From an optimization exercise on the open Yosys and OpenROAD flow, aimed at small area and a short achievable clock period; shortcuts taken in it are not production practice.
The series may have gaps, and a smaller design here may also do less where the tests do not look.
No functional check of the RTL was part of any run shown here.

### Floorplan with the power grid, run 1

Pins as bars on the die edge.
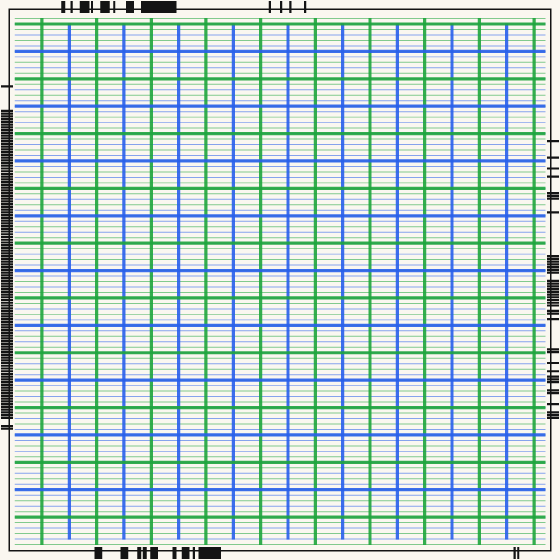
### Placement by cell class, run 1

Fill, decap, tap and diode cells in gray.
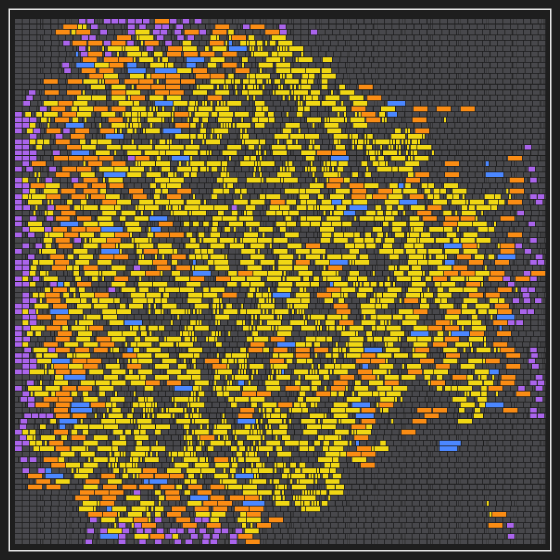
### Clock distribution, run 1

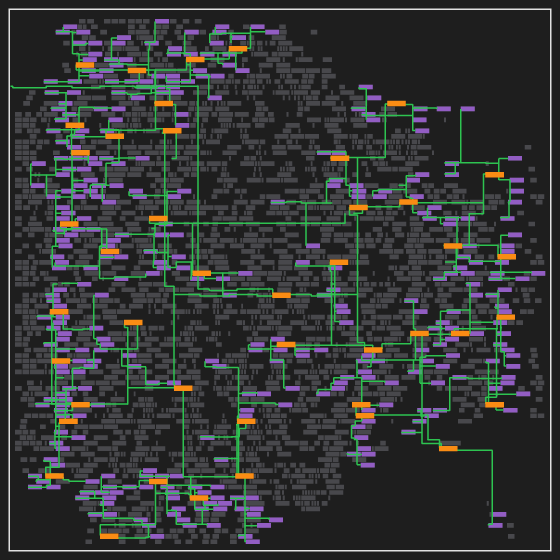
**flow/config.mk**
```make
export PLATFORM = sky130hd
export DESIGN_NAME = winograd_top
export DESIGN_NICKNAME = winograd_top
export VERILOG_FILES = /design/flow/design.v
export SDC_FILE = /design/flow/constraint.sdc
export NUM_CORES = 4
export LEC_CHECK = 0
export CAP_MARGIN = 20
export CORE_MARGIN = 2
export CORE_UTILIZATION = 40
export SLEW_MARGIN = 20
export SYNTH_HIERARCHICAL = 1
```
**flow/constraint.sdc**
```tcl
create_clock -name core_clock -period 15.5 [get_ports {clk}]
set_input_delay 3.1000 -clock core_clock [delete_from_list [all_inputs] [get_ports {clk}]]
set_output_delay 3.1000 -clock core_clock [all_outputs]
set_load 0.01 [all_outputs]
```
**flow/design.v**
```verilog
module winograd(clk, inp10, inp11, inp12, inp13, inp20, inp21, inp22, inp23, inp30, inp31, inp32, inp33, inp40, inp41, inp42, inp43, ker10, ker11, ker12, ker20, ker21, ker22, ker30, ker31, ker32, out10, out11, out20, out21);
input clk;
input [7:0] inp10;
input [7:0] inp11;
input [7:0] inp12;
input [7:0] inp13;
input [7:0] inp20;
input [7:0] inp21;
input [7:0] inp22;
input [7:0] inp23;
input [7:0] inp30;
input [7:0] inp31;
input [7:0] inp32;
input [7:0] inp33;
input [7:0] inp40;
input [7:0] inp41;
input [7:0] inp42;
input [7:0] inp43;
input [7:0] ker10;
input [7:0] ker11;
input [7:0] ker12;
input [7:0] ker20;
input [7:0] ker21;
input [7:0] ker22;
input [7:0] ker30;
input [7:0] ker31;
input [7:0] ker32;
output [7:0] out10;
output [7:0] out11;
output [7:0] out20;
output [7:0] out21;
reg r1_ker10_0;
reg r1_ker30_0;
reg r1_ker10_1;
reg r1_ker30_1;
reg r1_ker10_2;
reg r1_ker30_2;
reg r1_ker10_3;
reg r1_ker30_3;
reg r1_ker10_4;
reg r1_ker30_4;
reg r1_n8;
reg r1_ker10_5;
reg r1_ker30_5;
reg r1_ker10_6;
reg r1_ker30_6;
reg r1_n15;
reg r1_ker20_2;
reg r1_n5;
reg r1_n20;
reg r1_ker20_3;
reg r1_n7;
reg r1_ker20_4;
reg r1_ker20_5;
reg r1_ker20_6;
reg r1_ker20_7;
reg r1_n36;
reg r1_ker11_0;
reg r1_ker31_0;
reg r1_ker11_1;
reg r1_ker31_1;
reg r1_ker11_2;
reg r1_ker31_2;
reg r1_ker11_3;
reg r1_ker31_3;
reg r1_n54;
reg r1_ker11_4;
reg r1_ker31_4;
reg r1_ker11_5;
reg r1_ker31_5;
reg r1_ker11_6;
reg r1_ker31_6;
reg r1_n63;
reg r1_ker21_0;
reg r1_n49;
reg r1_ker21_1;
reg r1_n66;
reg r1_n51;
reg r1_ker21_2;
reg r1_n53;
reg r1_ker21_3;
reg r1_ker21_4;
reg r1_ker21_5;
reg r1_ker21_6;
reg r1_ker21_7;
reg r1_ker12_0;
reg r1_ker32_0;
reg r1_ker12_1;
reg r1_ker32_1;
reg r1_ker12_2;
reg r1_ker32_2;
reg r1_ker12_3;
reg r1_ker32_3;
reg r1_ker12_4;
reg r1_ker32_4;
reg r1_n104;
reg r1_ker12_5;
reg r1_ker32_5;
reg r1_ker12_6;
reg r1_ker32_6;
reg r1_n111;
reg r1_ker22_2;
reg r1_n101;
reg r1_n116;
reg r1_ker22_3;
reg r1_n103;
reg r1_ker22_4;
reg r1_ker22_5;
reg r1_ker22_6;
reg r1_ker22_7;
reg r1_n132;
reg r1_n17;
reg r1_n113;
reg r1_n230;
reg r1_n19;
reg r1_n115;
reg r1_n65;
reg r1_n229;
reg r1_n33;
reg r1_n129;
reg r1_n35;
reg r1_n131;
reg r1_inp13_0;
reg r1_inp13_1;
reg r1_inp13_2;
reg r1_inp13_3;
reg r1_n334;
reg r1_n337;
reg r1_n336;
reg r1_inp13_4;
reg r1_inp23_4;
reg r1_inp33_4;
reg r1_n338;
reg r1_inp13_5;
reg r1_inp23_5;
reg r1_inp33_5;
reg r1_n349;
reg r1_n355;
reg r1_inp43_0;
reg r1_inp43_1;
reg r1_inp43_2;
reg r1_inp43_3;
reg r1_n366;
reg r1_n369;
reg r1_n368;
reg r1_inp43_4;
reg r1_n370;
reg r1_inp43_5;
reg r1_n381;
reg r1_n387;
reg r1_inp12_0;
reg r1_inp12_1;
reg r1_inp12_2;
reg r1_inp12_3;
reg r1_inp22_3;
reg r1_inp32_3;
reg r1_n398;
reg r1_n401;
reg r1_n400;
reg r1_inp12_4;
reg r1_inp22_4;
reg r1_inp32_4;
reg r1_n402;
reg r1_inp12_5;
reg r1_inp22_5;
reg r1_inp32_5;
reg r1_n413;
reg r1_n419;
reg r1_inp42_0;
reg r1_inp42_1;
reg r1_inp42_2;
reg r1_inp42_3;
reg r1_n430;
reg r1_n432;
reg r1_inp42_4;
reg r1_inp42_5;
reg r1_n445;
reg r1_n451;
reg r1_inp11_0;
reg r1_inp11_1;
reg r1_inp11_2;
reg r1_inp11_3;
reg r1_n462;
reg r1_n465;
reg r1_n464;
reg r1_inp11_4;
reg r1_inp21_4;
reg r1_inp31_4;
reg r1_n466;
reg r1_inp11_5;
reg r1_inp21_5;
reg r1_inp31_5;
reg r1_n477;
reg r1_n483;
reg r1_inp41_0;
reg r1_inp41_1;
reg r1_inp41_2;
reg r1_inp41_3;
reg r1_n494;
reg r1_n497;
reg r1_n496;
reg r1_inp41_4;
reg r1_n498;
reg r1_inp41_5;
reg r1_n509;
reg r1_n515;
reg r1_inp10_0;
reg r1_inp10_1;
reg r1_inp10_2;
reg r1_inp10_3;
reg r1_inp20_3;
reg r1_inp30_3;
reg r1_n526;
reg r1_n529;
reg r1_n528;
reg r1_inp10_4;
reg r1_inp20_4;
reg r1_inp30_4;
reg r1_n530;
reg r1_inp10_5;
reg r1_inp20_5;
reg r1_inp30_5;
reg r1_n541;
reg r1_n547;
reg r1_inp40_0;
reg r1_inp40_1;
reg r1_inp40_2;
reg r1_inp40_3;
reg r1_n558;
reg r1_n560;
reg r1_inp40_4;
reg r1_inp40_5;
reg r1_n573;
reg r1_n579;
reg r1_n519;
reg r1_n584;
reg r1_n459;
reg r1_n395;
reg r1_n582;
reg r1_n523;
reg r1_n463;
reg r1_n399;
reg r1_n527;
reg r1_n327;
reg r1_n614;
reg r1_n616;
reg r1_n331;
reg r1_n335;
reg r1_n551;
reg r1_n645;
reg r1_n491;
reg r1_n427;
reg r1_n646;
reg r1_n555;
reg r1_n495;
reg r1_n431;
reg r1_n559;
reg r1_n359;
reg r1_n678;
reg r1_n680;
reg r1_n363;
reg r1_n367;
reg r1_n734;
reg r1_n762;
reg r1_n790;
reg r1_n818;
reg r1_n615;
reg r2_n960;
reg r2_n953;
reg r2_n962;
reg r2_n955;
reg r2_n978;
reg r1_n583;
reg r2_n1051;
reg r2_n1044;
reg r2_n1053;
reg r2_n1046;
reg r2_n1069;
reg r1_n679;
reg r2_n1291;
reg r2_n1284;
reg r2_n1293;
reg r2_n1286;
reg r2_n1307;
reg r2_n1308;
reg r2_n1367;
reg r2_n1374;
reg r2_n1382;
reg r2_n1375;
reg r2_n1384;
reg r2_n1398;
reg r2_n1399;
reg r2_n1528;
reg r2_n944;
reg r2_n1275;
reg r2_n1535;
reg r2_n1530;
reg r2_n954;
reg r2_n1285;
reg r2_n1547;
reg r2_n1561;
reg r2_n1577;
reg r2_n1627;
reg r2_n1035;
reg r2_n1366;
reg r2_n1634;
reg r2_n1629;
reg r2_n1646;
reg r2_n1045;
reg r2_n1660;
reg r2_n1676;
reg r2_n1715;
reg r2_n1628;
reg r2_n1529;
reg r2_n1720;
reg r2_n1730;
reg r2_n1721;
reg r2_n1744;
reg r2_n1743;
reg r2_n1758;
reg r2_n1745;
reg r2_n1778;
reg r2_n1822;
reg r2_n1830;
reg r2_n1823;
reg r2_n1842;
reg r2_n1852;
reg r2_n1843;
reg r2_n1854;
reg r2_n1872;
reg r2_n1923;
reg r2_n1925;
reg r2_n1930;
reg r2_n1942;
reg r2_n1956;
reg r2_n1972;
reg r2_n2022;
reg r2_n2024;
reg r2_n2029;
reg r2_n2041;
reg r2_n2055;
reg r2_n2071;
reg r2_n2112;
reg r2_n1924;
reg r2_n2117;
reg r2_n2023;
reg r2_n2127;
reg r2_n2118;
reg r2_n2141;
reg r2_n2157;
reg r2_n2176;
reg r2_n2223;
reg r2_n2218;
reg r2_n2233;
reg r2_n2224;
reg r2_n2247;
reg r2_n2263;
reg r2_n2281;
reg r2_n2264;
reg r3_n1750;
reg r2_n2297;
reg r3_n2297;
reg r3_n2295;
reg r3_n2181;
reg r2_n2291;
reg r3_n2291;
reg r3_n2303;
reg r3_n2293;
reg r3_n2292;
reg r3_n2287;
reg r3_n2305;
reg r3_n2289;
reg r3_n1736;
reg r3_n2300;
reg r2_n2288;
reg r3_n2288;
reg r3_n2304;
reg r3_n2294;
reg r3_n2299;
reg r3_n1766;
reg r3_n2306;
reg r3_n2301;
reg r3_n2296;
reg r2_n2302;
reg r3_n2302;
reg r3_n2290;
reg r3_n2298;
wire n1, n2;
wino_ha u_n2(ker10[0], ker30[0], n1, n2);
wire n3, n4;
wino_fa u_n4(ker10[1], ker30[1], n2, n3, n4);
wire n5, n6;
wino_fa u_n6(ker10[2], ker30[2], n4, n5, n6);
wire n7, n8;
wino_fa u_n8(ker10[3], ker30[3], n6, n7, n8);
wire n9, n10;
wino_fa u_n10(r1_ker10_4, r1_ker30_4, r1_n8, n9, n10);
wire n11, n12;
wino_fa u_n12(r1_ker10_5, r1_ker30_5, n10, n11, n12);
wire n13, n14;
wino_fa u_n14(r1_ker10_6, r1_ker30_6, n12, n13, n14);
wire n15;
wino_x2 u_n15(ker10[7], ker30[7], n15);
wire n16;
wino_x2 u_n16(r1_n15, n14, n16);
wire n17, n18;
wino_ha u_n18(ker20[0], n1, n17, n18);
wire n19, n20;
wino_fa u_n20(ker20[1], n18, n3, n19, n20);
wire n21, n22;
wino_fa u_n22(r1_ker20_2, r1_n5, r1_n20, n21, n22);
wire n23, n24;
wino_fa u_n24(r1_ker20_3, r1_n7, n22, n23, n24);
wire n25, n26;
wino_fa u_n26(r1_ker20_4, n9, n24, n25, n26);
wire n27, n28;
wino_fa u_n28(r1_ker20_5, n11, n26, n27, n28);
wire n29, n30;
wino_fa u_n30(r1_ker20_6, n13, n28, n29, n30);
wire n31;
wino_x2 u_n31(r1_ker20_7, n16, n31);
wire n32;
wino_x2 u_n32(n31, n30, n32);
wire n33, n34;
wino_x2 u_n33(ker20[0], n1, n33);
wino_nandn u_n34(ker20[0], n1, n34);
wire n35, n36;
wino_fa u_n36(~ker20[1], n34, n3, n35, n36);
wire n37, n38;
wino_fa u_n38(~r1_ker20_2, r1_n5, r1_n36, n37, n38);
wire n39, n40;
wino_fa u_n40(~r1_ker20_3, r1_n7, n38, n39, n40);
wire n41, n42;
wino_fa u_n42(~r1_ker20_4, n9, n40, n41, n42);
wire n43, n44;
wino_fa u_n44(~r1_ker20_5, n11, n42, n43, n44);
wire n45, n46;
wino_fa u_n46(~r1_ker20_6, n13, n44, n45, n46);
wire n47;
wino_x2 u_n47(r1_ker20_7, n16, n47);
wire n48;
wino_x2 u_n48(n47, n46, n48);
wire n49, n50;
wino_ha u_n50(ker11[0], ker31[0], n49, n50);
wire n51, n52;
wino_fa u_n52(ker11[1], ker31[1], n50, n51, n52);
wire n53, n54;
wino_fa u_n54(ker11[2], ker31[2], n52, n53, n54);
wire n55, n56;
wino_fa u_n56(r1_ker11_3, r1_ker31_3, r1_n54, n55, n56);
wire n57, n58;
wino_fa u_n58(r1_ker11_4, r1_ker31_4, n56, n57, n58);
wire n59, n60;
wino_fa u_n60(r1_ker11_5, r1_ker31_5, n58, n59, n60);
wire n61, n62;
wino_fa u_n62(r1_ker11_6, r1_ker31_6, n60, n61, n62);
wire n63;
wino_x2 u_n63(ker11[7], ker31[7], n63);
wire n64;
wino_x2 u_n64(r1_n63, n62, n64);
wire n65, n66;
wino_ha u_n66(ker21[0], n49, n65, n66);
wire n67, n68;
wino_fa u_n68(r1_ker21_1, r1_n66, r1_n51, n67, n68);
wire n69, n70;
wino_fa u_n70(r1_ker21_2, r1_n53, n68, n69, n70);
wire n71, n72;
wino_fa u_n72(r1_ker21_3, n55, n70, n71, n72);
wire n73, n74;
wino_fa u_n74(r1_ker21_4, n57, n72, n73, n74);
wire n75, n76;
wino_fa u_n76(r1_ker21_5, n59, n74, n75, n76);
wire n77, n78;
wino_fa u_n78(r1_ker21_6, n61, n76, n77, n78);
wire n79;
wino_x2 u_n79(r1_ker21_7, n64, n79);
wire n80;
wino_x2 u_n80(n79, n78, n80);
wire n81, n82;
wino_x2 u_n81(r1_ker21_0, r1_n49, n81);
wino_nandn u_n82(r1_ker21_0, r1_n49, n82);
wire n83, n84;
wino_fa u_n84(~r1_ker21_1, n82, r1_n51, n83, n84);
wire n85, n86;
wino_fa u_n86(~r1_ker21_2, r1_n53, n84, n85, n86);
wire n87, n88;
wino_fa u_n88(~r1_ker21_3, n55, n86, n87, n88);
wire n89, n90;
wino_fa u_n90(~r1_ker21_4, n57, n88, n89, n90);
wire n91, n92;
wino_fa u_n92(~r1_ker21_5, n59, n90, n91, n92);
wire n93, n94;
wino_fa u_n94(~r1_ker21_6, n61, n92, n93, n94);
wire n95;
wino_x2 u_n95(r1_ker21_7, n64, n95);
wire n96;
wino_x2 u_n96(n95, n94, n96);
wire n97, n98;
wino_ha u_n98(ker12[0], ker32[0], n97, n98);
wire n99, n100;
wino_fa u_n100(ker12[1], ker32[1], n98, n99, n100);
wire n101, n102;
wino_fa u_n102(ker12[2], ker32[2], n100, n101, n102);
wire n103, n104;
wino_fa u_n104(ker12[3], ker32[3], n102, n103, n104);
wire n105, n106;
wino_fa u_n106(r1_ker12_4, r1_ker32_4, r1_n104, n105, n106);
wire n107, n108;
wino_fa u_n108(r1_ker12_5, r1_ker32_5, n106, n107, n108);
wire n109, n110;
wino_fa u_n110(r1_ker12_6, r1_ker32_6, n108, n109, n110);
wire n111;
wino_x2 u_n111(ker12[7], ker32[7], n111);
wire n112;
wino_x2 u_n112(r1_n111, n110, n112);
wire n113, n114;
wino_ha u_n114(ker22[0], n97, n113, n114);
wire n115, n116;
wino_fa u_n116(ker22[1], n114, n99, n115, n116);
wire n117, n118;
wino_fa u_n118(r1_ker22_2, r1_n101, r1_n116, n117, n118);
wire n119, n120;
wino_fa u_n120(r1_ker22_3, r1_n103, n118, n119, n120);
wire n121, n122;
wino_fa u_n122(r1_ker22_4, n105, n120, n121, n122);
wire n123, n124;
wino_fa u_n124(r1_ker22_5, n107, n122, n123, n124);
wire n125, n126;
wino_fa u_n126(r1_ker22_6, n109, n124, n125, n126);
wire n127;
wino_x2 u_n127(r1_ker22_7, n112, n127);
wire n128;
wino_x2 u_n128(n127, n126, n128);
wire n129, n130;
wino_x2 u_n129(ker22[0], n97, n129);
wino_nandn u_n130(ker22[0], n97, n130);
wire n131, n132;
wino_fa u_n132(~ker22[1], n130, n99, n131, n132);
wire n133, n134;
wino_fa u_n134(~r1_ker22_2, r1_n101, r1_n132, n133, n134);
wire n135, n136;
wino_fa u_n136(~r1_ker22_3, r1_n103, n134, n135, n136);
wire n137, n138;
wino_fa u_n138(~r1_ker22_4, n105, n136, n137, n138);
wire n139, n140;
wino_fa u_n140(~r1_ker22_5, n107, n138, n139, n140);
wire n141, n142;
wino_fa u_n142(~r1_ker22_6, n109, n140, n141, n142);
wire n143;
wino_x2 u_n143(r1_ker22_7, n112, n143);
wire n144;
wino_x2 u_n144(n143, n142, n144);
wire n145, n146;
wino_ha u_n146(r1_ker30_0, r1_ker32_0, n145, n146);
wire n147, n148;
wino_fa u_n148(r1_ker30_1, r1_ker32_1, n146, n147, n148);
wire n149, n150;
wino_fa u_n150(r1_ker30_2, r1_ker32_2, n148, n149, n150);
wire n151, n152;
wino_fa u_n152(r1_ker30_3, r1_ker32_3, n150, n151, n152);
wire n153, n154;
wino_fa u_n154(r1_ker30_4, r1_ker32_4, n152, n153, n154);
wire n155, n156;
wino_fa u_n156(r1_ker30_5, r1_ker32_5, n154, n155, n156);
wire n157;
wino_x2 u_n157(r1_ker30_6, r1_ker32_6, n157);
wire n158;
wino_x2 u_n158(n157, n156, n158);
wire n159, n160;
wino_ha u_n160(r1_ker31_0, n145, n159, n160);
wire n161, n162;
wino_fa u_n162(r1_ker31_1, n160, n147, n161, n162);
wire n163, n164;
wino_fa u_n164(r1_ker31_2, n149, n162, n163, n164);
wire n165, n166;
wino_fa u_n166(r1_ker31_3, n151, n164, n165, n166);
wire n167, n168;
wino_fa u_n168(r1_ker31_4, n153, n166, n167, n168);
wire n169, n170;
wino_fa u_n170(r1_ker31_5, n155, n168, n169, n170);
wire n171;
wino_x2 u_n171(r1_ker31_6, n158, n171);
wire n172;
wino_x2 u_n172(n171, n170, n172);
wire n173, n174;
wino_x2 u_n173(r1_ker31_0, n145, n173);
wino_nandn u_n174(r1_ker31_0, n145, n174);
wire n175, n176;
wino_fa u_n176(~r1_ker31_1, n174, n147, n175, n176);
wire n177, n178;
wino_fa u_n178(~r1_ker31_2, n149, n176, n177, n178);
wire n179, n180;
wino_fa u_n180(~r1_ker31_3, n151, n178, n179, n180);
wire n181, n182;
wino_fa u_n182(~r1_ker31_4, n153, n180, n181, n182);
wire n183, n184;
wino_fa u_n184(~r1_ker31_5, n155, n182, n183, n184);
wire n185;
wino_x2 u_n185(r1_ker31_6, n158, n185);
wire n186;
wino_x2 u_n186(n185, n184, n186);
wire n187, n188;
wino_ha u_n188(r1_ker10_0, r1_ker12_0, n187, n188);
wire n189, n190;
wino_fa u_n190(r1_ker10_1, r1_ker12_1, n188, n189, n190);
wire n191, n192;
wino_fa u_n192(r1_ker10_2, r1_ker12_2, n190, n191, n192);
wire n193, n194;
wino_fa u_n194(r1_ker10_3, r1_ker12_3, n192, n193, n194);
wire n195, n196;
wino_fa u_n196(r1_ker10_4, r1_ker12_4, n194, n195, n196);
wire n197, n198;
wino_fa u_n198(r1_ker10_5, r1_ker12_5, n196, n197, n198);
wire n199;
wino_x2 u_n199(r1_ker10_6, r1_ker12_6, n199);
wire n200;
wino_x2 u_n200(n199, n198, n200);
wire n201, n202;
wino_ha u_n202(r1_ker11_0, n187, n201, n202);
wire n203, n204;
wino_fa u_n204(r1_ker11_1, n202, n189, n203, n204);
wire n205, n206;
wino_fa u_n206(r1_ker11_2, n191, n204, n205, n206);
wire n207, n208;
wino_fa u_n208(r1_ker11_3, n193, n206, n207, n208);
wire n209, n210;
wino_fa u_n210(r1_ker11_4, n195, n208, n209, n210);
wire n211, n212;
wino_fa u_n212(r1_ker11_5, n197, n210, n211, n212);
wire n213;
wino_x2 u_n213(r1_ker11_6, n200, n213);
wire n214;
wino_x2 u_n214(n213, n212, n214);
wire n215, n216;
wino_x2 u_n215(r1_ker11_0, n187, n215);
wino_nandn u_n216(r1_ker11_0, n187, n216);
wire n217, n218;
wino_fa u_n218(~r1_ker11_1, n216, n189, n217, n218);
wire n219, n220;
wino_fa u_n220(~r1_ker11_2, n191, n218, n219, n220);
wire n221, n222;
wino_fa u_n222(~r1_ker11_3, n193, n220, n221, n222);
wire n223, n224;
wino_fa u_n224(~r1_ker11_4, n195, n222, n223, n224);
wire n225, n226;
wino_fa u_n226(~r1_ker11_5, n197, n224, n225, n226);
wire n227;
wino_x2 u_n227(r1_ker11_6, n200, n227);
wire n228;
wino_x2 u_n228(n227, n226, n228);
wire n229, n230;
wino_ha u_n230(n17, n113, n229, n230);
wire n231, n232;
wino_fa u_n232(r1_n230, r1_n19, r1_n115, n231, n232);
wire n233, n234;
wino_fa u_n234(n21, n117, n232, n233, n234);
wire n235, n236;
wino_fa u_n236(n23, n119, n234, n235, n236);
wire n237, n238;
wino_fa u_n238(n25, n121, n236, n237, n238);
wire n239, n240;
wino_fa u_n240(n27, n123, n238, n239, n240);
wire n241, n242;
wino_fa u_n242(n29, n125, n240, n241, n242);
wire n243;
wino_x2 u_n243(n32, n128, n243);
wire n244;
wino_x2 u_n244(n243, n242, n244);
wire n245, n246;
wino_ha u_n246(r1_n65, r1_n229, n245, n246);
wire n247, n248;
wino_fa u_n248(n246, n67, n231, n247, n248);
wire n249, n250;
wino_fa u_n250(n69, n233, n248, n249, n250);
wire n251, n252;
wino_fa u_n252(n71, n235, n250, n251, n252);
wire n253, n254;
wino_fa u_n254(n73, n237, n252, n253, n254);
wire n255, n256;
wino_fa u_n256(n75, n239, n254, n255, n256);
wire n257, n258;
wino_fa u_n258(n77, n241, n256, n257, n258);
wire n259;
wino_x2 u_n259(n80, n244, n259);
wire n260;
wino_x2 u_n260(n259, n258, n260);
wire n261, n262;
wino_x2 u_n261(r1_n65, r1_n229, n261);
wino_nandn u_n262(r1_n65, r1_n229, n262);
wire n263, n264;
wino_fa u_n264(n262, ~n67, n231, n263, n264);
wire n265, n266;
wino_fa u_n266(~n69, n233, n264, n265, n266);
wire n267, n268;
wino_fa u_n268(~n71, n235, n266, n267, n268);
wire n269, n270;
wino_fa u_n270(~n73, n237, n268, n269, n270);
wire n271, n272;
wino_fa u_n272(~n75, n239, n270, n271, n272);
wire n273, n274;
wino_fa u_n274(~n77, n241, n272, n273, n274);
wire n275;
wino_x2 u_n275(n80, n244, n275);
wire n276;
wino_x2 u_n276(n275, n274, n276);
wire n277, n278;
wino_ha u_n278(r1_n33, r1_n129, n277, n278);
wire n279, n280;
wino_fa u_n280(n278, r1_n35, r1_n131, n279, n280);
wire n281, n282;
wino_fa u_n282(n37, n133, n280, n281, n282);
wire n283, n284;
wino_fa u_n284(n39, n135, n282, n283, n284);
wire n285, n286;
wino_fa u_n286(n41, n137, n284, n285, n286);
wire n287, n288;
wino_fa u_n288(n43, n139, n286, n287, n288);
wire n289, n290;
wino_fa u_n290(n45, n141, n288, n289, n290);
wire n291;
wino_x2 u_n291(n48, n144, n291);
wire n292;
wino_x2 u_n292(n291, n290, n292);
wire n293, n294;
wino_ha u_n294(n81, n277, n293, n294);
wire n295, n296;
wino_fa u_n296(n294, n83, n279, n295, n296);
wire n297, n298;
wino_fa u_n298(n85, n281, n296, n297, n298);
wire n299, n300;
wino_fa u_n300(n87, n283, n298, n299, n300);
wire n301, n302;
wino_fa u_n302(n89, n285, n300, n301, n302);
wire n303, n304;
wino_fa u_n304(n91, n287, n302, n303, n304);
wire n305, n306;
wino_fa u_n306(n93, n289, n304, n305, n306);
wire n307;
wino_x2 u_n307(n96, n292, n307);
wire n308;
wino_x2 u_n308(n307, n306, n308);
wire n309, n310;
wino_x2 u_n309(n81, n277, n309);
wino_nandn u_n310(n81, n277, n310);
wire n311, n312;
wino_fa u_n312(n310, ~n83, n279, n311, n312);
wire n313, n314;
wino_fa u_n314(~n85, n281, n312, n313, n314);
wire n315, n316;
wino_fa u_n316(~n87, n283, n314, n315, n316);
wire n317, n318;
wino_fa u_n318(~n89, n285, n316, n317, n318);
wire n319, n320;
wino_fa u_n320(~n91, n287, n318, n319, n320);
wire n321, n322;
wino_fa u_n322(~n93, n289, n320, n321, n322);
wire n323;
wino_x2 u_n323(n96, n292, n323);
wire n324;
wino_x2 u_n324(n323, n322, n324);
wire n325, n326;
wino_x2 u_n325(inp23[0], inp13[0], n325);
wino_nandn u_n326(inp23[0], inp13[0], n326);
wire n327, n328;
wino_ha u_n328(inp33[0], n325, n327, n328);
wire n329, n330;
wino_fa u_n330(inp13[1], ~inp23[1], inp33[1], n329, n330);
wire n331, n332;
wino_fa u_n332(n326, n328, n329, n331, n332);
wire n333, n334;
wino_fa u_n334(inp13[2], ~inp23[2], inp33[2], n333, n334);
wire n335, n336;
wino_fa u_n336(n330, n333, n332, n335, n336);
wire n337, n338;
wino_fa u_n338(inp13[3], ~inp23[3], inp33[3], n337, n338);
wire n339, n340;
wino_fa u_n340(r1_n334, r1_n337, r1_n336, n339, n340);
wire n341, n342;
wino_fa u_n342(r1_inp13_4, ~r1_inp23_4, r1_inp33_4, n341, n342);
wire n343, n344;
wino_fa u_n344(r1_n338, n341, n340, n343, n344);
wire n345, n346;
wino_fa u_n346(r1_inp13_5, ~r1_inp23_5, r1_inp33_5, n345, n346);
wire n347, n348;
wino_fa u_n348(n342, n345, n344, n347, n348);
wire n349, n350;
wino_fa u_n350(inp13[6], ~inp23[6], inp33[6], n349, n350);
wire n351, n352;
wino_fa u_n352(n346, r1_n349, n348, n351, n352);
wire n353;
wino_x2 u_n353(inp13[7], inp23[7], n353);
wire n354;
wino_x2 u_n354(inp33[7], n353, n354);
wire n355;
wino_x2 u_n355(n354, n350, n355);
wire n356;
wino_x2 u_n356(r1_n355, n352, n356);
wire n357, n358;
wino_x2 u_n357(inp23[0], inp33[0], n357);
wino_nor u_n358(inp23[0], inp33[0], n358);
wire n359, n360;
wino_x2 u_n359(inp43[0], n357, n359);
wino_nor u_n360(inp43[0], n357, n360);
wire n361, n362;
wino_fa u_n362(inp23[1], inp33[1], ~inp43[1], n361, n362);
wire n363, n364;
wino_fa u_n364(~n358, n360, n361, n363, n364);
wire n365, n366;
wino_fa u_n366(inp23[2], inp33[2], ~inp43[2], n365, n366);
wire n367, n368;
wino_fa u_n368(n362, n365, n364, n367, n368);
wire n369, n370;
wino_fa u_n370(inp23[3], inp33[3], ~inp43[3], n369, n370);
wire n371, n372;
wino_fa u_n372(r1_n366, r1_n369, r1_n368, n371, n372);
wire n373, n374;
wino_fa u_n374(r1_inp23_4, r1_inp33_4, ~r1_inp43_4, n373, n374);
wire n375, n376;
wino_fa u_n376(r1_n370, n373, n372, n375, n376);
wire n377, n378;
wino_fa u_n378(r1_inp23_5, r1_inp33_5, ~r1_inp43_5, n377, n378);
wire n379, n380;
wino_fa u_n380(n374, n377, n376, n379, n380);
wire n381, n382;
wino_fa u_n382(inp23[6], inp33[6], ~inp43[6], n381, n382);
wire n383, n384;
wino_fa u_n384(n378, r1_n381, n380, n383, n384);
wire n385;
wino_x2 u_n385(inp23[7], inp33[7], n385);
wire n386;
wino_x2 u_n386(inp43[7], n385, n386);
wire n387;
wino_x2 u_n387(n386, n382, n387);
wire n388;
wino_x2 u_n388(r1_n387, n384, n388);
wire n389, n390;
wino_x2 u_n389(inp22[0], inp12[0], n389);
wino_nandn u_n390(inp22[0], inp12[0], n390);
wire n391, n392;
wino_ha u_n392(inp32[0], n389, n391, n392);
wire n393, n394;
wino_fa u_n394(inp12[1], ~inp22[1], inp32[1], n393, n394);
wire n395, n396;
wino_fa u_n396(n390, n392, n393, n395, n396);
wire n397, n398;
wino_fa u_n398(inp12[2], ~inp22[2], inp32[2], n397, n398);
wire n399, n400;
wino_fa u_n400(n394, n397, n396, n399, n400);
wire n401, n402;
wino_fa u_n402(inp12[3], ~inp22[3], inp32[3], n401, n402);
wire n403, n404;
wino_fa u_n404(r1_n398, r1_n401, r1_n400, n403, n404);
wire n405, n406;
wino_fa u_n406(r1_inp12_4, ~r1_inp22_4, r1_inp32_4, n405, n406);
wire n407, n408;
wino_fa u_n408(r1_n402, n405, n404, n407, n408);
wire n409, n410;
wino_fa u_n410(r1_inp12_5, ~r1_inp22_5, r1_inp32_5, n409, n410);
wire n411, n412;
wino_fa u_n412(n406, n409, n408, n411, n412);
wire n413, n414;
wino_fa u_n414(inp12[6], ~inp22[6], inp32[6], n413, n414);
wire n415, n416;
wino_fa u_n416(n410, r1_n413, n412, n415, n416);
wire n417;
wino_x2 u_n417(inp12[7], inp22[7], n417);
wire n418;
wino_x2 u_n418(inp32[7], n417, n418);
wire n419;
wino_x2 u_n419(n418, n414, n419);
wire n420;
wino_x2 u_n420(r1_n419, n416, n420);
wire n421, n422;
wino_x2 u_n421(inp22[0], inp32[0], n421);
wino_nor u_n422(inp22[0], inp32[0], n422);
wire n423, n424;
wino_x2 u_n423(inp42[0], n421, n423);
wino_nor u_n424(inp42[0], n421, n424);
wire n425, n426;
wino_fa u_n426(inp22[1], inp32[1], ~inp42[1], n425, n426);
wire n427, n428;
wino_fa u_n428(~n422, n424, n425, n427, n428);
wire n429, n430;
wino_fa u_n430(inp22[2], inp32[2], ~inp42[2], n429, n430);
wire n431, n432;
wino_fa u_n432(n426, n429, n428, n431, n432);
wire n433, n434;
wino_fa u_n434(r1_inp22_3, r1_inp32_3, ~r1_inp42_3, n433, n434);
wire n435, n436;
wino_fa u_n436(r1_n430, n433, r1_n432, n435, n436);
wire n437, n438;
wino_fa u_n438(r1_inp22_4, r1_inp32_4, ~r1_inp42_4, n437, n438);
wire n439, n440;
wino_fa u_n440(n434, n437, n436, n439, n440);
wire n441, n442;
wino_fa u_n442(r1_inp22_5, r1_inp32_5, ~r1_inp42_5, n441, n442);
wire n443, n444;
wino_fa u_n444(n438, n441, n440, n443, n444);
wire n445, n446;
wino_fa u_n446(inp22[6], inp32[6], ~inp42[6], n445, n446);
wire n447, n448;
wino_fa u_n448(n442, r1_n445, n444, n447, n448);
wire n449;
wino_x2 u_n449(inp22[7], inp32[7], n449);
wire n450;
wino_x2 u_n450(inp42[7], n449, n450);
wire n451;
wino_x2 u_n451(n450, n446, n451);
wire n452;
wino_x2 u_n452(r1_n451, n448, n452);
wire n453, n454;
wino_x2 u_n453(inp21[0], inp11[0], n453);
wino_nandn u_n454(inp21[0], inp11[0], n454);
wire n455, n456;
wino_ha u_n456(inp31[0], n453, n455, n456);
wire n457, n458;
wino_fa u_n458(inp11[1], ~inp21[1], inp31[1], n457, n458);
wire n459, n460;
wino_fa u_n460(n454, n456, n457, n459, n460);
wire n461, n462;
wino_fa u_n462(inp11[2], ~inp21[2], inp31[2], n461, n462);
wire n463, n464;
wino_fa u_n464(n458, n461, n460, n463, n464);
wire n465, n466;
wino_fa u_n466(inp11[3], ~inp21[3], inp31[3], n465, n466);
wire n467, n468;
wino_fa u_n468(r1_n462, r1_n465, r1_n464, n467, n468);
wire n469, n470;
wino_fa u_n470(r1_inp11_4, ~r1_inp21_4, r1_inp31_4, n469, n470);
wire n471, n472;
wino_fa u_n472(r1_n466, n469, n468, n471, n472);
wire n473, n474;
wino_fa u_n474(r1_inp11_5, ~r1_inp21_5, r1_inp31_5, n473, n474);
wire n475, n476;
wino_fa u_n476(n470, n473, n472, n475, n476);
wire n477, n478;
wino_fa u_n478(inp11[6], ~inp21[6], inp31[6], n477, n478);
wire n479, n480;
wino_fa u_n480(n474, r1_n477, n476, n479, n480);
wire n481;
wino_x2 u_n481(inp11[7], inp21[7], n481);
wire n482;
wino_x2 u_n482(inp31[7], n481, n482);
wire n483;
wino_x2 u_n483(n482, n478, n483);
wire n484;
wino_x2 u_n484(r1_n483, n480, n484);
wire n485, n486;
wino_x2 u_n485(inp21[0], inp31[0], n485);
wino_nor u_n486(inp21[0], inp31[0], n486);
wire n487, n488;
wino_x2 u_n487(inp41[0], n485, n487);
wino_nor u_n488(inp41[0], n485, n488);
wire n489, n490;
wino_fa u_n490(inp21[1], inp31[1], ~inp41[1], n489, n490);
wire n491, n492;
wino_fa u_n492(~n486, n488, n489, n491, n492);
wire n493, n494;
wino_fa u_n494(inp21[2], inp31[2], ~inp41[2], n493, n494);
wire n495, n496;
wino_fa u_n496(n490, n493, n492, n495, n496);
wire n497, n498;
wino_fa u_n498(inp21[3], inp31[3], ~inp41[3], n497, n498);
wire n499, n500;
wino_fa u_n500(r1_n494, r1_n497, r1_n496, n499, n500);
wire n501, n502;
wino_fa u_n502(r1_inp21_4, r1_inp31_4, ~r1_inp41_4, n501, n502);
wire n503, n504;
wino_fa u_n504(r1_n498, n501, n500, n503, n504);
wire n505, n506;
wino_fa u_n506(r1_inp21_5, r1_inp31_5, ~r1_inp41_5, n505, n506);
wire n507, n508;
wino_fa u_n508(n502, n505, n504, n507, n508);
wire n509, n510;
wino_fa u_n510(inp21[6], inp31[6], ~inp41[6], n509, n510);
wire n511, n512;
wino_fa u_n512(n506, r1_n509, n508, n511, n512);
wire n513;
wino_x2 u_n513(inp21[7], inp31[7], n513);
wire n514;
wino_x2 u_n514(inp41[7], n513, n514);
wire n515;
wino_x2 u_n515(n514, n510, n515);
wire n516;
wino_x2 u_n516(r1_n515, n512, n516);
wire n517, n518;
wino_x2 u_n517(inp20[0], inp10[0], n517);
wino_nandn u_n518(inp20[0], inp10[0], n518);
wire n519, n520;
wino_ha u_n520(inp30[0], n517, n519, n520);
wire n521, n522;
wino_fa u_n522(inp10[1], ~inp20[1], inp30[1], n521, n522);
wire n523, n524;
wino_fa u_n524(n518, n520, n521, n523, n524);
wire n525, n526;
wino_fa u_n526(inp10[2], ~inp20[2], inp30[2], n525, n526);
wire n527, n528;
wino_fa u_n528(n522, n525, n524, n527, n528);
wire n529, n530;
wino_fa u_n530(inp10[3], ~inp20[3], inp30[3], n529, n530);
wire n531, n532;
wino_fa u_n532(r1_n526, r1_n529, r1_n528, n531, n532);
wire n533, n534;
wino_fa u_n534(r1_inp10_4, ~r1_inp20_4, r1_inp30_4, n533, n534);
wire n535, n536;
wino_fa u_n536(r1_n530, n533, n532, n535, n536);
wire n537, n538;
wino_fa u_n538(r1_inp10_5, ~r1_inp20_5, r1_inp30_5, n537, n538);
wire n539, n540;
wino_fa u_n540(n534, n537, n536, n539, n540);
wire n541, n542;
wino_fa u_n542(inp10[6], ~inp20[6], inp30[6], n541, n542);
wire n543, n544;
wino_fa u_n544(n538, r1_n541, n540, n543, n544);
wire n545;
wino_x2 u_n545(inp10[7], inp20[7], n545);
wire n546;
wino_x2 u_n546(inp30[7], n545, n546);
wire n547;
wino_x2 u_n547(n546, n542, n547);
wire n548;
wino_x2 u_n548(r1_n547, n544, n548);
wire n549, n550;
wino_x2 u_n549(inp20[0], inp30[0], n549);
wino_nor u_n550(inp20[0], inp30[0], n550);
wire n551, n552;
wino_x2 u_n551(inp40[0], n549, n551);
wino_nor u_n552(inp40[0], n549, n552);
wire n553, n554;
wino_fa u_n554(inp20[1], inp30[1], ~inp40[1], n553, n554);
wire n555, n556;
wino_fa u_n556(~n550, n552, n553, n555, n556);
wire n557, n558;
wino_fa u_n558(inp20[2], inp30[2], ~inp40[2], n557, n558);
wire n559, n560;
wino_fa u_n560(n554, n557, n556, n559, n560);
wire n561, n562;
wino_fa u_n562(r1_inp20_3, r1_inp30_3, ~r1_inp40_3, n561, n562);
wire n563, n564;
wino_fa u_n564(r1_n558, n561, r1_n560, n563, n564);
wire n565, n566;
wino_fa u_n566(r1_inp20_4, r1_inp30_4, ~r1_inp40_4, n565, n566);
wire n567, n568;
wino_fa u_n568(n562, n565, n564, n567, n568);
wire n569, n570;
wino_fa u_n570(r1_inp20_5, r1_inp30_5, ~r1_inp40_5, n569, n570);
wire n571, n572;
wino_fa u_n572(n566, n569, n568, n571, n572);
wire n573, n574;
wino_fa u_n574(inp20[6], inp30[6], ~inp40[6], n573, n574);
wire n575, n576;
wino_fa u_n576(n570, r1_n573, n572, n575, n576);
wire n577;
wino_x2 u_n577(inp20[7], inp30[7], n577);
wire n578;
wino_x2 u_n578(inp40[7], n577, n578);
wire n579;
wino_x2 u_n579(n578, n574, n579);
wire n580;
wino_x2 u_n580(r1_n579, n576, n580);
wire n581, n582;
wino_x2 u_n581(n455, n391, n581);
wino_nor u_n582(n455, n391, n582);
wire n583, n584;
wino_x2 u_n583(n519, n581, n583);
wino_nor u_n584(n519, n581, n584);
wire n585, n586;
wino_fa u_n586(r1_n584, r1_n459, r1_n395, n585, n586);
wire n587, n588;
wino_fa u_n588(r1_n582, r1_n523, ~n585, n587, n588);
wire n589, n590;
wino_fa u_n590(r1_n463, r1_n399, n586, n589, n590);
wire n591, n592;
wino_fa u_n592(r1_n527, ~n589, n588, n591, n592);
wire n593, n594;
wino_fa u_n594(n467, n403, n590, n593, n594);
wire n595, n596;
wino_fa u_n596(n531, ~n593, n592, n595, n596);
wire n597, n598;
wino_fa u_n598(n471, n407, n594, n597, n598);
wire n599, n600;
wino_fa u_n600(n535, ~n597, n596, n599, n600);
wire n601, n602;
wino_fa u_n602(n475, n411, n598, n601, n602);
wire n603, n604;
wino_fa u_n604(n539, ~n601, n600, n603, n604);
wire n605, n606;
wino_fa u_n606(n479, n415, n602, n605, n606);
wire n607, n608;
wino_fa u_n608(n543, ~n605, n604, n607, n608);
wire n609;
wino_x2 u_n609(n484, n420, n609);
wire n610;
wino_x2 u_n610(n548, n609, n610);
wire n611;
wino_x2 u_n611(n606, n610, n611);
wire n612;
wino_x2 u_n612(n611, n608, n612);
wire n613, n614;
wino_x2 u_n613(n391, n455, n613);
wino_nandn u_n614(n391, n455, n614);
wire n615, n616;
wino_ha u_n616(n327, n613, n615, n616);
wire n617, n618;
wino_fa u_n618(r1_n614, r1_n616, r1_n459, n617, n618);
wire n619, n620;
wino_fa u_n620(~r1_n395, r1_n331, n617, n619, n620);
wire n621, n622;
wino_fa u_n622(r1_n463, r1_n335, n618, n621, n622);
wire n623, n624;
wino_fa u_n624(~r1_n399, n620, n621, n623, n624);
wire n625, n626;
wino_fa u_n626(n467, n339, n622, n625, n626);
wire n627, n628;
wino_fa u_n628(~n403, n624, n625, n627, n628);
wire n629, n630;
wino_fa u_n630(n471, n343, n626, n629, n630);
wire n631, n632;
wino_fa u_n632(~n407, n628, n629, n631, n632);
wire n633, n634;
wino_fa u_n634(n475, n347, n630, n633, n634);
wire n635, n636;
wino_fa u_n636(~n411, n632, n633, n635, n636);
wire n637, n638;
wino_fa u_n638(n479, n351, n634, n637, n638);
wire n639, n640;
wino_fa u_n640(~n415, n636, n637, n639, n640);
wire n641;
wino_x2 u_n641(n484, n420, n641);
wire n642;
wino_x2 u_n642(n356, n641, n642);
wire n643;
wino_x2 u_n643(n638, n642, n643);
wire n644;
wino_x2 u_n644(n643, n640, n644);
wire n645, n646;
wino_x2 u_n645(n487, n423, n645);
wino_nor u_n646(n487, n423, n646);
wire n647, n648;
wino_x2 u_n647(r1_n551, r1_n645, n647);
wino_nor u_n648(r1_n551, r1_n645, n648);
wire n649, n650;
wino_fa u_n650(n648, r1_n491, r1_n427, n649, n650);
wire n651, n652;
wino_fa u_n652(r1_n646, r1_n555, ~n649, n651, n652);
wire n653, n654;
wino_fa u_n654(r1_n495, r1_n431, n650, n653, n654);
wire n655, n656;
wino_fa u_n656(r1_n559, ~n653, n652, n655, n656);
wire n657, n658;
wino_fa u_n658(n499, n435, n654, n657, n658);
wire n659, n660;
wino_fa u_n660(n563, ~n657, n656, n659, n660);
wire n661, n662;
wino_fa u_n662(n503, n439, n658, n661, n662);
wire n663, n664;
wino_fa u_n664(n567, ~n661, n660, n663, n664);
wire n665, n666;
wino_fa u_n666(n507, n443, n662, n665, n666);
wire n667, n668;
wino_fa u_n668(n571, ~n665, n664, n667, n668);
wire n669, n670;
wino_fa u_n670(n511, n447, n666, n669, n670);
wire n671, n672;
wino_fa u_n672(n575, ~n669, n668, n671, n672);
wire n673;
wino_x2 u_n673(n516, n452, n673);
wire n674;
wino_x2 u_n674(n580, n673, n674);
wire n675;
wino_x2 u_n675(n670, n674, n675);
wire n676;
wino_x2 u_n676(n675, n672, n676);
wire n677, n678;
wino_x2 u_n677(n423, n487, n677);
wino_nandn u_n678(n423, n487, n678);
wire n679, n680;
wino_ha u_n680(n359, n677, n679, n680);
wire n681, n682;
wino_fa u_n682(r1_n678, r1_n680, r1_n491, n681, n682);
wire n683, n684;
wino_fa u_n684(~r1_n427, r1_n363, n681, n683, n684);
wire n685, n686;
wino_fa u_n686(r1_n495, r1_n367, n682, n685, n686);
wire n687, n688;
wino_fa u_n688(~r1_n431, n684, n685, n687, n688);
wire n689, n690;
wino_fa u_n690(n499, n371, n686, n689, n690);
wire n691, n692;
wino_fa u_n692(~n435, n688, n689, n691, n692);
wire n693, n694;
wino_fa u_n694(n503, n375, n690, n693, n694);
wire n695, n696;
wino_fa u_n696(~n439, n692, n693, n695, n696);
wire n697, n698;
wino_fa u_n698(n507, n379, n694, n697, n698);
wire n699, n700;
wino_fa u_n700(~n443, n696, n697, n699, n700);
wire n701, n702;
wino_fa u_n702(n511, n383, n698, n701, n702);
wire n703, n704;
wino_fa u_n704(~n447, n700, n701, n703, n704);
wire n705;
wino_x2 u_n705(n516, n452, n705);
wire n706;
wino_x2 u_n706(n388, n705, n706);
wire n707;
wino_x2 u_n707(n702, n706, n707);
wire n708;
wino_x2 u_n708(n707, n704, n708);
wire n709, n710;
wino_x2 u_n709(r1_inp42_0, r1_inp41_0, n709);
wino_nandn u_n710(r1_inp42_0, r1_inp41_0, n710);
wire n711, n712;
wino_ha u_n712(r1_inp43_0, n709, n711, n712);
wire n713, n714;
wino_fa u_n714(r1_inp41_1, ~r1_inp42_1, r1_inp43_1, n713, n714);
wire n715, n716;
wino_fa u_n716(n710, n712, n713, n715, n716);
wire n717, n718;
wino_fa u_n718(r1_inp41_2, ~r1_inp42_2, r1_inp43_2, n717, n718);
wire n719, n720;
wino_fa u_n720(n714, n717, n716, n719, n720);
wire n721, n722;
wino_fa u_n722(r1_inp41_3, ~r1_inp42_3, r1_inp43_3, n721, n722);
wire n723, n724;
wino_fa u_n724(n718, n721, n720, n723, n724);
wire n725, n726;
wino_fa u_n726(r1_inp41_4, ~r1_inp42_4, r1_inp43_4, n725, n726);
wire n727, n728;
wino_fa u_n728(n722, n725, n724, n727, n728);
wire n729, n730;
wino_fa u_n730(r1_inp41_5, ~r1_inp42_5, r1_inp43_5, n729, n730);
wire n731, n732;
wino_fa u_n732(n726, n729, n728, n731, n732);
wire n733;
wino_x2 u_n733(inp41[6], inp42[6], n733);
wire n734;
wino_x2 u_n734(inp43[6], n733, n734);
wire n735;
wino_x2 u_n735(r1_n734, n730, n735);
wire n736;
wino_x2 u_n736(n735, n732, n736);
wire n737, n738;
wino_x2 u_n737(r1_inp41_0, r1_inp42_0, n737);
wino_nor u_n738(r1_inp41_0, r1_inp42_0, n738);
wire n739, n740;
wino_x2 u_n739(r1_inp40_0, n737, n739);
wino_nor u_n740(r1_inp40_0, n737, n740);
wire n741, n742;
wino_fa u_n742(r1_inp41_1, r1_inp42_1, ~r1_inp40_1, n741, n742);
wire n743, n744;
wino_fa u_n744(~n738, n740, n741, n743, n744);
wire n745, n746;
wino_fa u_n746(r1_inp41_2, r1_inp42_2, ~r1_inp40_2, n745, n746);
wire n747, n748;
wino_fa u_n748(n742, n745, n744, n747, n748);
wire n749, n750;
wino_fa u_n750(r1_inp41_3, r1_inp42_3, ~r1_inp40_3, n749, n750);
wire n751, n752;
wino_fa u_n752(n746, n749, n748, n751, n752);
wire n753, n754;
wino_fa u_n754(r1_inp41_4, r1_inp42_4, ~r1_inp40_4, n753, n754);
wire n755, n756;
wino_fa u_n756(n750, n753, n752, n755, n756);
wire n757, n758;
wino_fa u_n758(r1_inp41_5, r1_inp42_5, ~r1_inp40_5, n757, n758);
wire n759, n760;
wino_fa u_n760(n754, n757, n756, n759, n760);
wire n761;
wino_x2 u_n761(inp41[6], inp42[6], n761);
wire n762;
wino_x2 u_n762(inp40[6], n761, n762);
wire n763;
wino_x2 u_n763(r1_n762, n758, n763);
wire n764;
wino_x2 u_n764(n763, n760, n764);
wire n765, n766;
wino_x2 u_n765(r1_inp12_0, r1_inp11_0, n765);
wino_nandn u_n766(r1_inp12_0, r1_inp11_0, n766);
wire n767, n768;
wino_ha u_n768(r1_inp13_0, n765, n767, n768);
wire n769, n770;
wino_fa u_n770(r1_inp11_1, ~r1_inp12_1, r1_inp13_1, n769, n770);
wire n771, n772;
wino_fa u_n772(n766, n768, n769, n771, n772);
wire n773, n774;
wino_fa u_n774(r1_inp11_2, ~r1_inp12_2, r1_inp13_2, n773, n774);
wire n775, n776;
wino_fa u_n776(n770, n773, n772, n775, n776);
wire n777, n778;
wino_fa u_n778(r1_inp11_3, ~r1_inp12_3, r1_inp13_3, n777, n778);
wire n779, n780;
wino_fa u_n780(n774, n777, n776, n779, n780);
wire n781, n782;
wino_fa u_n782(r1_inp11_4, ~r1_inp12_4, r1_inp13_4, n781, n782);
wire n783, n784;
wino_fa u_n784(n778, n781, n780, n783, n784);
wire n785, n786;
wino_fa u_n786(r1_inp11_5, ~r1_inp12_5, r1_inp13_5, n785, n786);
wire n787, n788;
wino_fa u_n788(n782, n785, n784, n787, n788);
wire n789;
wino_x2 u_n789(inp11[6], inp12[6], n789);
wire n790;
wino_x2 u_n790(inp13[6], n789, n790);
wire n791;
wino_x2 u_n791(r1_n790, n786, n791);
wire n792;
wino_x2 u_n792(n791, n788, n792);
wire n793, n794;
wino_x2 u_n793(r1_inp11_0, r1_inp12_0, n793);
wino_nor u_n794(r1_inp11_0, r1_inp12_0, n794);
wire n795, n796;
wino_x2 u_n795(r1_inp10_0, n793, n795);
wino_nor u_n796(r1_inp10_0, n793, n796);
wire n797, n798;
wino_fa u_n798(r1_inp11_1, r1_inp12_1, ~r1_inp10_1, n797, n798);
wire n799, n800;
wino_fa u_n800(~n794, n796, n797, n799, n800);
wire n801, n802;
wino_fa u_n802(r1_inp11_2, r1_inp12_2, ~r1_inp10_2, n801, n802);
wire n803, n804;
wino_fa u_n804(n798, n801, n800, n803, n804);
wire n805, n806;
wino_fa u_n806(r1_inp11_3, r1_inp12_3, ~r1_inp10_3, n805, n806);
wire n807, n808;
wino_fa u_n808(n802, n805, n804, n807, n808);
wire n809, n810;
wino_fa u_n810(r1_inp11_4, r1_inp12_4, ~r1_inp10_4, n809, n810);
wire n811, n812;
wino_fa u_n812(n806, n809, n808, n811, n812);
wire n813, n814;
wino_fa u_n814(r1_inp11_5, r1_inp12_5, ~r1_inp10_5, n813, n814);
wire n815, n816;
wino_fa u_n816(n810, n813, n812, n815, n816);
wire n817;
wino_x2 u_n817(inp11[6], inp12[6], n817);
wire n818;
wino_x2 u_n818(inp10[6], n817, n818);
wire n819;
wino_x2 u_n819(r1_n818, n814, n819);
wire n820;
wino_x2 u_n820(n819, n816, n820);
wire n821;
wino_nand u_n821(r1_n113, r1_n519, n821);
wire n822;
wino_nand u_n822(r1_n113, r1_n523, n822);
wire n823;
wino_nand u_n823(r1_n113, r1_n527, n823);
wire n824;
wino_nand u_n824(r1_n113, n531, n824);
wire n825;
wino_nand u_n825(r1_n113, n535, n825);
wire n826;
wino_nand u_n826(r1_n113, n539, n826);
wire n827;
wino_nand u_n827(r1_n113, n543, n827);
wire n828;
wino_nand u_n828(r1_n115, r1_n519, n828);
wire n829;
wino_nand u_n829(r1_n115, r1_n523, n829);
wire n830;
wino_nand u_n830(r1_n115, r1_n527, n830);
wire n831;
wino_nand u_n831(r1_n115, n531, n831);
wire n832;
wino_nand u_n832(r1_n115, n535, n832);
wire n833;
wino_nand u_n833(r1_n115, n539, n833);
wire n834;
wino_nand u_n834(n117, r1_n519, n834);
wire n835;
wino_nand u_n835(n117, r1_n523, n835);
wire n836;
wino_nand u_n836(n117, r1_n527, n836);
wire n837;
wino_nand u_n837(n117, n531, n837);
wire n838;
wino_nand u_n838(n117, n535, n838);
wire n839;
wino_nand u_n839(n119, r1_n519, n839);
wire n840;
wino_nand u_n840(n119, r1_n523, n840);
wire n841;
wino_nand u_n841(n119, r1_n527, n841);
wire n842;
wino_nand u_n842(n119, n531, n842);
wire n843;
wino_nand u_n843(n121, r1_n519, n843);
wire n844;
wino_nand u_n844(n121, r1_n523, n844);
wire n845;
wino_nand u_n845(n121, r1_n527, n845);
wire n846;
wino_nand u_n846(n123, r1_n519, n846);
wire n847;
wino_nand u_n847(n123, r1_n523, n847);
wire n848;
wino_nand u_n848(n125, r1_n519, n848);
wire n849, n850;
wino_x2 u_n849(n822, n828, n849);
wino_nor u_n850(n822, n828, n850);
wire n851, n852;
wino_fa u_n852(n829, n823, n834, n851, n852);
wire n853, n854;
wino_x2 u_n853(n851, n850, n853);
wino_andn u_n854(n851, n850, n854);
wire n855, n856;
wino_fa u_n856(n830, n835, n824, n855, n856);
wire n857, n858;
wino_fa u_n858(n839, n852, n855, n857, n858);
wire n859, n860;
wino_x2 u_n859(n857, n854, n859);
wino_andn u_n860(n857, n854, n860);
wire n861, n862;
wino_fa u_n862(n836, n831, n840, n861, n862);
wire n863, n864;
wino_fa u_n864(n825, n856, n843, n863, n864);
wire n865, n866;
wino_fa u_n866(n861, n858, n863, n865, n866);
wire n867, n868;
wino_x2 u_n867(n865, n860, n867);
wino_andn u_n868(n865, n860, n868);
wire n869, n870;
wino_fa u_n870(n837, n841, n832, n869, n870);
wire n871, n872;
wino_fa u_n872(n844, n862, n826, n871, n872);
wire n873, n874;
wino_fa u_n874(n869, n846, n864, n873, n874);
wire n875, n876;
wino_fa u_n876(n871, n866, n873, n875, n876);
wire n877, n878;
wino_x2 u_n877(n875, n868, n877);
wino_andn u_n878(n875, n868, n878);
wire n879;
wino_x2 u_n879(n842, n838, n879);
wire n880;
wino_x2 u_n880(n845, n879, n880);
wire n881;
wino_x2 u_n881(n833, n870, n881);
wire n882;
wino_x2 u_n882(n880, n847, n882);
wire n883;
wino_x2 u_n883(n881, n882, n883);
wire n884;
wino_x2 u_n884(n827, n872, n884);
wire n885;
wino_x2 u_n885(n848, n874, n885);
wire n886;
wino_x2 u_n886(n883, n884, n886);
wire n887;
wino_x2 u_n887(n885, n886, n887);
wire n888;
wino_x2 u_n888(n876, n887, n888);
wire n889;
wino_x2 u_n889(n878, n888, n889);
wire n890;
wino_nand u_n890(n245, r1_n615, n890);
wire n891;
wino_nand u_n891(n245, n619, n891);
wire n892;
wino_nand u_n892(n245, n623, n892);
wire n893;
wino_nand u_n893(n245, n627, n893);
wire n894;
wino_nand u_n894(n245, n631, n894);
wire n895;
wino_nand u_n895(n245, n635, n895);
wire n896;
wino_nand u_n896(n245, n639, n896);
wire n897;
wino_nand u_n897(n245, n644, n897);
wire n898;
wino_nand u_n898(n247, r1_n615, n898);
wire n899;
wino_nand u_n899(n247, n619, n899);
wire n900;
wino_nand u_n900(n247, n623, n900);
wire n901;
wino_nand u_n901(n247, n627, n901);
wire n902;
wino_nand u_n902(n247, n631, n902);
wire n903;
wino_nand u_n903(n247, n635, n903);
wire n904;
wino_nand u_n904(n247, n639, n904);
wire n905;
wino_nand u_n905(n249, r1_n615, n905);
wire n906;
wino_nand u_n906(n249, n619, n906);
wire n907;
wino_nand u_n907(n249, n623, n907);
wire n908;
wino_nand u_n908(n249, n627, n908);
wire n909;
wino_nand u_n909(n249, n631, n909);
wire n910;
wino_nand u_n910(n249, n635, n910);
wire n911;
wino_nand u_n911(n251, r1_n615, n911);
wire n912;
wino_nand u_n912(n251, n619, n912);
wire n913;
wino_nand u_n913(n251, n623, n913);
wire n914;
wino_nand u_n914(n251, n627, n914);
wire n915;
wino_nand u_n915(n251, n631, n915);
wire n916;
wino_nand u_n916(n253, r1_n615, n916);
wire n917;
wino_nand u_n917(n253, n619, n917);
wire n918;
wino_nand u_n918(n253, n623, n918);
wire n919;
wino_nand u_n919(n253, n627, n919);
wire n920;
wino_nand u_n920(n255, r1_n615, n920);
wire n921;
wino_nand u_n921(n255, n619, n921);
wire n922;
wino_nand u_n922(n255, n623, n922);
wire n923;
wino_nand u_n923(n257, r1_n615, n923);
wire n924;
wino_nand u_n924(n257, n619, n924);
wire n925;
wino_nand u_n925(n260, r1_n615, n925);
wire n926, n927;
wino_x2 u_n926(n891, n898, n926);
wino_nor u_n927(n891, n898, n927);
wire n928, n929;
wino_fa u_n929(n899, n892, n905, n928, n929);
wire n930, n931;
wino_x2 u_n930(n928, n927, n930);
wino_andn u_n931(n928, n927, n931);
wire n932, n933;
wino_fa u_n933(n900, n906, n893, n932, n933);
wire n934, n935;
wino_fa u_n935(n911, n929, n932, n934, n935);
wire n936, n937;
wino_x2 u_n936(n934, n931, n936);
wino_andn u_n937(n934, n931, n937);
wire n938, n939;
wino_fa u_n939(n907, n901, n912, n938, n939);
wire n940, n941;
wino_fa u_n941(n894, n933, n916, n940, n941);
wire n942, n943;
wino_fa u_n943(n938, n935, n940, n942, n943);
wire n944, n945;
wino_x2 u_n944(n942, n937, n944);
wino_andn u_n945(n942, n937, n945);
wire n946, n947;
wino_fa u_n947(n908, n913, n902, n946, n947);
wire n948, n949;
wino_fa u_n949(n917, n939, n895, n948, n949);
wire n950, n951;
wino_fa u_n951(n946, n920, n941, n950, n951);
wire n952, n953;
wino_fa u_n953(n948, n943, n950, n952, n953);
wire n954, n955;
wino_x2 u_n954(n952, n945, n954);
wino_andn u_n955(n952, n945, n955);
wire n956, n957;
wino_fa u_n957(n914, n909, n918, n956, n957);
wire n958, n959;
wino_fa u_n959(n903, n947, n921, n958, n959);
wire n960, n961;
wino_fa u_n961(n956, n896, n949, n960, n961);
wire n962, n963;
wino_fa u_n963(n923, n951, n958, n962, n963);
wire n964, n965;
wino_fa u_n965(r2_n960, r2_n953, r2_n962, n964, n965);
wire n966, n967;
wino_x2 u_n966(n964, r2_n955, n966);
wino_andn u_n967(n964, r2_n955, n967);
wire n968;
wino_x2 u_n968(n915, n919, n968);
wire n969;
wino_x2 u_n969(n968, n910, n969);
wire n970;
wino_x2 u_n970(n922, n957, n970);
wire n971;
wino_x2 u_n971(n969, n970, n971);
wire n972;
wino_x2 u_n972(n904, n924, n972);
wire n973;
wino_x2 u_n973(n959, n897, n973);
wire n974;
wino_x2 u_n974(n971, n925, n974);
wire n975;
wino_x2 u_n975(n972, n973, n975);
wire n976;
wino_x2 u_n976(n961, n974, n976);
wire n977;
wino_x2 u_n977(n975, n963, n977);
wire n978;
wino_x2 u_n978(n976, n977, n978);
wire n979;
wino_x2 u_n979(r2_n978, n965, n979);
wire n980;
wino_x2 u_n980(n979, n967, n980);
wire n981;
wino_nand u_n981(n261, r1_n583, n981);
wire n982;
wino_andn u_n982(n587, n261, n982);
wire n983;
wino_andn u_n983(n591, n261, n983);
wire n984;
wino_andn u_n984(n595, n261, n984);
wire n985;
wino_andn u_n985(n599, n261, n985);
wire n986;
wino_andn u_n986(n603, n261, n986);
wire n987;
wino_andn u_n987(n607, n261, n987);
wire n988;
wino_andn u_n988(n612, n261, n988);
wire n989;
wino_nand u_n989(n263, r1_n583, n989);
wire n990;
wino_andn u_n990(n587, n263, n990);
wire n991;
wino_andn u_n991(n591, n263, n991);
wire n992;
wino_andn u_n992(n595, n263, n992);
wire n993;
wino_andn u_n993(n599, n263, n993);
wire n994;
wino_andn u_n994(n603, n263, n994);
wire n995;
wino_andn u_n995(n607, n263, n995);
wire n996;
wino_nand u_n996(n265, r1_n583, n996);
wire n997;
wino_andn u_n997(n587, n265, n997);
wire n998;
wino_andn u_n998(n591, n265, n998);
wire n999;
wino_andn u_n999(n595, n265, n999);
wire n1000;
wino_andn u_n1000(n599, n265, n1000);
wire n1001;
wino_andn u_n1001(n603, n265, n1001);
wire n1002;
wino_nand u_n1002(n267, r1_n583, n1002);
wire n1003;
wino_andn u_n1003(n587, n267, n1003);
wire n1004;
wino_andn u_n1004(n591, n267, n1004);
wire n1005;
wino_andn u_n1005(n595, n267, n1005);
wire n1006;
wino_andn u_n1006(n599, n267, n1006);
wire n1007;
wino_nand u_n1007(n269, r1_n583, n1007);
wire n1008;
wino_andn u_n1008(n587, n269, n1008);
wire n1009;
wino_andn u_n1009(n591, n269, n1009);
wire n1010;
wino_andn u_n1010(n595, n269, n1010);
wire n1011;
wino_nand u_n1011(n271, r1_n583, n1011);
wire n1012;
wino_andn u_n1012(n587, n271, n1012);
wire n1013;
wino_andn u_n1013(n591, n271, n1013);
wire n1014;
wino_nand u_n1014(n273, r1_n583, n1014);
wire n1015;
wino_andn u_n1015(n587, n273, n1015);
wire n1016;
wino_andn u_n1016(n276, r1_n583, n1016);
wire n1017, n1018;
wino_x2 u_n1017(n989, n982, n1017);
wino_andn u_n1018(n989, n982, n1018);
wire n1019, n1020;
wino_fa u_n1020(n990, n1018, n983, n1019, n1020);
wire n1021, n1022;
wino_x2 u_n1021(n996, n1019, n1021);
wino_andn u_n1022(n996, n1019, n1022);
wire n1023, n1024;
wino_fa u_n1024(n991, n997, n984, n1023, n1024);
wire n1025, n1026;
wino_fa u_n1026(n1020, ~n1002, n1022, n1025, n1026);
wire n1027, n1028;
wino_ha u_n1028(n1023, n1025, n1027, n1028);
wire n1029, n1030;
wino_fa u_n1030(n998, n992, n1003, n1029, n1030);
wire n1031, n1032;
wino_fa u_n1032(n985, n1024, n1029, n1031, n1032);
wire n1033, n1034;
wino_fa u_n1034(n1026, n1028, n1031, n1033, n1034);
wire n1035, n1036;
wino_x2 u_n1035(n1007, n1033, n1035);
wino_andn u_n1036(n1007, n1033, n1036);
wire n1037, n1038;
wino_fa u_n1038(n999, n1004, n993, n1037, n1038);
wire n1039, n1040;
wino_fa u_n1040(n1008, n1030, n986, n1039, n1040);
wire n1041, n1042;
wino_fa u_n1042(~n1011, n1037, n1032, n1041, n1042);
wire n1043, n1044;
wino_fa u_n1044(n1039, n1034, n1041, n1043, n1044);
wire n1045, n1046;
wino_ha u_n1046(n1036, n1043, n1045, n1046);
wire n1047, n1048;
wino_fa u_n1048(n1005, n1000, n1009, n1047, n1048);
wire n1049, n1050;
wino_fa u_n1050(n994, n1038, n1012, n1049, n1050);
wire n1051, n1052;
wino_fa u_n1052(n1047, n987, n1040, n1051, n1052);
wire n1053, n1054;
wino_fa u_n1054(~n1014, n1042, n1049, n1053, n1054);
wire n1055, n1056;
wino_fa u_n1056(r2_n1051, r2_n1044, r2_n1053, n1055, n1056);
wire n1057, n1058;
wino_ha u_n1058(r2_n1046, n1055, n1057, n1058);
wire n1059;
wino_x2 u_n1059(n1006, n1010, n1059);
wire n1060;
wino_x2 u_n1060(n1059, n1001, n1060);
wire n1061;
wino_x2 u_n1061(n1013, n1048, n1061);
wire n1062;
wino_x2 u_n1062(n1060, n1061, n1062);
wire n1063;
wino_x2 u_n1063(n995, n1015, n1063);
wire n1064;
wino_x2 u_n1064(n1050, n1062, n1064);
wire n1065;
wino_x2 u_n1065(n988, n1016, n1065);
wire n1066;
wino_x2 u_n1066(n1063, n1064, n1066);
wire n1067;
wino_x2 u_n1067(n1065, n1052, n1067);
wire n1068;
wino_x2 u_n1068(n1054, n1066, n1068);
wire n1069;
wino_x2 u_n1069(n1067, n1068, n1069);
wire n1070;
wino_x2 u_n1070(r2_n1069, n1056, n1070);
wire n1071;
wino_x2 u_n1071(n1070, n1058, n1071);
wire n1072;
wino_nand u_n1072(r1_n17, r1_n327, n1072);
wire n1073;
wino_nand u_n1073(r1_n17, r1_n331, n1073);
wire n1074;
wino_nand u_n1074(r1_n17, r1_n335, n1074);
wire n1075;
wino_nand u_n1075(r1_n17, n339, n1075);
wire n1076;
wino_nand u_n1076(r1_n17, n343, n1076);
wire n1077;
wino_nand u_n1077(r1_n17, n347, n1077);
wire n1078;
wino_nand u_n1078(r1_n17, n351, n1078);
wire n1079;
wino_nand u_n1079(r1_n19, r1_n327, n1079);
wire n1080;
wino_nand u_n1080(r1_n19, r1_n331, n1080);
wire n1081;
wino_nand u_n1081(r1_n19, r1_n335, n1081);
wire n1082;
wino_nand u_n1082(r1_n19, n339, n1082);
wire n1083;
wino_nand u_n1083(r1_n19, n343, n1083);
wire n1084;
wino_nand u_n1084(r1_n19, n347, n1084);
wire n1085;
wino_nand u_n1085(n21, r1_n327, n1085);
wire n1086;
wino_nand u_n1086(n21, r1_n331, n1086);
wire n1087;
wino_nand u_n1087(n21, r1_n335, n1087);
wire n1088;
wino_nand u_n1088(n21, n339, n1088);
wire n1089;
wino_nand u_n1089(n21, n343, n1089);
wire n1090;
wino_nand u_n1090(n23, r1_n327, n1090);
wire n1091;
wino_nand u_n1091(n23, r1_n331, n1091);
wire n1092;
wino_nand u_n1092(n23, r1_n335, n1092);
wire n1093;
wino_nand u_n1093(n23, n339, n1093);
wire n1094;
wino_nand u_n1094(n25, r1_n327, n1094);
wire n1095;
wino_nand u_n1095(n25, r1_n331, n1095);
wire n1096;
wino_nand u_n1096(n25, r1_n335, n1096);
wire n1097;
wino_nand u_n1097(n27, r1_n327, n1097);
wire n1098;
wino_nand u_n1098(n27, r1_n331, n1098);
wire n1099;
wino_nand u_n1099(n29, r1_n327, n1099);
wire n1100, n1101;
wino_x2 u_n1100(n1072, n1073, n1100);
wino_nor u_n1101(n1072, n1073, n1101);
wire n1102, n1103;
wino_x2 u_n1102(n1100, n1079, n1102);
wino_andn u_n1103(n1100, n1079, n1103);
wire n1104, n1105;
wino_x2 u_n1104(n1101, n1080, n1104);
wino_nandn u_n1105(n1101, n1080, n1105);
wire n1106, n1107;
wino_fa u_n1107(n1074, n1103, n1104, n1106, n1107);
wire n1108, n1109;
wino_ha u_n1109(n1085, n1106, n1108, n1109);
wire n1110, n1111;
wino_x2 u_n1110(n1081, n1105, n1110);
wino_nor u_n1111(n1081, n1105, n1111);
wire n1112, n1113;
wino_fa u_n1113(n1086, n1075, n1107, n1112, n1113);
wire n1114, n1115;
wino_fa u_n1115(~n1110, n1090, n1109, n1114, n1115);
wire n1116, n1117;
wino_ha u_n1117(n1112, n1114, n1116, n1117);
wire n1118, n1119;
wino_x2 u_n1118(n1111, n1087, n1118);
wino_nandn u_n1119(n1111, n1087, n1119);
wire n1120, n1121;
wino_fa u_n1121(n1082, n1118, n1091, n1120, n1121);
wire n1122, n1123;
wino_fa u_n1123(n1076, n1113, n1094, n1122, n1123);
wire n1124, n1125;
wino_fa u_n1125(n1120, n1115, n1117, n1124, n1125);
wire n1126, n1127;
wino_ha u_n1127(n1122, n1124, n1126, n1127);
wire n1128, n1129;
wino_x2 u_n1128(n1088, n1119, n1128);
wino_nor u_n1129(n1088, n1119, n1129);
wire n1130, n1131;
wino_fa u_n1131(n1092, n1083, n1095, n1130, n1131);
wire n1132, n1133;
wino_fa u_n1133(n1121, n1077, n1097, n1132, n1133);
wire n1134, n1135;
wino_fa u_n1135(~n1128, n1123, n1130, n1134, n1135);
wire n1136, n1137;
wino_fa u_n1137(n1125, n1132, n1134, n1136, n1137);
wire n1138, n1139;
wino_ha u_n1139(n1127, n1136, n1138, n1139);
wire n1140;
wino_x2 u_n1140(n1093, n1129, n1140);
wire n1141;
wino_x2 u_n1141(n1089, n1096, n1141);
wire n1142;
wino_x2 u_n1142(n1140, n1141, n1142);
wire n1143;
wino_x2 u_n1143(n1084, n1098, n1143);
wire n1144;
wino_x2 u_n1144(n1131, n1142, n1144);
wire n1145;
wino_x2 u_n1145(n1143, n1144, n1145);
wire n1146;
wino_x2 u_n1146(n1078, n1099, n1146);
wire n1147;
wino_x2 u_n1147(n1133, n1135, n1147);
wire n1148;
wino_x2 u_n1148(n1145, n1146, n1148);
wire n1149;
wino_x2 u_n1149(n1147, n1148, n1149);
wire n1150;
wino_x2 u_n1150(n1137, n1149, n1150);
wire n1151;
wino_x2 u_n1151(n1139, n1150, n1151);
wire n1152;
wino_nand u_n1152(r1_n129, r1_n551, n1152);
wire n1153;
wino_nand u_n1153(r1_n129, r1_n555, n1153);
wire n1154;
wino_nand u_n1154(r1_n129, r1_n559, n1154);
wire n1155;
wino_nand u_n1155(r1_n129, n563, n1155);
wire n1156;
wino_nand u_n1156(r1_n129, n567, n1156);
wire n1157;
wino_nand u_n1157(r1_n129, n571, n1157);
wire n1158;
wino_nand u_n1158(r1_n129, n575, n1158);
wire n1159;
wino_nand u_n1159(r1_n131, r1_n551, n1159);
wire n1160;
wino_nand u_n1160(r1_n131, r1_n555, n1160);
wire n1161;
wino_nand u_n1161(r1_n131, r1_n559, n1161);
wire n1162;
wino_nand u_n1162(r1_n131, n563, n1162);
wire n1163;
wino_nand u_n1163(r1_n131, n567, n1163);
wire n1164;
wino_nand u_n1164(r1_n131, n571, n1164);
wire n1165;
wino_nand u_n1165(n133, r1_n551, n1165);
wire n1166;
wino_nand u_n1166(n133, r1_n555, n1166);
wire n1167;
wino_nand u_n1167(n133, r1_n559, n1167);
wire n1168;
wino_nand u_n1168(n133, n563, n1168);
wire n1169;
wino_nand u_n1169(n133, n567, n1169);
wire n1170;
wino_nand u_n1170(n135, r1_n551, n1170);
wire n1171;
wino_nand u_n1171(n135, r1_n555, n1171);
wire n1172;
wino_nand u_n1172(n135, r1_n559, n1172);
wire n1173;
wino_nand u_n1173(n135, n563, n1173);
wire n1174;
wino_nand u_n1174(n137, r1_n551, n1174);
wire n1175;
wino_nand u_n1175(n137, r1_n555, n1175);
wire n1176;
wino_nand u_n1176(n137, r1_n559, n1176);
wire n1177;
wino_nand u_n1177(n139, r1_n551, n1177);
wire n1178;
wino_nand u_n1178(n139, r1_n555, n1178);
wire n1179;
wino_nand u_n1179(n141, r1_n551, n1179);
wire n1180, n1181;
wino_x2 u_n1180(n1153, n1159, n1180);
wino_nor u_n1181(n1153, n1159, n1181);
wire n1182, n1183;
wino_fa u_n1183(n1160, n1154, n1165, n1182, n1183);
wire n1184, n1185;
wino_x2 u_n1184(n1182, n1181, n1184);
wino_andn u_n1185(n1182, n1181, n1185);
wire n1186, n1187;
wino_fa u_n1187(n1161, n1166, n1155, n1186, n1187);
wire n1188, n1189;
wino_fa u_n1189(n1170, n1183, n1186, n1188, n1189);
wire n1190, n1191;
wino_x2 u_n1190(n1188, n1185, n1190);
wino_andn u_n1191(n1188, n1185, n1191);
wire n1192, n1193;
wino_fa u_n1193(n1167, n1162, n1171, n1192, n1193);
wire n1194, n1195;
wino_fa u_n1195(n1156, n1187, n1174, n1194, n1195);
wire n1196, n1197;
wino_fa u_n1197(n1192, n1189, n1194, n1196, n1197);
wire n1198, n1199;
wino_x2 u_n1198(n1196, n1191, n1198);
wino_andn u_n1199(n1196, n1191, n1199);
wire n1200, n1201;
wino_fa u_n1201(n1168, n1172, n1163, n1200, n1201);
wire n1202, n1203;
wino_fa u_n1203(n1175, n1193, n1157, n1202, n1203);
wire n1204, n1205;
wino_fa u_n1205(n1200, n1177, n1195, n1204, n1205);
wire n1206, n1207;
wino_fa u_n1207(n1202, n1197, n1204, n1206, n1207);
wire n1208, n1209;
wino_x2 u_n1208(n1206, n1199, n1208);
wino_andn u_n1209(n1206, n1199, n1209);
wire n1210;
wino_x2 u_n1210(n1173, n1169, n1210);
wire n1211;
wino_x2 u_n1211(n1176, n1210, n1211);
wire n1212;
wino_x2 u_n1212(n1164, n1201, n1212);
wire n1213;
wino_x2 u_n1213(n1211, n1178, n1213);
wire n1214;
wino_x2 u_n1214(n1212, n1213, n1214);
wire n1215;
wino_x2 u_n1215(n1158, n1203, n1215);
wire n1216;
wino_x2 u_n1216(n1179, n1205, n1216);
wire n1217;
wino_x2 u_n1217(n1214, n1215, n1217);
wire n1218;
wino_x2 u_n1218(n1216, n1217, n1218);
wire n1219;
wino_x2 u_n1219(n1207, n1218, n1219);
wire n1220;
wino_x2 u_n1220(n1209, n1219, n1220);
wire n1221;
wino_nand u_n1221(n293, r1_n679, n1221);
wire n1222;
wino_nand u_n1222(n293, n683, n1222);
wire n1223;
wino_nand u_n1223(n293, n687, n1223);
wire n1224;
wino_nand u_n1224(n293, n691, n1224);
wire n1225;
wino_nand u_n1225(n293, n695, n1225);
wire n1226;
wino_nand u_n1226(n293, n699, n1226);
wire n1227;
wino_nand u_n1227(n293, n703, n1227);
wire n1228;
wino_nand u_n1228(n293, n708, n1228);
wire n1229;
wino_nand u_n1229(n295, r1_n679, n1229);
wire n1230;
wino_nand u_n1230(n295, n683, n1230);
wire n1231;
wino_nand u_n1231(n295, n687, n1231);
wire n1232;
wino_nand u_n1232(n295, n691, n1232);
wire n1233;
wino_nand u_n1233(n295, n695, n1233);
wire n1234;
wino_nand u_n1234(n295, n699, n1234);
wire n1235;
wino_nand u_n1235(n295, n703, n1235);
wire n1236;
wino_nand u_n1236(n297, r1_n679, n1236);
wire n1237;
wino_nand u_n1237(n297, n683, n1237);
wire n1238;
wino_nand u_n1238(n297, n687, n1238);
wire n1239;
wino_nand u_n1239(n297, n691, n1239);
wire n1240;
wino_nand u_n1240(n297, n695, n1240);
wire n1241;
wino_nand u_n1241(n297, n699, n1241);
wire n1242;
wino_nand u_n1242(n299, r1_n679, n1242);
wire n1243;
wino_nand u_n1243(n299, n683, n1243);
wire n1244;
wino_nand u_n1244(n299, n687, n1244);
wire n1245;
wino_nand u_n1245(n299, n691, n1245);
wire n1246;
wino_nand u_n1246(n299, n695, n1246);
wire n1247;
wino_nand u_n1247(n301, r1_n679, n1247);
wire n1248;
wino_nand u_n1248(n301, n683, n1248);
wire n1249;
wino_nand u_n1249(n301, n687, n1249);
wire n1250;
wino_nand u_n1250(n301, n691, n1250);
wire n1251;
wino_nand u_n1251(n303, r1_n679, n1251);
wire n1252;
wino_nand u_n1252(n303, n683, n1252);
wire n1253;
wino_nand u_n1253(n303, n687, n1253);
wire n1254;
wino_nand u_n1254(n305, r1_n679, n1254);
wire n1255;
wino_nand u_n1255(n305, n683, n1255);
wire n1256;
wino_andn u_n1256(n308, r1_n679, n1256);
wire n1257, n1258;
wino_x2 u_n1257(n1222, n1229, n1257);
wino_nor u_n1258(n1222, n1229, n1258);
wire n1259, n1260;
wino_fa u_n1260(n1230, n1223, n1236, n1259, n1260);
wire n1261, n1262;
wino_x2 u_n1261(n1259, n1258, n1261);
wino_andn u_n1262(n1259, n1258, n1262);
wire n1263, n1264;
wino_fa u_n1264(n1231, n1237, n1224, n1263, n1264);
wire n1265, n1266;
wino_fa u_n1266(n1242, n1260, n1263, n1265, n1266);
wire n1267, n1268;
wino_x2 u_n1267(n1265, n1262, n1267);
wino_andn u_n1268(n1265, n1262, n1268);
wire n1269, n1270;
wino_fa u_n1270(n1238, n1232, n1243, n1269, n1270);
wire n1271, n1272;
wino_fa u_n1272(n1225, n1264, n1247, n1271, n1272);
wire n1273, n1274;
wino_fa u_n1274(n1269, n1266, n1271, n1273, n1274);
wire n1275, n1276;
wino_x2 u_n1275(n1273, n1268, n1275);
wino_andn u_n1276(n1273, n1268, n1276);
wire n1277, n1278;
wino_fa u_n1278(n1239, n1244, n1233, n1277, n1278);
wire n1279, n1280;
wino_fa u_n1280(n1248, n1270, n1226, n1279, n1280);
wire n1281, n1282;
wino_fa u_n1282(n1277, n1251, n1272, n1281, n1282);
wire n1283, n1284;
wino_fa u_n1284(n1279, n1274, n1281, n1283, n1284);
wire n1285, n1286;
wino_x2 u_n1285(n1283, n1276, n1285);
wino_andn u_n1286(n1283, n1276, n1286);
wire n1287, n1288;
wino_fa u_n1288(n1245, n1240, n1249, n1287, n1288);
wire n1289, n1290;
wino_fa u_n1290(n1234, n1278, n1252, n1289, n1290);
wire n1291, n1292;
wino_fa u_n1292(n1287, n1227, n1280, n1291, n1292);
wire n1293, n1294;
wino_fa u_n1294(n1254, n1282, n1289, n1293, n1294);
wire n1295, n1296;
wino_fa u_n1296(r2_n1291, r2_n1284, r2_n1293, n1295, n1296);
wire n1297, n1298;
wino_x2 u_n1297(n1295, r2_n1286, n1297);
wino_andn u_n1298(n1295, r2_n1286, n1298);
wire n1299;
wino_x2 u_n1299(n1246, n1250, n1299);
wire n1300;
wino_x2 u_n1300(n1299, n1241, n1300);
wire n1301;
wino_x2 u_n1301(n1253, n1288, n1301);
wire n1302;
wino_x2 u_n1302(n1300, n1301, n1302);
wire n1303;
wino_x2 u_n1303(n1235, n1255, n1303);
wire n1304;
wino_x2 u_n1304(n1290, n1228, n1304);
wire n1305;
wino_x2 u_n1305(n1302, n1256, n1305);
wire n1306;
wino_x2 u_n1306(n1303, n1304, n1306);
wire n1307;
wino_x2 u_n1307(n1292, n1305, n1307);
wire n1308;
wino_x2 u_n1308(n1306, n1294, n1308);
wire n1309;
wino_x2 u_n1309(r2_n1307, r2_n1308, n1309);
wire n1310;
wino_x2 u_n1310(n1309, n1296, n1310);
wire n1311;
wino_x2 u_n1311(n1310, n1298, n1311);
wire n1312;
wino_nand u_n1312(n309, n647, n1312);
wire n1313;
wino_andn u_n1313(n651, n309, n1313);
wire n1314;
wino_andn u_n1314(n655, n309, n1314);
wire n1315;
wino_andn u_n1315(n659, n309, n1315);
wire n1316;
wino_andn u_n1316(n663, n309, n1316);
wire n1317;
wino_andn u_n1317(n667, n309, n1317);
wire n1318;
wino_andn u_n1318(n671, n309, n1318);
wire n1319;
wino_andn u_n1319(n676, n309, n1319);
wire n1320;
wino_nand u_n1320(n311, n647, n1320);
wire n1321;
wino_andn u_n1321(n651, n311, n1321);
wire n1322;
wino_andn u_n1322(n655, n311, n1322);
wire n1323;
wino_andn u_n1323(n659, n311, n1323);
wire n1324;
wino_andn u_n1324(n663, n311, n1324);
wire n1325;
wino_andn u_n1325(n667, n311, n1325);
wire n1326;
wino_andn u_n1326(n671, n311, n1326);
wire n1327;
wino_nand u_n1327(n313, n647, n1327);
wire n1328;
wino_andn u_n1328(n651, n313, n1328);
wire n1329;
wino_andn u_n1329(n655, n313, n1329);
wire n1330;
wino_andn u_n1330(n659, n313, n1330);
wire n1331;
wino_andn u_n1331(n663, n313, n1331);
wire n1332;
wino_andn u_n1332(n667, n313, n1332);
wire n1333;
wino_nand u_n1333(n315, n647, n1333);
wire n1334;
wino_andn u_n1334(n651, n315, n1334);
wire n1335;
wino_andn u_n1335(n655, n315, n1335);
wire n1336;
wino_andn u_n1336(n659, n315, n1336);
wire n1337;
wino_andn u_n1337(n663, n315, n1337);
wire n1338;
wino_nand u_n1338(n317, n647, n1338);
wire n1339;
wino_andn u_n1339(n651, n317, n1339);
wire n1340;
wino_andn u_n1340(n655, n317, n1340);
wire n1341;
wino_andn u_n1341(n659, n317, n1341);
wire n1342;
wino_nand u_n1342(n319, n647, n1342);
wire n1343;
wino_andn u_n1343(n651, n319, n1343);
wire n1344;
wino_andn u_n1344(n655, n319, n1344);
wire n1345;
wino_nand u_n1345(n321, n647, n1345);
wire n1346;
wino_andn u_n1346(n651, n321, n1346);
wire n1347;
wino_nand u_n1347(n324, n647, n1347);
wire n1348, n1349;
wino_x2 u_n1348(n1320, n1313, n1348);
wino_andn u_n1349(n1320, n1313, n1349);
wire n1350, n1351;
wino_fa u_n1351(n1321, n1349, n1314, n1350, n1351);
wire n1352, n1353;
wino_x2 u_n1352(n1327, n1350, n1352);
wino_andn u_n1353(n1327, n1350, n1353);
wire n1354, n1355;
wino_fa u_n1355(n1322, n1328, n1315, n1354, n1355);
wire n1356, n1357;
wino_fa u_n1357(n1351, ~n1333, n1353, n1356, n1357);
wire n1358, n1359;
wino_ha u_n1359(n1354, n1356, n1358, n1359);
wire n1360, n1361;
wino_fa u_n1361(n1329, n1323, n1334, n1360, n1361);
wire n1362, n1363;
wino_fa u_n1363(n1316, n1355, n1360, n1362, n1363);
wire n1364, n1365;
wino_fa u_n1365(n1357, n1359, n1362, n1364, n1365);
wire n1366, n1367;
wino_x2 u_n1366(n1338, n1364, n1366);
wino_andn u_n1367(n1338, n1364, n1367);
wire n1368, n1369;
wino_fa u_n1369(n1330, n1335, n1324, n1368, n1369);
wire n1370, n1371;
wino_fa u_n1371(n1339, n1361, n1317, n1370, n1371);
wire n1372, n1373;
wino_fa u_n1373(~n1342, n1368, n1363, n1372, n1373);
wire n1374, n1375;
wino_fa u_n1375(n1370, n1365, n1372, n1374, n1375);
wire n1376, n1377;
wino_ha u_n1377(r2_n1367, r2_n1374, n1376, n1377);
wire n1378, n1379;
wino_fa u_n1379(n1336, n1331, n1340, n1378, n1379);
wire n1380, n1381;
wino_fa u_n1381(n1325, n1369, n1343, n1380, n1381);
wire n1382, n1383;
wino_fa u_n1383(n1378, n1318, n1371, n1382, n1383);
wire n1384, n1385;
wino_fa u_n1385(~n1345, n1373, n1380, n1384, n1385);
wire n1386, n1387;
wino_fa u_n1387(r2_n1382, r2_n1375, r2_n1384, n1386, n1387);
wire n1388, n1389;
wino_ha u_n1389(n1377, n1386, n1388, n1389);
wire n1390;
wino_x2 u_n1390(n1337, n1341, n1390);
wire n1391;
wino_x2 u_n1391(n1390, n1332, n1391);
wire n1392;
wino_x2 u_n1392(n1344, n1379, n1392);
wire n1393;
wino_x2 u_n1393(n1391, n1392, n1393);
wire n1394;
wino_x2 u_n1394(n1326, n1346, n1394);
wire n1395;
wino_x2 u_n1395(n1381, n1393, n1395);
wire n1396;
wino_x2 u_n1396(n1319, n1347, n1396);
wire n1397;
wino_x2 u_n1397(n1394, n1395, n1397);
wire n1398;
wino_x2 u_n1398(n1396, n1383, n1398);
wire n1399;
wino_x2 u_n1399(n1385, n1397, n1399);
wire n1400;
wino_x2 u_n1400(r2_n1398, r2_n1399, n1400);
wire n1401;
wino_x2 u_n1401(n1400, n1387, n1401);
wire n1402;
wino_x2 u_n1402(n1401, n1389, n1402);
wire n1403;
wino_nand u_n1403(r1_n33, r1_n359, n1403);
wire n1404;
wino_nand u_n1404(r1_n33, r1_n363, n1404);
wire n1405;
wino_nand u_n1405(r1_n33, r1_n367, n1405);
wire n1406;
wino_nand u_n1406(r1_n33, n371, n1406);
wire n1407;
wino_nand u_n1407(r1_n33, n375, n1407);
wire n1408;
wino_nand u_n1408(r1_n33, n379, n1408);
wire n1409;
wino_nand u_n1409(r1_n33, n383, n1409);
wire n1410;
wino_nand u_n1410(r1_n35, r1_n359, n1410);
wire n1411;
wino_nand u_n1411(r1_n35, r1_n363, n1411);
wire n1412;
wino_nand u_n1412(r1_n35, r1_n367, n1412);
wire n1413;
wino_nand u_n1413(r1_n35, n371, n1413);
wire n1414;
wino_nand u_n1414(r1_n35, n375, n1414);
wire n1415;
wino_nand u_n1415(r1_n35, n379, n1415);
wire n1416;
wino_nand u_n1416(n37, r1_n359, n1416);
wire n1417;
wino_nand u_n1417(n37, r1_n363, n1417);
wire n1418;
wino_nand u_n1418(n37, r1_n367, n1418);
wire n1419;
wino_nand u_n1419(n37, n371, n1419);
wire n1420;
wino_nand u_n1420(n37, n375, n1420);
wire n1421;
wino_nand u_n1421(n39, r1_n359, n1421);
wire n1422;
wino_nand u_n1422(n39, r1_n363, n1422);
wire n1423;
wino_nand u_n1423(n39, r1_n367, n1423);
wire n1424;
wino_nand u_n1424(n39, n371, n1424);
wire n1425;
wino_nand u_n1425(n41, r1_n359, n1425);
wire n1426;
wino_nand u_n1426(n41, r1_n363, n1426);
wire n1427;
wino_nand u_n1427(n41, r1_n367, n1427);
wire n1428;
wino_nand u_n1428(n43, r1_n359, n1428);
wire n1429;
wino_nand u_n1429(n43, r1_n363, n1429);
wire n1430;
wino_nand u_n1430(n45, r1_n359, n1430);
wire n1431, n1432;
wino_x2 u_n1431(n1403, n1404, n1431);
wino_nor u_n1432(n1403, n1404, n1432);
wire n1433, n1434;
wino_x2 u_n1433(n1431, n1410, n1433);
wino_andn u_n1434(n1431, n1410, n1434);
wire n1435, n1436;
wino_x2 u_n1435(n1432, n1411, n1435);
wino_nandn u_n1436(n1432, n1411, n1436);
wire n1437, n1438;
wino_fa u_n1438(n1405, n1434, n1435, n1437, n1438);
wire n1439, n1440;
wino_ha u_n1440(n1416, n1437, n1439, n1440);
wire n1441, n1442;
wino_x2 u_n1441(n1412, n1436, n1441);
wino_nor u_n1442(n1412, n1436, n1442);
wire n1443, n1444;
wino_fa u_n1444(n1417, n1406, n1438, n1443, n1444);
wire n1445, n1446;
wino_fa u_n1446(~n1441, n1421, n1440, n1445, n1446);
wire n1447, n1448;
wino_ha u_n1448(n1443, n1445, n1447, n1448);
wire n1449, n1450;
wino_x2 u_n1449(n1442, n1418, n1449);
wino_nandn u_n1450(n1442, n1418, n1450);
wire n1451, n1452;
wino_fa u_n1452(n1413, n1449, n1422, n1451, n1452);
wire n1453, n1454;
wino_fa u_n1454(n1407, n1444, n1425, n1453, n1454);
wire n1455, n1456;
wino_fa u_n1456(n1451, n1446, n1448, n1455, n1456);
wire n1457, n1458;
wino_ha u_n1458(n1453, n1455, n1457, n1458);
wire n1459, n1460;
wino_x2 u_n1459(n1419, n1450, n1459);
wino_nor u_n1460(n1419, n1450, n1460);
wire n1461, n1462;
wino_fa u_n1462(n1423, n1414, n1426, n1461, n1462);
wire n1463, n1464;
wino_fa u_n1464(n1452, n1408, n1428, n1463, n1464);
wire n1465, n1466;
wino_fa u_n1466(~n1459, n1454, n1461, n1465, n1466);
wire n1467, n1468;
wino_fa u_n1468(n1456, n1463, n1465, n1467, n1468);
wire n1469, n1470;
wino_ha u_n1470(n1458, n1467, n1469, n1470);
wire n1471;
wino_x2 u_n1471(n1424, n1460, n1471);
wire n1472;
wino_x2 u_n1472(n1420, n1427, n1472);
wire n1473;
wino_x2 u_n1473(n1471, n1472, n1473);
wire n1474;
wino_x2 u_n1474(n1415, n1429, n1474);
wire n1475;
wino_x2 u_n1475(n1462, n1473, n1475);
wire n1476;
wino_x2 u_n1476(n1474, n1475, n1476);
wire n1477;
wino_x2 u_n1477(n1409, n1430, n1477);
wire n1478;
wino_x2 u_n1478(n1464, n1466, n1478);
wire n1479;
wino_x2 u_n1479(n1476, n1477, n1479);
wire n1480;
wino_x2 u_n1480(n1478, n1479, n1480);
wire n1481;
wino_x2 u_n1481(n1468, n1480, n1481);
wire n1482;
wino_x2 u_n1482(n1470, n1481, n1482);
wire n1483;
wino_nand u_n1483(n201, n767, n1483);
wire n1484;
wino_nand u_n1484(n201, n771, n1484);
wire n1485;
wino_nand u_n1485(n201, n775, n1485);
wire n1486;
wino_nand u_n1486(n201, n779, n1486);
wire n1487;
wino_nand u_n1487(n201, n783, n1487);
wire n1488;
wino_nand u_n1488(n201, n787, n1488);
wire n1489;
wino_andn u_n1489(n792, n201, n1489);
wire n1490;
wino_nand u_n1490(n203, n767, n1490);
wire n1491;
wino_nand u_n1491(n203, n771, n1491);
wire n1492;
wino_nand u_n1492(n203, n775, n1492);
wire n1493;
wino_nand u_n1493(n203, n779, n1493);
wire n1494;
wino_nand u_n1494(n203, n783, n1494);
wire n1495;
wino_nand u_n1495(n203, n787, n1495);
wire n1496;
wino_nand u_n1496(n205, n767, n1496);
wire n1497;
wino_nand u_n1497(n205, n771, n1497);
wire n1498;
wino_nand u_n1498(n205, n775, n1498);
wire n1499;
wino_nand u_n1499(n205, n779, n1499);
wire n1500;
wino_nand u_n1500(n205, n783, n1500);
wire n1501;
wino_nand u_n1501(n207, n767, n1501);
wire n1502;
wino_nand u_n1502(n207, n771, n1502);
wire n1503;
wino_nand u_n1503(n207, n775, n1503);
wire n1504;
wino_nand u_n1504(n207, n779, n1504);
wire n1505;
wino_nand u_n1505(n209, n767, n1505);
wire n1506;
wino_nand u_n1506(n209, n771, n1506);
wire n1507;
wino_nand u_n1507(n209, n775, n1507);
wire n1508;
wino_nand u_n1508(n211, n767, n1508);
wire n1509;
wino_nand u_n1509(n211, n771, n1509);
wire n1510;
wino_nand u_n1510(n214, n767, n1510);
wire n1511, n1512;
wino_x2 u_n1511(n1221, n890, n1511);
wino_nor u_n1512(n1221, n890, n1512);
wire n1513, n1514;
wino_x2 u_n1513(n1483, n1512, n1513);
wino_nor u_n1514(n1483, n1512, n1514);
wire n1515, n1516;
wino_fa u_n1516(~n1513, n926, n1257, n1515, n1516);
wire n1517, n1518;
wino_x2 u_n1517(n1484, n1490, n1517);
wino_nor u_n1518(n1484, n1490, n1518);
wire n1519, n1520;
wino_fa u_n1520(n1517, n1514, ~n1516, n1519, n1520);
wire n1521, n1522;
wino_fa u_n1522(n930, n1261, n1519, n1521, n1522);
wire n1523, n1524;
wino_x2 u_n1523(n1518, n1491, n1523);
wino_nandn u_n1524(n1518, n1491, n1524);
wire n1525, n1526;
wino_fa u_n1526(n1485, n1496, n1523, n1525, n1526);
wire n1527, n1528;
wino_fa u_n1528(~n1525, n1520, n1522, n1527, n1528);
wire n1529, n1530;
wino_fa u_n1530(n936, n1267, n1527, n1529, n1530);
wire n1531, n1532;
wino_x2 u_n1531(n1492, n1497, n1531);
wino_nor u_n1532(n1492, n1497, n1532);
wire n1533, n1534;
wino_fa u_n1534(n1524, n1486, n1501, n1533, n1534);
wire n1535, n1536;
wino_fa u_n1536(~n1531, n1526, n1533, n1535, n1536);
wire n1537, n1538;
wino_fa u_n1538(r2_n1528, r2_n944, r2_n1275, n1537, n1538);
wire n1539, n1540;
wino_fa u_n1540(~r2_n1535, r2_n1530, n1537, n1539, n1540);
wire n1541, n1542;
wino_x2 u_n1541(n1532, n1498, n1541);
wino_nandn u_n1542(n1532, n1498, n1542);
wire n1543, n1544;
wino_fa u_n1544(n1493, n1502, n1541, n1543, n1544);
wire n1545, n1546;
wino_fa u_n1546(n1487, n1505, n1534, n1545, n1546);
wire n1547, n1548;
wino_fa u_n1548(n1543, n1536, n1545, n1547, n1548);
wire n1549, n1550;
wino_fa u_n1550(n1538, r2_n954, r2_n1285, n1549, n1550);
wire n1551, n1552;
wino_fa u_n1552(~r2_n1547, n1540, n1549, n1551, n1552);
wire n1553, n1554;
wino_x2 u_n1553(n1499, n1503, n1553);
wino_nor u_n1554(n1499, n1503, n1554);
wire n1555, n1556;
wino_fa u_n1556(n1542, n1494, n1506, n1555, n1556);
wire n1557, n1558;
wino_fa u_n1558(n1544, n1488, n1508, n1557, n1558);
wire n1559, n1560;
wino_fa u_n1560(~n1553, n1546, n1555, n1559, n1560);
wire n1561, n1562;
wino_fa u_n1562(n1548, n1557, n1559, n1561, n1562);
wire n1563, n1564;
wino_fa u_n1564(n1550, n966, n1297, n1563, n1564);
wire n1565, n1566;
wino_fa u_n1566(~r2_n1561, n1552, n1563, n1565, n1566);
wire n1567;
wino_x2 u_n1567(n1504, n1554, n1567);
wire n1568;
wino_x2 u_n1568(n1500, n1507, n1568);
wire n1569;
wino_x2 u_n1569(n1567, n1568, n1569);
wire n1570;
wino_x2 u_n1570(n1495, n1509, n1570);
wire n1571;
wino_x2 u_n1571(n1556, n1489, n1571);
wire n1572;
wino_x2 u_n1572(n1569, n1510, n1572);
wire n1573;
wino_x2 u_n1573(n1570, n1571, n1573);
wire n1574;
wino_x2 u_n1574(n1572, n1558, n1574);
wire n1575;
wino_x2 u_n1575(n1573, n1560, n1575);
wire n1576;
wino_x2 u_n1576(n1574, n1575, n1576);
wire n1577;
wino_x2 u_n1577(n1576, n1562, n1577);
wire n1578;
wino_x2 u_n1578(r2_n1577, n980, n1578);
wire n1579;
wino_x2 u_n1579(n1311, n1578, n1579);
wire n1580;
wino_x2 u_n1580(n1564, n1579, n1580);
wire n1581;
wino_x2 u_n1581(n1580, n1566, n1581);
wire n1582;
wino_nand u_n1582(n215, n795, n1582);
wire n1583;
wino_nand u_n1583(n215, n799, n1583);
wire n1584;
wino_nand u_n1584(n215, n803, n1584);
wire n1585;
wino_nand u_n1585(n215, n807, n1585);
wire n1586;
wino_nand u_n1586(n215, n811, n1586);
wire n1587;
wino_nand u_n1587(n215, n815, n1587);
wire n1588;
wino_andn u_n1588(n820, n215, n1588);
wire n1589;
wino_nand u_n1589(n217, n795, n1589);
wire n1590;
wino_nand u_n1590(n217, n799, n1590);
wire n1591;
wino_nand u_n1591(n217, n803, n1591);
wire n1592;
wino_nand u_n1592(n217, n807, n1592);
wire n1593;
wino_nand u_n1593(n217, n811, n1593);
wire n1594;
wino_nand u_n1594(n217, n815, n1594);
wire n1595;
wino_nand u_n1595(n219, n795, n1595);
wire n1596;
wino_nand u_n1596(n219, n799, n1596);
wire n1597;
wino_nand u_n1597(n219, n803, n1597);
wire n1598;
wino_nand u_n1598(n219, n807, n1598);
wire n1599;
wino_nand u_n1599(n219, n811, n1599);
wire n1600;
wino_nand u_n1600(n221, n795, n1600);
wire n1601;
wino_nand u_n1601(n221, n799, n1601);
wire n1602;
wino_nand u_n1602(n221, n803, n1602);
wire n1603;
wino_nand u_n1603(n221, n807, n1603);
wire n1604;
wino_nand u_n1604(n223, n795, n1604);
wire n1605;
wino_nand u_n1605(n223, n799, n1605);
wire n1606;
wino_nand u_n1606(n223, n803, n1606);
wire n1607;
wino_nand u_n1607(n225, n795, n1607);
wire n1608;
wino_nand u_n1608(n225, n799, n1608);
wire n1609;
wino_andn u_n1609(n228, n795, n1609);
wire n1610, n1611;
wino_x2 u_n1610(n1312, n981, n1610);
wino_nor u_n1611(n1312, n981, n1611);
wire n1612, n1613;
wino_x2 u_n1612(n1582, n1611, n1612);
wino_nor u_n1613(n1582, n1611, n1613);
wire n1614, n1615;
wino_fa u_n1615(n1612, n1017, n1348, n1614, n1615);
wire n1616, n1617;
wino_x2 u_n1616(n1583, n1589, n1616);
wino_nor u_n1617(n1583, n1589, n1617);
wire n1618, n1619;
wino_fa u_n1619(n1613, n1616, n1615, n1618, n1619);
wire n1620, n1621;
wino_fa u_n1621(n1021, n1352, n1618, n1620, n1621);
wire n1622, n1623;
wino_x2 u_n1622(n1617, n1590, n1622);
wino_nandn u_n1623(n1617, n1590, n1623);
wire n1624, n1625;
wino_fa u_n1625(n1584, n1595, n1622, n1624, n1625);
wire n1626, n1627;
wino_fa u_n1627(~n1624, n1619, n1621, n1626, n1627);
wire n1628, n1629;
wino_fa u_n1629(n1027, n1358, ~n1626, n1628, n1629);
wire n1630, n1631;
wino_x2 u_n1630(n1591, n1596, n1630);
wino_nor u_n1631(n1591, n1596, n1631);
wire n1632, n1633;
wino_fa u_n1633(n1623, n1585, n1600, n1632, n1633);
wire n1634, n1635;
wino_fa u_n1635(~n1630, n1625, n1632, n1634, n1635);
wire n1636, n1637;
wino_fa u_n1637(r2_n1627, r2_n1035, r2_n1366, n1636, n1637);
wire n1638, n1639;
wino_fa u_n1639(r2_n1634, r2_n1629, ~n1636, n1638, n1639);
wire n1640, n1641;
wino_x2 u_n1640(n1631, n1597, n1640);
wino_nandn u_n1641(n1631, n1597, n1641);
wire n1642, n1643;
wino_fa u_n1643(n1592, n1601, n1640, n1642, n1643);
wire n1644, n1645;
wino_fa u_n1645(n1586, n1604, n1633, n1644, n1645);
wire n1646, n1647;
wino_fa u_n1647(n1642, n1635, n1644, n1646, n1647);
wire n1648, n1649;
wino_fa u_n1649(r2_n1646, r2_n1045, n1376, n1648, n1649);
wire n1650, n1651;
wino_fa u_n1651(~n1637, n1648, n1639, n1650, n1651);
wire n1652, n1653;
wino_x2 u_n1652(n1598, n1602, n1652);
wino_nor u_n1653(n1598, n1602, n1653);
wire n1654, n1655;
wino_fa u_n1655(n1641, n1593, n1605, n1654, n1655);
wire n1656, n1657;
wino_fa u_n1657(n1643, n1587, n1607, n1656, n1657);
wire n1658, n1659;
wino_fa u_n1659(~n1652, n1645, n1654, n1658, n1659);
wire n1660, n1661;
wino_fa u_n1661(n1647, n1656, n1658, n1660, n1661);
wire n1662, n1663;
wino_fa u_n1663(r2_n1660, n1649, n1057, n1662, n1663);
wire n1664, n1665;
wino_fa u_n1665(n1388, n1662, n1651, n1664, n1665);
wire n1666;
wino_x2 u_n1666(n1603, n1653, n1666);
wire n1667;
wino_x2 u_n1667(n1599, n1606, n1667);
wire n1668;
wino_x2 u_n1668(n1666, n1667, n1668);
wire n1669;
wino_x2 u_n1669(n1594, n1608, n1669);
wire n1670;
wino_x2 u_n1670(n1655, n1588, n1670);
wire n1671;
wino_x2 u_n1671(n1668, n1609, n1671);
wire n1672;
wino_x2 u_n1672(n1669, n1670, n1672);
wire n1673;
wino_x2 u_n1673(n1671, n1657, n1673);
wire n1674;
wino_x2 u_n1674(n1672, n1659, n1674);
wire n1675;
wino_x2 u_n1675(n1673, n1674, n1675);
wire n1676;
wino_x2 u_n1676(n1675, n1661, n1676);
wire n1677;
wino_x2 u_n1677(r2_n1676, n1071, n1677);
wire n1678;
wino_x2 u_n1678(n1402, n1677, n1678);
wire n1679;
wino_x2 u_n1679(n1663, n1678, n1679);
wire n1680;
wino_x2 u_n1680(n1679, n1665, n1680);
wire n1681;
wino_nand u_n1681(r1_ker12_0, r1_inp10_0, n1681);
wire n1682;
wino_nand u_n1682(r1_ker12_0, r1_inp10_1, n1682);
wire n1683;
wino_nand u_n1683(r1_ker12_0, r1_inp10_2, n1683);
wire n1684;
wino_nand u_n1684(r1_ker12_0, r1_inp10_3, n1684);
wire n1685;
wino_nand u_n1685(r1_ker12_0, r1_inp10_4, n1685);
wire n1686;
wino_nand u_n1686(r1_ker12_0, r1_inp10_5, n1686);
wire n1687;
wino_nand u_n1687(r1_ker12_1, r1_inp10_0, n1687);
wire n1688;
wino_nand u_n1688(r1_ker12_1, r1_inp10_1, n1688);
wire n1689;
wino_nand u_n1689(r1_ker12_1, r1_inp10_2, n1689);
wire n1690;
wino_nand u_n1690(r1_ker12_1, r1_inp10_3, n1690);
wire n1691;
wino_nand u_n1691(r1_ker12_1, r1_inp10_4, n1691);
wire n1692;
wino_nand u_n1692(r1_ker12_2, r1_inp10_0, n1692);
wire n1693;
wino_nand u_n1693(r1_ker12_2, r1_inp10_1, n1693);
wire n1694;
wino_nand u_n1694(r1_ker12_2, r1_inp10_2, n1694);
wire n1695;
wino_nand u_n1695(r1_ker12_2, r1_inp10_3, n1695);
wire n1696;
wino_nand u_n1696(r1_ker12_3, r1_inp10_0, n1696);
wire n1697;
wino_nand u_n1697(r1_ker12_3, r1_inp10_1, n1697);
wire n1698;
wino_nand u_n1698(r1_ker12_3, r1_inp10_2, n1698);
wire n1699;
wino_nand u_n1699(r1_ker12_4, r1_inp10_0, n1699);
wire n1700;
wino_nand u_n1700(r1_ker12_4, r1_inp10_1, n1700);
wire n1701;
wino_nand u_n1701(r1_ker12_5, r1_inp10_0, n1701);
wire n1702, n1703;
wino_x2 u_n1702(n1511, n1610, n1702);
wino_nandn u_n1703(n1511, n1610, n1703);
wire n1704, n1705;
wino_fa u_n1705(n1152, n821, n1703, n1704, n1705);
wire n1706, n1707;
wino_fa u_n1707(~n1704, n1614, n1515, n1706, n1707);
wire n1708, n1709;
wino_x2 u_n1708(n1681, n849, n1708);
wino_nand u_n1709(n1681, n849, n1709);
wire n1710, n1711;
wino_fa u_n1711(n1180, n1708, ~n1705, n1710, n1711);
wire n1712, n1713;
wino_fa u_n1713(n1710, n1707, n1620, n1712, n1713);
wire n1714, n1715;
wino_x2 u_n1714(n1712, n1521, n1714);
wino_andn u_n1715(n1712, n1521, n1715);
wire n1716, n1717;
wino_fa u_n1717(n1682, n1687, ~n1709, n1716, n1717);
wire n1718, n1719;
wino_fa u_n1719(~n1716, n853, n1184, n1718, n1719);
wire n1720, n1721;
wino_fa u_n1721(n1711, ~n1718, n1713, n1720, n1721);
wire n1722, n1723;
wino_fa u_n1723(r2_n1715, r2_n1628, r2_n1529, n1722, n1723);
wire n1724, n1725;
wino_x2 u_n1724(r2_n1720, n1722, n1724);
wino_andn u_n1725(r2_n1720, n1722, n1725);
wire n1726, n1727;
wino_fa u_n1727(n1683, n1688, n1692, n1726, n1727);
wire n1728, n1729;
wino_fa u_n1729(n1726, n1717, ~n1719, n1728, n1729);
wire n1730, n1731;
wino_fa u_n1731(n859, n1190, ~n1728, n1730, n1731);
wire n1732, n1733;
wino_fa u_n1733(r2_n1730, ~r2_n1721, n1723, n1732, n1733);
wire n1734, n1735;
wino_fa u_n1735(n1725, n1539, n1732, n1734, n1735);
wire n1736, n1737;
wino_ha u_n1737(n1638, n1734, n1736, n1737);
wire n1738, n1739;
wino_fa u_n1739(n1684, n1689, n1693, n1738, n1739);
wire n1740, n1741;
wino_fa u_n1741(n1696, n1727, n1738, n1740, n1741);
wire n1742, n1743;
wino_fa u_n1743(n1740, n1729, ~n867, n1742, n1743);
wire n1744, n1745;
wino_fa u_n1745(n1198, n1731, ~n1742, n1744, n1745);
wire n1746, n1747;
wino_fa u_n1747(r2_n1744, n1733, n1551, n1746, n1747);
wire n1748, n1749;
wino_fa u_n1749(n1735, n1650, n1737, n1748, n1749);
wire n1750, n1751;
wino_ha u_n1751(n1746, n1748, n1750, n1751);
wire n1752, n1753;
wino_fa u_n1753(n1685, n1690, n1694, n1752, n1753);
wire n1754, n1755;
wino_fa u_n1755(n1697, n1699, n1739, n1754, n1755);
wire n1756, n1757;
wino_fa u_n1757(n1752, n1741, n1754, n1756, n1757);
wire n1758, n1759;
wino_fa u_n1759(~n1756, n877, n1208, n1758, n1759);
wire n1760, n1761;
wino_fa u_n1761(~r2_n1743, r2_n1758, r2_n1745, n1760, n1761);
wire n1762, n1763;
wino_fa u_n1763(n1760, n1747, n1565, n1762, n1763);
wire n1764, n1765;
wino_fa u_n1765(n1664, n1749, n1762, n1764, n1765);
wire n1766, n1767;
wino_ha u_n1767(n1751, n1764, n1766, n1767);
wire n1768;
wino_x2 u_n1768(n1686, n1691, n1768);
wire n1769;
wino_x2 u_n1769(n1695, n1698, n1769);
wire n1770;
wino_x2 u_n1770(n1700, n1701, n1770);
wire n1771;
wino_x2 u_n1771(n1768, n1769, n1771);
wire n1772;
wino_x2 u_n1772(n1770, n1753, n1772);
wire n1773;
wino_x2 u_n1773(n1771, n1772, n1773);
wire n1774;
wino_x2 u_n1774(n1755, n1773, n1774);
wire n1775;
wino_x2 u_n1775(n1774, n1757, n1775);
wire n1776;
wino_x2 u_n1776(n1775, n889, n1776);
wire n1777;
wino_x2 u_n1777(n1220, n1759, n1777);
wire n1778;
wino_x2 u_n1778(n1776, n1777, n1778);
wire n1779;
wino_x2 u_n1779(r2_n1778, n1761, n1779);
wire n1780;
wino_x2 u_n1780(n1779, n1581, n1780);
wire n1781;
wino_x2 u_n1781(n1680, n1780, n1781);
wire n1782;
wino_x2 u_n1782(n1763, n1781, n1782);
wire n1783;
wino_x2 u_n1783(n1782, n1765, n1783);
wire n1784;
wino_x2 u_n1784(n1783, n1767, n1784);
wire n1785;
wino_nand u_n1785(r1_ker10_0, r1_inp13_0, n1785);
wire n1786;
wino_nand u_n1786(r1_ker10_0, r1_inp13_1, n1786);
wire n1787;
wino_nand u_n1787(r1_ker10_0, r1_inp13_2, n1787);
wire n1788;
wino_nand u_n1788(r1_ker10_0, r1_inp13_3, n1788);
wire n1789;
wino_nand u_n1789(r1_ker10_0, r1_inp13_4, n1789);
wire n1790;
wino_nand u_n1790(r1_ker10_0, r1_inp13_5, n1790);
wire n1791;
wino_nand u_n1791(r1_ker10_1, r1_inp13_0, n1791);
wire n1792;
wino_nand u_n1792(r1_ker10_1, r1_inp13_1, n1792);
wire n1793;
wino_nand u_n1793(r1_ker10_1, r1_inp13_2, n1793);
wire n1794;
wino_nand u_n1794(r1_ker10_1, r1_inp13_3, n1794);
wire n1795;
wino_nand u_n1795(r1_ker10_1, r1_inp13_4, n1795);
wire n1796;
wino_nand u_n1796(r1_ker10_2, r1_inp13_0, n1796);
wire n1797;
wino_nand u_n1797(r1_ker10_2, r1_inp13_1, n1797);
wire n1798;
wino_nand u_n1798(r1_ker10_2, r1_inp13_2, n1798);
wire n1799;
wino_nand u_n1799(r1_ker10_2, r1_inp13_3, n1799);
wire n1800;
wino_nand u_n1800(r1_ker10_3, r1_inp13_0, n1800);
wire n1801;
wino_nand u_n1801(r1_ker10_3, r1_inp13_1, n1801);
wire n1802;
wino_nand u_n1802(r1_ker10_3, r1_inp13_2, n1802);
wire n1803;
wino_nand u_n1803(r1_ker10_4, r1_inp13_0, n1803);
wire n1804;
wino_nand u_n1804(r1_ker10_4, r1_inp13_1, n1804);
wire n1805;
wino_nand u_n1805(r1_ker10_5, r1_inp13_0, n1805);
wire n1806, n1807;
wino_ha u_n1807(n1610, n1511, n1806, n1807);
wire n1808, n1809;
wino_fa u_n1809(n1403, n1072, ~n1807, n1808, n1809);
wire n1810, n1811;
wino_fa u_n1811(n1808, ~n1515, n1614, n1810, n1811);
wire n1812, n1813;
wino_fa u_n1813(n1785, n1102, n1433, n1812, n1813);
wire n1814, n1815;
wino_fa u_n1815(n1809, n1812, n1811, n1814, n1815);
wire n1816, n1817;
wino_fa u_n1817(n1620, n1521, n1814, n1816, n1817);
wire n1818, n1819;
wino_fa u_n1819(n1786, n1791, n1813, n1818, n1819);
wire n1820, n1821;
wino_fa u_n1821(n1108, n1439, ~n1818, n1820, n1821);
wire n1822, n1823;
wino_fa u_n1823(~n1820, n1815, n1817, n1822, n1823);
wire n1824, n1825;
wino_fa u_n1825(r2_n1529, ~r2_n1628, r2_n1822, n1824, n1825);
wire n1826, n1827;
wino_fa u_n1827(n1787, n1792, n1796, n1826, n1827);
wire n1828, n1829;
wino_fa u_n1829(n1821, n1116, n1447, n1828, n1829);
wire n1830, n1831;
wino_fa u_n1831(n1826, n1819, ~n1828, n1830, n1831);
wire n1832, n1833;
wino_fa u_n1833(r2_n1830, r2_n1823, n1825, n1832, n1833);
wire n1834, n1835;
wino_fa u_n1835(n1539, n1832, ~n1638, n1834, n1835);
wire n1836, n1837;
wino_fa u_n1837(n1788, n1793, n1797, n1836, n1837);
wire n1838, n1839;
wino_fa u_n1839(n1800, n1827, n1836, n1838, n1839);
wire n1840, n1841;
wino_fa u_n1841(n1829, n1126, n1457, n1840, n1841);
wire n1842, n1843;
wino_fa u_n1843(n1838, n1831, ~n1840, n1842, n1843);
wire n1844, n1845;
wino_fa u_n1845(r2_n1842, n1833, n1551, n1844, n1845);
wire n1846, n1847;
wino_fa u_n1847(~n1650, n1835, n1844, n1846, n1847);
wire n1848, n1849;
wino_fa u_n1849(n1789, n1794, n1798, n1848, n1849);
wire n1850, n1851;
wino_fa u_n1851(n1801, n1803, n1837, n1850, n1851);
wire n1852, n1853;
wino_fa u_n1853(n1848, n1839, n1850, n1852, n1853);
wire n1854, n1855;
wino_fa u_n1855(n1841, n1138, n1469, n1854, n1855);
wire n1856, n1857;
wino_fa u_n1857(r2_n1852, r2_n1843, ~r2_n1854, n1856, n1857);
wire n1858, n1859;
wino_fa u_n1859(n1856, n1845, n1565, n1858, n1859);
wire n1860, n1861;
wino_fa u_n1861(~n1664, n1847, n1858, n1860, n1861);
wire n1862;
wino_x2 u_n1862(n1790, n1795, n1862);
wire n1863;
wino_x2 u_n1863(n1799, n1802, n1863);
wire n1864;
wino_x2 u_n1864(n1804, n1805, n1864);
wire n1865;
wino_x2 u_n1865(n1862, n1863, n1865);
wire n1866;
wino_x2 u_n1866(n1864, n1849, n1866);
wire n1867;
wino_x2 u_n1867(n1865, n1866, n1867);
wire n1868;
wino_x2 u_n1868(n1851, n1867, n1868);
wire n1869;
wino_x2 u_n1869(n1868, n1853, n1869);
wire n1870;
wino_x2 u_n1870(n1869, n1151, n1870);
wire n1871;
wino_x2 u_n1871(n1482, n1855, n1871);
wire n1872;
wino_x2 u_n1872(n1870, n1871, n1872);
wire n1873;
wino_x2 u_n1873(r2_n1872, n1857, n1873);
wire n1874;
wino_x2 u_n1874(n1873, n1581, n1874);
wire n1875;
wino_x2 u_n1875(n1680, n1874, n1875);
wire n1876;
wino_x2 u_n1876(n1859, n1875, n1876);
wire n1877;
wino_x2 u_n1877(n1876, n1861, n1877);
wire n1878;
wino_nand u_n1878(n159, n711, n1878);
wire n1879;
wino_nand u_n1879(n159, n715, n1879);
wire n1880;
wino_nand u_n1880(n159, n719, n1880);
wire n1881;
wino_nand u_n1881(n159, n723, n1881);
wire n1882;
wino_nand u_n1882(n159, n727, n1882);
wire n1883;
wino_nand u_n1883(n159, n731, n1883);
wire n1884;
wino_andn u_n1884(n736, n159, n1884);
wire n1885;
wino_nand u_n1885(n161, n711, n1885);
wire n1886;
wino_nand u_n1886(n161, n715, n1886);
wire n1887;
wino_nand u_n1887(n161, n719, n1887);
wire n1888;
wino_nand u_n1888(n161, n723, n1888);
wire n1889;
wino_nand u_n1889(n161, n727, n1889);
wire n1890;
wino_nand u_n1890(n161, n731, n1890);
wire n1891;
wino_nand u_n1891(n163, n711, n1891);
wire n1892;
wino_nand u_n1892(n163, n715, n1892);
wire n1893;
wino_nand u_n1893(n163, n719, n1893);
wire n1894;
wino_nand u_n1894(n163, n723, n1894);
wire n1895;
wino_nand u_n1895(n163, n727, n1895);
wire n1896;
wino_nand u_n1896(n165, n711, n1896);
wire n1897;
wino_nand u_n1897(n165, n715, n1897);
wire n1898;
wino_nand u_n1898(n165, n719, n1898);
wire n1899;
wino_nand u_n1899(n165, n723, n1899);
wire n1900;
wino_nand u_n1900(n167, n711, n1900);
wire n1901;
wino_nand u_n1901(n167, n715, n1901);
wire n1902;
wino_nand u_n1902(n167, n719, n1902);
wire n1903;
wino_nand u_n1903(n169, n711, n1903);
wire n1904;
wino_nand u_n1904(n169, n715, n1904);
wire n1905;
wino_nand u_n1905(n172, n711, n1905);
wire n1906, n1907;
wino_x2 u_n1906(n1221, n890, n1906);
wino_nandn u_n1907(n1221, n890, n1907);
wire n1908, n1909;
wino_x2 u_n1908(n1878, n1907, n1908);
wino_nor u_n1909(n1878, n1907, n1909);
wire n1910, n1911;
wino_fa u_n1911(n1908, ~n1257, n926, n1910, n1911);
wire n1912, n1913;
wino_x2 u_n1912(n1879, n1885, n1912);
wino_nor u_n1913(n1879, n1885, n1913);
wire n1914, n1915;
wino_fa u_n1915(n1912, n1909, n1911, n1914, n1915);
wire n1916, n1917;
wino_fa u_n1917(n1261, ~n930, n1914, n1916, n1917);
wire n1918, n1919;
wino_x2 u_n1918(n1913, n1886, n1918);
wino_nandn u_n1919(n1913, n1886, n1919);
wire n1920, n1921;
wino_fa u_n1921(n1880, n1891, n1918, n1920, n1921);
wire n1922, n1923;
wino_fa u_n1923(~n1920, n1915, n1917, n1922, n1923);
wire n1924, n1925;
wino_fa u_n1925(n1267, ~n936, n1922, n1924, n1925);
wire n1926, n1927;
wino_x2 u_n1926(n1887, n1892, n1926);
wino_nor u_n1927(n1887, n1892, n1927);
wire n1928, n1929;
wino_fa u_n1929(n1919, n1881, n1896, n1928, n1929);
wire n1930, n1931;
wino_fa u_n1931(~n1926, n1921, n1928, n1930, n1931);
wire n1932, n1933;
wino_fa u_n1933(r2_n1923, r2_n1275, r2_n1925, n1932, n1933);
wire n1934, n1935;
wino_fa u_n1935(r2_n1930, r2_n944, ~n1932, n1934, n1935);
wire n1936, n1937;
wino_x2 u_n1936(n1927, n1893, n1936);
wino_nandn u_n1937(n1927, n1893, n1937);
wire n1938, n1939;
wino_fa u_n1939(n1888, n1897, n1936, n1938, n1939);
wire n1940, n1941;
wino_fa u_n1941(n1882, n1900, n1929, n1940, n1941);
wire n1942, n1943;
wino_fa u_n1943(n1938, n1931, n1940, n1942, n1943);
wire n1944, n1945;
wino_fa u_n1945(r2_n1942, ~r2_n1285, r2_n954, n1944, n1945);
wire n1946, n1947;
wino_fa u_n1947(~n1933, n1944, n1935, n1946, n1947);
wire n1948, n1949;
wino_x2 u_n1948(n1894, n1898, n1948);
wino_nor u_n1949(n1894, n1898, n1949);
wire n1950, n1951;
wino_fa u_n1951(n1937, n1889, n1901, n1950, n1951);
wire n1952, n1953;
wino_fa u_n1953(n1939, n1883, n1903, n1952, n1953);
wire n1954, n1955;
wino_fa u_n1955(~n1948, n1941, n1950, n1954, n1955);
wire n1956, n1957;
wino_fa u_n1957(n1943, n1952, n1954, n1956, n1957);
wire n1958, n1959;
wino_fa u_n1959(r2_n1956, n1945, n966, n1958, n1959);
wire n1960, n1961;
wino_fa u_n1961(~n1297, n1958, n1947, n1960, n1961);
wire n1962;
wino_x2 u_n1962(n1899, n1949, n1962);
wire n1963;
wino_x2 u_n1963(n1895, n1902, n1963);
wire n1964;
wino_x2 u_n1964(n1962, n1963, n1964);
wire n1965;
wino_x2 u_n1965(n1890, n1904, n1965);
wire n1966;
wino_x2 u_n1966(n1951, n1884, n1966);
wire n1967;
wino_x2 u_n1967(n1964, n1905, n1967);
wire n1968;
wino_x2 u_n1968(n1965, n1966, n1968);
wire n1969;
wino_x2 u_n1969(n1967, n1953, n1969);
wire n1970;
wino_x2 u_n1970(n1968, n1955, n1970);
wire n1971;
wino_x2 u_n1971(n1969, n1970, n1971);
wire n1972;
wino_x2 u_n1972(n1971, n1957, n1972);
wire n1973;
wino_x2 u_n1973(r2_n1972, n1311, n1973);
wire n1974;
wino_x2 u_n1974(n980, n1973, n1974);
wire n1975;
wino_x2 u_n1975(n1959, n1974, n1975);
wire n1976;
wino_x2 u_n1976(n1975, n1961, n1976);
wire n1977;
wino_nand u_n1977(n173, n739, n1977);
wire n1978;
wino_nand u_n1978(n173, n743, n1978);
wire n1979;
wino_nand u_n1979(n173, n747, n1979);
wire n1980;
wino_nand u_n1980(n173, n751, n1980);
wire n1981;
wino_nand u_n1981(n173, n755, n1981);
wire n1982;
wino_nand u_n1982(n173, n759, n1982);
wire n1983;
wino_andn u_n1983(n764, n173, n1983);
wire n1984;
wino_nand u_n1984(n175, n739, n1984);
wire n1985;
wino_nand u_n1985(n175, n743, n1985);
wire n1986;
wino_nand u_n1986(n175, n747, n1986);
wire n1987;
wino_nand u_n1987(n175, n751, n1987);
wire n1988;
wino_nand u_n1988(n175, n755, n1988);
wire n1989;
wino_nand u_n1989(n175, n759, n1989);
wire n1990;
wino_nand u_n1990(n177, n739, n1990);
wire n1991;
wino_nand u_n1991(n177, n743, n1991);
wire n1992;
wino_nand u_n1992(n177, n747, n1992);
wire n1993;
wino_nand u_n1993(n177, n751, n1993);
wire n1994;
wino_nand u_n1994(n177, n755, n1994);
wire n1995;
wino_nand u_n1995(n179, n739, n1995);
wire n1996;
wino_nand u_n1996(n179, n743, n1996);
wire n1997;
wino_nand u_n1997(n179, n747, n1997);
wire n1998;
wino_nand u_n1998(n179, n751, n1998);
wire n1999;
wino_nand u_n1999(n181, n739, n1999);
wire n2000;
wino_nand u_n2000(n181, n743, n2000);
wire n2001;
wino_nand u_n2001(n181, n747, n2001);
wire n2002;
wino_nand u_n2002(n183, n739, n2002);
wire n2003;
wino_nand u_n2003(n183, n743, n2003);
wire n2004;
wino_andn u_n2004(n186, n739, n2004);
wire n2005, n2006;
wino_x2 u_n2005(n1312, n981, n2005);
wino_nandn u_n2006(n1312, n981, n2006);
wire n2007, n2008;
wino_x2 u_n2007(n1977, n2006, n2007);
wino_nor u_n2008(n1977, n2006, n2008);
wire n2009, n2010;
wino_fa u_n2010(n2007, n1348, ~n1017, n2009, n2010);
wire n2011, n2012;
wino_x2 u_n2011(n1978, n1984, n2011);
wino_nor u_n2012(n1978, n1984, n2012);
wire n2013, n2014;
wino_fa u_n2014(n2011, n2008, n2010, n2013, n2014);
wire n2015, n2016;
wino_fa u_n2016(n1352, ~n1021, n2013, n2015, n2016);
wire n2017, n2018;
wino_x2 u_n2017(n2012, n1985, n2017);
wino_nandn u_n2018(n2012, n1985, n2018);
wire n2019, n2020;
wino_fa u_n2020(n1979, n1990, n2017, n2019, n2020);
wire n2021, n2022;
wino_fa u_n2022(~n2019, n2014, n2016, n2021, n2022);
wire n2023, n2024;
wino_fa u_n2024(~n1358, n1027, n2021, n2023, n2024);
wire n2025, n2026;
wino_x2 u_n2025(n1986, n1991, n2025);
wino_nor u_n2026(n1986, n1991, n2026);
wire n2027, n2028;
wino_fa u_n2028(n2018, n1980, n1995, n2027, n2028);
wire n2029, n2030;
wino_fa u_n2030(~n2025, n2020, n2027, n2029, n2030);
wire n2031, n2032;
wino_fa u_n2032(r2_n2022, r2_n2024, r2_n1366, n2031, n2032);
wire n2033, n2034;
wino_fa u_n2034(r2_n2029, r2_n1035, ~n2031, n2033, n2034);
wire n2035, n2036;
wino_x2 u_n2035(n2026, n1992, n2035);
wino_nandn u_n2036(n2026, n1992, n2036);
wire n2037, n2038;
wino_fa u_n2038(n1987, n1996, n2035, n2037, n2038);
wire n2039, n2040;
wino_fa u_n2040(n1981, n1999, n2028, n2039, n2040);
wire n2041, n2042;
wino_fa u_n2042(n2037, n2030, n2039, n2041, n2042);
wire n2043, n2044;
wino_fa u_n2044(r2_n2041, ~n2032, n1376, n2043, n2044);
wire n2045, n2046;
wino_fa u_n2046(~r2_n1045, n2034, n2043, n2045, n2046);
wire n2047, n2048;
wino_x2 u_n2047(n1993, n1997, n2047);
wino_nor u_n2048(n1993, n1997, n2048);
wire n2049, n2050;
wino_fa u_n2050(n2036, n1988, n2000, n2049, n2050);
wire n2051, n2052;
wino_fa u_n2052(n2038, n1982, n2002, n2051, n2052);
wire n2053, n2054;
wino_fa u_n2054(~n2047, n2040, n2049, n2053, n2054);
wire n2055, n2056;
wino_fa u_n2056(n2042, n2051, n2053, n2055, n2056);
wire n2057, n2058;
wino_fa u_n2058(r2_n2055, n1388, n2044, n2057, n2058);
wire n2059, n2060;
wino_fa u_n2060(~n1057, n2046, n2057, n2059, n2060);
wire n2061;
wino_x2 u_n2061(n1998, n2048, n2061);
wire n2062;
wino_x2 u_n2062(n1994, n2001, n2062);
wire n2063;
wino_x2 u_n2063(n2061, n2062, n2063);
wire n2064;
wino_x2 u_n2064(n1989, n2003, n2064);
wire n2065;
wino_x2 u_n2065(n2050, n1983, n2065);
wire n2066;
wino_x2 u_n2066(n2063, n2004, n2066);
wire n2067;
wino_x2 u_n2067(n2064, n2065, n2067);
wire n2068;
wino_x2 u_n2068(n2066, n2052, n2068);
wire n2069;
wino_x2 u_n2069(n2067, n2054, n2069);
wire n2070;
wino_x2 u_n2070(n2068, n2069, n2070);
wire n2071;
wino_x2 u_n2071(n2070, n2056, n2071);
wire n2072;
wino_x2 u_n2072(r2_n2071, n1402, n2072);
wire n2073;
wino_x2 u_n2073(n1071, n2072, n2073);
wire n2074;
wino_x2 u_n2074(n2058, n2073, n2074);
wire n2075;
wino_x2 u_n2075(n2074, n2060, n2075);
wire n2076;
wino_nand u_n2076(r1_ker32_0, r1_inp40_0, n2076);
wire n2077;
wino_nand u_n2077(r1_ker32_0, r1_inp40_1, n2077);
wire n2078;
wino_nand u_n2078(r1_ker32_0, r1_inp40_2, n2078);
wire n2079;
wino_nand u_n2079(r1_ker32_0, r1_inp40_3, n2079);
wire n2080;
wino_nand u_n2080(r1_ker32_0, r1_inp40_4, n2080);
wire n2081;
wino_nand u_n2081(r1_ker32_0, r1_inp40_5, n2081);
wire n2082;
wino_nand u_n2082(r1_ker32_1, r1_inp40_0, n2082);
wire n2083;
wino_nand u_n2083(r1_ker32_1, r1_inp40_1, n2083);
wire n2084;
wino_nand u_n2084(r1_ker32_1, r1_inp40_2, n2084);
wire n2085;
wino_nand u_n2085(r1_ker32_1, r1_inp40_3, n2085);
wire n2086;
wino_nand u_n2086(r1_ker32_1, r1_inp40_4, n2086);
wire n2087;
wino_nand u_n2087(r1_ker32_2, r1_inp40_0, n2087);
wire n2088;
wino_nand u_n2088(r1_ker32_2, r1_inp40_1, n2088);
wire n2089;
wino_nand u_n2089(r1_ker32_2, r1_inp40_2, n2089);
wire n2090;
wino_nand u_n2090(r1_ker32_2, r1_inp40_3, n2090);
wire n2091;
wino_nand u_n2091(r1_ker32_3, r1_inp40_0, n2091);
wire n2092;
wino_nand u_n2092(r1_ker32_3, r1_inp40_1, n2092);
wire n2093;
wino_nand u_n2093(r1_ker32_3, r1_inp40_2, n2093);
wire n2094;
wino_nand u_n2094(r1_ker32_4, r1_inp40_0, n2094);
wire n2095;
wino_nand u_n2095(r1_ker32_4, r1_inp40_1, n2095);
wire n2096;
wino_nand u_n2096(r1_ker32_5, r1_inp40_0, n2096);
wire n2097, n2098;
wino_x2 u_n2097(n1906, n2005, n2097);
wino_nandn u_n2098(n1906, n2005, n2098);
wire n2099, n2100;
wino_x2 u_n2099(n821, n1152, n2099);
wino_nandn u_n2100(n821, n1152, n2100);
wire n2101, n2102;
wino_fa u_n2102(n2099, n2098, n1910, n2101, n2102);
wire n2103, n2104;
wino_x2 u_n2103(n2009, n2101, n2103);
wino_andn u_n2104(n2009, n2101, n2104);
wire n2105, n2106;
wino_fa u_n2106(n2076, ~n2100, n1180, n2105, n2106);
wire n2107, n2108;
wino_fa u_n2108(n849, ~n2105, n2102, n2107, n2108);
wire n2109, n2110;
wino_fa u_n2110(n2104, n1916, n2107, n2109, n2110);
wire n2111, n2112;
wino_x2 u_n2111(n2015, n2109, n2111);
wino_andn u_n2112(n2015, n2109, n2112);
wire n2113, n2114;
wino_fa u_n2114(n2077, n2082, n2106, n2113, n2114);
wire n2115, n2116;
wino_fa u_n2116(~n1184, n853, n2113, n2115, n2116);
wire n2117, n2118;
wino_fa u_n2118(~n2115, n2108, n2110, n2117, n2118);
wire n2119, n2120;
wino_fa u_n2120(r2_n2112, r2_n1924, r2_n2117, n2119, n2120);
wire n2121, n2122;
wino_x2 u_n2121(r2_n2023, n2119, n2121);
wino_andn u_n2122(r2_n2023, n2119, n2122);
wire n2123, n2124;
wino_fa u_n2124(n2078, n2083, n2087, n2123, n2124);
wire n2125, n2126;
wino_fa u_n2126(n2123, n2114, n2116, n2125, n2126);
wire n2127, n2128;
wino_fa u_n2128(~n1190, n859, n2125, n2127, n2128);
wire n2129, n2130;
wino_fa u_n2130(~r2_n2127, r2_n2118, n2120, n2129, n2130);
wire n2131, n2132;
wino_fa u_n2132(n2122, n2129, n2033, n2131, n2132);
wire n2133, n2134;
wino_x2 u_n2133(n1934, n2131, n2133);
wino_andn u_n2134(n1934, n2131, n2134);
wire n2135, n2136;
wino_fa u_n2136(n2079, n2084, n2088, n2135, n2136);
wire n2137, n2138;
wino_fa u_n2138(n2091, n2124, n2135, n2137, n2138);
wire n2139, n2140;
wino_fa u_n2140(n2137, n2126, n867, n2139, n2140);
wire n2141, n2142;
wino_fa u_n2142(~n1198, n2128, n2139, n2141, n2142);
wire n2143, n2144;
wino_fa u_n2144(n2130, n2045, n2132, n2143, n2144);
wire n2145, n2146;
wino_fa u_n2146(r2_n2141, n1946, ~n2134, n2145, n2146);
wire n2147, n2148;
wino_x2 u_n2147(n2145, n2143, n2147);
wino_andn u_n2148(n2145, n2143, n2148);
wire n2149, n2150;
wino_fa u_n2150(n2080, n2085, n2089, n2149, n2150);
wire n2151, n2152;
wino_fa u_n2152(n2092, n2094, n2136, n2151, n2152);
wire n2153, n2154;
wino_fa u_n2154(n2149, n2138, n2151, n2153, n2154);
wire n2155, n2156;
wino_fa u_n2156(n2153, n877, n2140, n2155, n2156);
wire n2157, n2158;
wino_fa u_n2158(~n1208, n2142, n2155, n2157, n2158);
wire n2159, n2160;
wino_fa u_n2160(r2_n2157, n1960, ~n2059, n2159, n2160);
wire n2161, n2162;
wino_fa u_n2162(~n2144, n2146, n2159, n2161, n2162);
wire n2163, n2164;
wino_x2 u_n2163(n2161, n2148, n2163);
wino_andn u_n2164(n2161, n2148, n2164);
wire n2165;
wino_x2 u_n2165(n2081, n2086, n2165);
wire n2166;
wino_x2 u_n2166(n2090, n2093, n2166);
wire n2167;
wino_x2 u_n2167(n2095, n2096, n2167);
wire n2168;
wino_x2 u_n2168(n2165, n2166, n2168);
wire n2169;
wino_x2 u_n2169(n2167, n2150, n2169);
wire n2170;
wino_x2 u_n2170(n2168, n2169, n2170);
wire n2171;
wino_x2 u_n2171(n2152, n2170, n2171);
wire n2172;
wino_x2 u_n2172(n2171, n2154, n2172);
wire n2173;
wino_x2 u_n2173(n2172, n1220, n2173);
wire n2174;
wino_x2 u_n2174(n889, n2156, n2174);
wire n2175;
wino_x2 u_n2175(n2173, n2174, n2175);
wire n2176;
wino_x2 u_n2176(n2175, n2158, n2176);
wire n2177;
wino_x2 u_n2177(r2_n2176, n1976, n2177);
wire n2178;
wino_x2 u_n2178(n2075, n2177, n2178);
wire n2179;
wino_x2 u_n2179(n2160, n2178, n2179);
wire n2180;
wino_x2 u_n2180(n2179, n2162, n2180);
wire n2181;
wino_x2 u_n2181(n2180, n2164, n2181);
wire n2182;
wino_nand u_n2182(r1_ker30_0, r1_inp43_0, n2182);
wire n2183;
wino_nand u_n2183(r1_ker30_0, r1_inp43_1, n2183);
wire n2184;
wino_nand u_n2184(r1_ker30_0, r1_inp43_2, n2184);
wire n2185;
wino_nand u_n2185(r1_ker30_0, r1_inp43_3, n2185);
wire n2186;
wino_nand u_n2186(r1_ker30_0, r1_inp43_4, n2186);
wire n2187;
wino_nand u_n2187(r1_ker30_0, r1_inp43_5, n2187);
wire n2188;
wino_nand u_n2188(r1_ker30_1, r1_inp43_0, n2188);
wire n2189;
wino_nand u_n2189(r1_ker30_1, r1_inp43_1, n2189);
wire n2190;
wino_nand u_n2190(r1_ker30_1, r1_inp43_2, n2190);
wire n2191;
wino_nand u_n2191(r1_ker30_1, r1_inp43_3, n2191);
wire n2192;
wino_nand u_n2192(r1_ker30_1, r1_inp43_4, n2192);
wire n2193;
wino_nand u_n2193(r1_ker30_2, r1_inp43_0, n2193);
wire n2194;
wino_nand u_n2194(r1_ker30_2, r1_inp43_1, n2194);
wire n2195;
wino_nand u_n2195(r1_ker30_2, r1_inp43_2, n2195);
wire n2196;
wino_nand u_n2196(r1_ker30_2, r1_inp43_3, n2196);
wire n2197;
wino_nand u_n2197(r1_ker30_3, r1_inp43_0, n2197);
wire n2198;
wino_nand u_n2198(r1_ker30_3, r1_inp43_1, n2198);
wire n2199;
wino_nand u_n2199(r1_ker30_3, r1_inp43_2, n2199);
wire n2200;
wino_nand u_n2200(r1_ker30_4, r1_inp43_0, n2200);
wire n2201;
wino_nand u_n2201(r1_ker30_4, r1_inp43_1, n2201);
wire n2202;
wino_nand u_n2202(r1_ker30_5, r1_inp43_0, n2202);
wire n2203, n2204;
wino_ha u_n2204(n2005, n1906, n2203, n2204);
wire n2205, n2206;
wino_x2 u_n2205(n1403, n1072, n2205);
wino_nandn u_n2206(n1403, n1072, n2206);
wire n2207, n2208;
wino_fa u_n2208(n2205, n2204, ~n1910, n2207, n2208);
wire n2209, n2210;
wino_x2 u_n2209(n2009, n2207, n2209);
wino_andn u_n2210(n2009, n2207, n2210);
wire n2211, n2212;
wino_fa u_n2212(n2182, ~n2206, n1433, n2211, n2212);
wire n2213, n2214;
wino_fa u_n2214(n1102, ~n2211, n2208, n2213, n2214);
wire n2215, n2216;
wino_fa u_n2216(~n2210, n1916, n2015, n2215, n2216);
wire n2217, n2218;
wino_x2 u_n2217(n2215, n2213, n2217);
wino_andn u_n2218(n2215, n2213, n2218);
wire n2219, n2220;
wino_fa u_n2220(n2183, n2188, n2212, n2219, n2220);
wire n2221, n2222;
wino_fa u_n2222(~n1439, n1108, n2219, n2221, n2222);
wire n2223, n2224;
wino_fa u_n2224(n2221, ~n2214, n2216, n2223, n2224);
wire n2225, n2226;
wino_fa u_n2226(r2_n1924, r2_n2023, r2_n2223, n2225, n2226);
wire n2227, n2228;
wino_x2 u_n2227(n2225, r2_n2218, n2227);
wino_andn u_n2228(n2225, r2_n2218, n2228);
wire n2229, n2230;
wino_fa u_n2230(n2184, n2189, n2193, n2229, n2230);
wire n2231, n2232;
wino_fa u_n2232(n2229, n2220, n2222, n2231, n2232);
wire n2233, n2234;
wino_fa u_n2234(~n1447, n1116, n2231, n2233, n2234);
wire n2235, n2236;
wino_fa u_n2236(r2_n2233, r2_n2224, n2226, n2235, n2236);
wire n2237, n2238;
wino_fa u_n2238(n2228, n1934, n2033, n2237, n2238);
wire n2239, n2240;
wino_x2 u_n2239(n2235, n2237, n2239);
wino_andn u_n2240(n2235, n2237, n2240);
wire n2241, n2242;
wino_fa u_n2242(n2185, n2190, n2194, n2241, n2242);
wire n2243, n2244;
wino_fa u_n2244(n2197, n2230, n2241, n2243, n2244);
wire n2245, n2246;
wino_fa u_n2246(n2243, n2232, n1126, n2245, n2246);
wire n2247, n2248;
wino_fa u_n2248(~n1457, n2234, n2245, n2247, n2248);
wire n2249, n2250;
wino_fa u_n2250(n1946, n2045, n2238, n2249, n2250);
wire n2251, n2252;
wino_fa u_n2252(r2_n2247, n2236, ~n2240, n2251, n2252);
wire n2253, n2254;
wino_x2 u_n2253(n2251, n2249, n2253);
wino_andn u_n2254(n2251, n2249, n2254);
wire n2255, n2256;
wino_fa u_n2256(n2186, n2191, n2195, n2255, n2256);
wire n2257, n2258;
wino_fa u_n2258(n2198, n2200, n2242, n2257, n2258);
wire n2259, n2260;
wino_fa u_n2260(n2255, n2244, n2257, n2259, n2260);
wire n2261, n2262;
wino_fa u_n2262(n2259, n2246, n1138, n2261, n2262);
wire n2263, n2264;
wino_fa u_n2264(~n1469, n2248, n2261, n2263, n2264);
wire n2265, n2266;
wino_fa u_n2266(n1960, n2059, n2250, n2265, n2266);
wire n2267, n2268;
wino_fa u_n2268(r2_n2263, n2252, ~n2265, n2267, n2268);
wire n2269, n2270;
wino_x2 u_n2269(n2267, n2254, n2269);
wino_andn u_n2270(n2267, n2254, n2270);
wire n2271;
wino_x2 u_n2271(n2187, n2192, n2271);
wire n2272;
wino_x2 u_n2272(n2196, n2199, n2272);
wire n2273;
wino_x2 u_n2273(n2201, n2202, n2273);
wire n2274;
wino_x2 u_n2274(n2271, n2272, n2274);
wire n2275;
wino_x2 u_n2275(n2273, n2256, n2275);
wire n2276;
wino_x2 u_n2276(n2274, n2275, n2276);
wire n2277;
wino_x2 u_n2277(n2258, n2276, n2277);
wire n2278;
wino_x2 u_n2278(n2277, n2260, n2278);
wire n2279;
wino_x2 u_n2279(n2278, n1482, n2279);
wire n2280;
wino_x2 u_n2280(n1151, n2262, n2280);
wire n2281;
wino_x2 u_n2281(n2279, n2280, n2281);
wire n2282;
wino_x2 u_n2282(r2_n2281, r2_n2264, n2282);
wire n2283;
wino_x2 u_n2283(n2282, n1976, n2283);
wire n2284;
wino_x2 u_n2284(n2075, n2283, n2284);
wire n2285;
wino_x2 u_n2285(n2266, n2284, n2285);
wire n2286;
wino_x2 u_n2286(n2285, n2268, n2286);
wire n2287;
wino_x2 u_n2287(n2286, n2270, n2287);
wire n2288;
assign n2288 = ~n1714;
wire n2289;
assign n2289 = ~n1724;
wire n2290;
assign n2290 = ~n1784;
wire n2291;
assign n2291 = ~n1816;
wire n2292;
assign n2292 = ~n1824;
wire n2293;
assign n2293 = ~n1834;
wire n2294;
assign n2294 = ~n1846;
wire n2295;
assign n2295 = ~n1860;
wire n2296;
assign n2296 = ~n1877;
wire n2297;
assign n2297 = ~n2111;
wire n2298;
assign n2298 = ~n2121;
wire n2299;
assign n2299 = ~n2133;
wire n2300;
assign n2300 = ~n2147;
wire n2301;
assign n2301 = ~n2163;
wire n2302;
assign n2302 = ~n2217;
wire n2303;
assign n2303 = ~n2227;
wire n2304;
assign n2304 = ~n2239;
wire n2305;
assign n2305 = ~n2253;
wire n2306;
assign n2306 = ~n2269;
always @(posedge clk) begin
  r1_ker10_0 <= ker10[0];
  r1_ker30_0 <= ker30[0];
  r1_ker10_1 <= ker10[1];
  r1_ker30_1 <= ker30[1];
  r1_ker10_2 <= ker10[2];
  r1_ker30_2 <= ker30[2];
  r1_ker10_3 <= ker10[3];
  r1_ker30_3 <= ker30[3];
  r1_ker10_4 <= ker10[4];
  r1_ker30_4 <= ker30[4];
  r1_n8 <= n8;
  r1_ker10_5 <= ker10[5];
  r1_ker30_5 <= ker30[5];
  r1_ker10_6 <= ker10[6];
  r1_ker30_6 <= ker30[6];
  r1_n15 <= n15;
  r1_ker20_2 <= ker20[2];
  r1_n5 <= n5;
  r1_n20 <= n20;
  r1_ker20_3 <= ker20[3];
  r1_n7 <= n7;
  r1_ker20_4 <= ker20[4];
  r1_ker20_5 <= ker20[5];
  r1_ker20_6 <= ker20[6];
  r1_ker20_7 <= ker20[7];
  r1_n36 <= n36;
  r1_ker11_0 <= ker11[0];
  r1_ker31_0 <= ker31[0];
  r1_ker11_1 <= ker11[1];
  r1_ker31_1 <= ker31[1];
  r1_ker11_2 <= ker11[2];
  r1_ker31_2 <= ker31[2];
  r1_ker11_3 <= ker11[3];
  r1_ker31_3 <= ker31[3];
  r1_n54 <= n54;
  r1_ker11_4 <= ker11[4];
  r1_ker31_4 <= ker31[4];
  r1_ker11_5 <= ker11[5];
  r1_ker31_5 <= ker31[5];
  r1_ker11_6 <= ker11[6];
  r1_ker31_6 <= ker31[6];
  r1_n63 <= n63;
  r1_ker21_0 <= ker21[0];
  r1_n49 <= n49;
  r1_ker21_1 <= ker21[1];
  r1_n66 <= n66;
  r1_n51 <= n51;
  r1_ker21_2 <= ker21[2];
  r1_n53 <= n53;
  r1_ker21_3 <= ker21[3];
  r1_ker21_4 <= ker21[4];
  r1_ker21_5 <= ker21[5];
  r1_ker21_6 <= ker21[6];
  r1_ker21_7 <= ker21[7];
  r1_ker12_0 <= ker12[0];
  r1_ker32_0 <= ker32[0];
  r1_ker12_1 <= ker12[1];
  r1_ker32_1 <= ker32[1];
  r1_ker12_2 <= ker12[2];
  r1_ker32_2 <= ker32[2];
  r1_ker12_3 <= ker12[3];
  r1_ker32_3 <= ker32[3];
  r1_ker12_4 <= ker12[4];
  r1_ker32_4 <= ker32[4];
  r1_n104 <= n104;
  r1_ker12_5 <= ker12[5];
  r1_ker32_5 <= ker32[5];
  r1_ker12_6 <= ker12[6];
  r1_ker32_6 <= ker32[6];
  r1_n111 <= n111;
  r1_ker22_2 <= ker22[2];
  r1_n101 <= n101;
  r1_n116 <= n116;
  r1_ker22_3 <= ker22[3];
  r1_n103 <= n103;
  r1_ker22_4 <= ker22[4];
  r1_ker22_5 <= ker22[5];
  r1_ker22_6 <= ker22[6];
  r1_ker22_7 <= ker22[7];
  r1_n132 <= n132;
  r1_n17 <= n17;
  r1_n113 <= n113;
  r1_n230 <= n230;
  r1_n19 <= n19;
  r1_n115 <= n115;
  r1_n65 <= n65;
  r1_n229 <= n229;
  r1_n33 <= n33;
  r1_n129 <= n129;
  r1_n35 <= n35;
  r1_n131 <= n131;
  r1_inp13_0 <= inp13[0];
  r1_inp13_1 <= inp13[1];
  r1_inp13_2 <= inp13[2];
  r1_inp13_3 <= inp13[3];
  r1_n334 <= n334;
  r1_n337 <= n337;
  r1_n336 <= n336;
  r1_inp13_4 <= inp13[4];
  r1_inp23_4 <= inp23[4];
  r1_inp33_4 <= inp33[4];
  r1_n338 <= n338;
  r1_inp13_5 <= inp13[5];
  r1_inp23_5 <= inp23[5];
  r1_inp33_5 <= inp33[5];
  r1_n349 <= n349;
  r1_n355 <= n355;
  r1_inp43_0 <= inp43[0];
  r1_inp43_1 <= inp43[1];
  r1_inp43_2 <= inp43[2];
  r1_inp43_3 <= inp43[3];
  r1_n366 <= n366;
  r1_n369 <= n369;
  r1_n368 <= n368;
  r1_inp43_4 <= inp43[4];
  r1_n370 <= n370;
  r1_inp43_5 <= inp43[5];
  r1_n381 <= n381;
  r1_n387 <= n387;
  r1_inp12_0 <= inp12[0];
  r1_inp12_1 <= inp12[1];
  r1_inp12_2 <= inp12[2];
  r1_inp12_3 <= inp12[3];
  r1_inp22_3 <= inp22[3];
  r1_inp32_3 <= inp32[3];
  r1_n398 <= n398;
  r1_n401 <= n401;
  r1_n400 <= n400;
  r1_inp12_4 <= inp12[4];
  r1_inp22_4 <= inp22[4];
  r1_inp32_4 <= inp32[4];
  r1_n402 <= n402;
  r1_inp12_5 <= inp12[5];
  r1_inp22_5 <= inp22[5];
  r1_inp32_5 <= inp32[5];
  r1_n413 <= n413;
  r1_n419 <= n419;
  r1_inp42_0 <= inp42[0];
  r1_inp42_1 <= inp42[1];
  r1_inp42_2 <= inp42[2];
  r1_inp42_3 <= inp42[3];
  r1_n430 <= n430;
  r1_n432 <= n432;
  r1_inp42_4 <= inp42[4];
  r1_inp42_5 <= inp42[5];
  r1_n445 <= n445;
  r1_n451 <= n451;
  r1_inp11_0 <= inp11[0];
  r1_inp11_1 <= inp11[1];
  r1_inp11_2 <= inp11[2];
  r1_inp11_3 <= inp11[3];
  r1_n462 <= n462;
  r1_n465 <= n465;
  r1_n464 <= n464;
  r1_inp11_4 <= inp11[4];
  r1_inp21_4 <= inp21[4];
  r1_inp31_4 <= inp31[4];
  r1_n466 <= n466;
  r1_inp11_5 <= inp11[5];
  r1_inp21_5 <= inp21[5];
  r1_inp31_5 <= inp31[5];
  r1_n477 <= n477;
  r1_n483 <= n483;
  r1_inp41_0 <= inp41[0];
  r1_inp41_1 <= inp41[1];
  r1_inp41_2 <= inp41[2];
  r1_inp41_3 <= inp41[3];
  r1_n494 <= n494;
  r1_n497 <= n497;
  r1_n496 <= n496;
  r1_inp41_4 <= inp41[4];
  r1_n498 <= n498;
  r1_inp41_5 <= inp41[5];
  r1_n509 <= n509;
  r1_n515 <= n515;
  r1_inp10_0 <= inp10[0];
  r1_inp10_1 <= inp10[1];
  r1_inp10_2 <= inp10[2];
  r1_inp10_3 <= inp10[3];
  r1_inp20_3 <= inp20[3];
  r1_inp30_3 <= inp30[3];
  r1_n526 <= n526;
  r1_n529 <= n529;
  r1_n528 <= n528;
  r1_inp10_4 <= inp10[4];
  r1_inp20_4 <= inp20[4];
  r1_inp30_4 <= inp30[4];
  r1_n530 <= n530;
  r1_inp10_5 <= inp10[5];
  r1_inp20_5 <= inp20[5];
  r1_inp30_5 <= inp30[5];
  r1_n541 <= n541;
  r1_n547 <= n547;
  r1_inp40_0 <= inp40[0];
  r1_inp40_1 <= inp40[1];
  r1_inp40_2 <= inp40[2];
  r1_inp40_3 <= inp40[3];
  r1_n558 <= n558;
  r1_n560 <= n560;
  r1_inp40_4 <= inp40[4];
  r1_inp40_5 <= inp40[5];
  r1_n573 <= n573;
  r1_n579 <= n579;
  r1_n519 <= n519;
  r1_n584 <= n584;
  r1_n459 <= n459;
  r1_n395 <= n395;
  r1_n582 <= n582;
  r1_n523 <= n523;
  r1_n463 <= n463;
  r1_n399 <= n399;
  r1_n527 <= n527;
  r1_n327 <= n327;
  r1_n614 <= n614;
  r1_n616 <= n616;
  r1_n331 <= n331;
  r1_n335 <= n335;
  r1_n551 <= n551;
  r1_n645 <= n645;
  r1_n491 <= n491;
  r1_n427 <= n427;
  r1_n646 <= n646;
  r1_n555 <= n555;
  r1_n495 <= n495;
  r1_n431 <= n431;
  r1_n559 <= n559;
  r1_n359 <= n359;
  r1_n678 <= n678;
  r1_n680 <= n680;
  r1_n363 <= n363;
  r1_n367 <= n367;
  r1_n734 <= n734;
  r1_n762 <= n762;
  r1_n790 <= n790;
  r1_n818 <= n818;
  r1_n615 <= n615;
  r2_n960 <= n960;
  r2_n953 <= n953;
  r2_n962 <= n962;
  r2_n955 <= n955;
  r2_n978 <= n978;
  r1_n583 <= n583;
  r2_n1051 <= n1051;
  r2_n1044 <= n1044;
  r2_n1053 <= n1053;
  r2_n1046 <= n1046;
  r2_n1069 <= n1069;
  r1_n679 <= n679;
  r2_n1291 <= n1291;
  r2_n1284 <= n1284;
  r2_n1293 <= n1293;
  r2_n1286 <= n1286;
  r2_n1307 <= n1307;
  r2_n1308 <= n1308;
  r2_n1367 <= n1367;
  r2_n1374 <= n1374;
  r2_n1382 <= n1382;
  r2_n1375 <= n1375;
  r2_n1384 <= n1384;
  r2_n1398 <= n1398;
  r2_n1399 <= n1399;
  r2_n1528 <= n1528;
  r2_n944 <= n944;
  r2_n1275 <= n1275;
  r2_n1535 <= n1535;
  r2_n1530 <= n1530;
  r2_n954 <= n954;
  r2_n1285 <= n1285;
  r2_n1547 <= n1547;
  r2_n1561 <= n1561;
  r2_n1577 <= n1577;
  r2_n1627 <= n1627;
  r2_n1035 <= n1035;
  r2_n1366 <= n1366;
  r2_n1634 <= n1634;
  r2_n1629 <= n1629;
  r2_n1646 <= n1646;
  r2_n1045 <= n1045;
  r2_n1660 <= n1660;
  r2_n1676 <= n1676;
  r2_n1715 <= n1715;
  r2_n1628 <= n1628;
  r2_n1529 <= n1529;
  r2_n1720 <= n1720;
  r2_n1730 <= n1730;
  r2_n1721 <= n1721;
  r2_n1744 <= n1744;
  r2_n1743 <= n1743;
  r2_n1758 <= n1758;
  r2_n1745 <= n1745;
  r2_n1778 <= n1778;
  r2_n1822 <= n1822;
  r2_n1830 <= n1830;
  r2_n1823 <= n1823;
  r2_n1842 <= n1842;
  r2_n1852 <= n1852;
  r2_n1843 <= n1843;
  r2_n1854 <= n1854;
  r2_n1872 <= n1872;
  r2_n1923 <= n1923;
  r2_n1925 <= n1925;
  r2_n1930 <= n1930;
  r2_n1942 <= n1942;
  r2_n1956 <= n1956;
  r2_n1972 <= n1972;
  r2_n2022 <= n2022;
  r2_n2024 <= n2024;
  r2_n2029 <= n2029;
  r2_n2041 <= n2041;
  r2_n2055 <= n2055;
  r2_n2071 <= n2071;
  r2_n2112 <= n2112;
  r2_n1924 <= n1924;
  r2_n2117 <= n2117;
  r2_n2023 <= n2023;
  r2_n2127 <= n2127;
  r2_n2118 <= n2118;
  r2_n2141 <= n2141;
  r2_n2157 <= n2157;
  r2_n2176 <= n2176;
  r2_n2223 <= n2223;
  r2_n2218 <= n2218;
  r2_n2233 <= n2233;
  r2_n2224 <= n2224;
  r2_n2247 <= n2247;
  r2_n2263 <= n2263;
  r2_n2281 <= n2281;
  r2_n2264 <= n2264;
  r3_n1750 <= n1750;
  r2_n2297 <= n2297;
  r3_n2297 <= r2_n2297;
  r3_n2295 <= n2295;
  r3_n2181 <= n2181;
  r2_n2291 <= n2291;
  r3_n2291 <= r2_n2291;
  r3_n2303 <= n2303;
  r3_n2293 <= n2293;
  r3_n2292 <= n2292;
  r3_n2287 <= n2287;
  r3_n2305 <= n2305;
  r3_n2289 <= n2289;
  r3_n1736 <= n1736;
  r3_n2300 <= n2300;
  r2_n2288 <= n2288;
  r3_n2288 <= r2_n2288;
  r3_n2304 <= n2304;
  r3_n2294 <= n2294;
  r3_n2299 <= n2299;
  r3_n1766 <= n1766;
  r3_n2306 <= n2306;
  r3_n2301 <= n2301;
  r3_n2296 <= n2296;
  r2_n2302 <= n2302;
  r3_n2302 <= r2_n2302;
  r3_n2290 <= n2290;
  r3_n2298 <= n2298;
end
assign out10 = {r3_n2290, r3_n2290, r3_n2290, r3_n1766, r3_n1750, r3_n1736, r3_n2289, r3_n2288};
assign out11 = {r3_n2296, r3_n2296, r3_n2296, r3_n2295, r3_n2294, r3_n2293, r3_n2292, r3_n2291};
assign out20 = {r3_n2181, r3_n2181, r3_n2181, r3_n2301, r3_n2300, r3_n2299, r3_n2298, r3_n2297};
assign out21 = {r3_n2287, r3_n2287, r3_n2287, r3_n2306, r3_n2305, r3_n2304, r3_n2303, r3_n2302};
endmodule
module wino_andn(an, b, y);
input an, b;
output y;
assign y = ~an & b;
endmodule
module wino_ha(a, b, s, c);
input a, b;
output s, c;
assign s = a ^ b;
assign c = a & b;
endmodule
module wino_nand(a, b, y);
input a, b;
output y;
assign y = ~(a & b);
endmodule
module wino_nandn(an, b, y);
input an, b;
output y;
assign y = ~(an & ~b);
endmodule
module wino_nor(a, b, y);
input a, b;
output y;
assign y = ~(a | b);
endmodule
module wino_x2(a, b, y);
input a, b;
output y;
assign y = a ^ b;
endmodule
module wino_fa(a, b, c, s, co);
input a, b, c;
output s, co;
assign s = a ^ b ^ c;
assign co = (a & b) | (a & c) | (b & c);
endmodule
module winograd_top(clk, rst_n, in_valid,
    inp10, inp11, inp12, inp13, inp20, inp21, inp22, inp23,
    inp30, inp31, inp32, inp33, inp40, inp41, inp42, inp43,
    ker10, ker11, ker12, ker20, ker21, ker22, ker30, ker31, ker32,
    out_valid, out10, out11, out20, out21);
    input clk, rst_n, in_valid;
    input [7:0] inp10, inp11, inp12, inp13;
    input [7:0] inp20, inp21, inp22, inp23;
    input [7:0] inp30, inp31, inp32, inp33;
    input [7:0] inp40, inp41, inp42, inp43;
    input [7:0] ker10, ker11, ker12;
    input [7:0] ker20, ker21, ker22;
    input [7:0] ker30, ker31, ker32;
    output out_valid;
    output [7:0] out10, out11, out20, out21;
    reg [3:1] vld;
    always @(posedge clk) begin
        if (rst_n == 1'b0)
            vld <= {3{1'b0}};
        else
            vld <= {vld[2:1], in_valid};
    end
    assign out_valid = vld[3];
    winograd core(clk, inp10, inp11, inp12, inp13, inp20, inp21, inp22, inp23,
                  inp30, inp31, inp32, inp33, inp40, inp41, inp42, inp43,
                  ker10, ker11, ker12, ker20, ker21, ker22, ker30, ker31, ker32,
                  out10, out11, out20, out21);
endmodule
```
**flow/run.sh**
```bash
#!/bin/bash
# synth_recipe.tcl (not shown) runs the flow's synth.tcl, then flattens the netlist and writes it again
# the make line also repeats each setting of config.mk as NAME=value (left out here)
make -C /OpenROAD-flow-scripts/flow DESIGN_CONFIG=/design/flow/config.mk WORK_HOME=/design/flow/orfs CLKGATE_MAP_FILE= SYNTH_SCRIPT=/design/flow/synth_recipe.tcl finish
```
==> flow_metrics.env, run 1 <==
export IMPL_place_area_um2=31200
export IMPL_grt_use_met1_pct=27.7
export IMPL_cp_depth=11
export IMPL_fmax_mhz=194
export IMPL_clk_latency_ps=600
export IMPL_hold_start="core.r2_n2291$_DFF_P_"
export IMPL_synthesis_area_um2=27900
export IMPL_start_util_pct=40.5
export IMPL_multi_input_area_share_pct=59.8
export IMPL_hold_depth=0
export IMPL_cts_hold_buf=0
export IMPL_ys_seq_elements=359
export IMPL_placed_cells=3418
export IMPL_io_buffers=235
export IMPL_reg2reg_to="core.r2_n1822$_DFF_P_"
export IMPL_wl_per_cell_um=22.1
export IMPL_synth_simple_gate_area_share_pct=11.8
export IMPL_slew_headroom_pct=30.4
export IMPL_yosys_cell_count_top_type="fa_1"
export IMPL_grt_pass1_wl_um=114000
export IMPL_dr_pass1_iters=5
export IMPL_crit_required_ps=15940
export IMPL_end_kind="flop"
export IMPL_via_per_inst=4.59
export IMPL_nNonClkInverters=240
export IMPL_num_antenna_cells=0
export IMPL_hold_class="reg -> reg"
export IMPL_r2r_slack_ps=10350
export IMPL_max_cap_violations=0
export IMPL_fin_nets=3369
export IMPL_synth_top_family_by_area="adder cells"
export IMPL_htreeDepth=2
export IMPL_final_common_cell="fa_1"
export IMPL_start_kind="flop"
export IMPL_outcome="finished clean"
export IMPL_taps=931
export IMPL_die_area_um2=71900
export IMPL_r2r_start="core.r1_n551$_DFF_P_"
export IMPL_yosys_top_cells_count="593 x fa_1, 445 x xor2_1, 389 x nand2_1"
export IMPL_reg2reg_depth=11
export IMPL_cts_resized=0
export IMPL_wl_met2_um=36800
export IMPL_synth_fa_ha_area_share_pct=44.4
export IMPL_clk_pin_slew_ps=60
export IMPL_clockRootBuffer="clkbuf_16"
export IMPL_final_cell_mix="593 x fa_1, 445 x xor2_1, 389 x nand2_1"
export IMPL_antenna_found_initial=2
export IMPL_grt_use_met2_pct=36.9
export IMPL_dp_hpwl_um=69400
export IMPL_cpPeakStageDelay_ps=990
export IMPL_regMostFlops="vld"
export IMPL_netlist_top_cells_area="fa_1 43%, dfxtp_1 26%, xor2_1 14%"
export IMPL_cp_max_fo=9
export IMPL_use_met3_pct=5.20
export IMPL_tritoncts="done"
export IMPL_synth_edf_count=0
-- 'Floorplan with the power grid' (at the start) --
| color | net |
|---|---|
| blue | VDD |
| green | VSS |
rows: 96
met5 straps: 19
die height: 268 um
Core Area: 68,800 um2

-- 'Placement by cell class' (at the start) --
| color | class | cells | share of their area |
|---|---|---|---|
| orange | sequential cells | 359 | 23% |
| purple | remaining buffers and delay cells | 236 | 7.5% |
| blue | clock drivers and dummy loads | 76 | 4.9% |
| yellow | combinational and other logic | 1,892 | 65% |
row count: 96
final core area utilization: 47.5%
Seq/total area: 22.0%
final instance area: 32,700 um2

-- 'Clock distribution' (at the start) --
[green] clock wires | length: 5,280 um
[purple] flip-flops | count: 359
[orange] clock drivers | count: 43
flops lie: spread over the die
Worst Clk Skew: 35.8 ps

### Signal wires by layer, run 1

The bar under the picture is 100 um long.
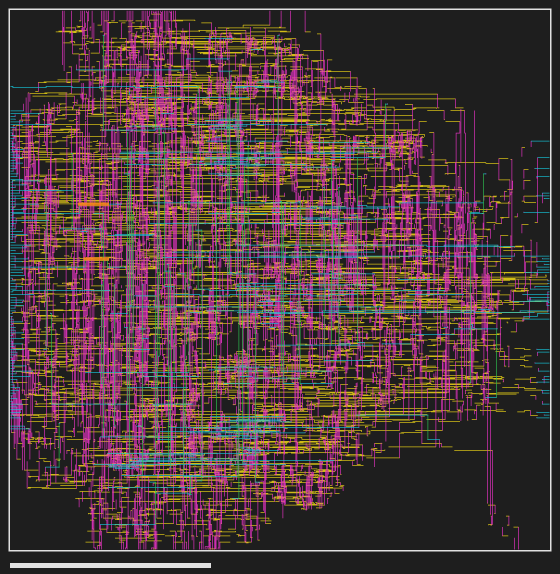

## Run 2: large edit since run 1, in outline
flow/design.v: 4041 -> 4034 lines; modules unchanged: 8
  winograd: edited, 3976 -> 3959 lines
  wino_and: new, 5 lines
  wino_xn: new, 5 lines
==> module wino_and as of run 2 <==
module wino_and(a, b, y);
input a, b;
output y;
assign y = a & b;
endmodule
==> module wino_xn as of run 2 <==
module wino_xn(a, b, y);
input a, b;
output y;
assign y = ~(a ^ b);
endmodule
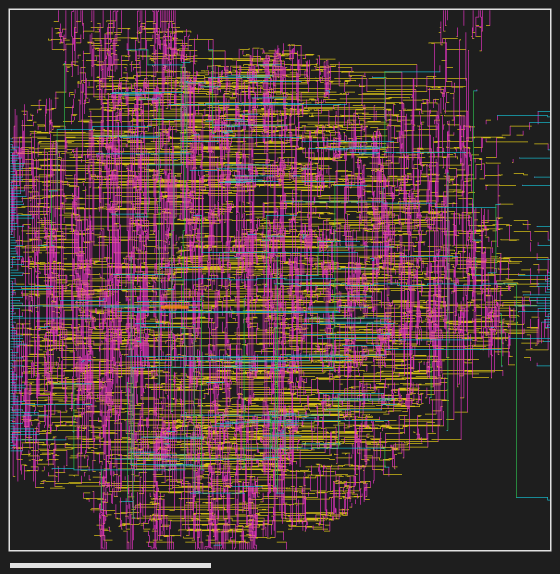
*Signal wires by layer, run 2*
The bar under the picture is 100 um long.
| color | layer | wire length |
|---|---|---|
| green | metal 4 | 2,190 um |
| magenta | metal 2 | 40.0 mm |
| cyan | metal 3 | 4,660 um |
| orange | metal 5 | 12.0 um |
| yellow | metal 1 | 33.3 mm |

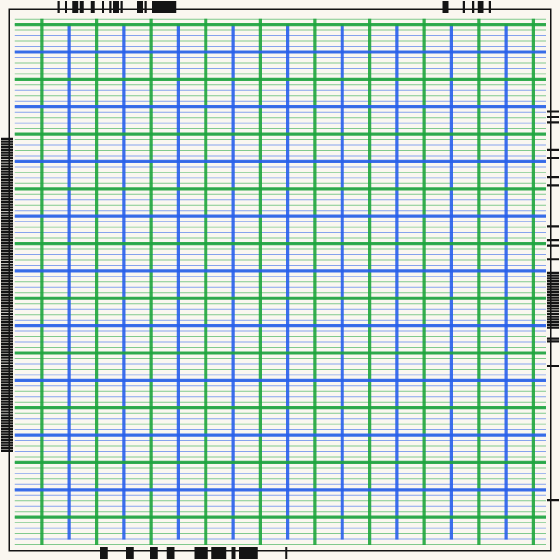
*Floorplan with the power grid, run 2*
Pins as bars on the die edge.
| color | net |
|---|---|
| green | VSS |
| blue | VDD |
met5 straps: 19
signal pins: 236
met1 rails: 97
met4 straps: 19
Die W: 268 um
Core Area: 68,900 um2
die height: 268 um

==> run 2 against run 1 <==
Net effect:
- still clean
- register-to-register slack lost 60 ps
- worst setup slack lost 56 ps
- wire length grew 3.7%
- non-clock buffer count shrank 1
==> flow_metrics.env, run 2 <==
export IMPL_clk_pin_slew_ps=60
export IMPL_cts_resized=0
export IMPL_htreeDepth=2
export IMPL_use_met3_pct=3.64
export IMPL_grt_pass1_wl_um=119000
export IMPL_fmax_mhz=192
export IMPL_cpPeakStageDelay_ps=780
export IMPL_hold_depth=0
export IMPL_via_per_inst=4.62
export IMPL_final_area_um2=32700
export IMPL_seq_cell_share_pct=22.0
export IMPL_antenna_found_initial=4
export IMPL_wl_per_cell_um=23.0
export IMPL_reg2reg_to="core.r2_n2031$_DFF_P_"
export IMPL_grt_use_met2_pct=40.3
export IMPL_reg2reg_depth=11
export IMPL_start_kind="flop"
export IMPL_synth_top_family_by_area="adder cells"
export IMPL_synth_simple_gate_area_share_pct=12.6
export IMPL_max_cap_violations=0
export IMPL_cp_max_fo=9
export IMPL_slew_headroom_pct=35.9
export IMPL_clockRootBuffer="clkbuf_16"
export IMPL_outcome="finished clean"
export IMPL_core_rowCount=96
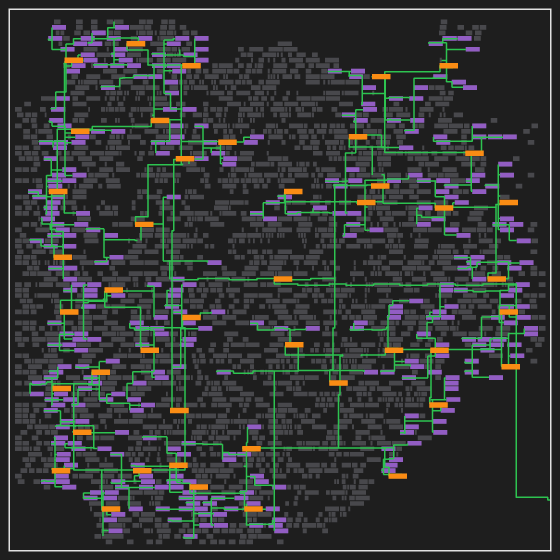
*Clock distribution, run 2*
[green] clock wires | length: 5,370 um
[purple] flip-flops | count: 359
[orange] clock drivers | count: 44
routed clock nets: 45
Worst Clk Skew: 24.5 ps
worst-skew pair later-pin latency: 600 ps

what the ideal ports hide:
Ports are ideal in the flow. The routed layouts listed here were re-timed in OpenROAD.
Step 1, drivers: a clkbuf_16 drives clk and a buf_2 each remaining input, both assumed.
Step 2, shift: input delay + t, output delay - t, t = (earliest + latest rising clock arrival at the registers) / 2. This alone moves slack from input paths to output paths.
Slacks: ideal ports / drivers / drivers and shift; pairs: ideal ports / drivers.
run | t (ns) | setup WS [ns] | worst setup path after step 2 | latest minus earliest clock arrival (ns) | pins driven straight from the clock port
run 1 | 0.640 | 10.346 / 10.346 / 10.301 | input to register | 0.036 / 0.036 | 1
run 2 | 0.651 | 10.289 / 10.289 / 10.289 | register to register | 0.028 / 0.028 | 1
After both steps every run listed still meets setup and hold. The setup slack of run 1, which loses most, moves by 0.000 ns with the drivers and by -0.045 ns with both steps.
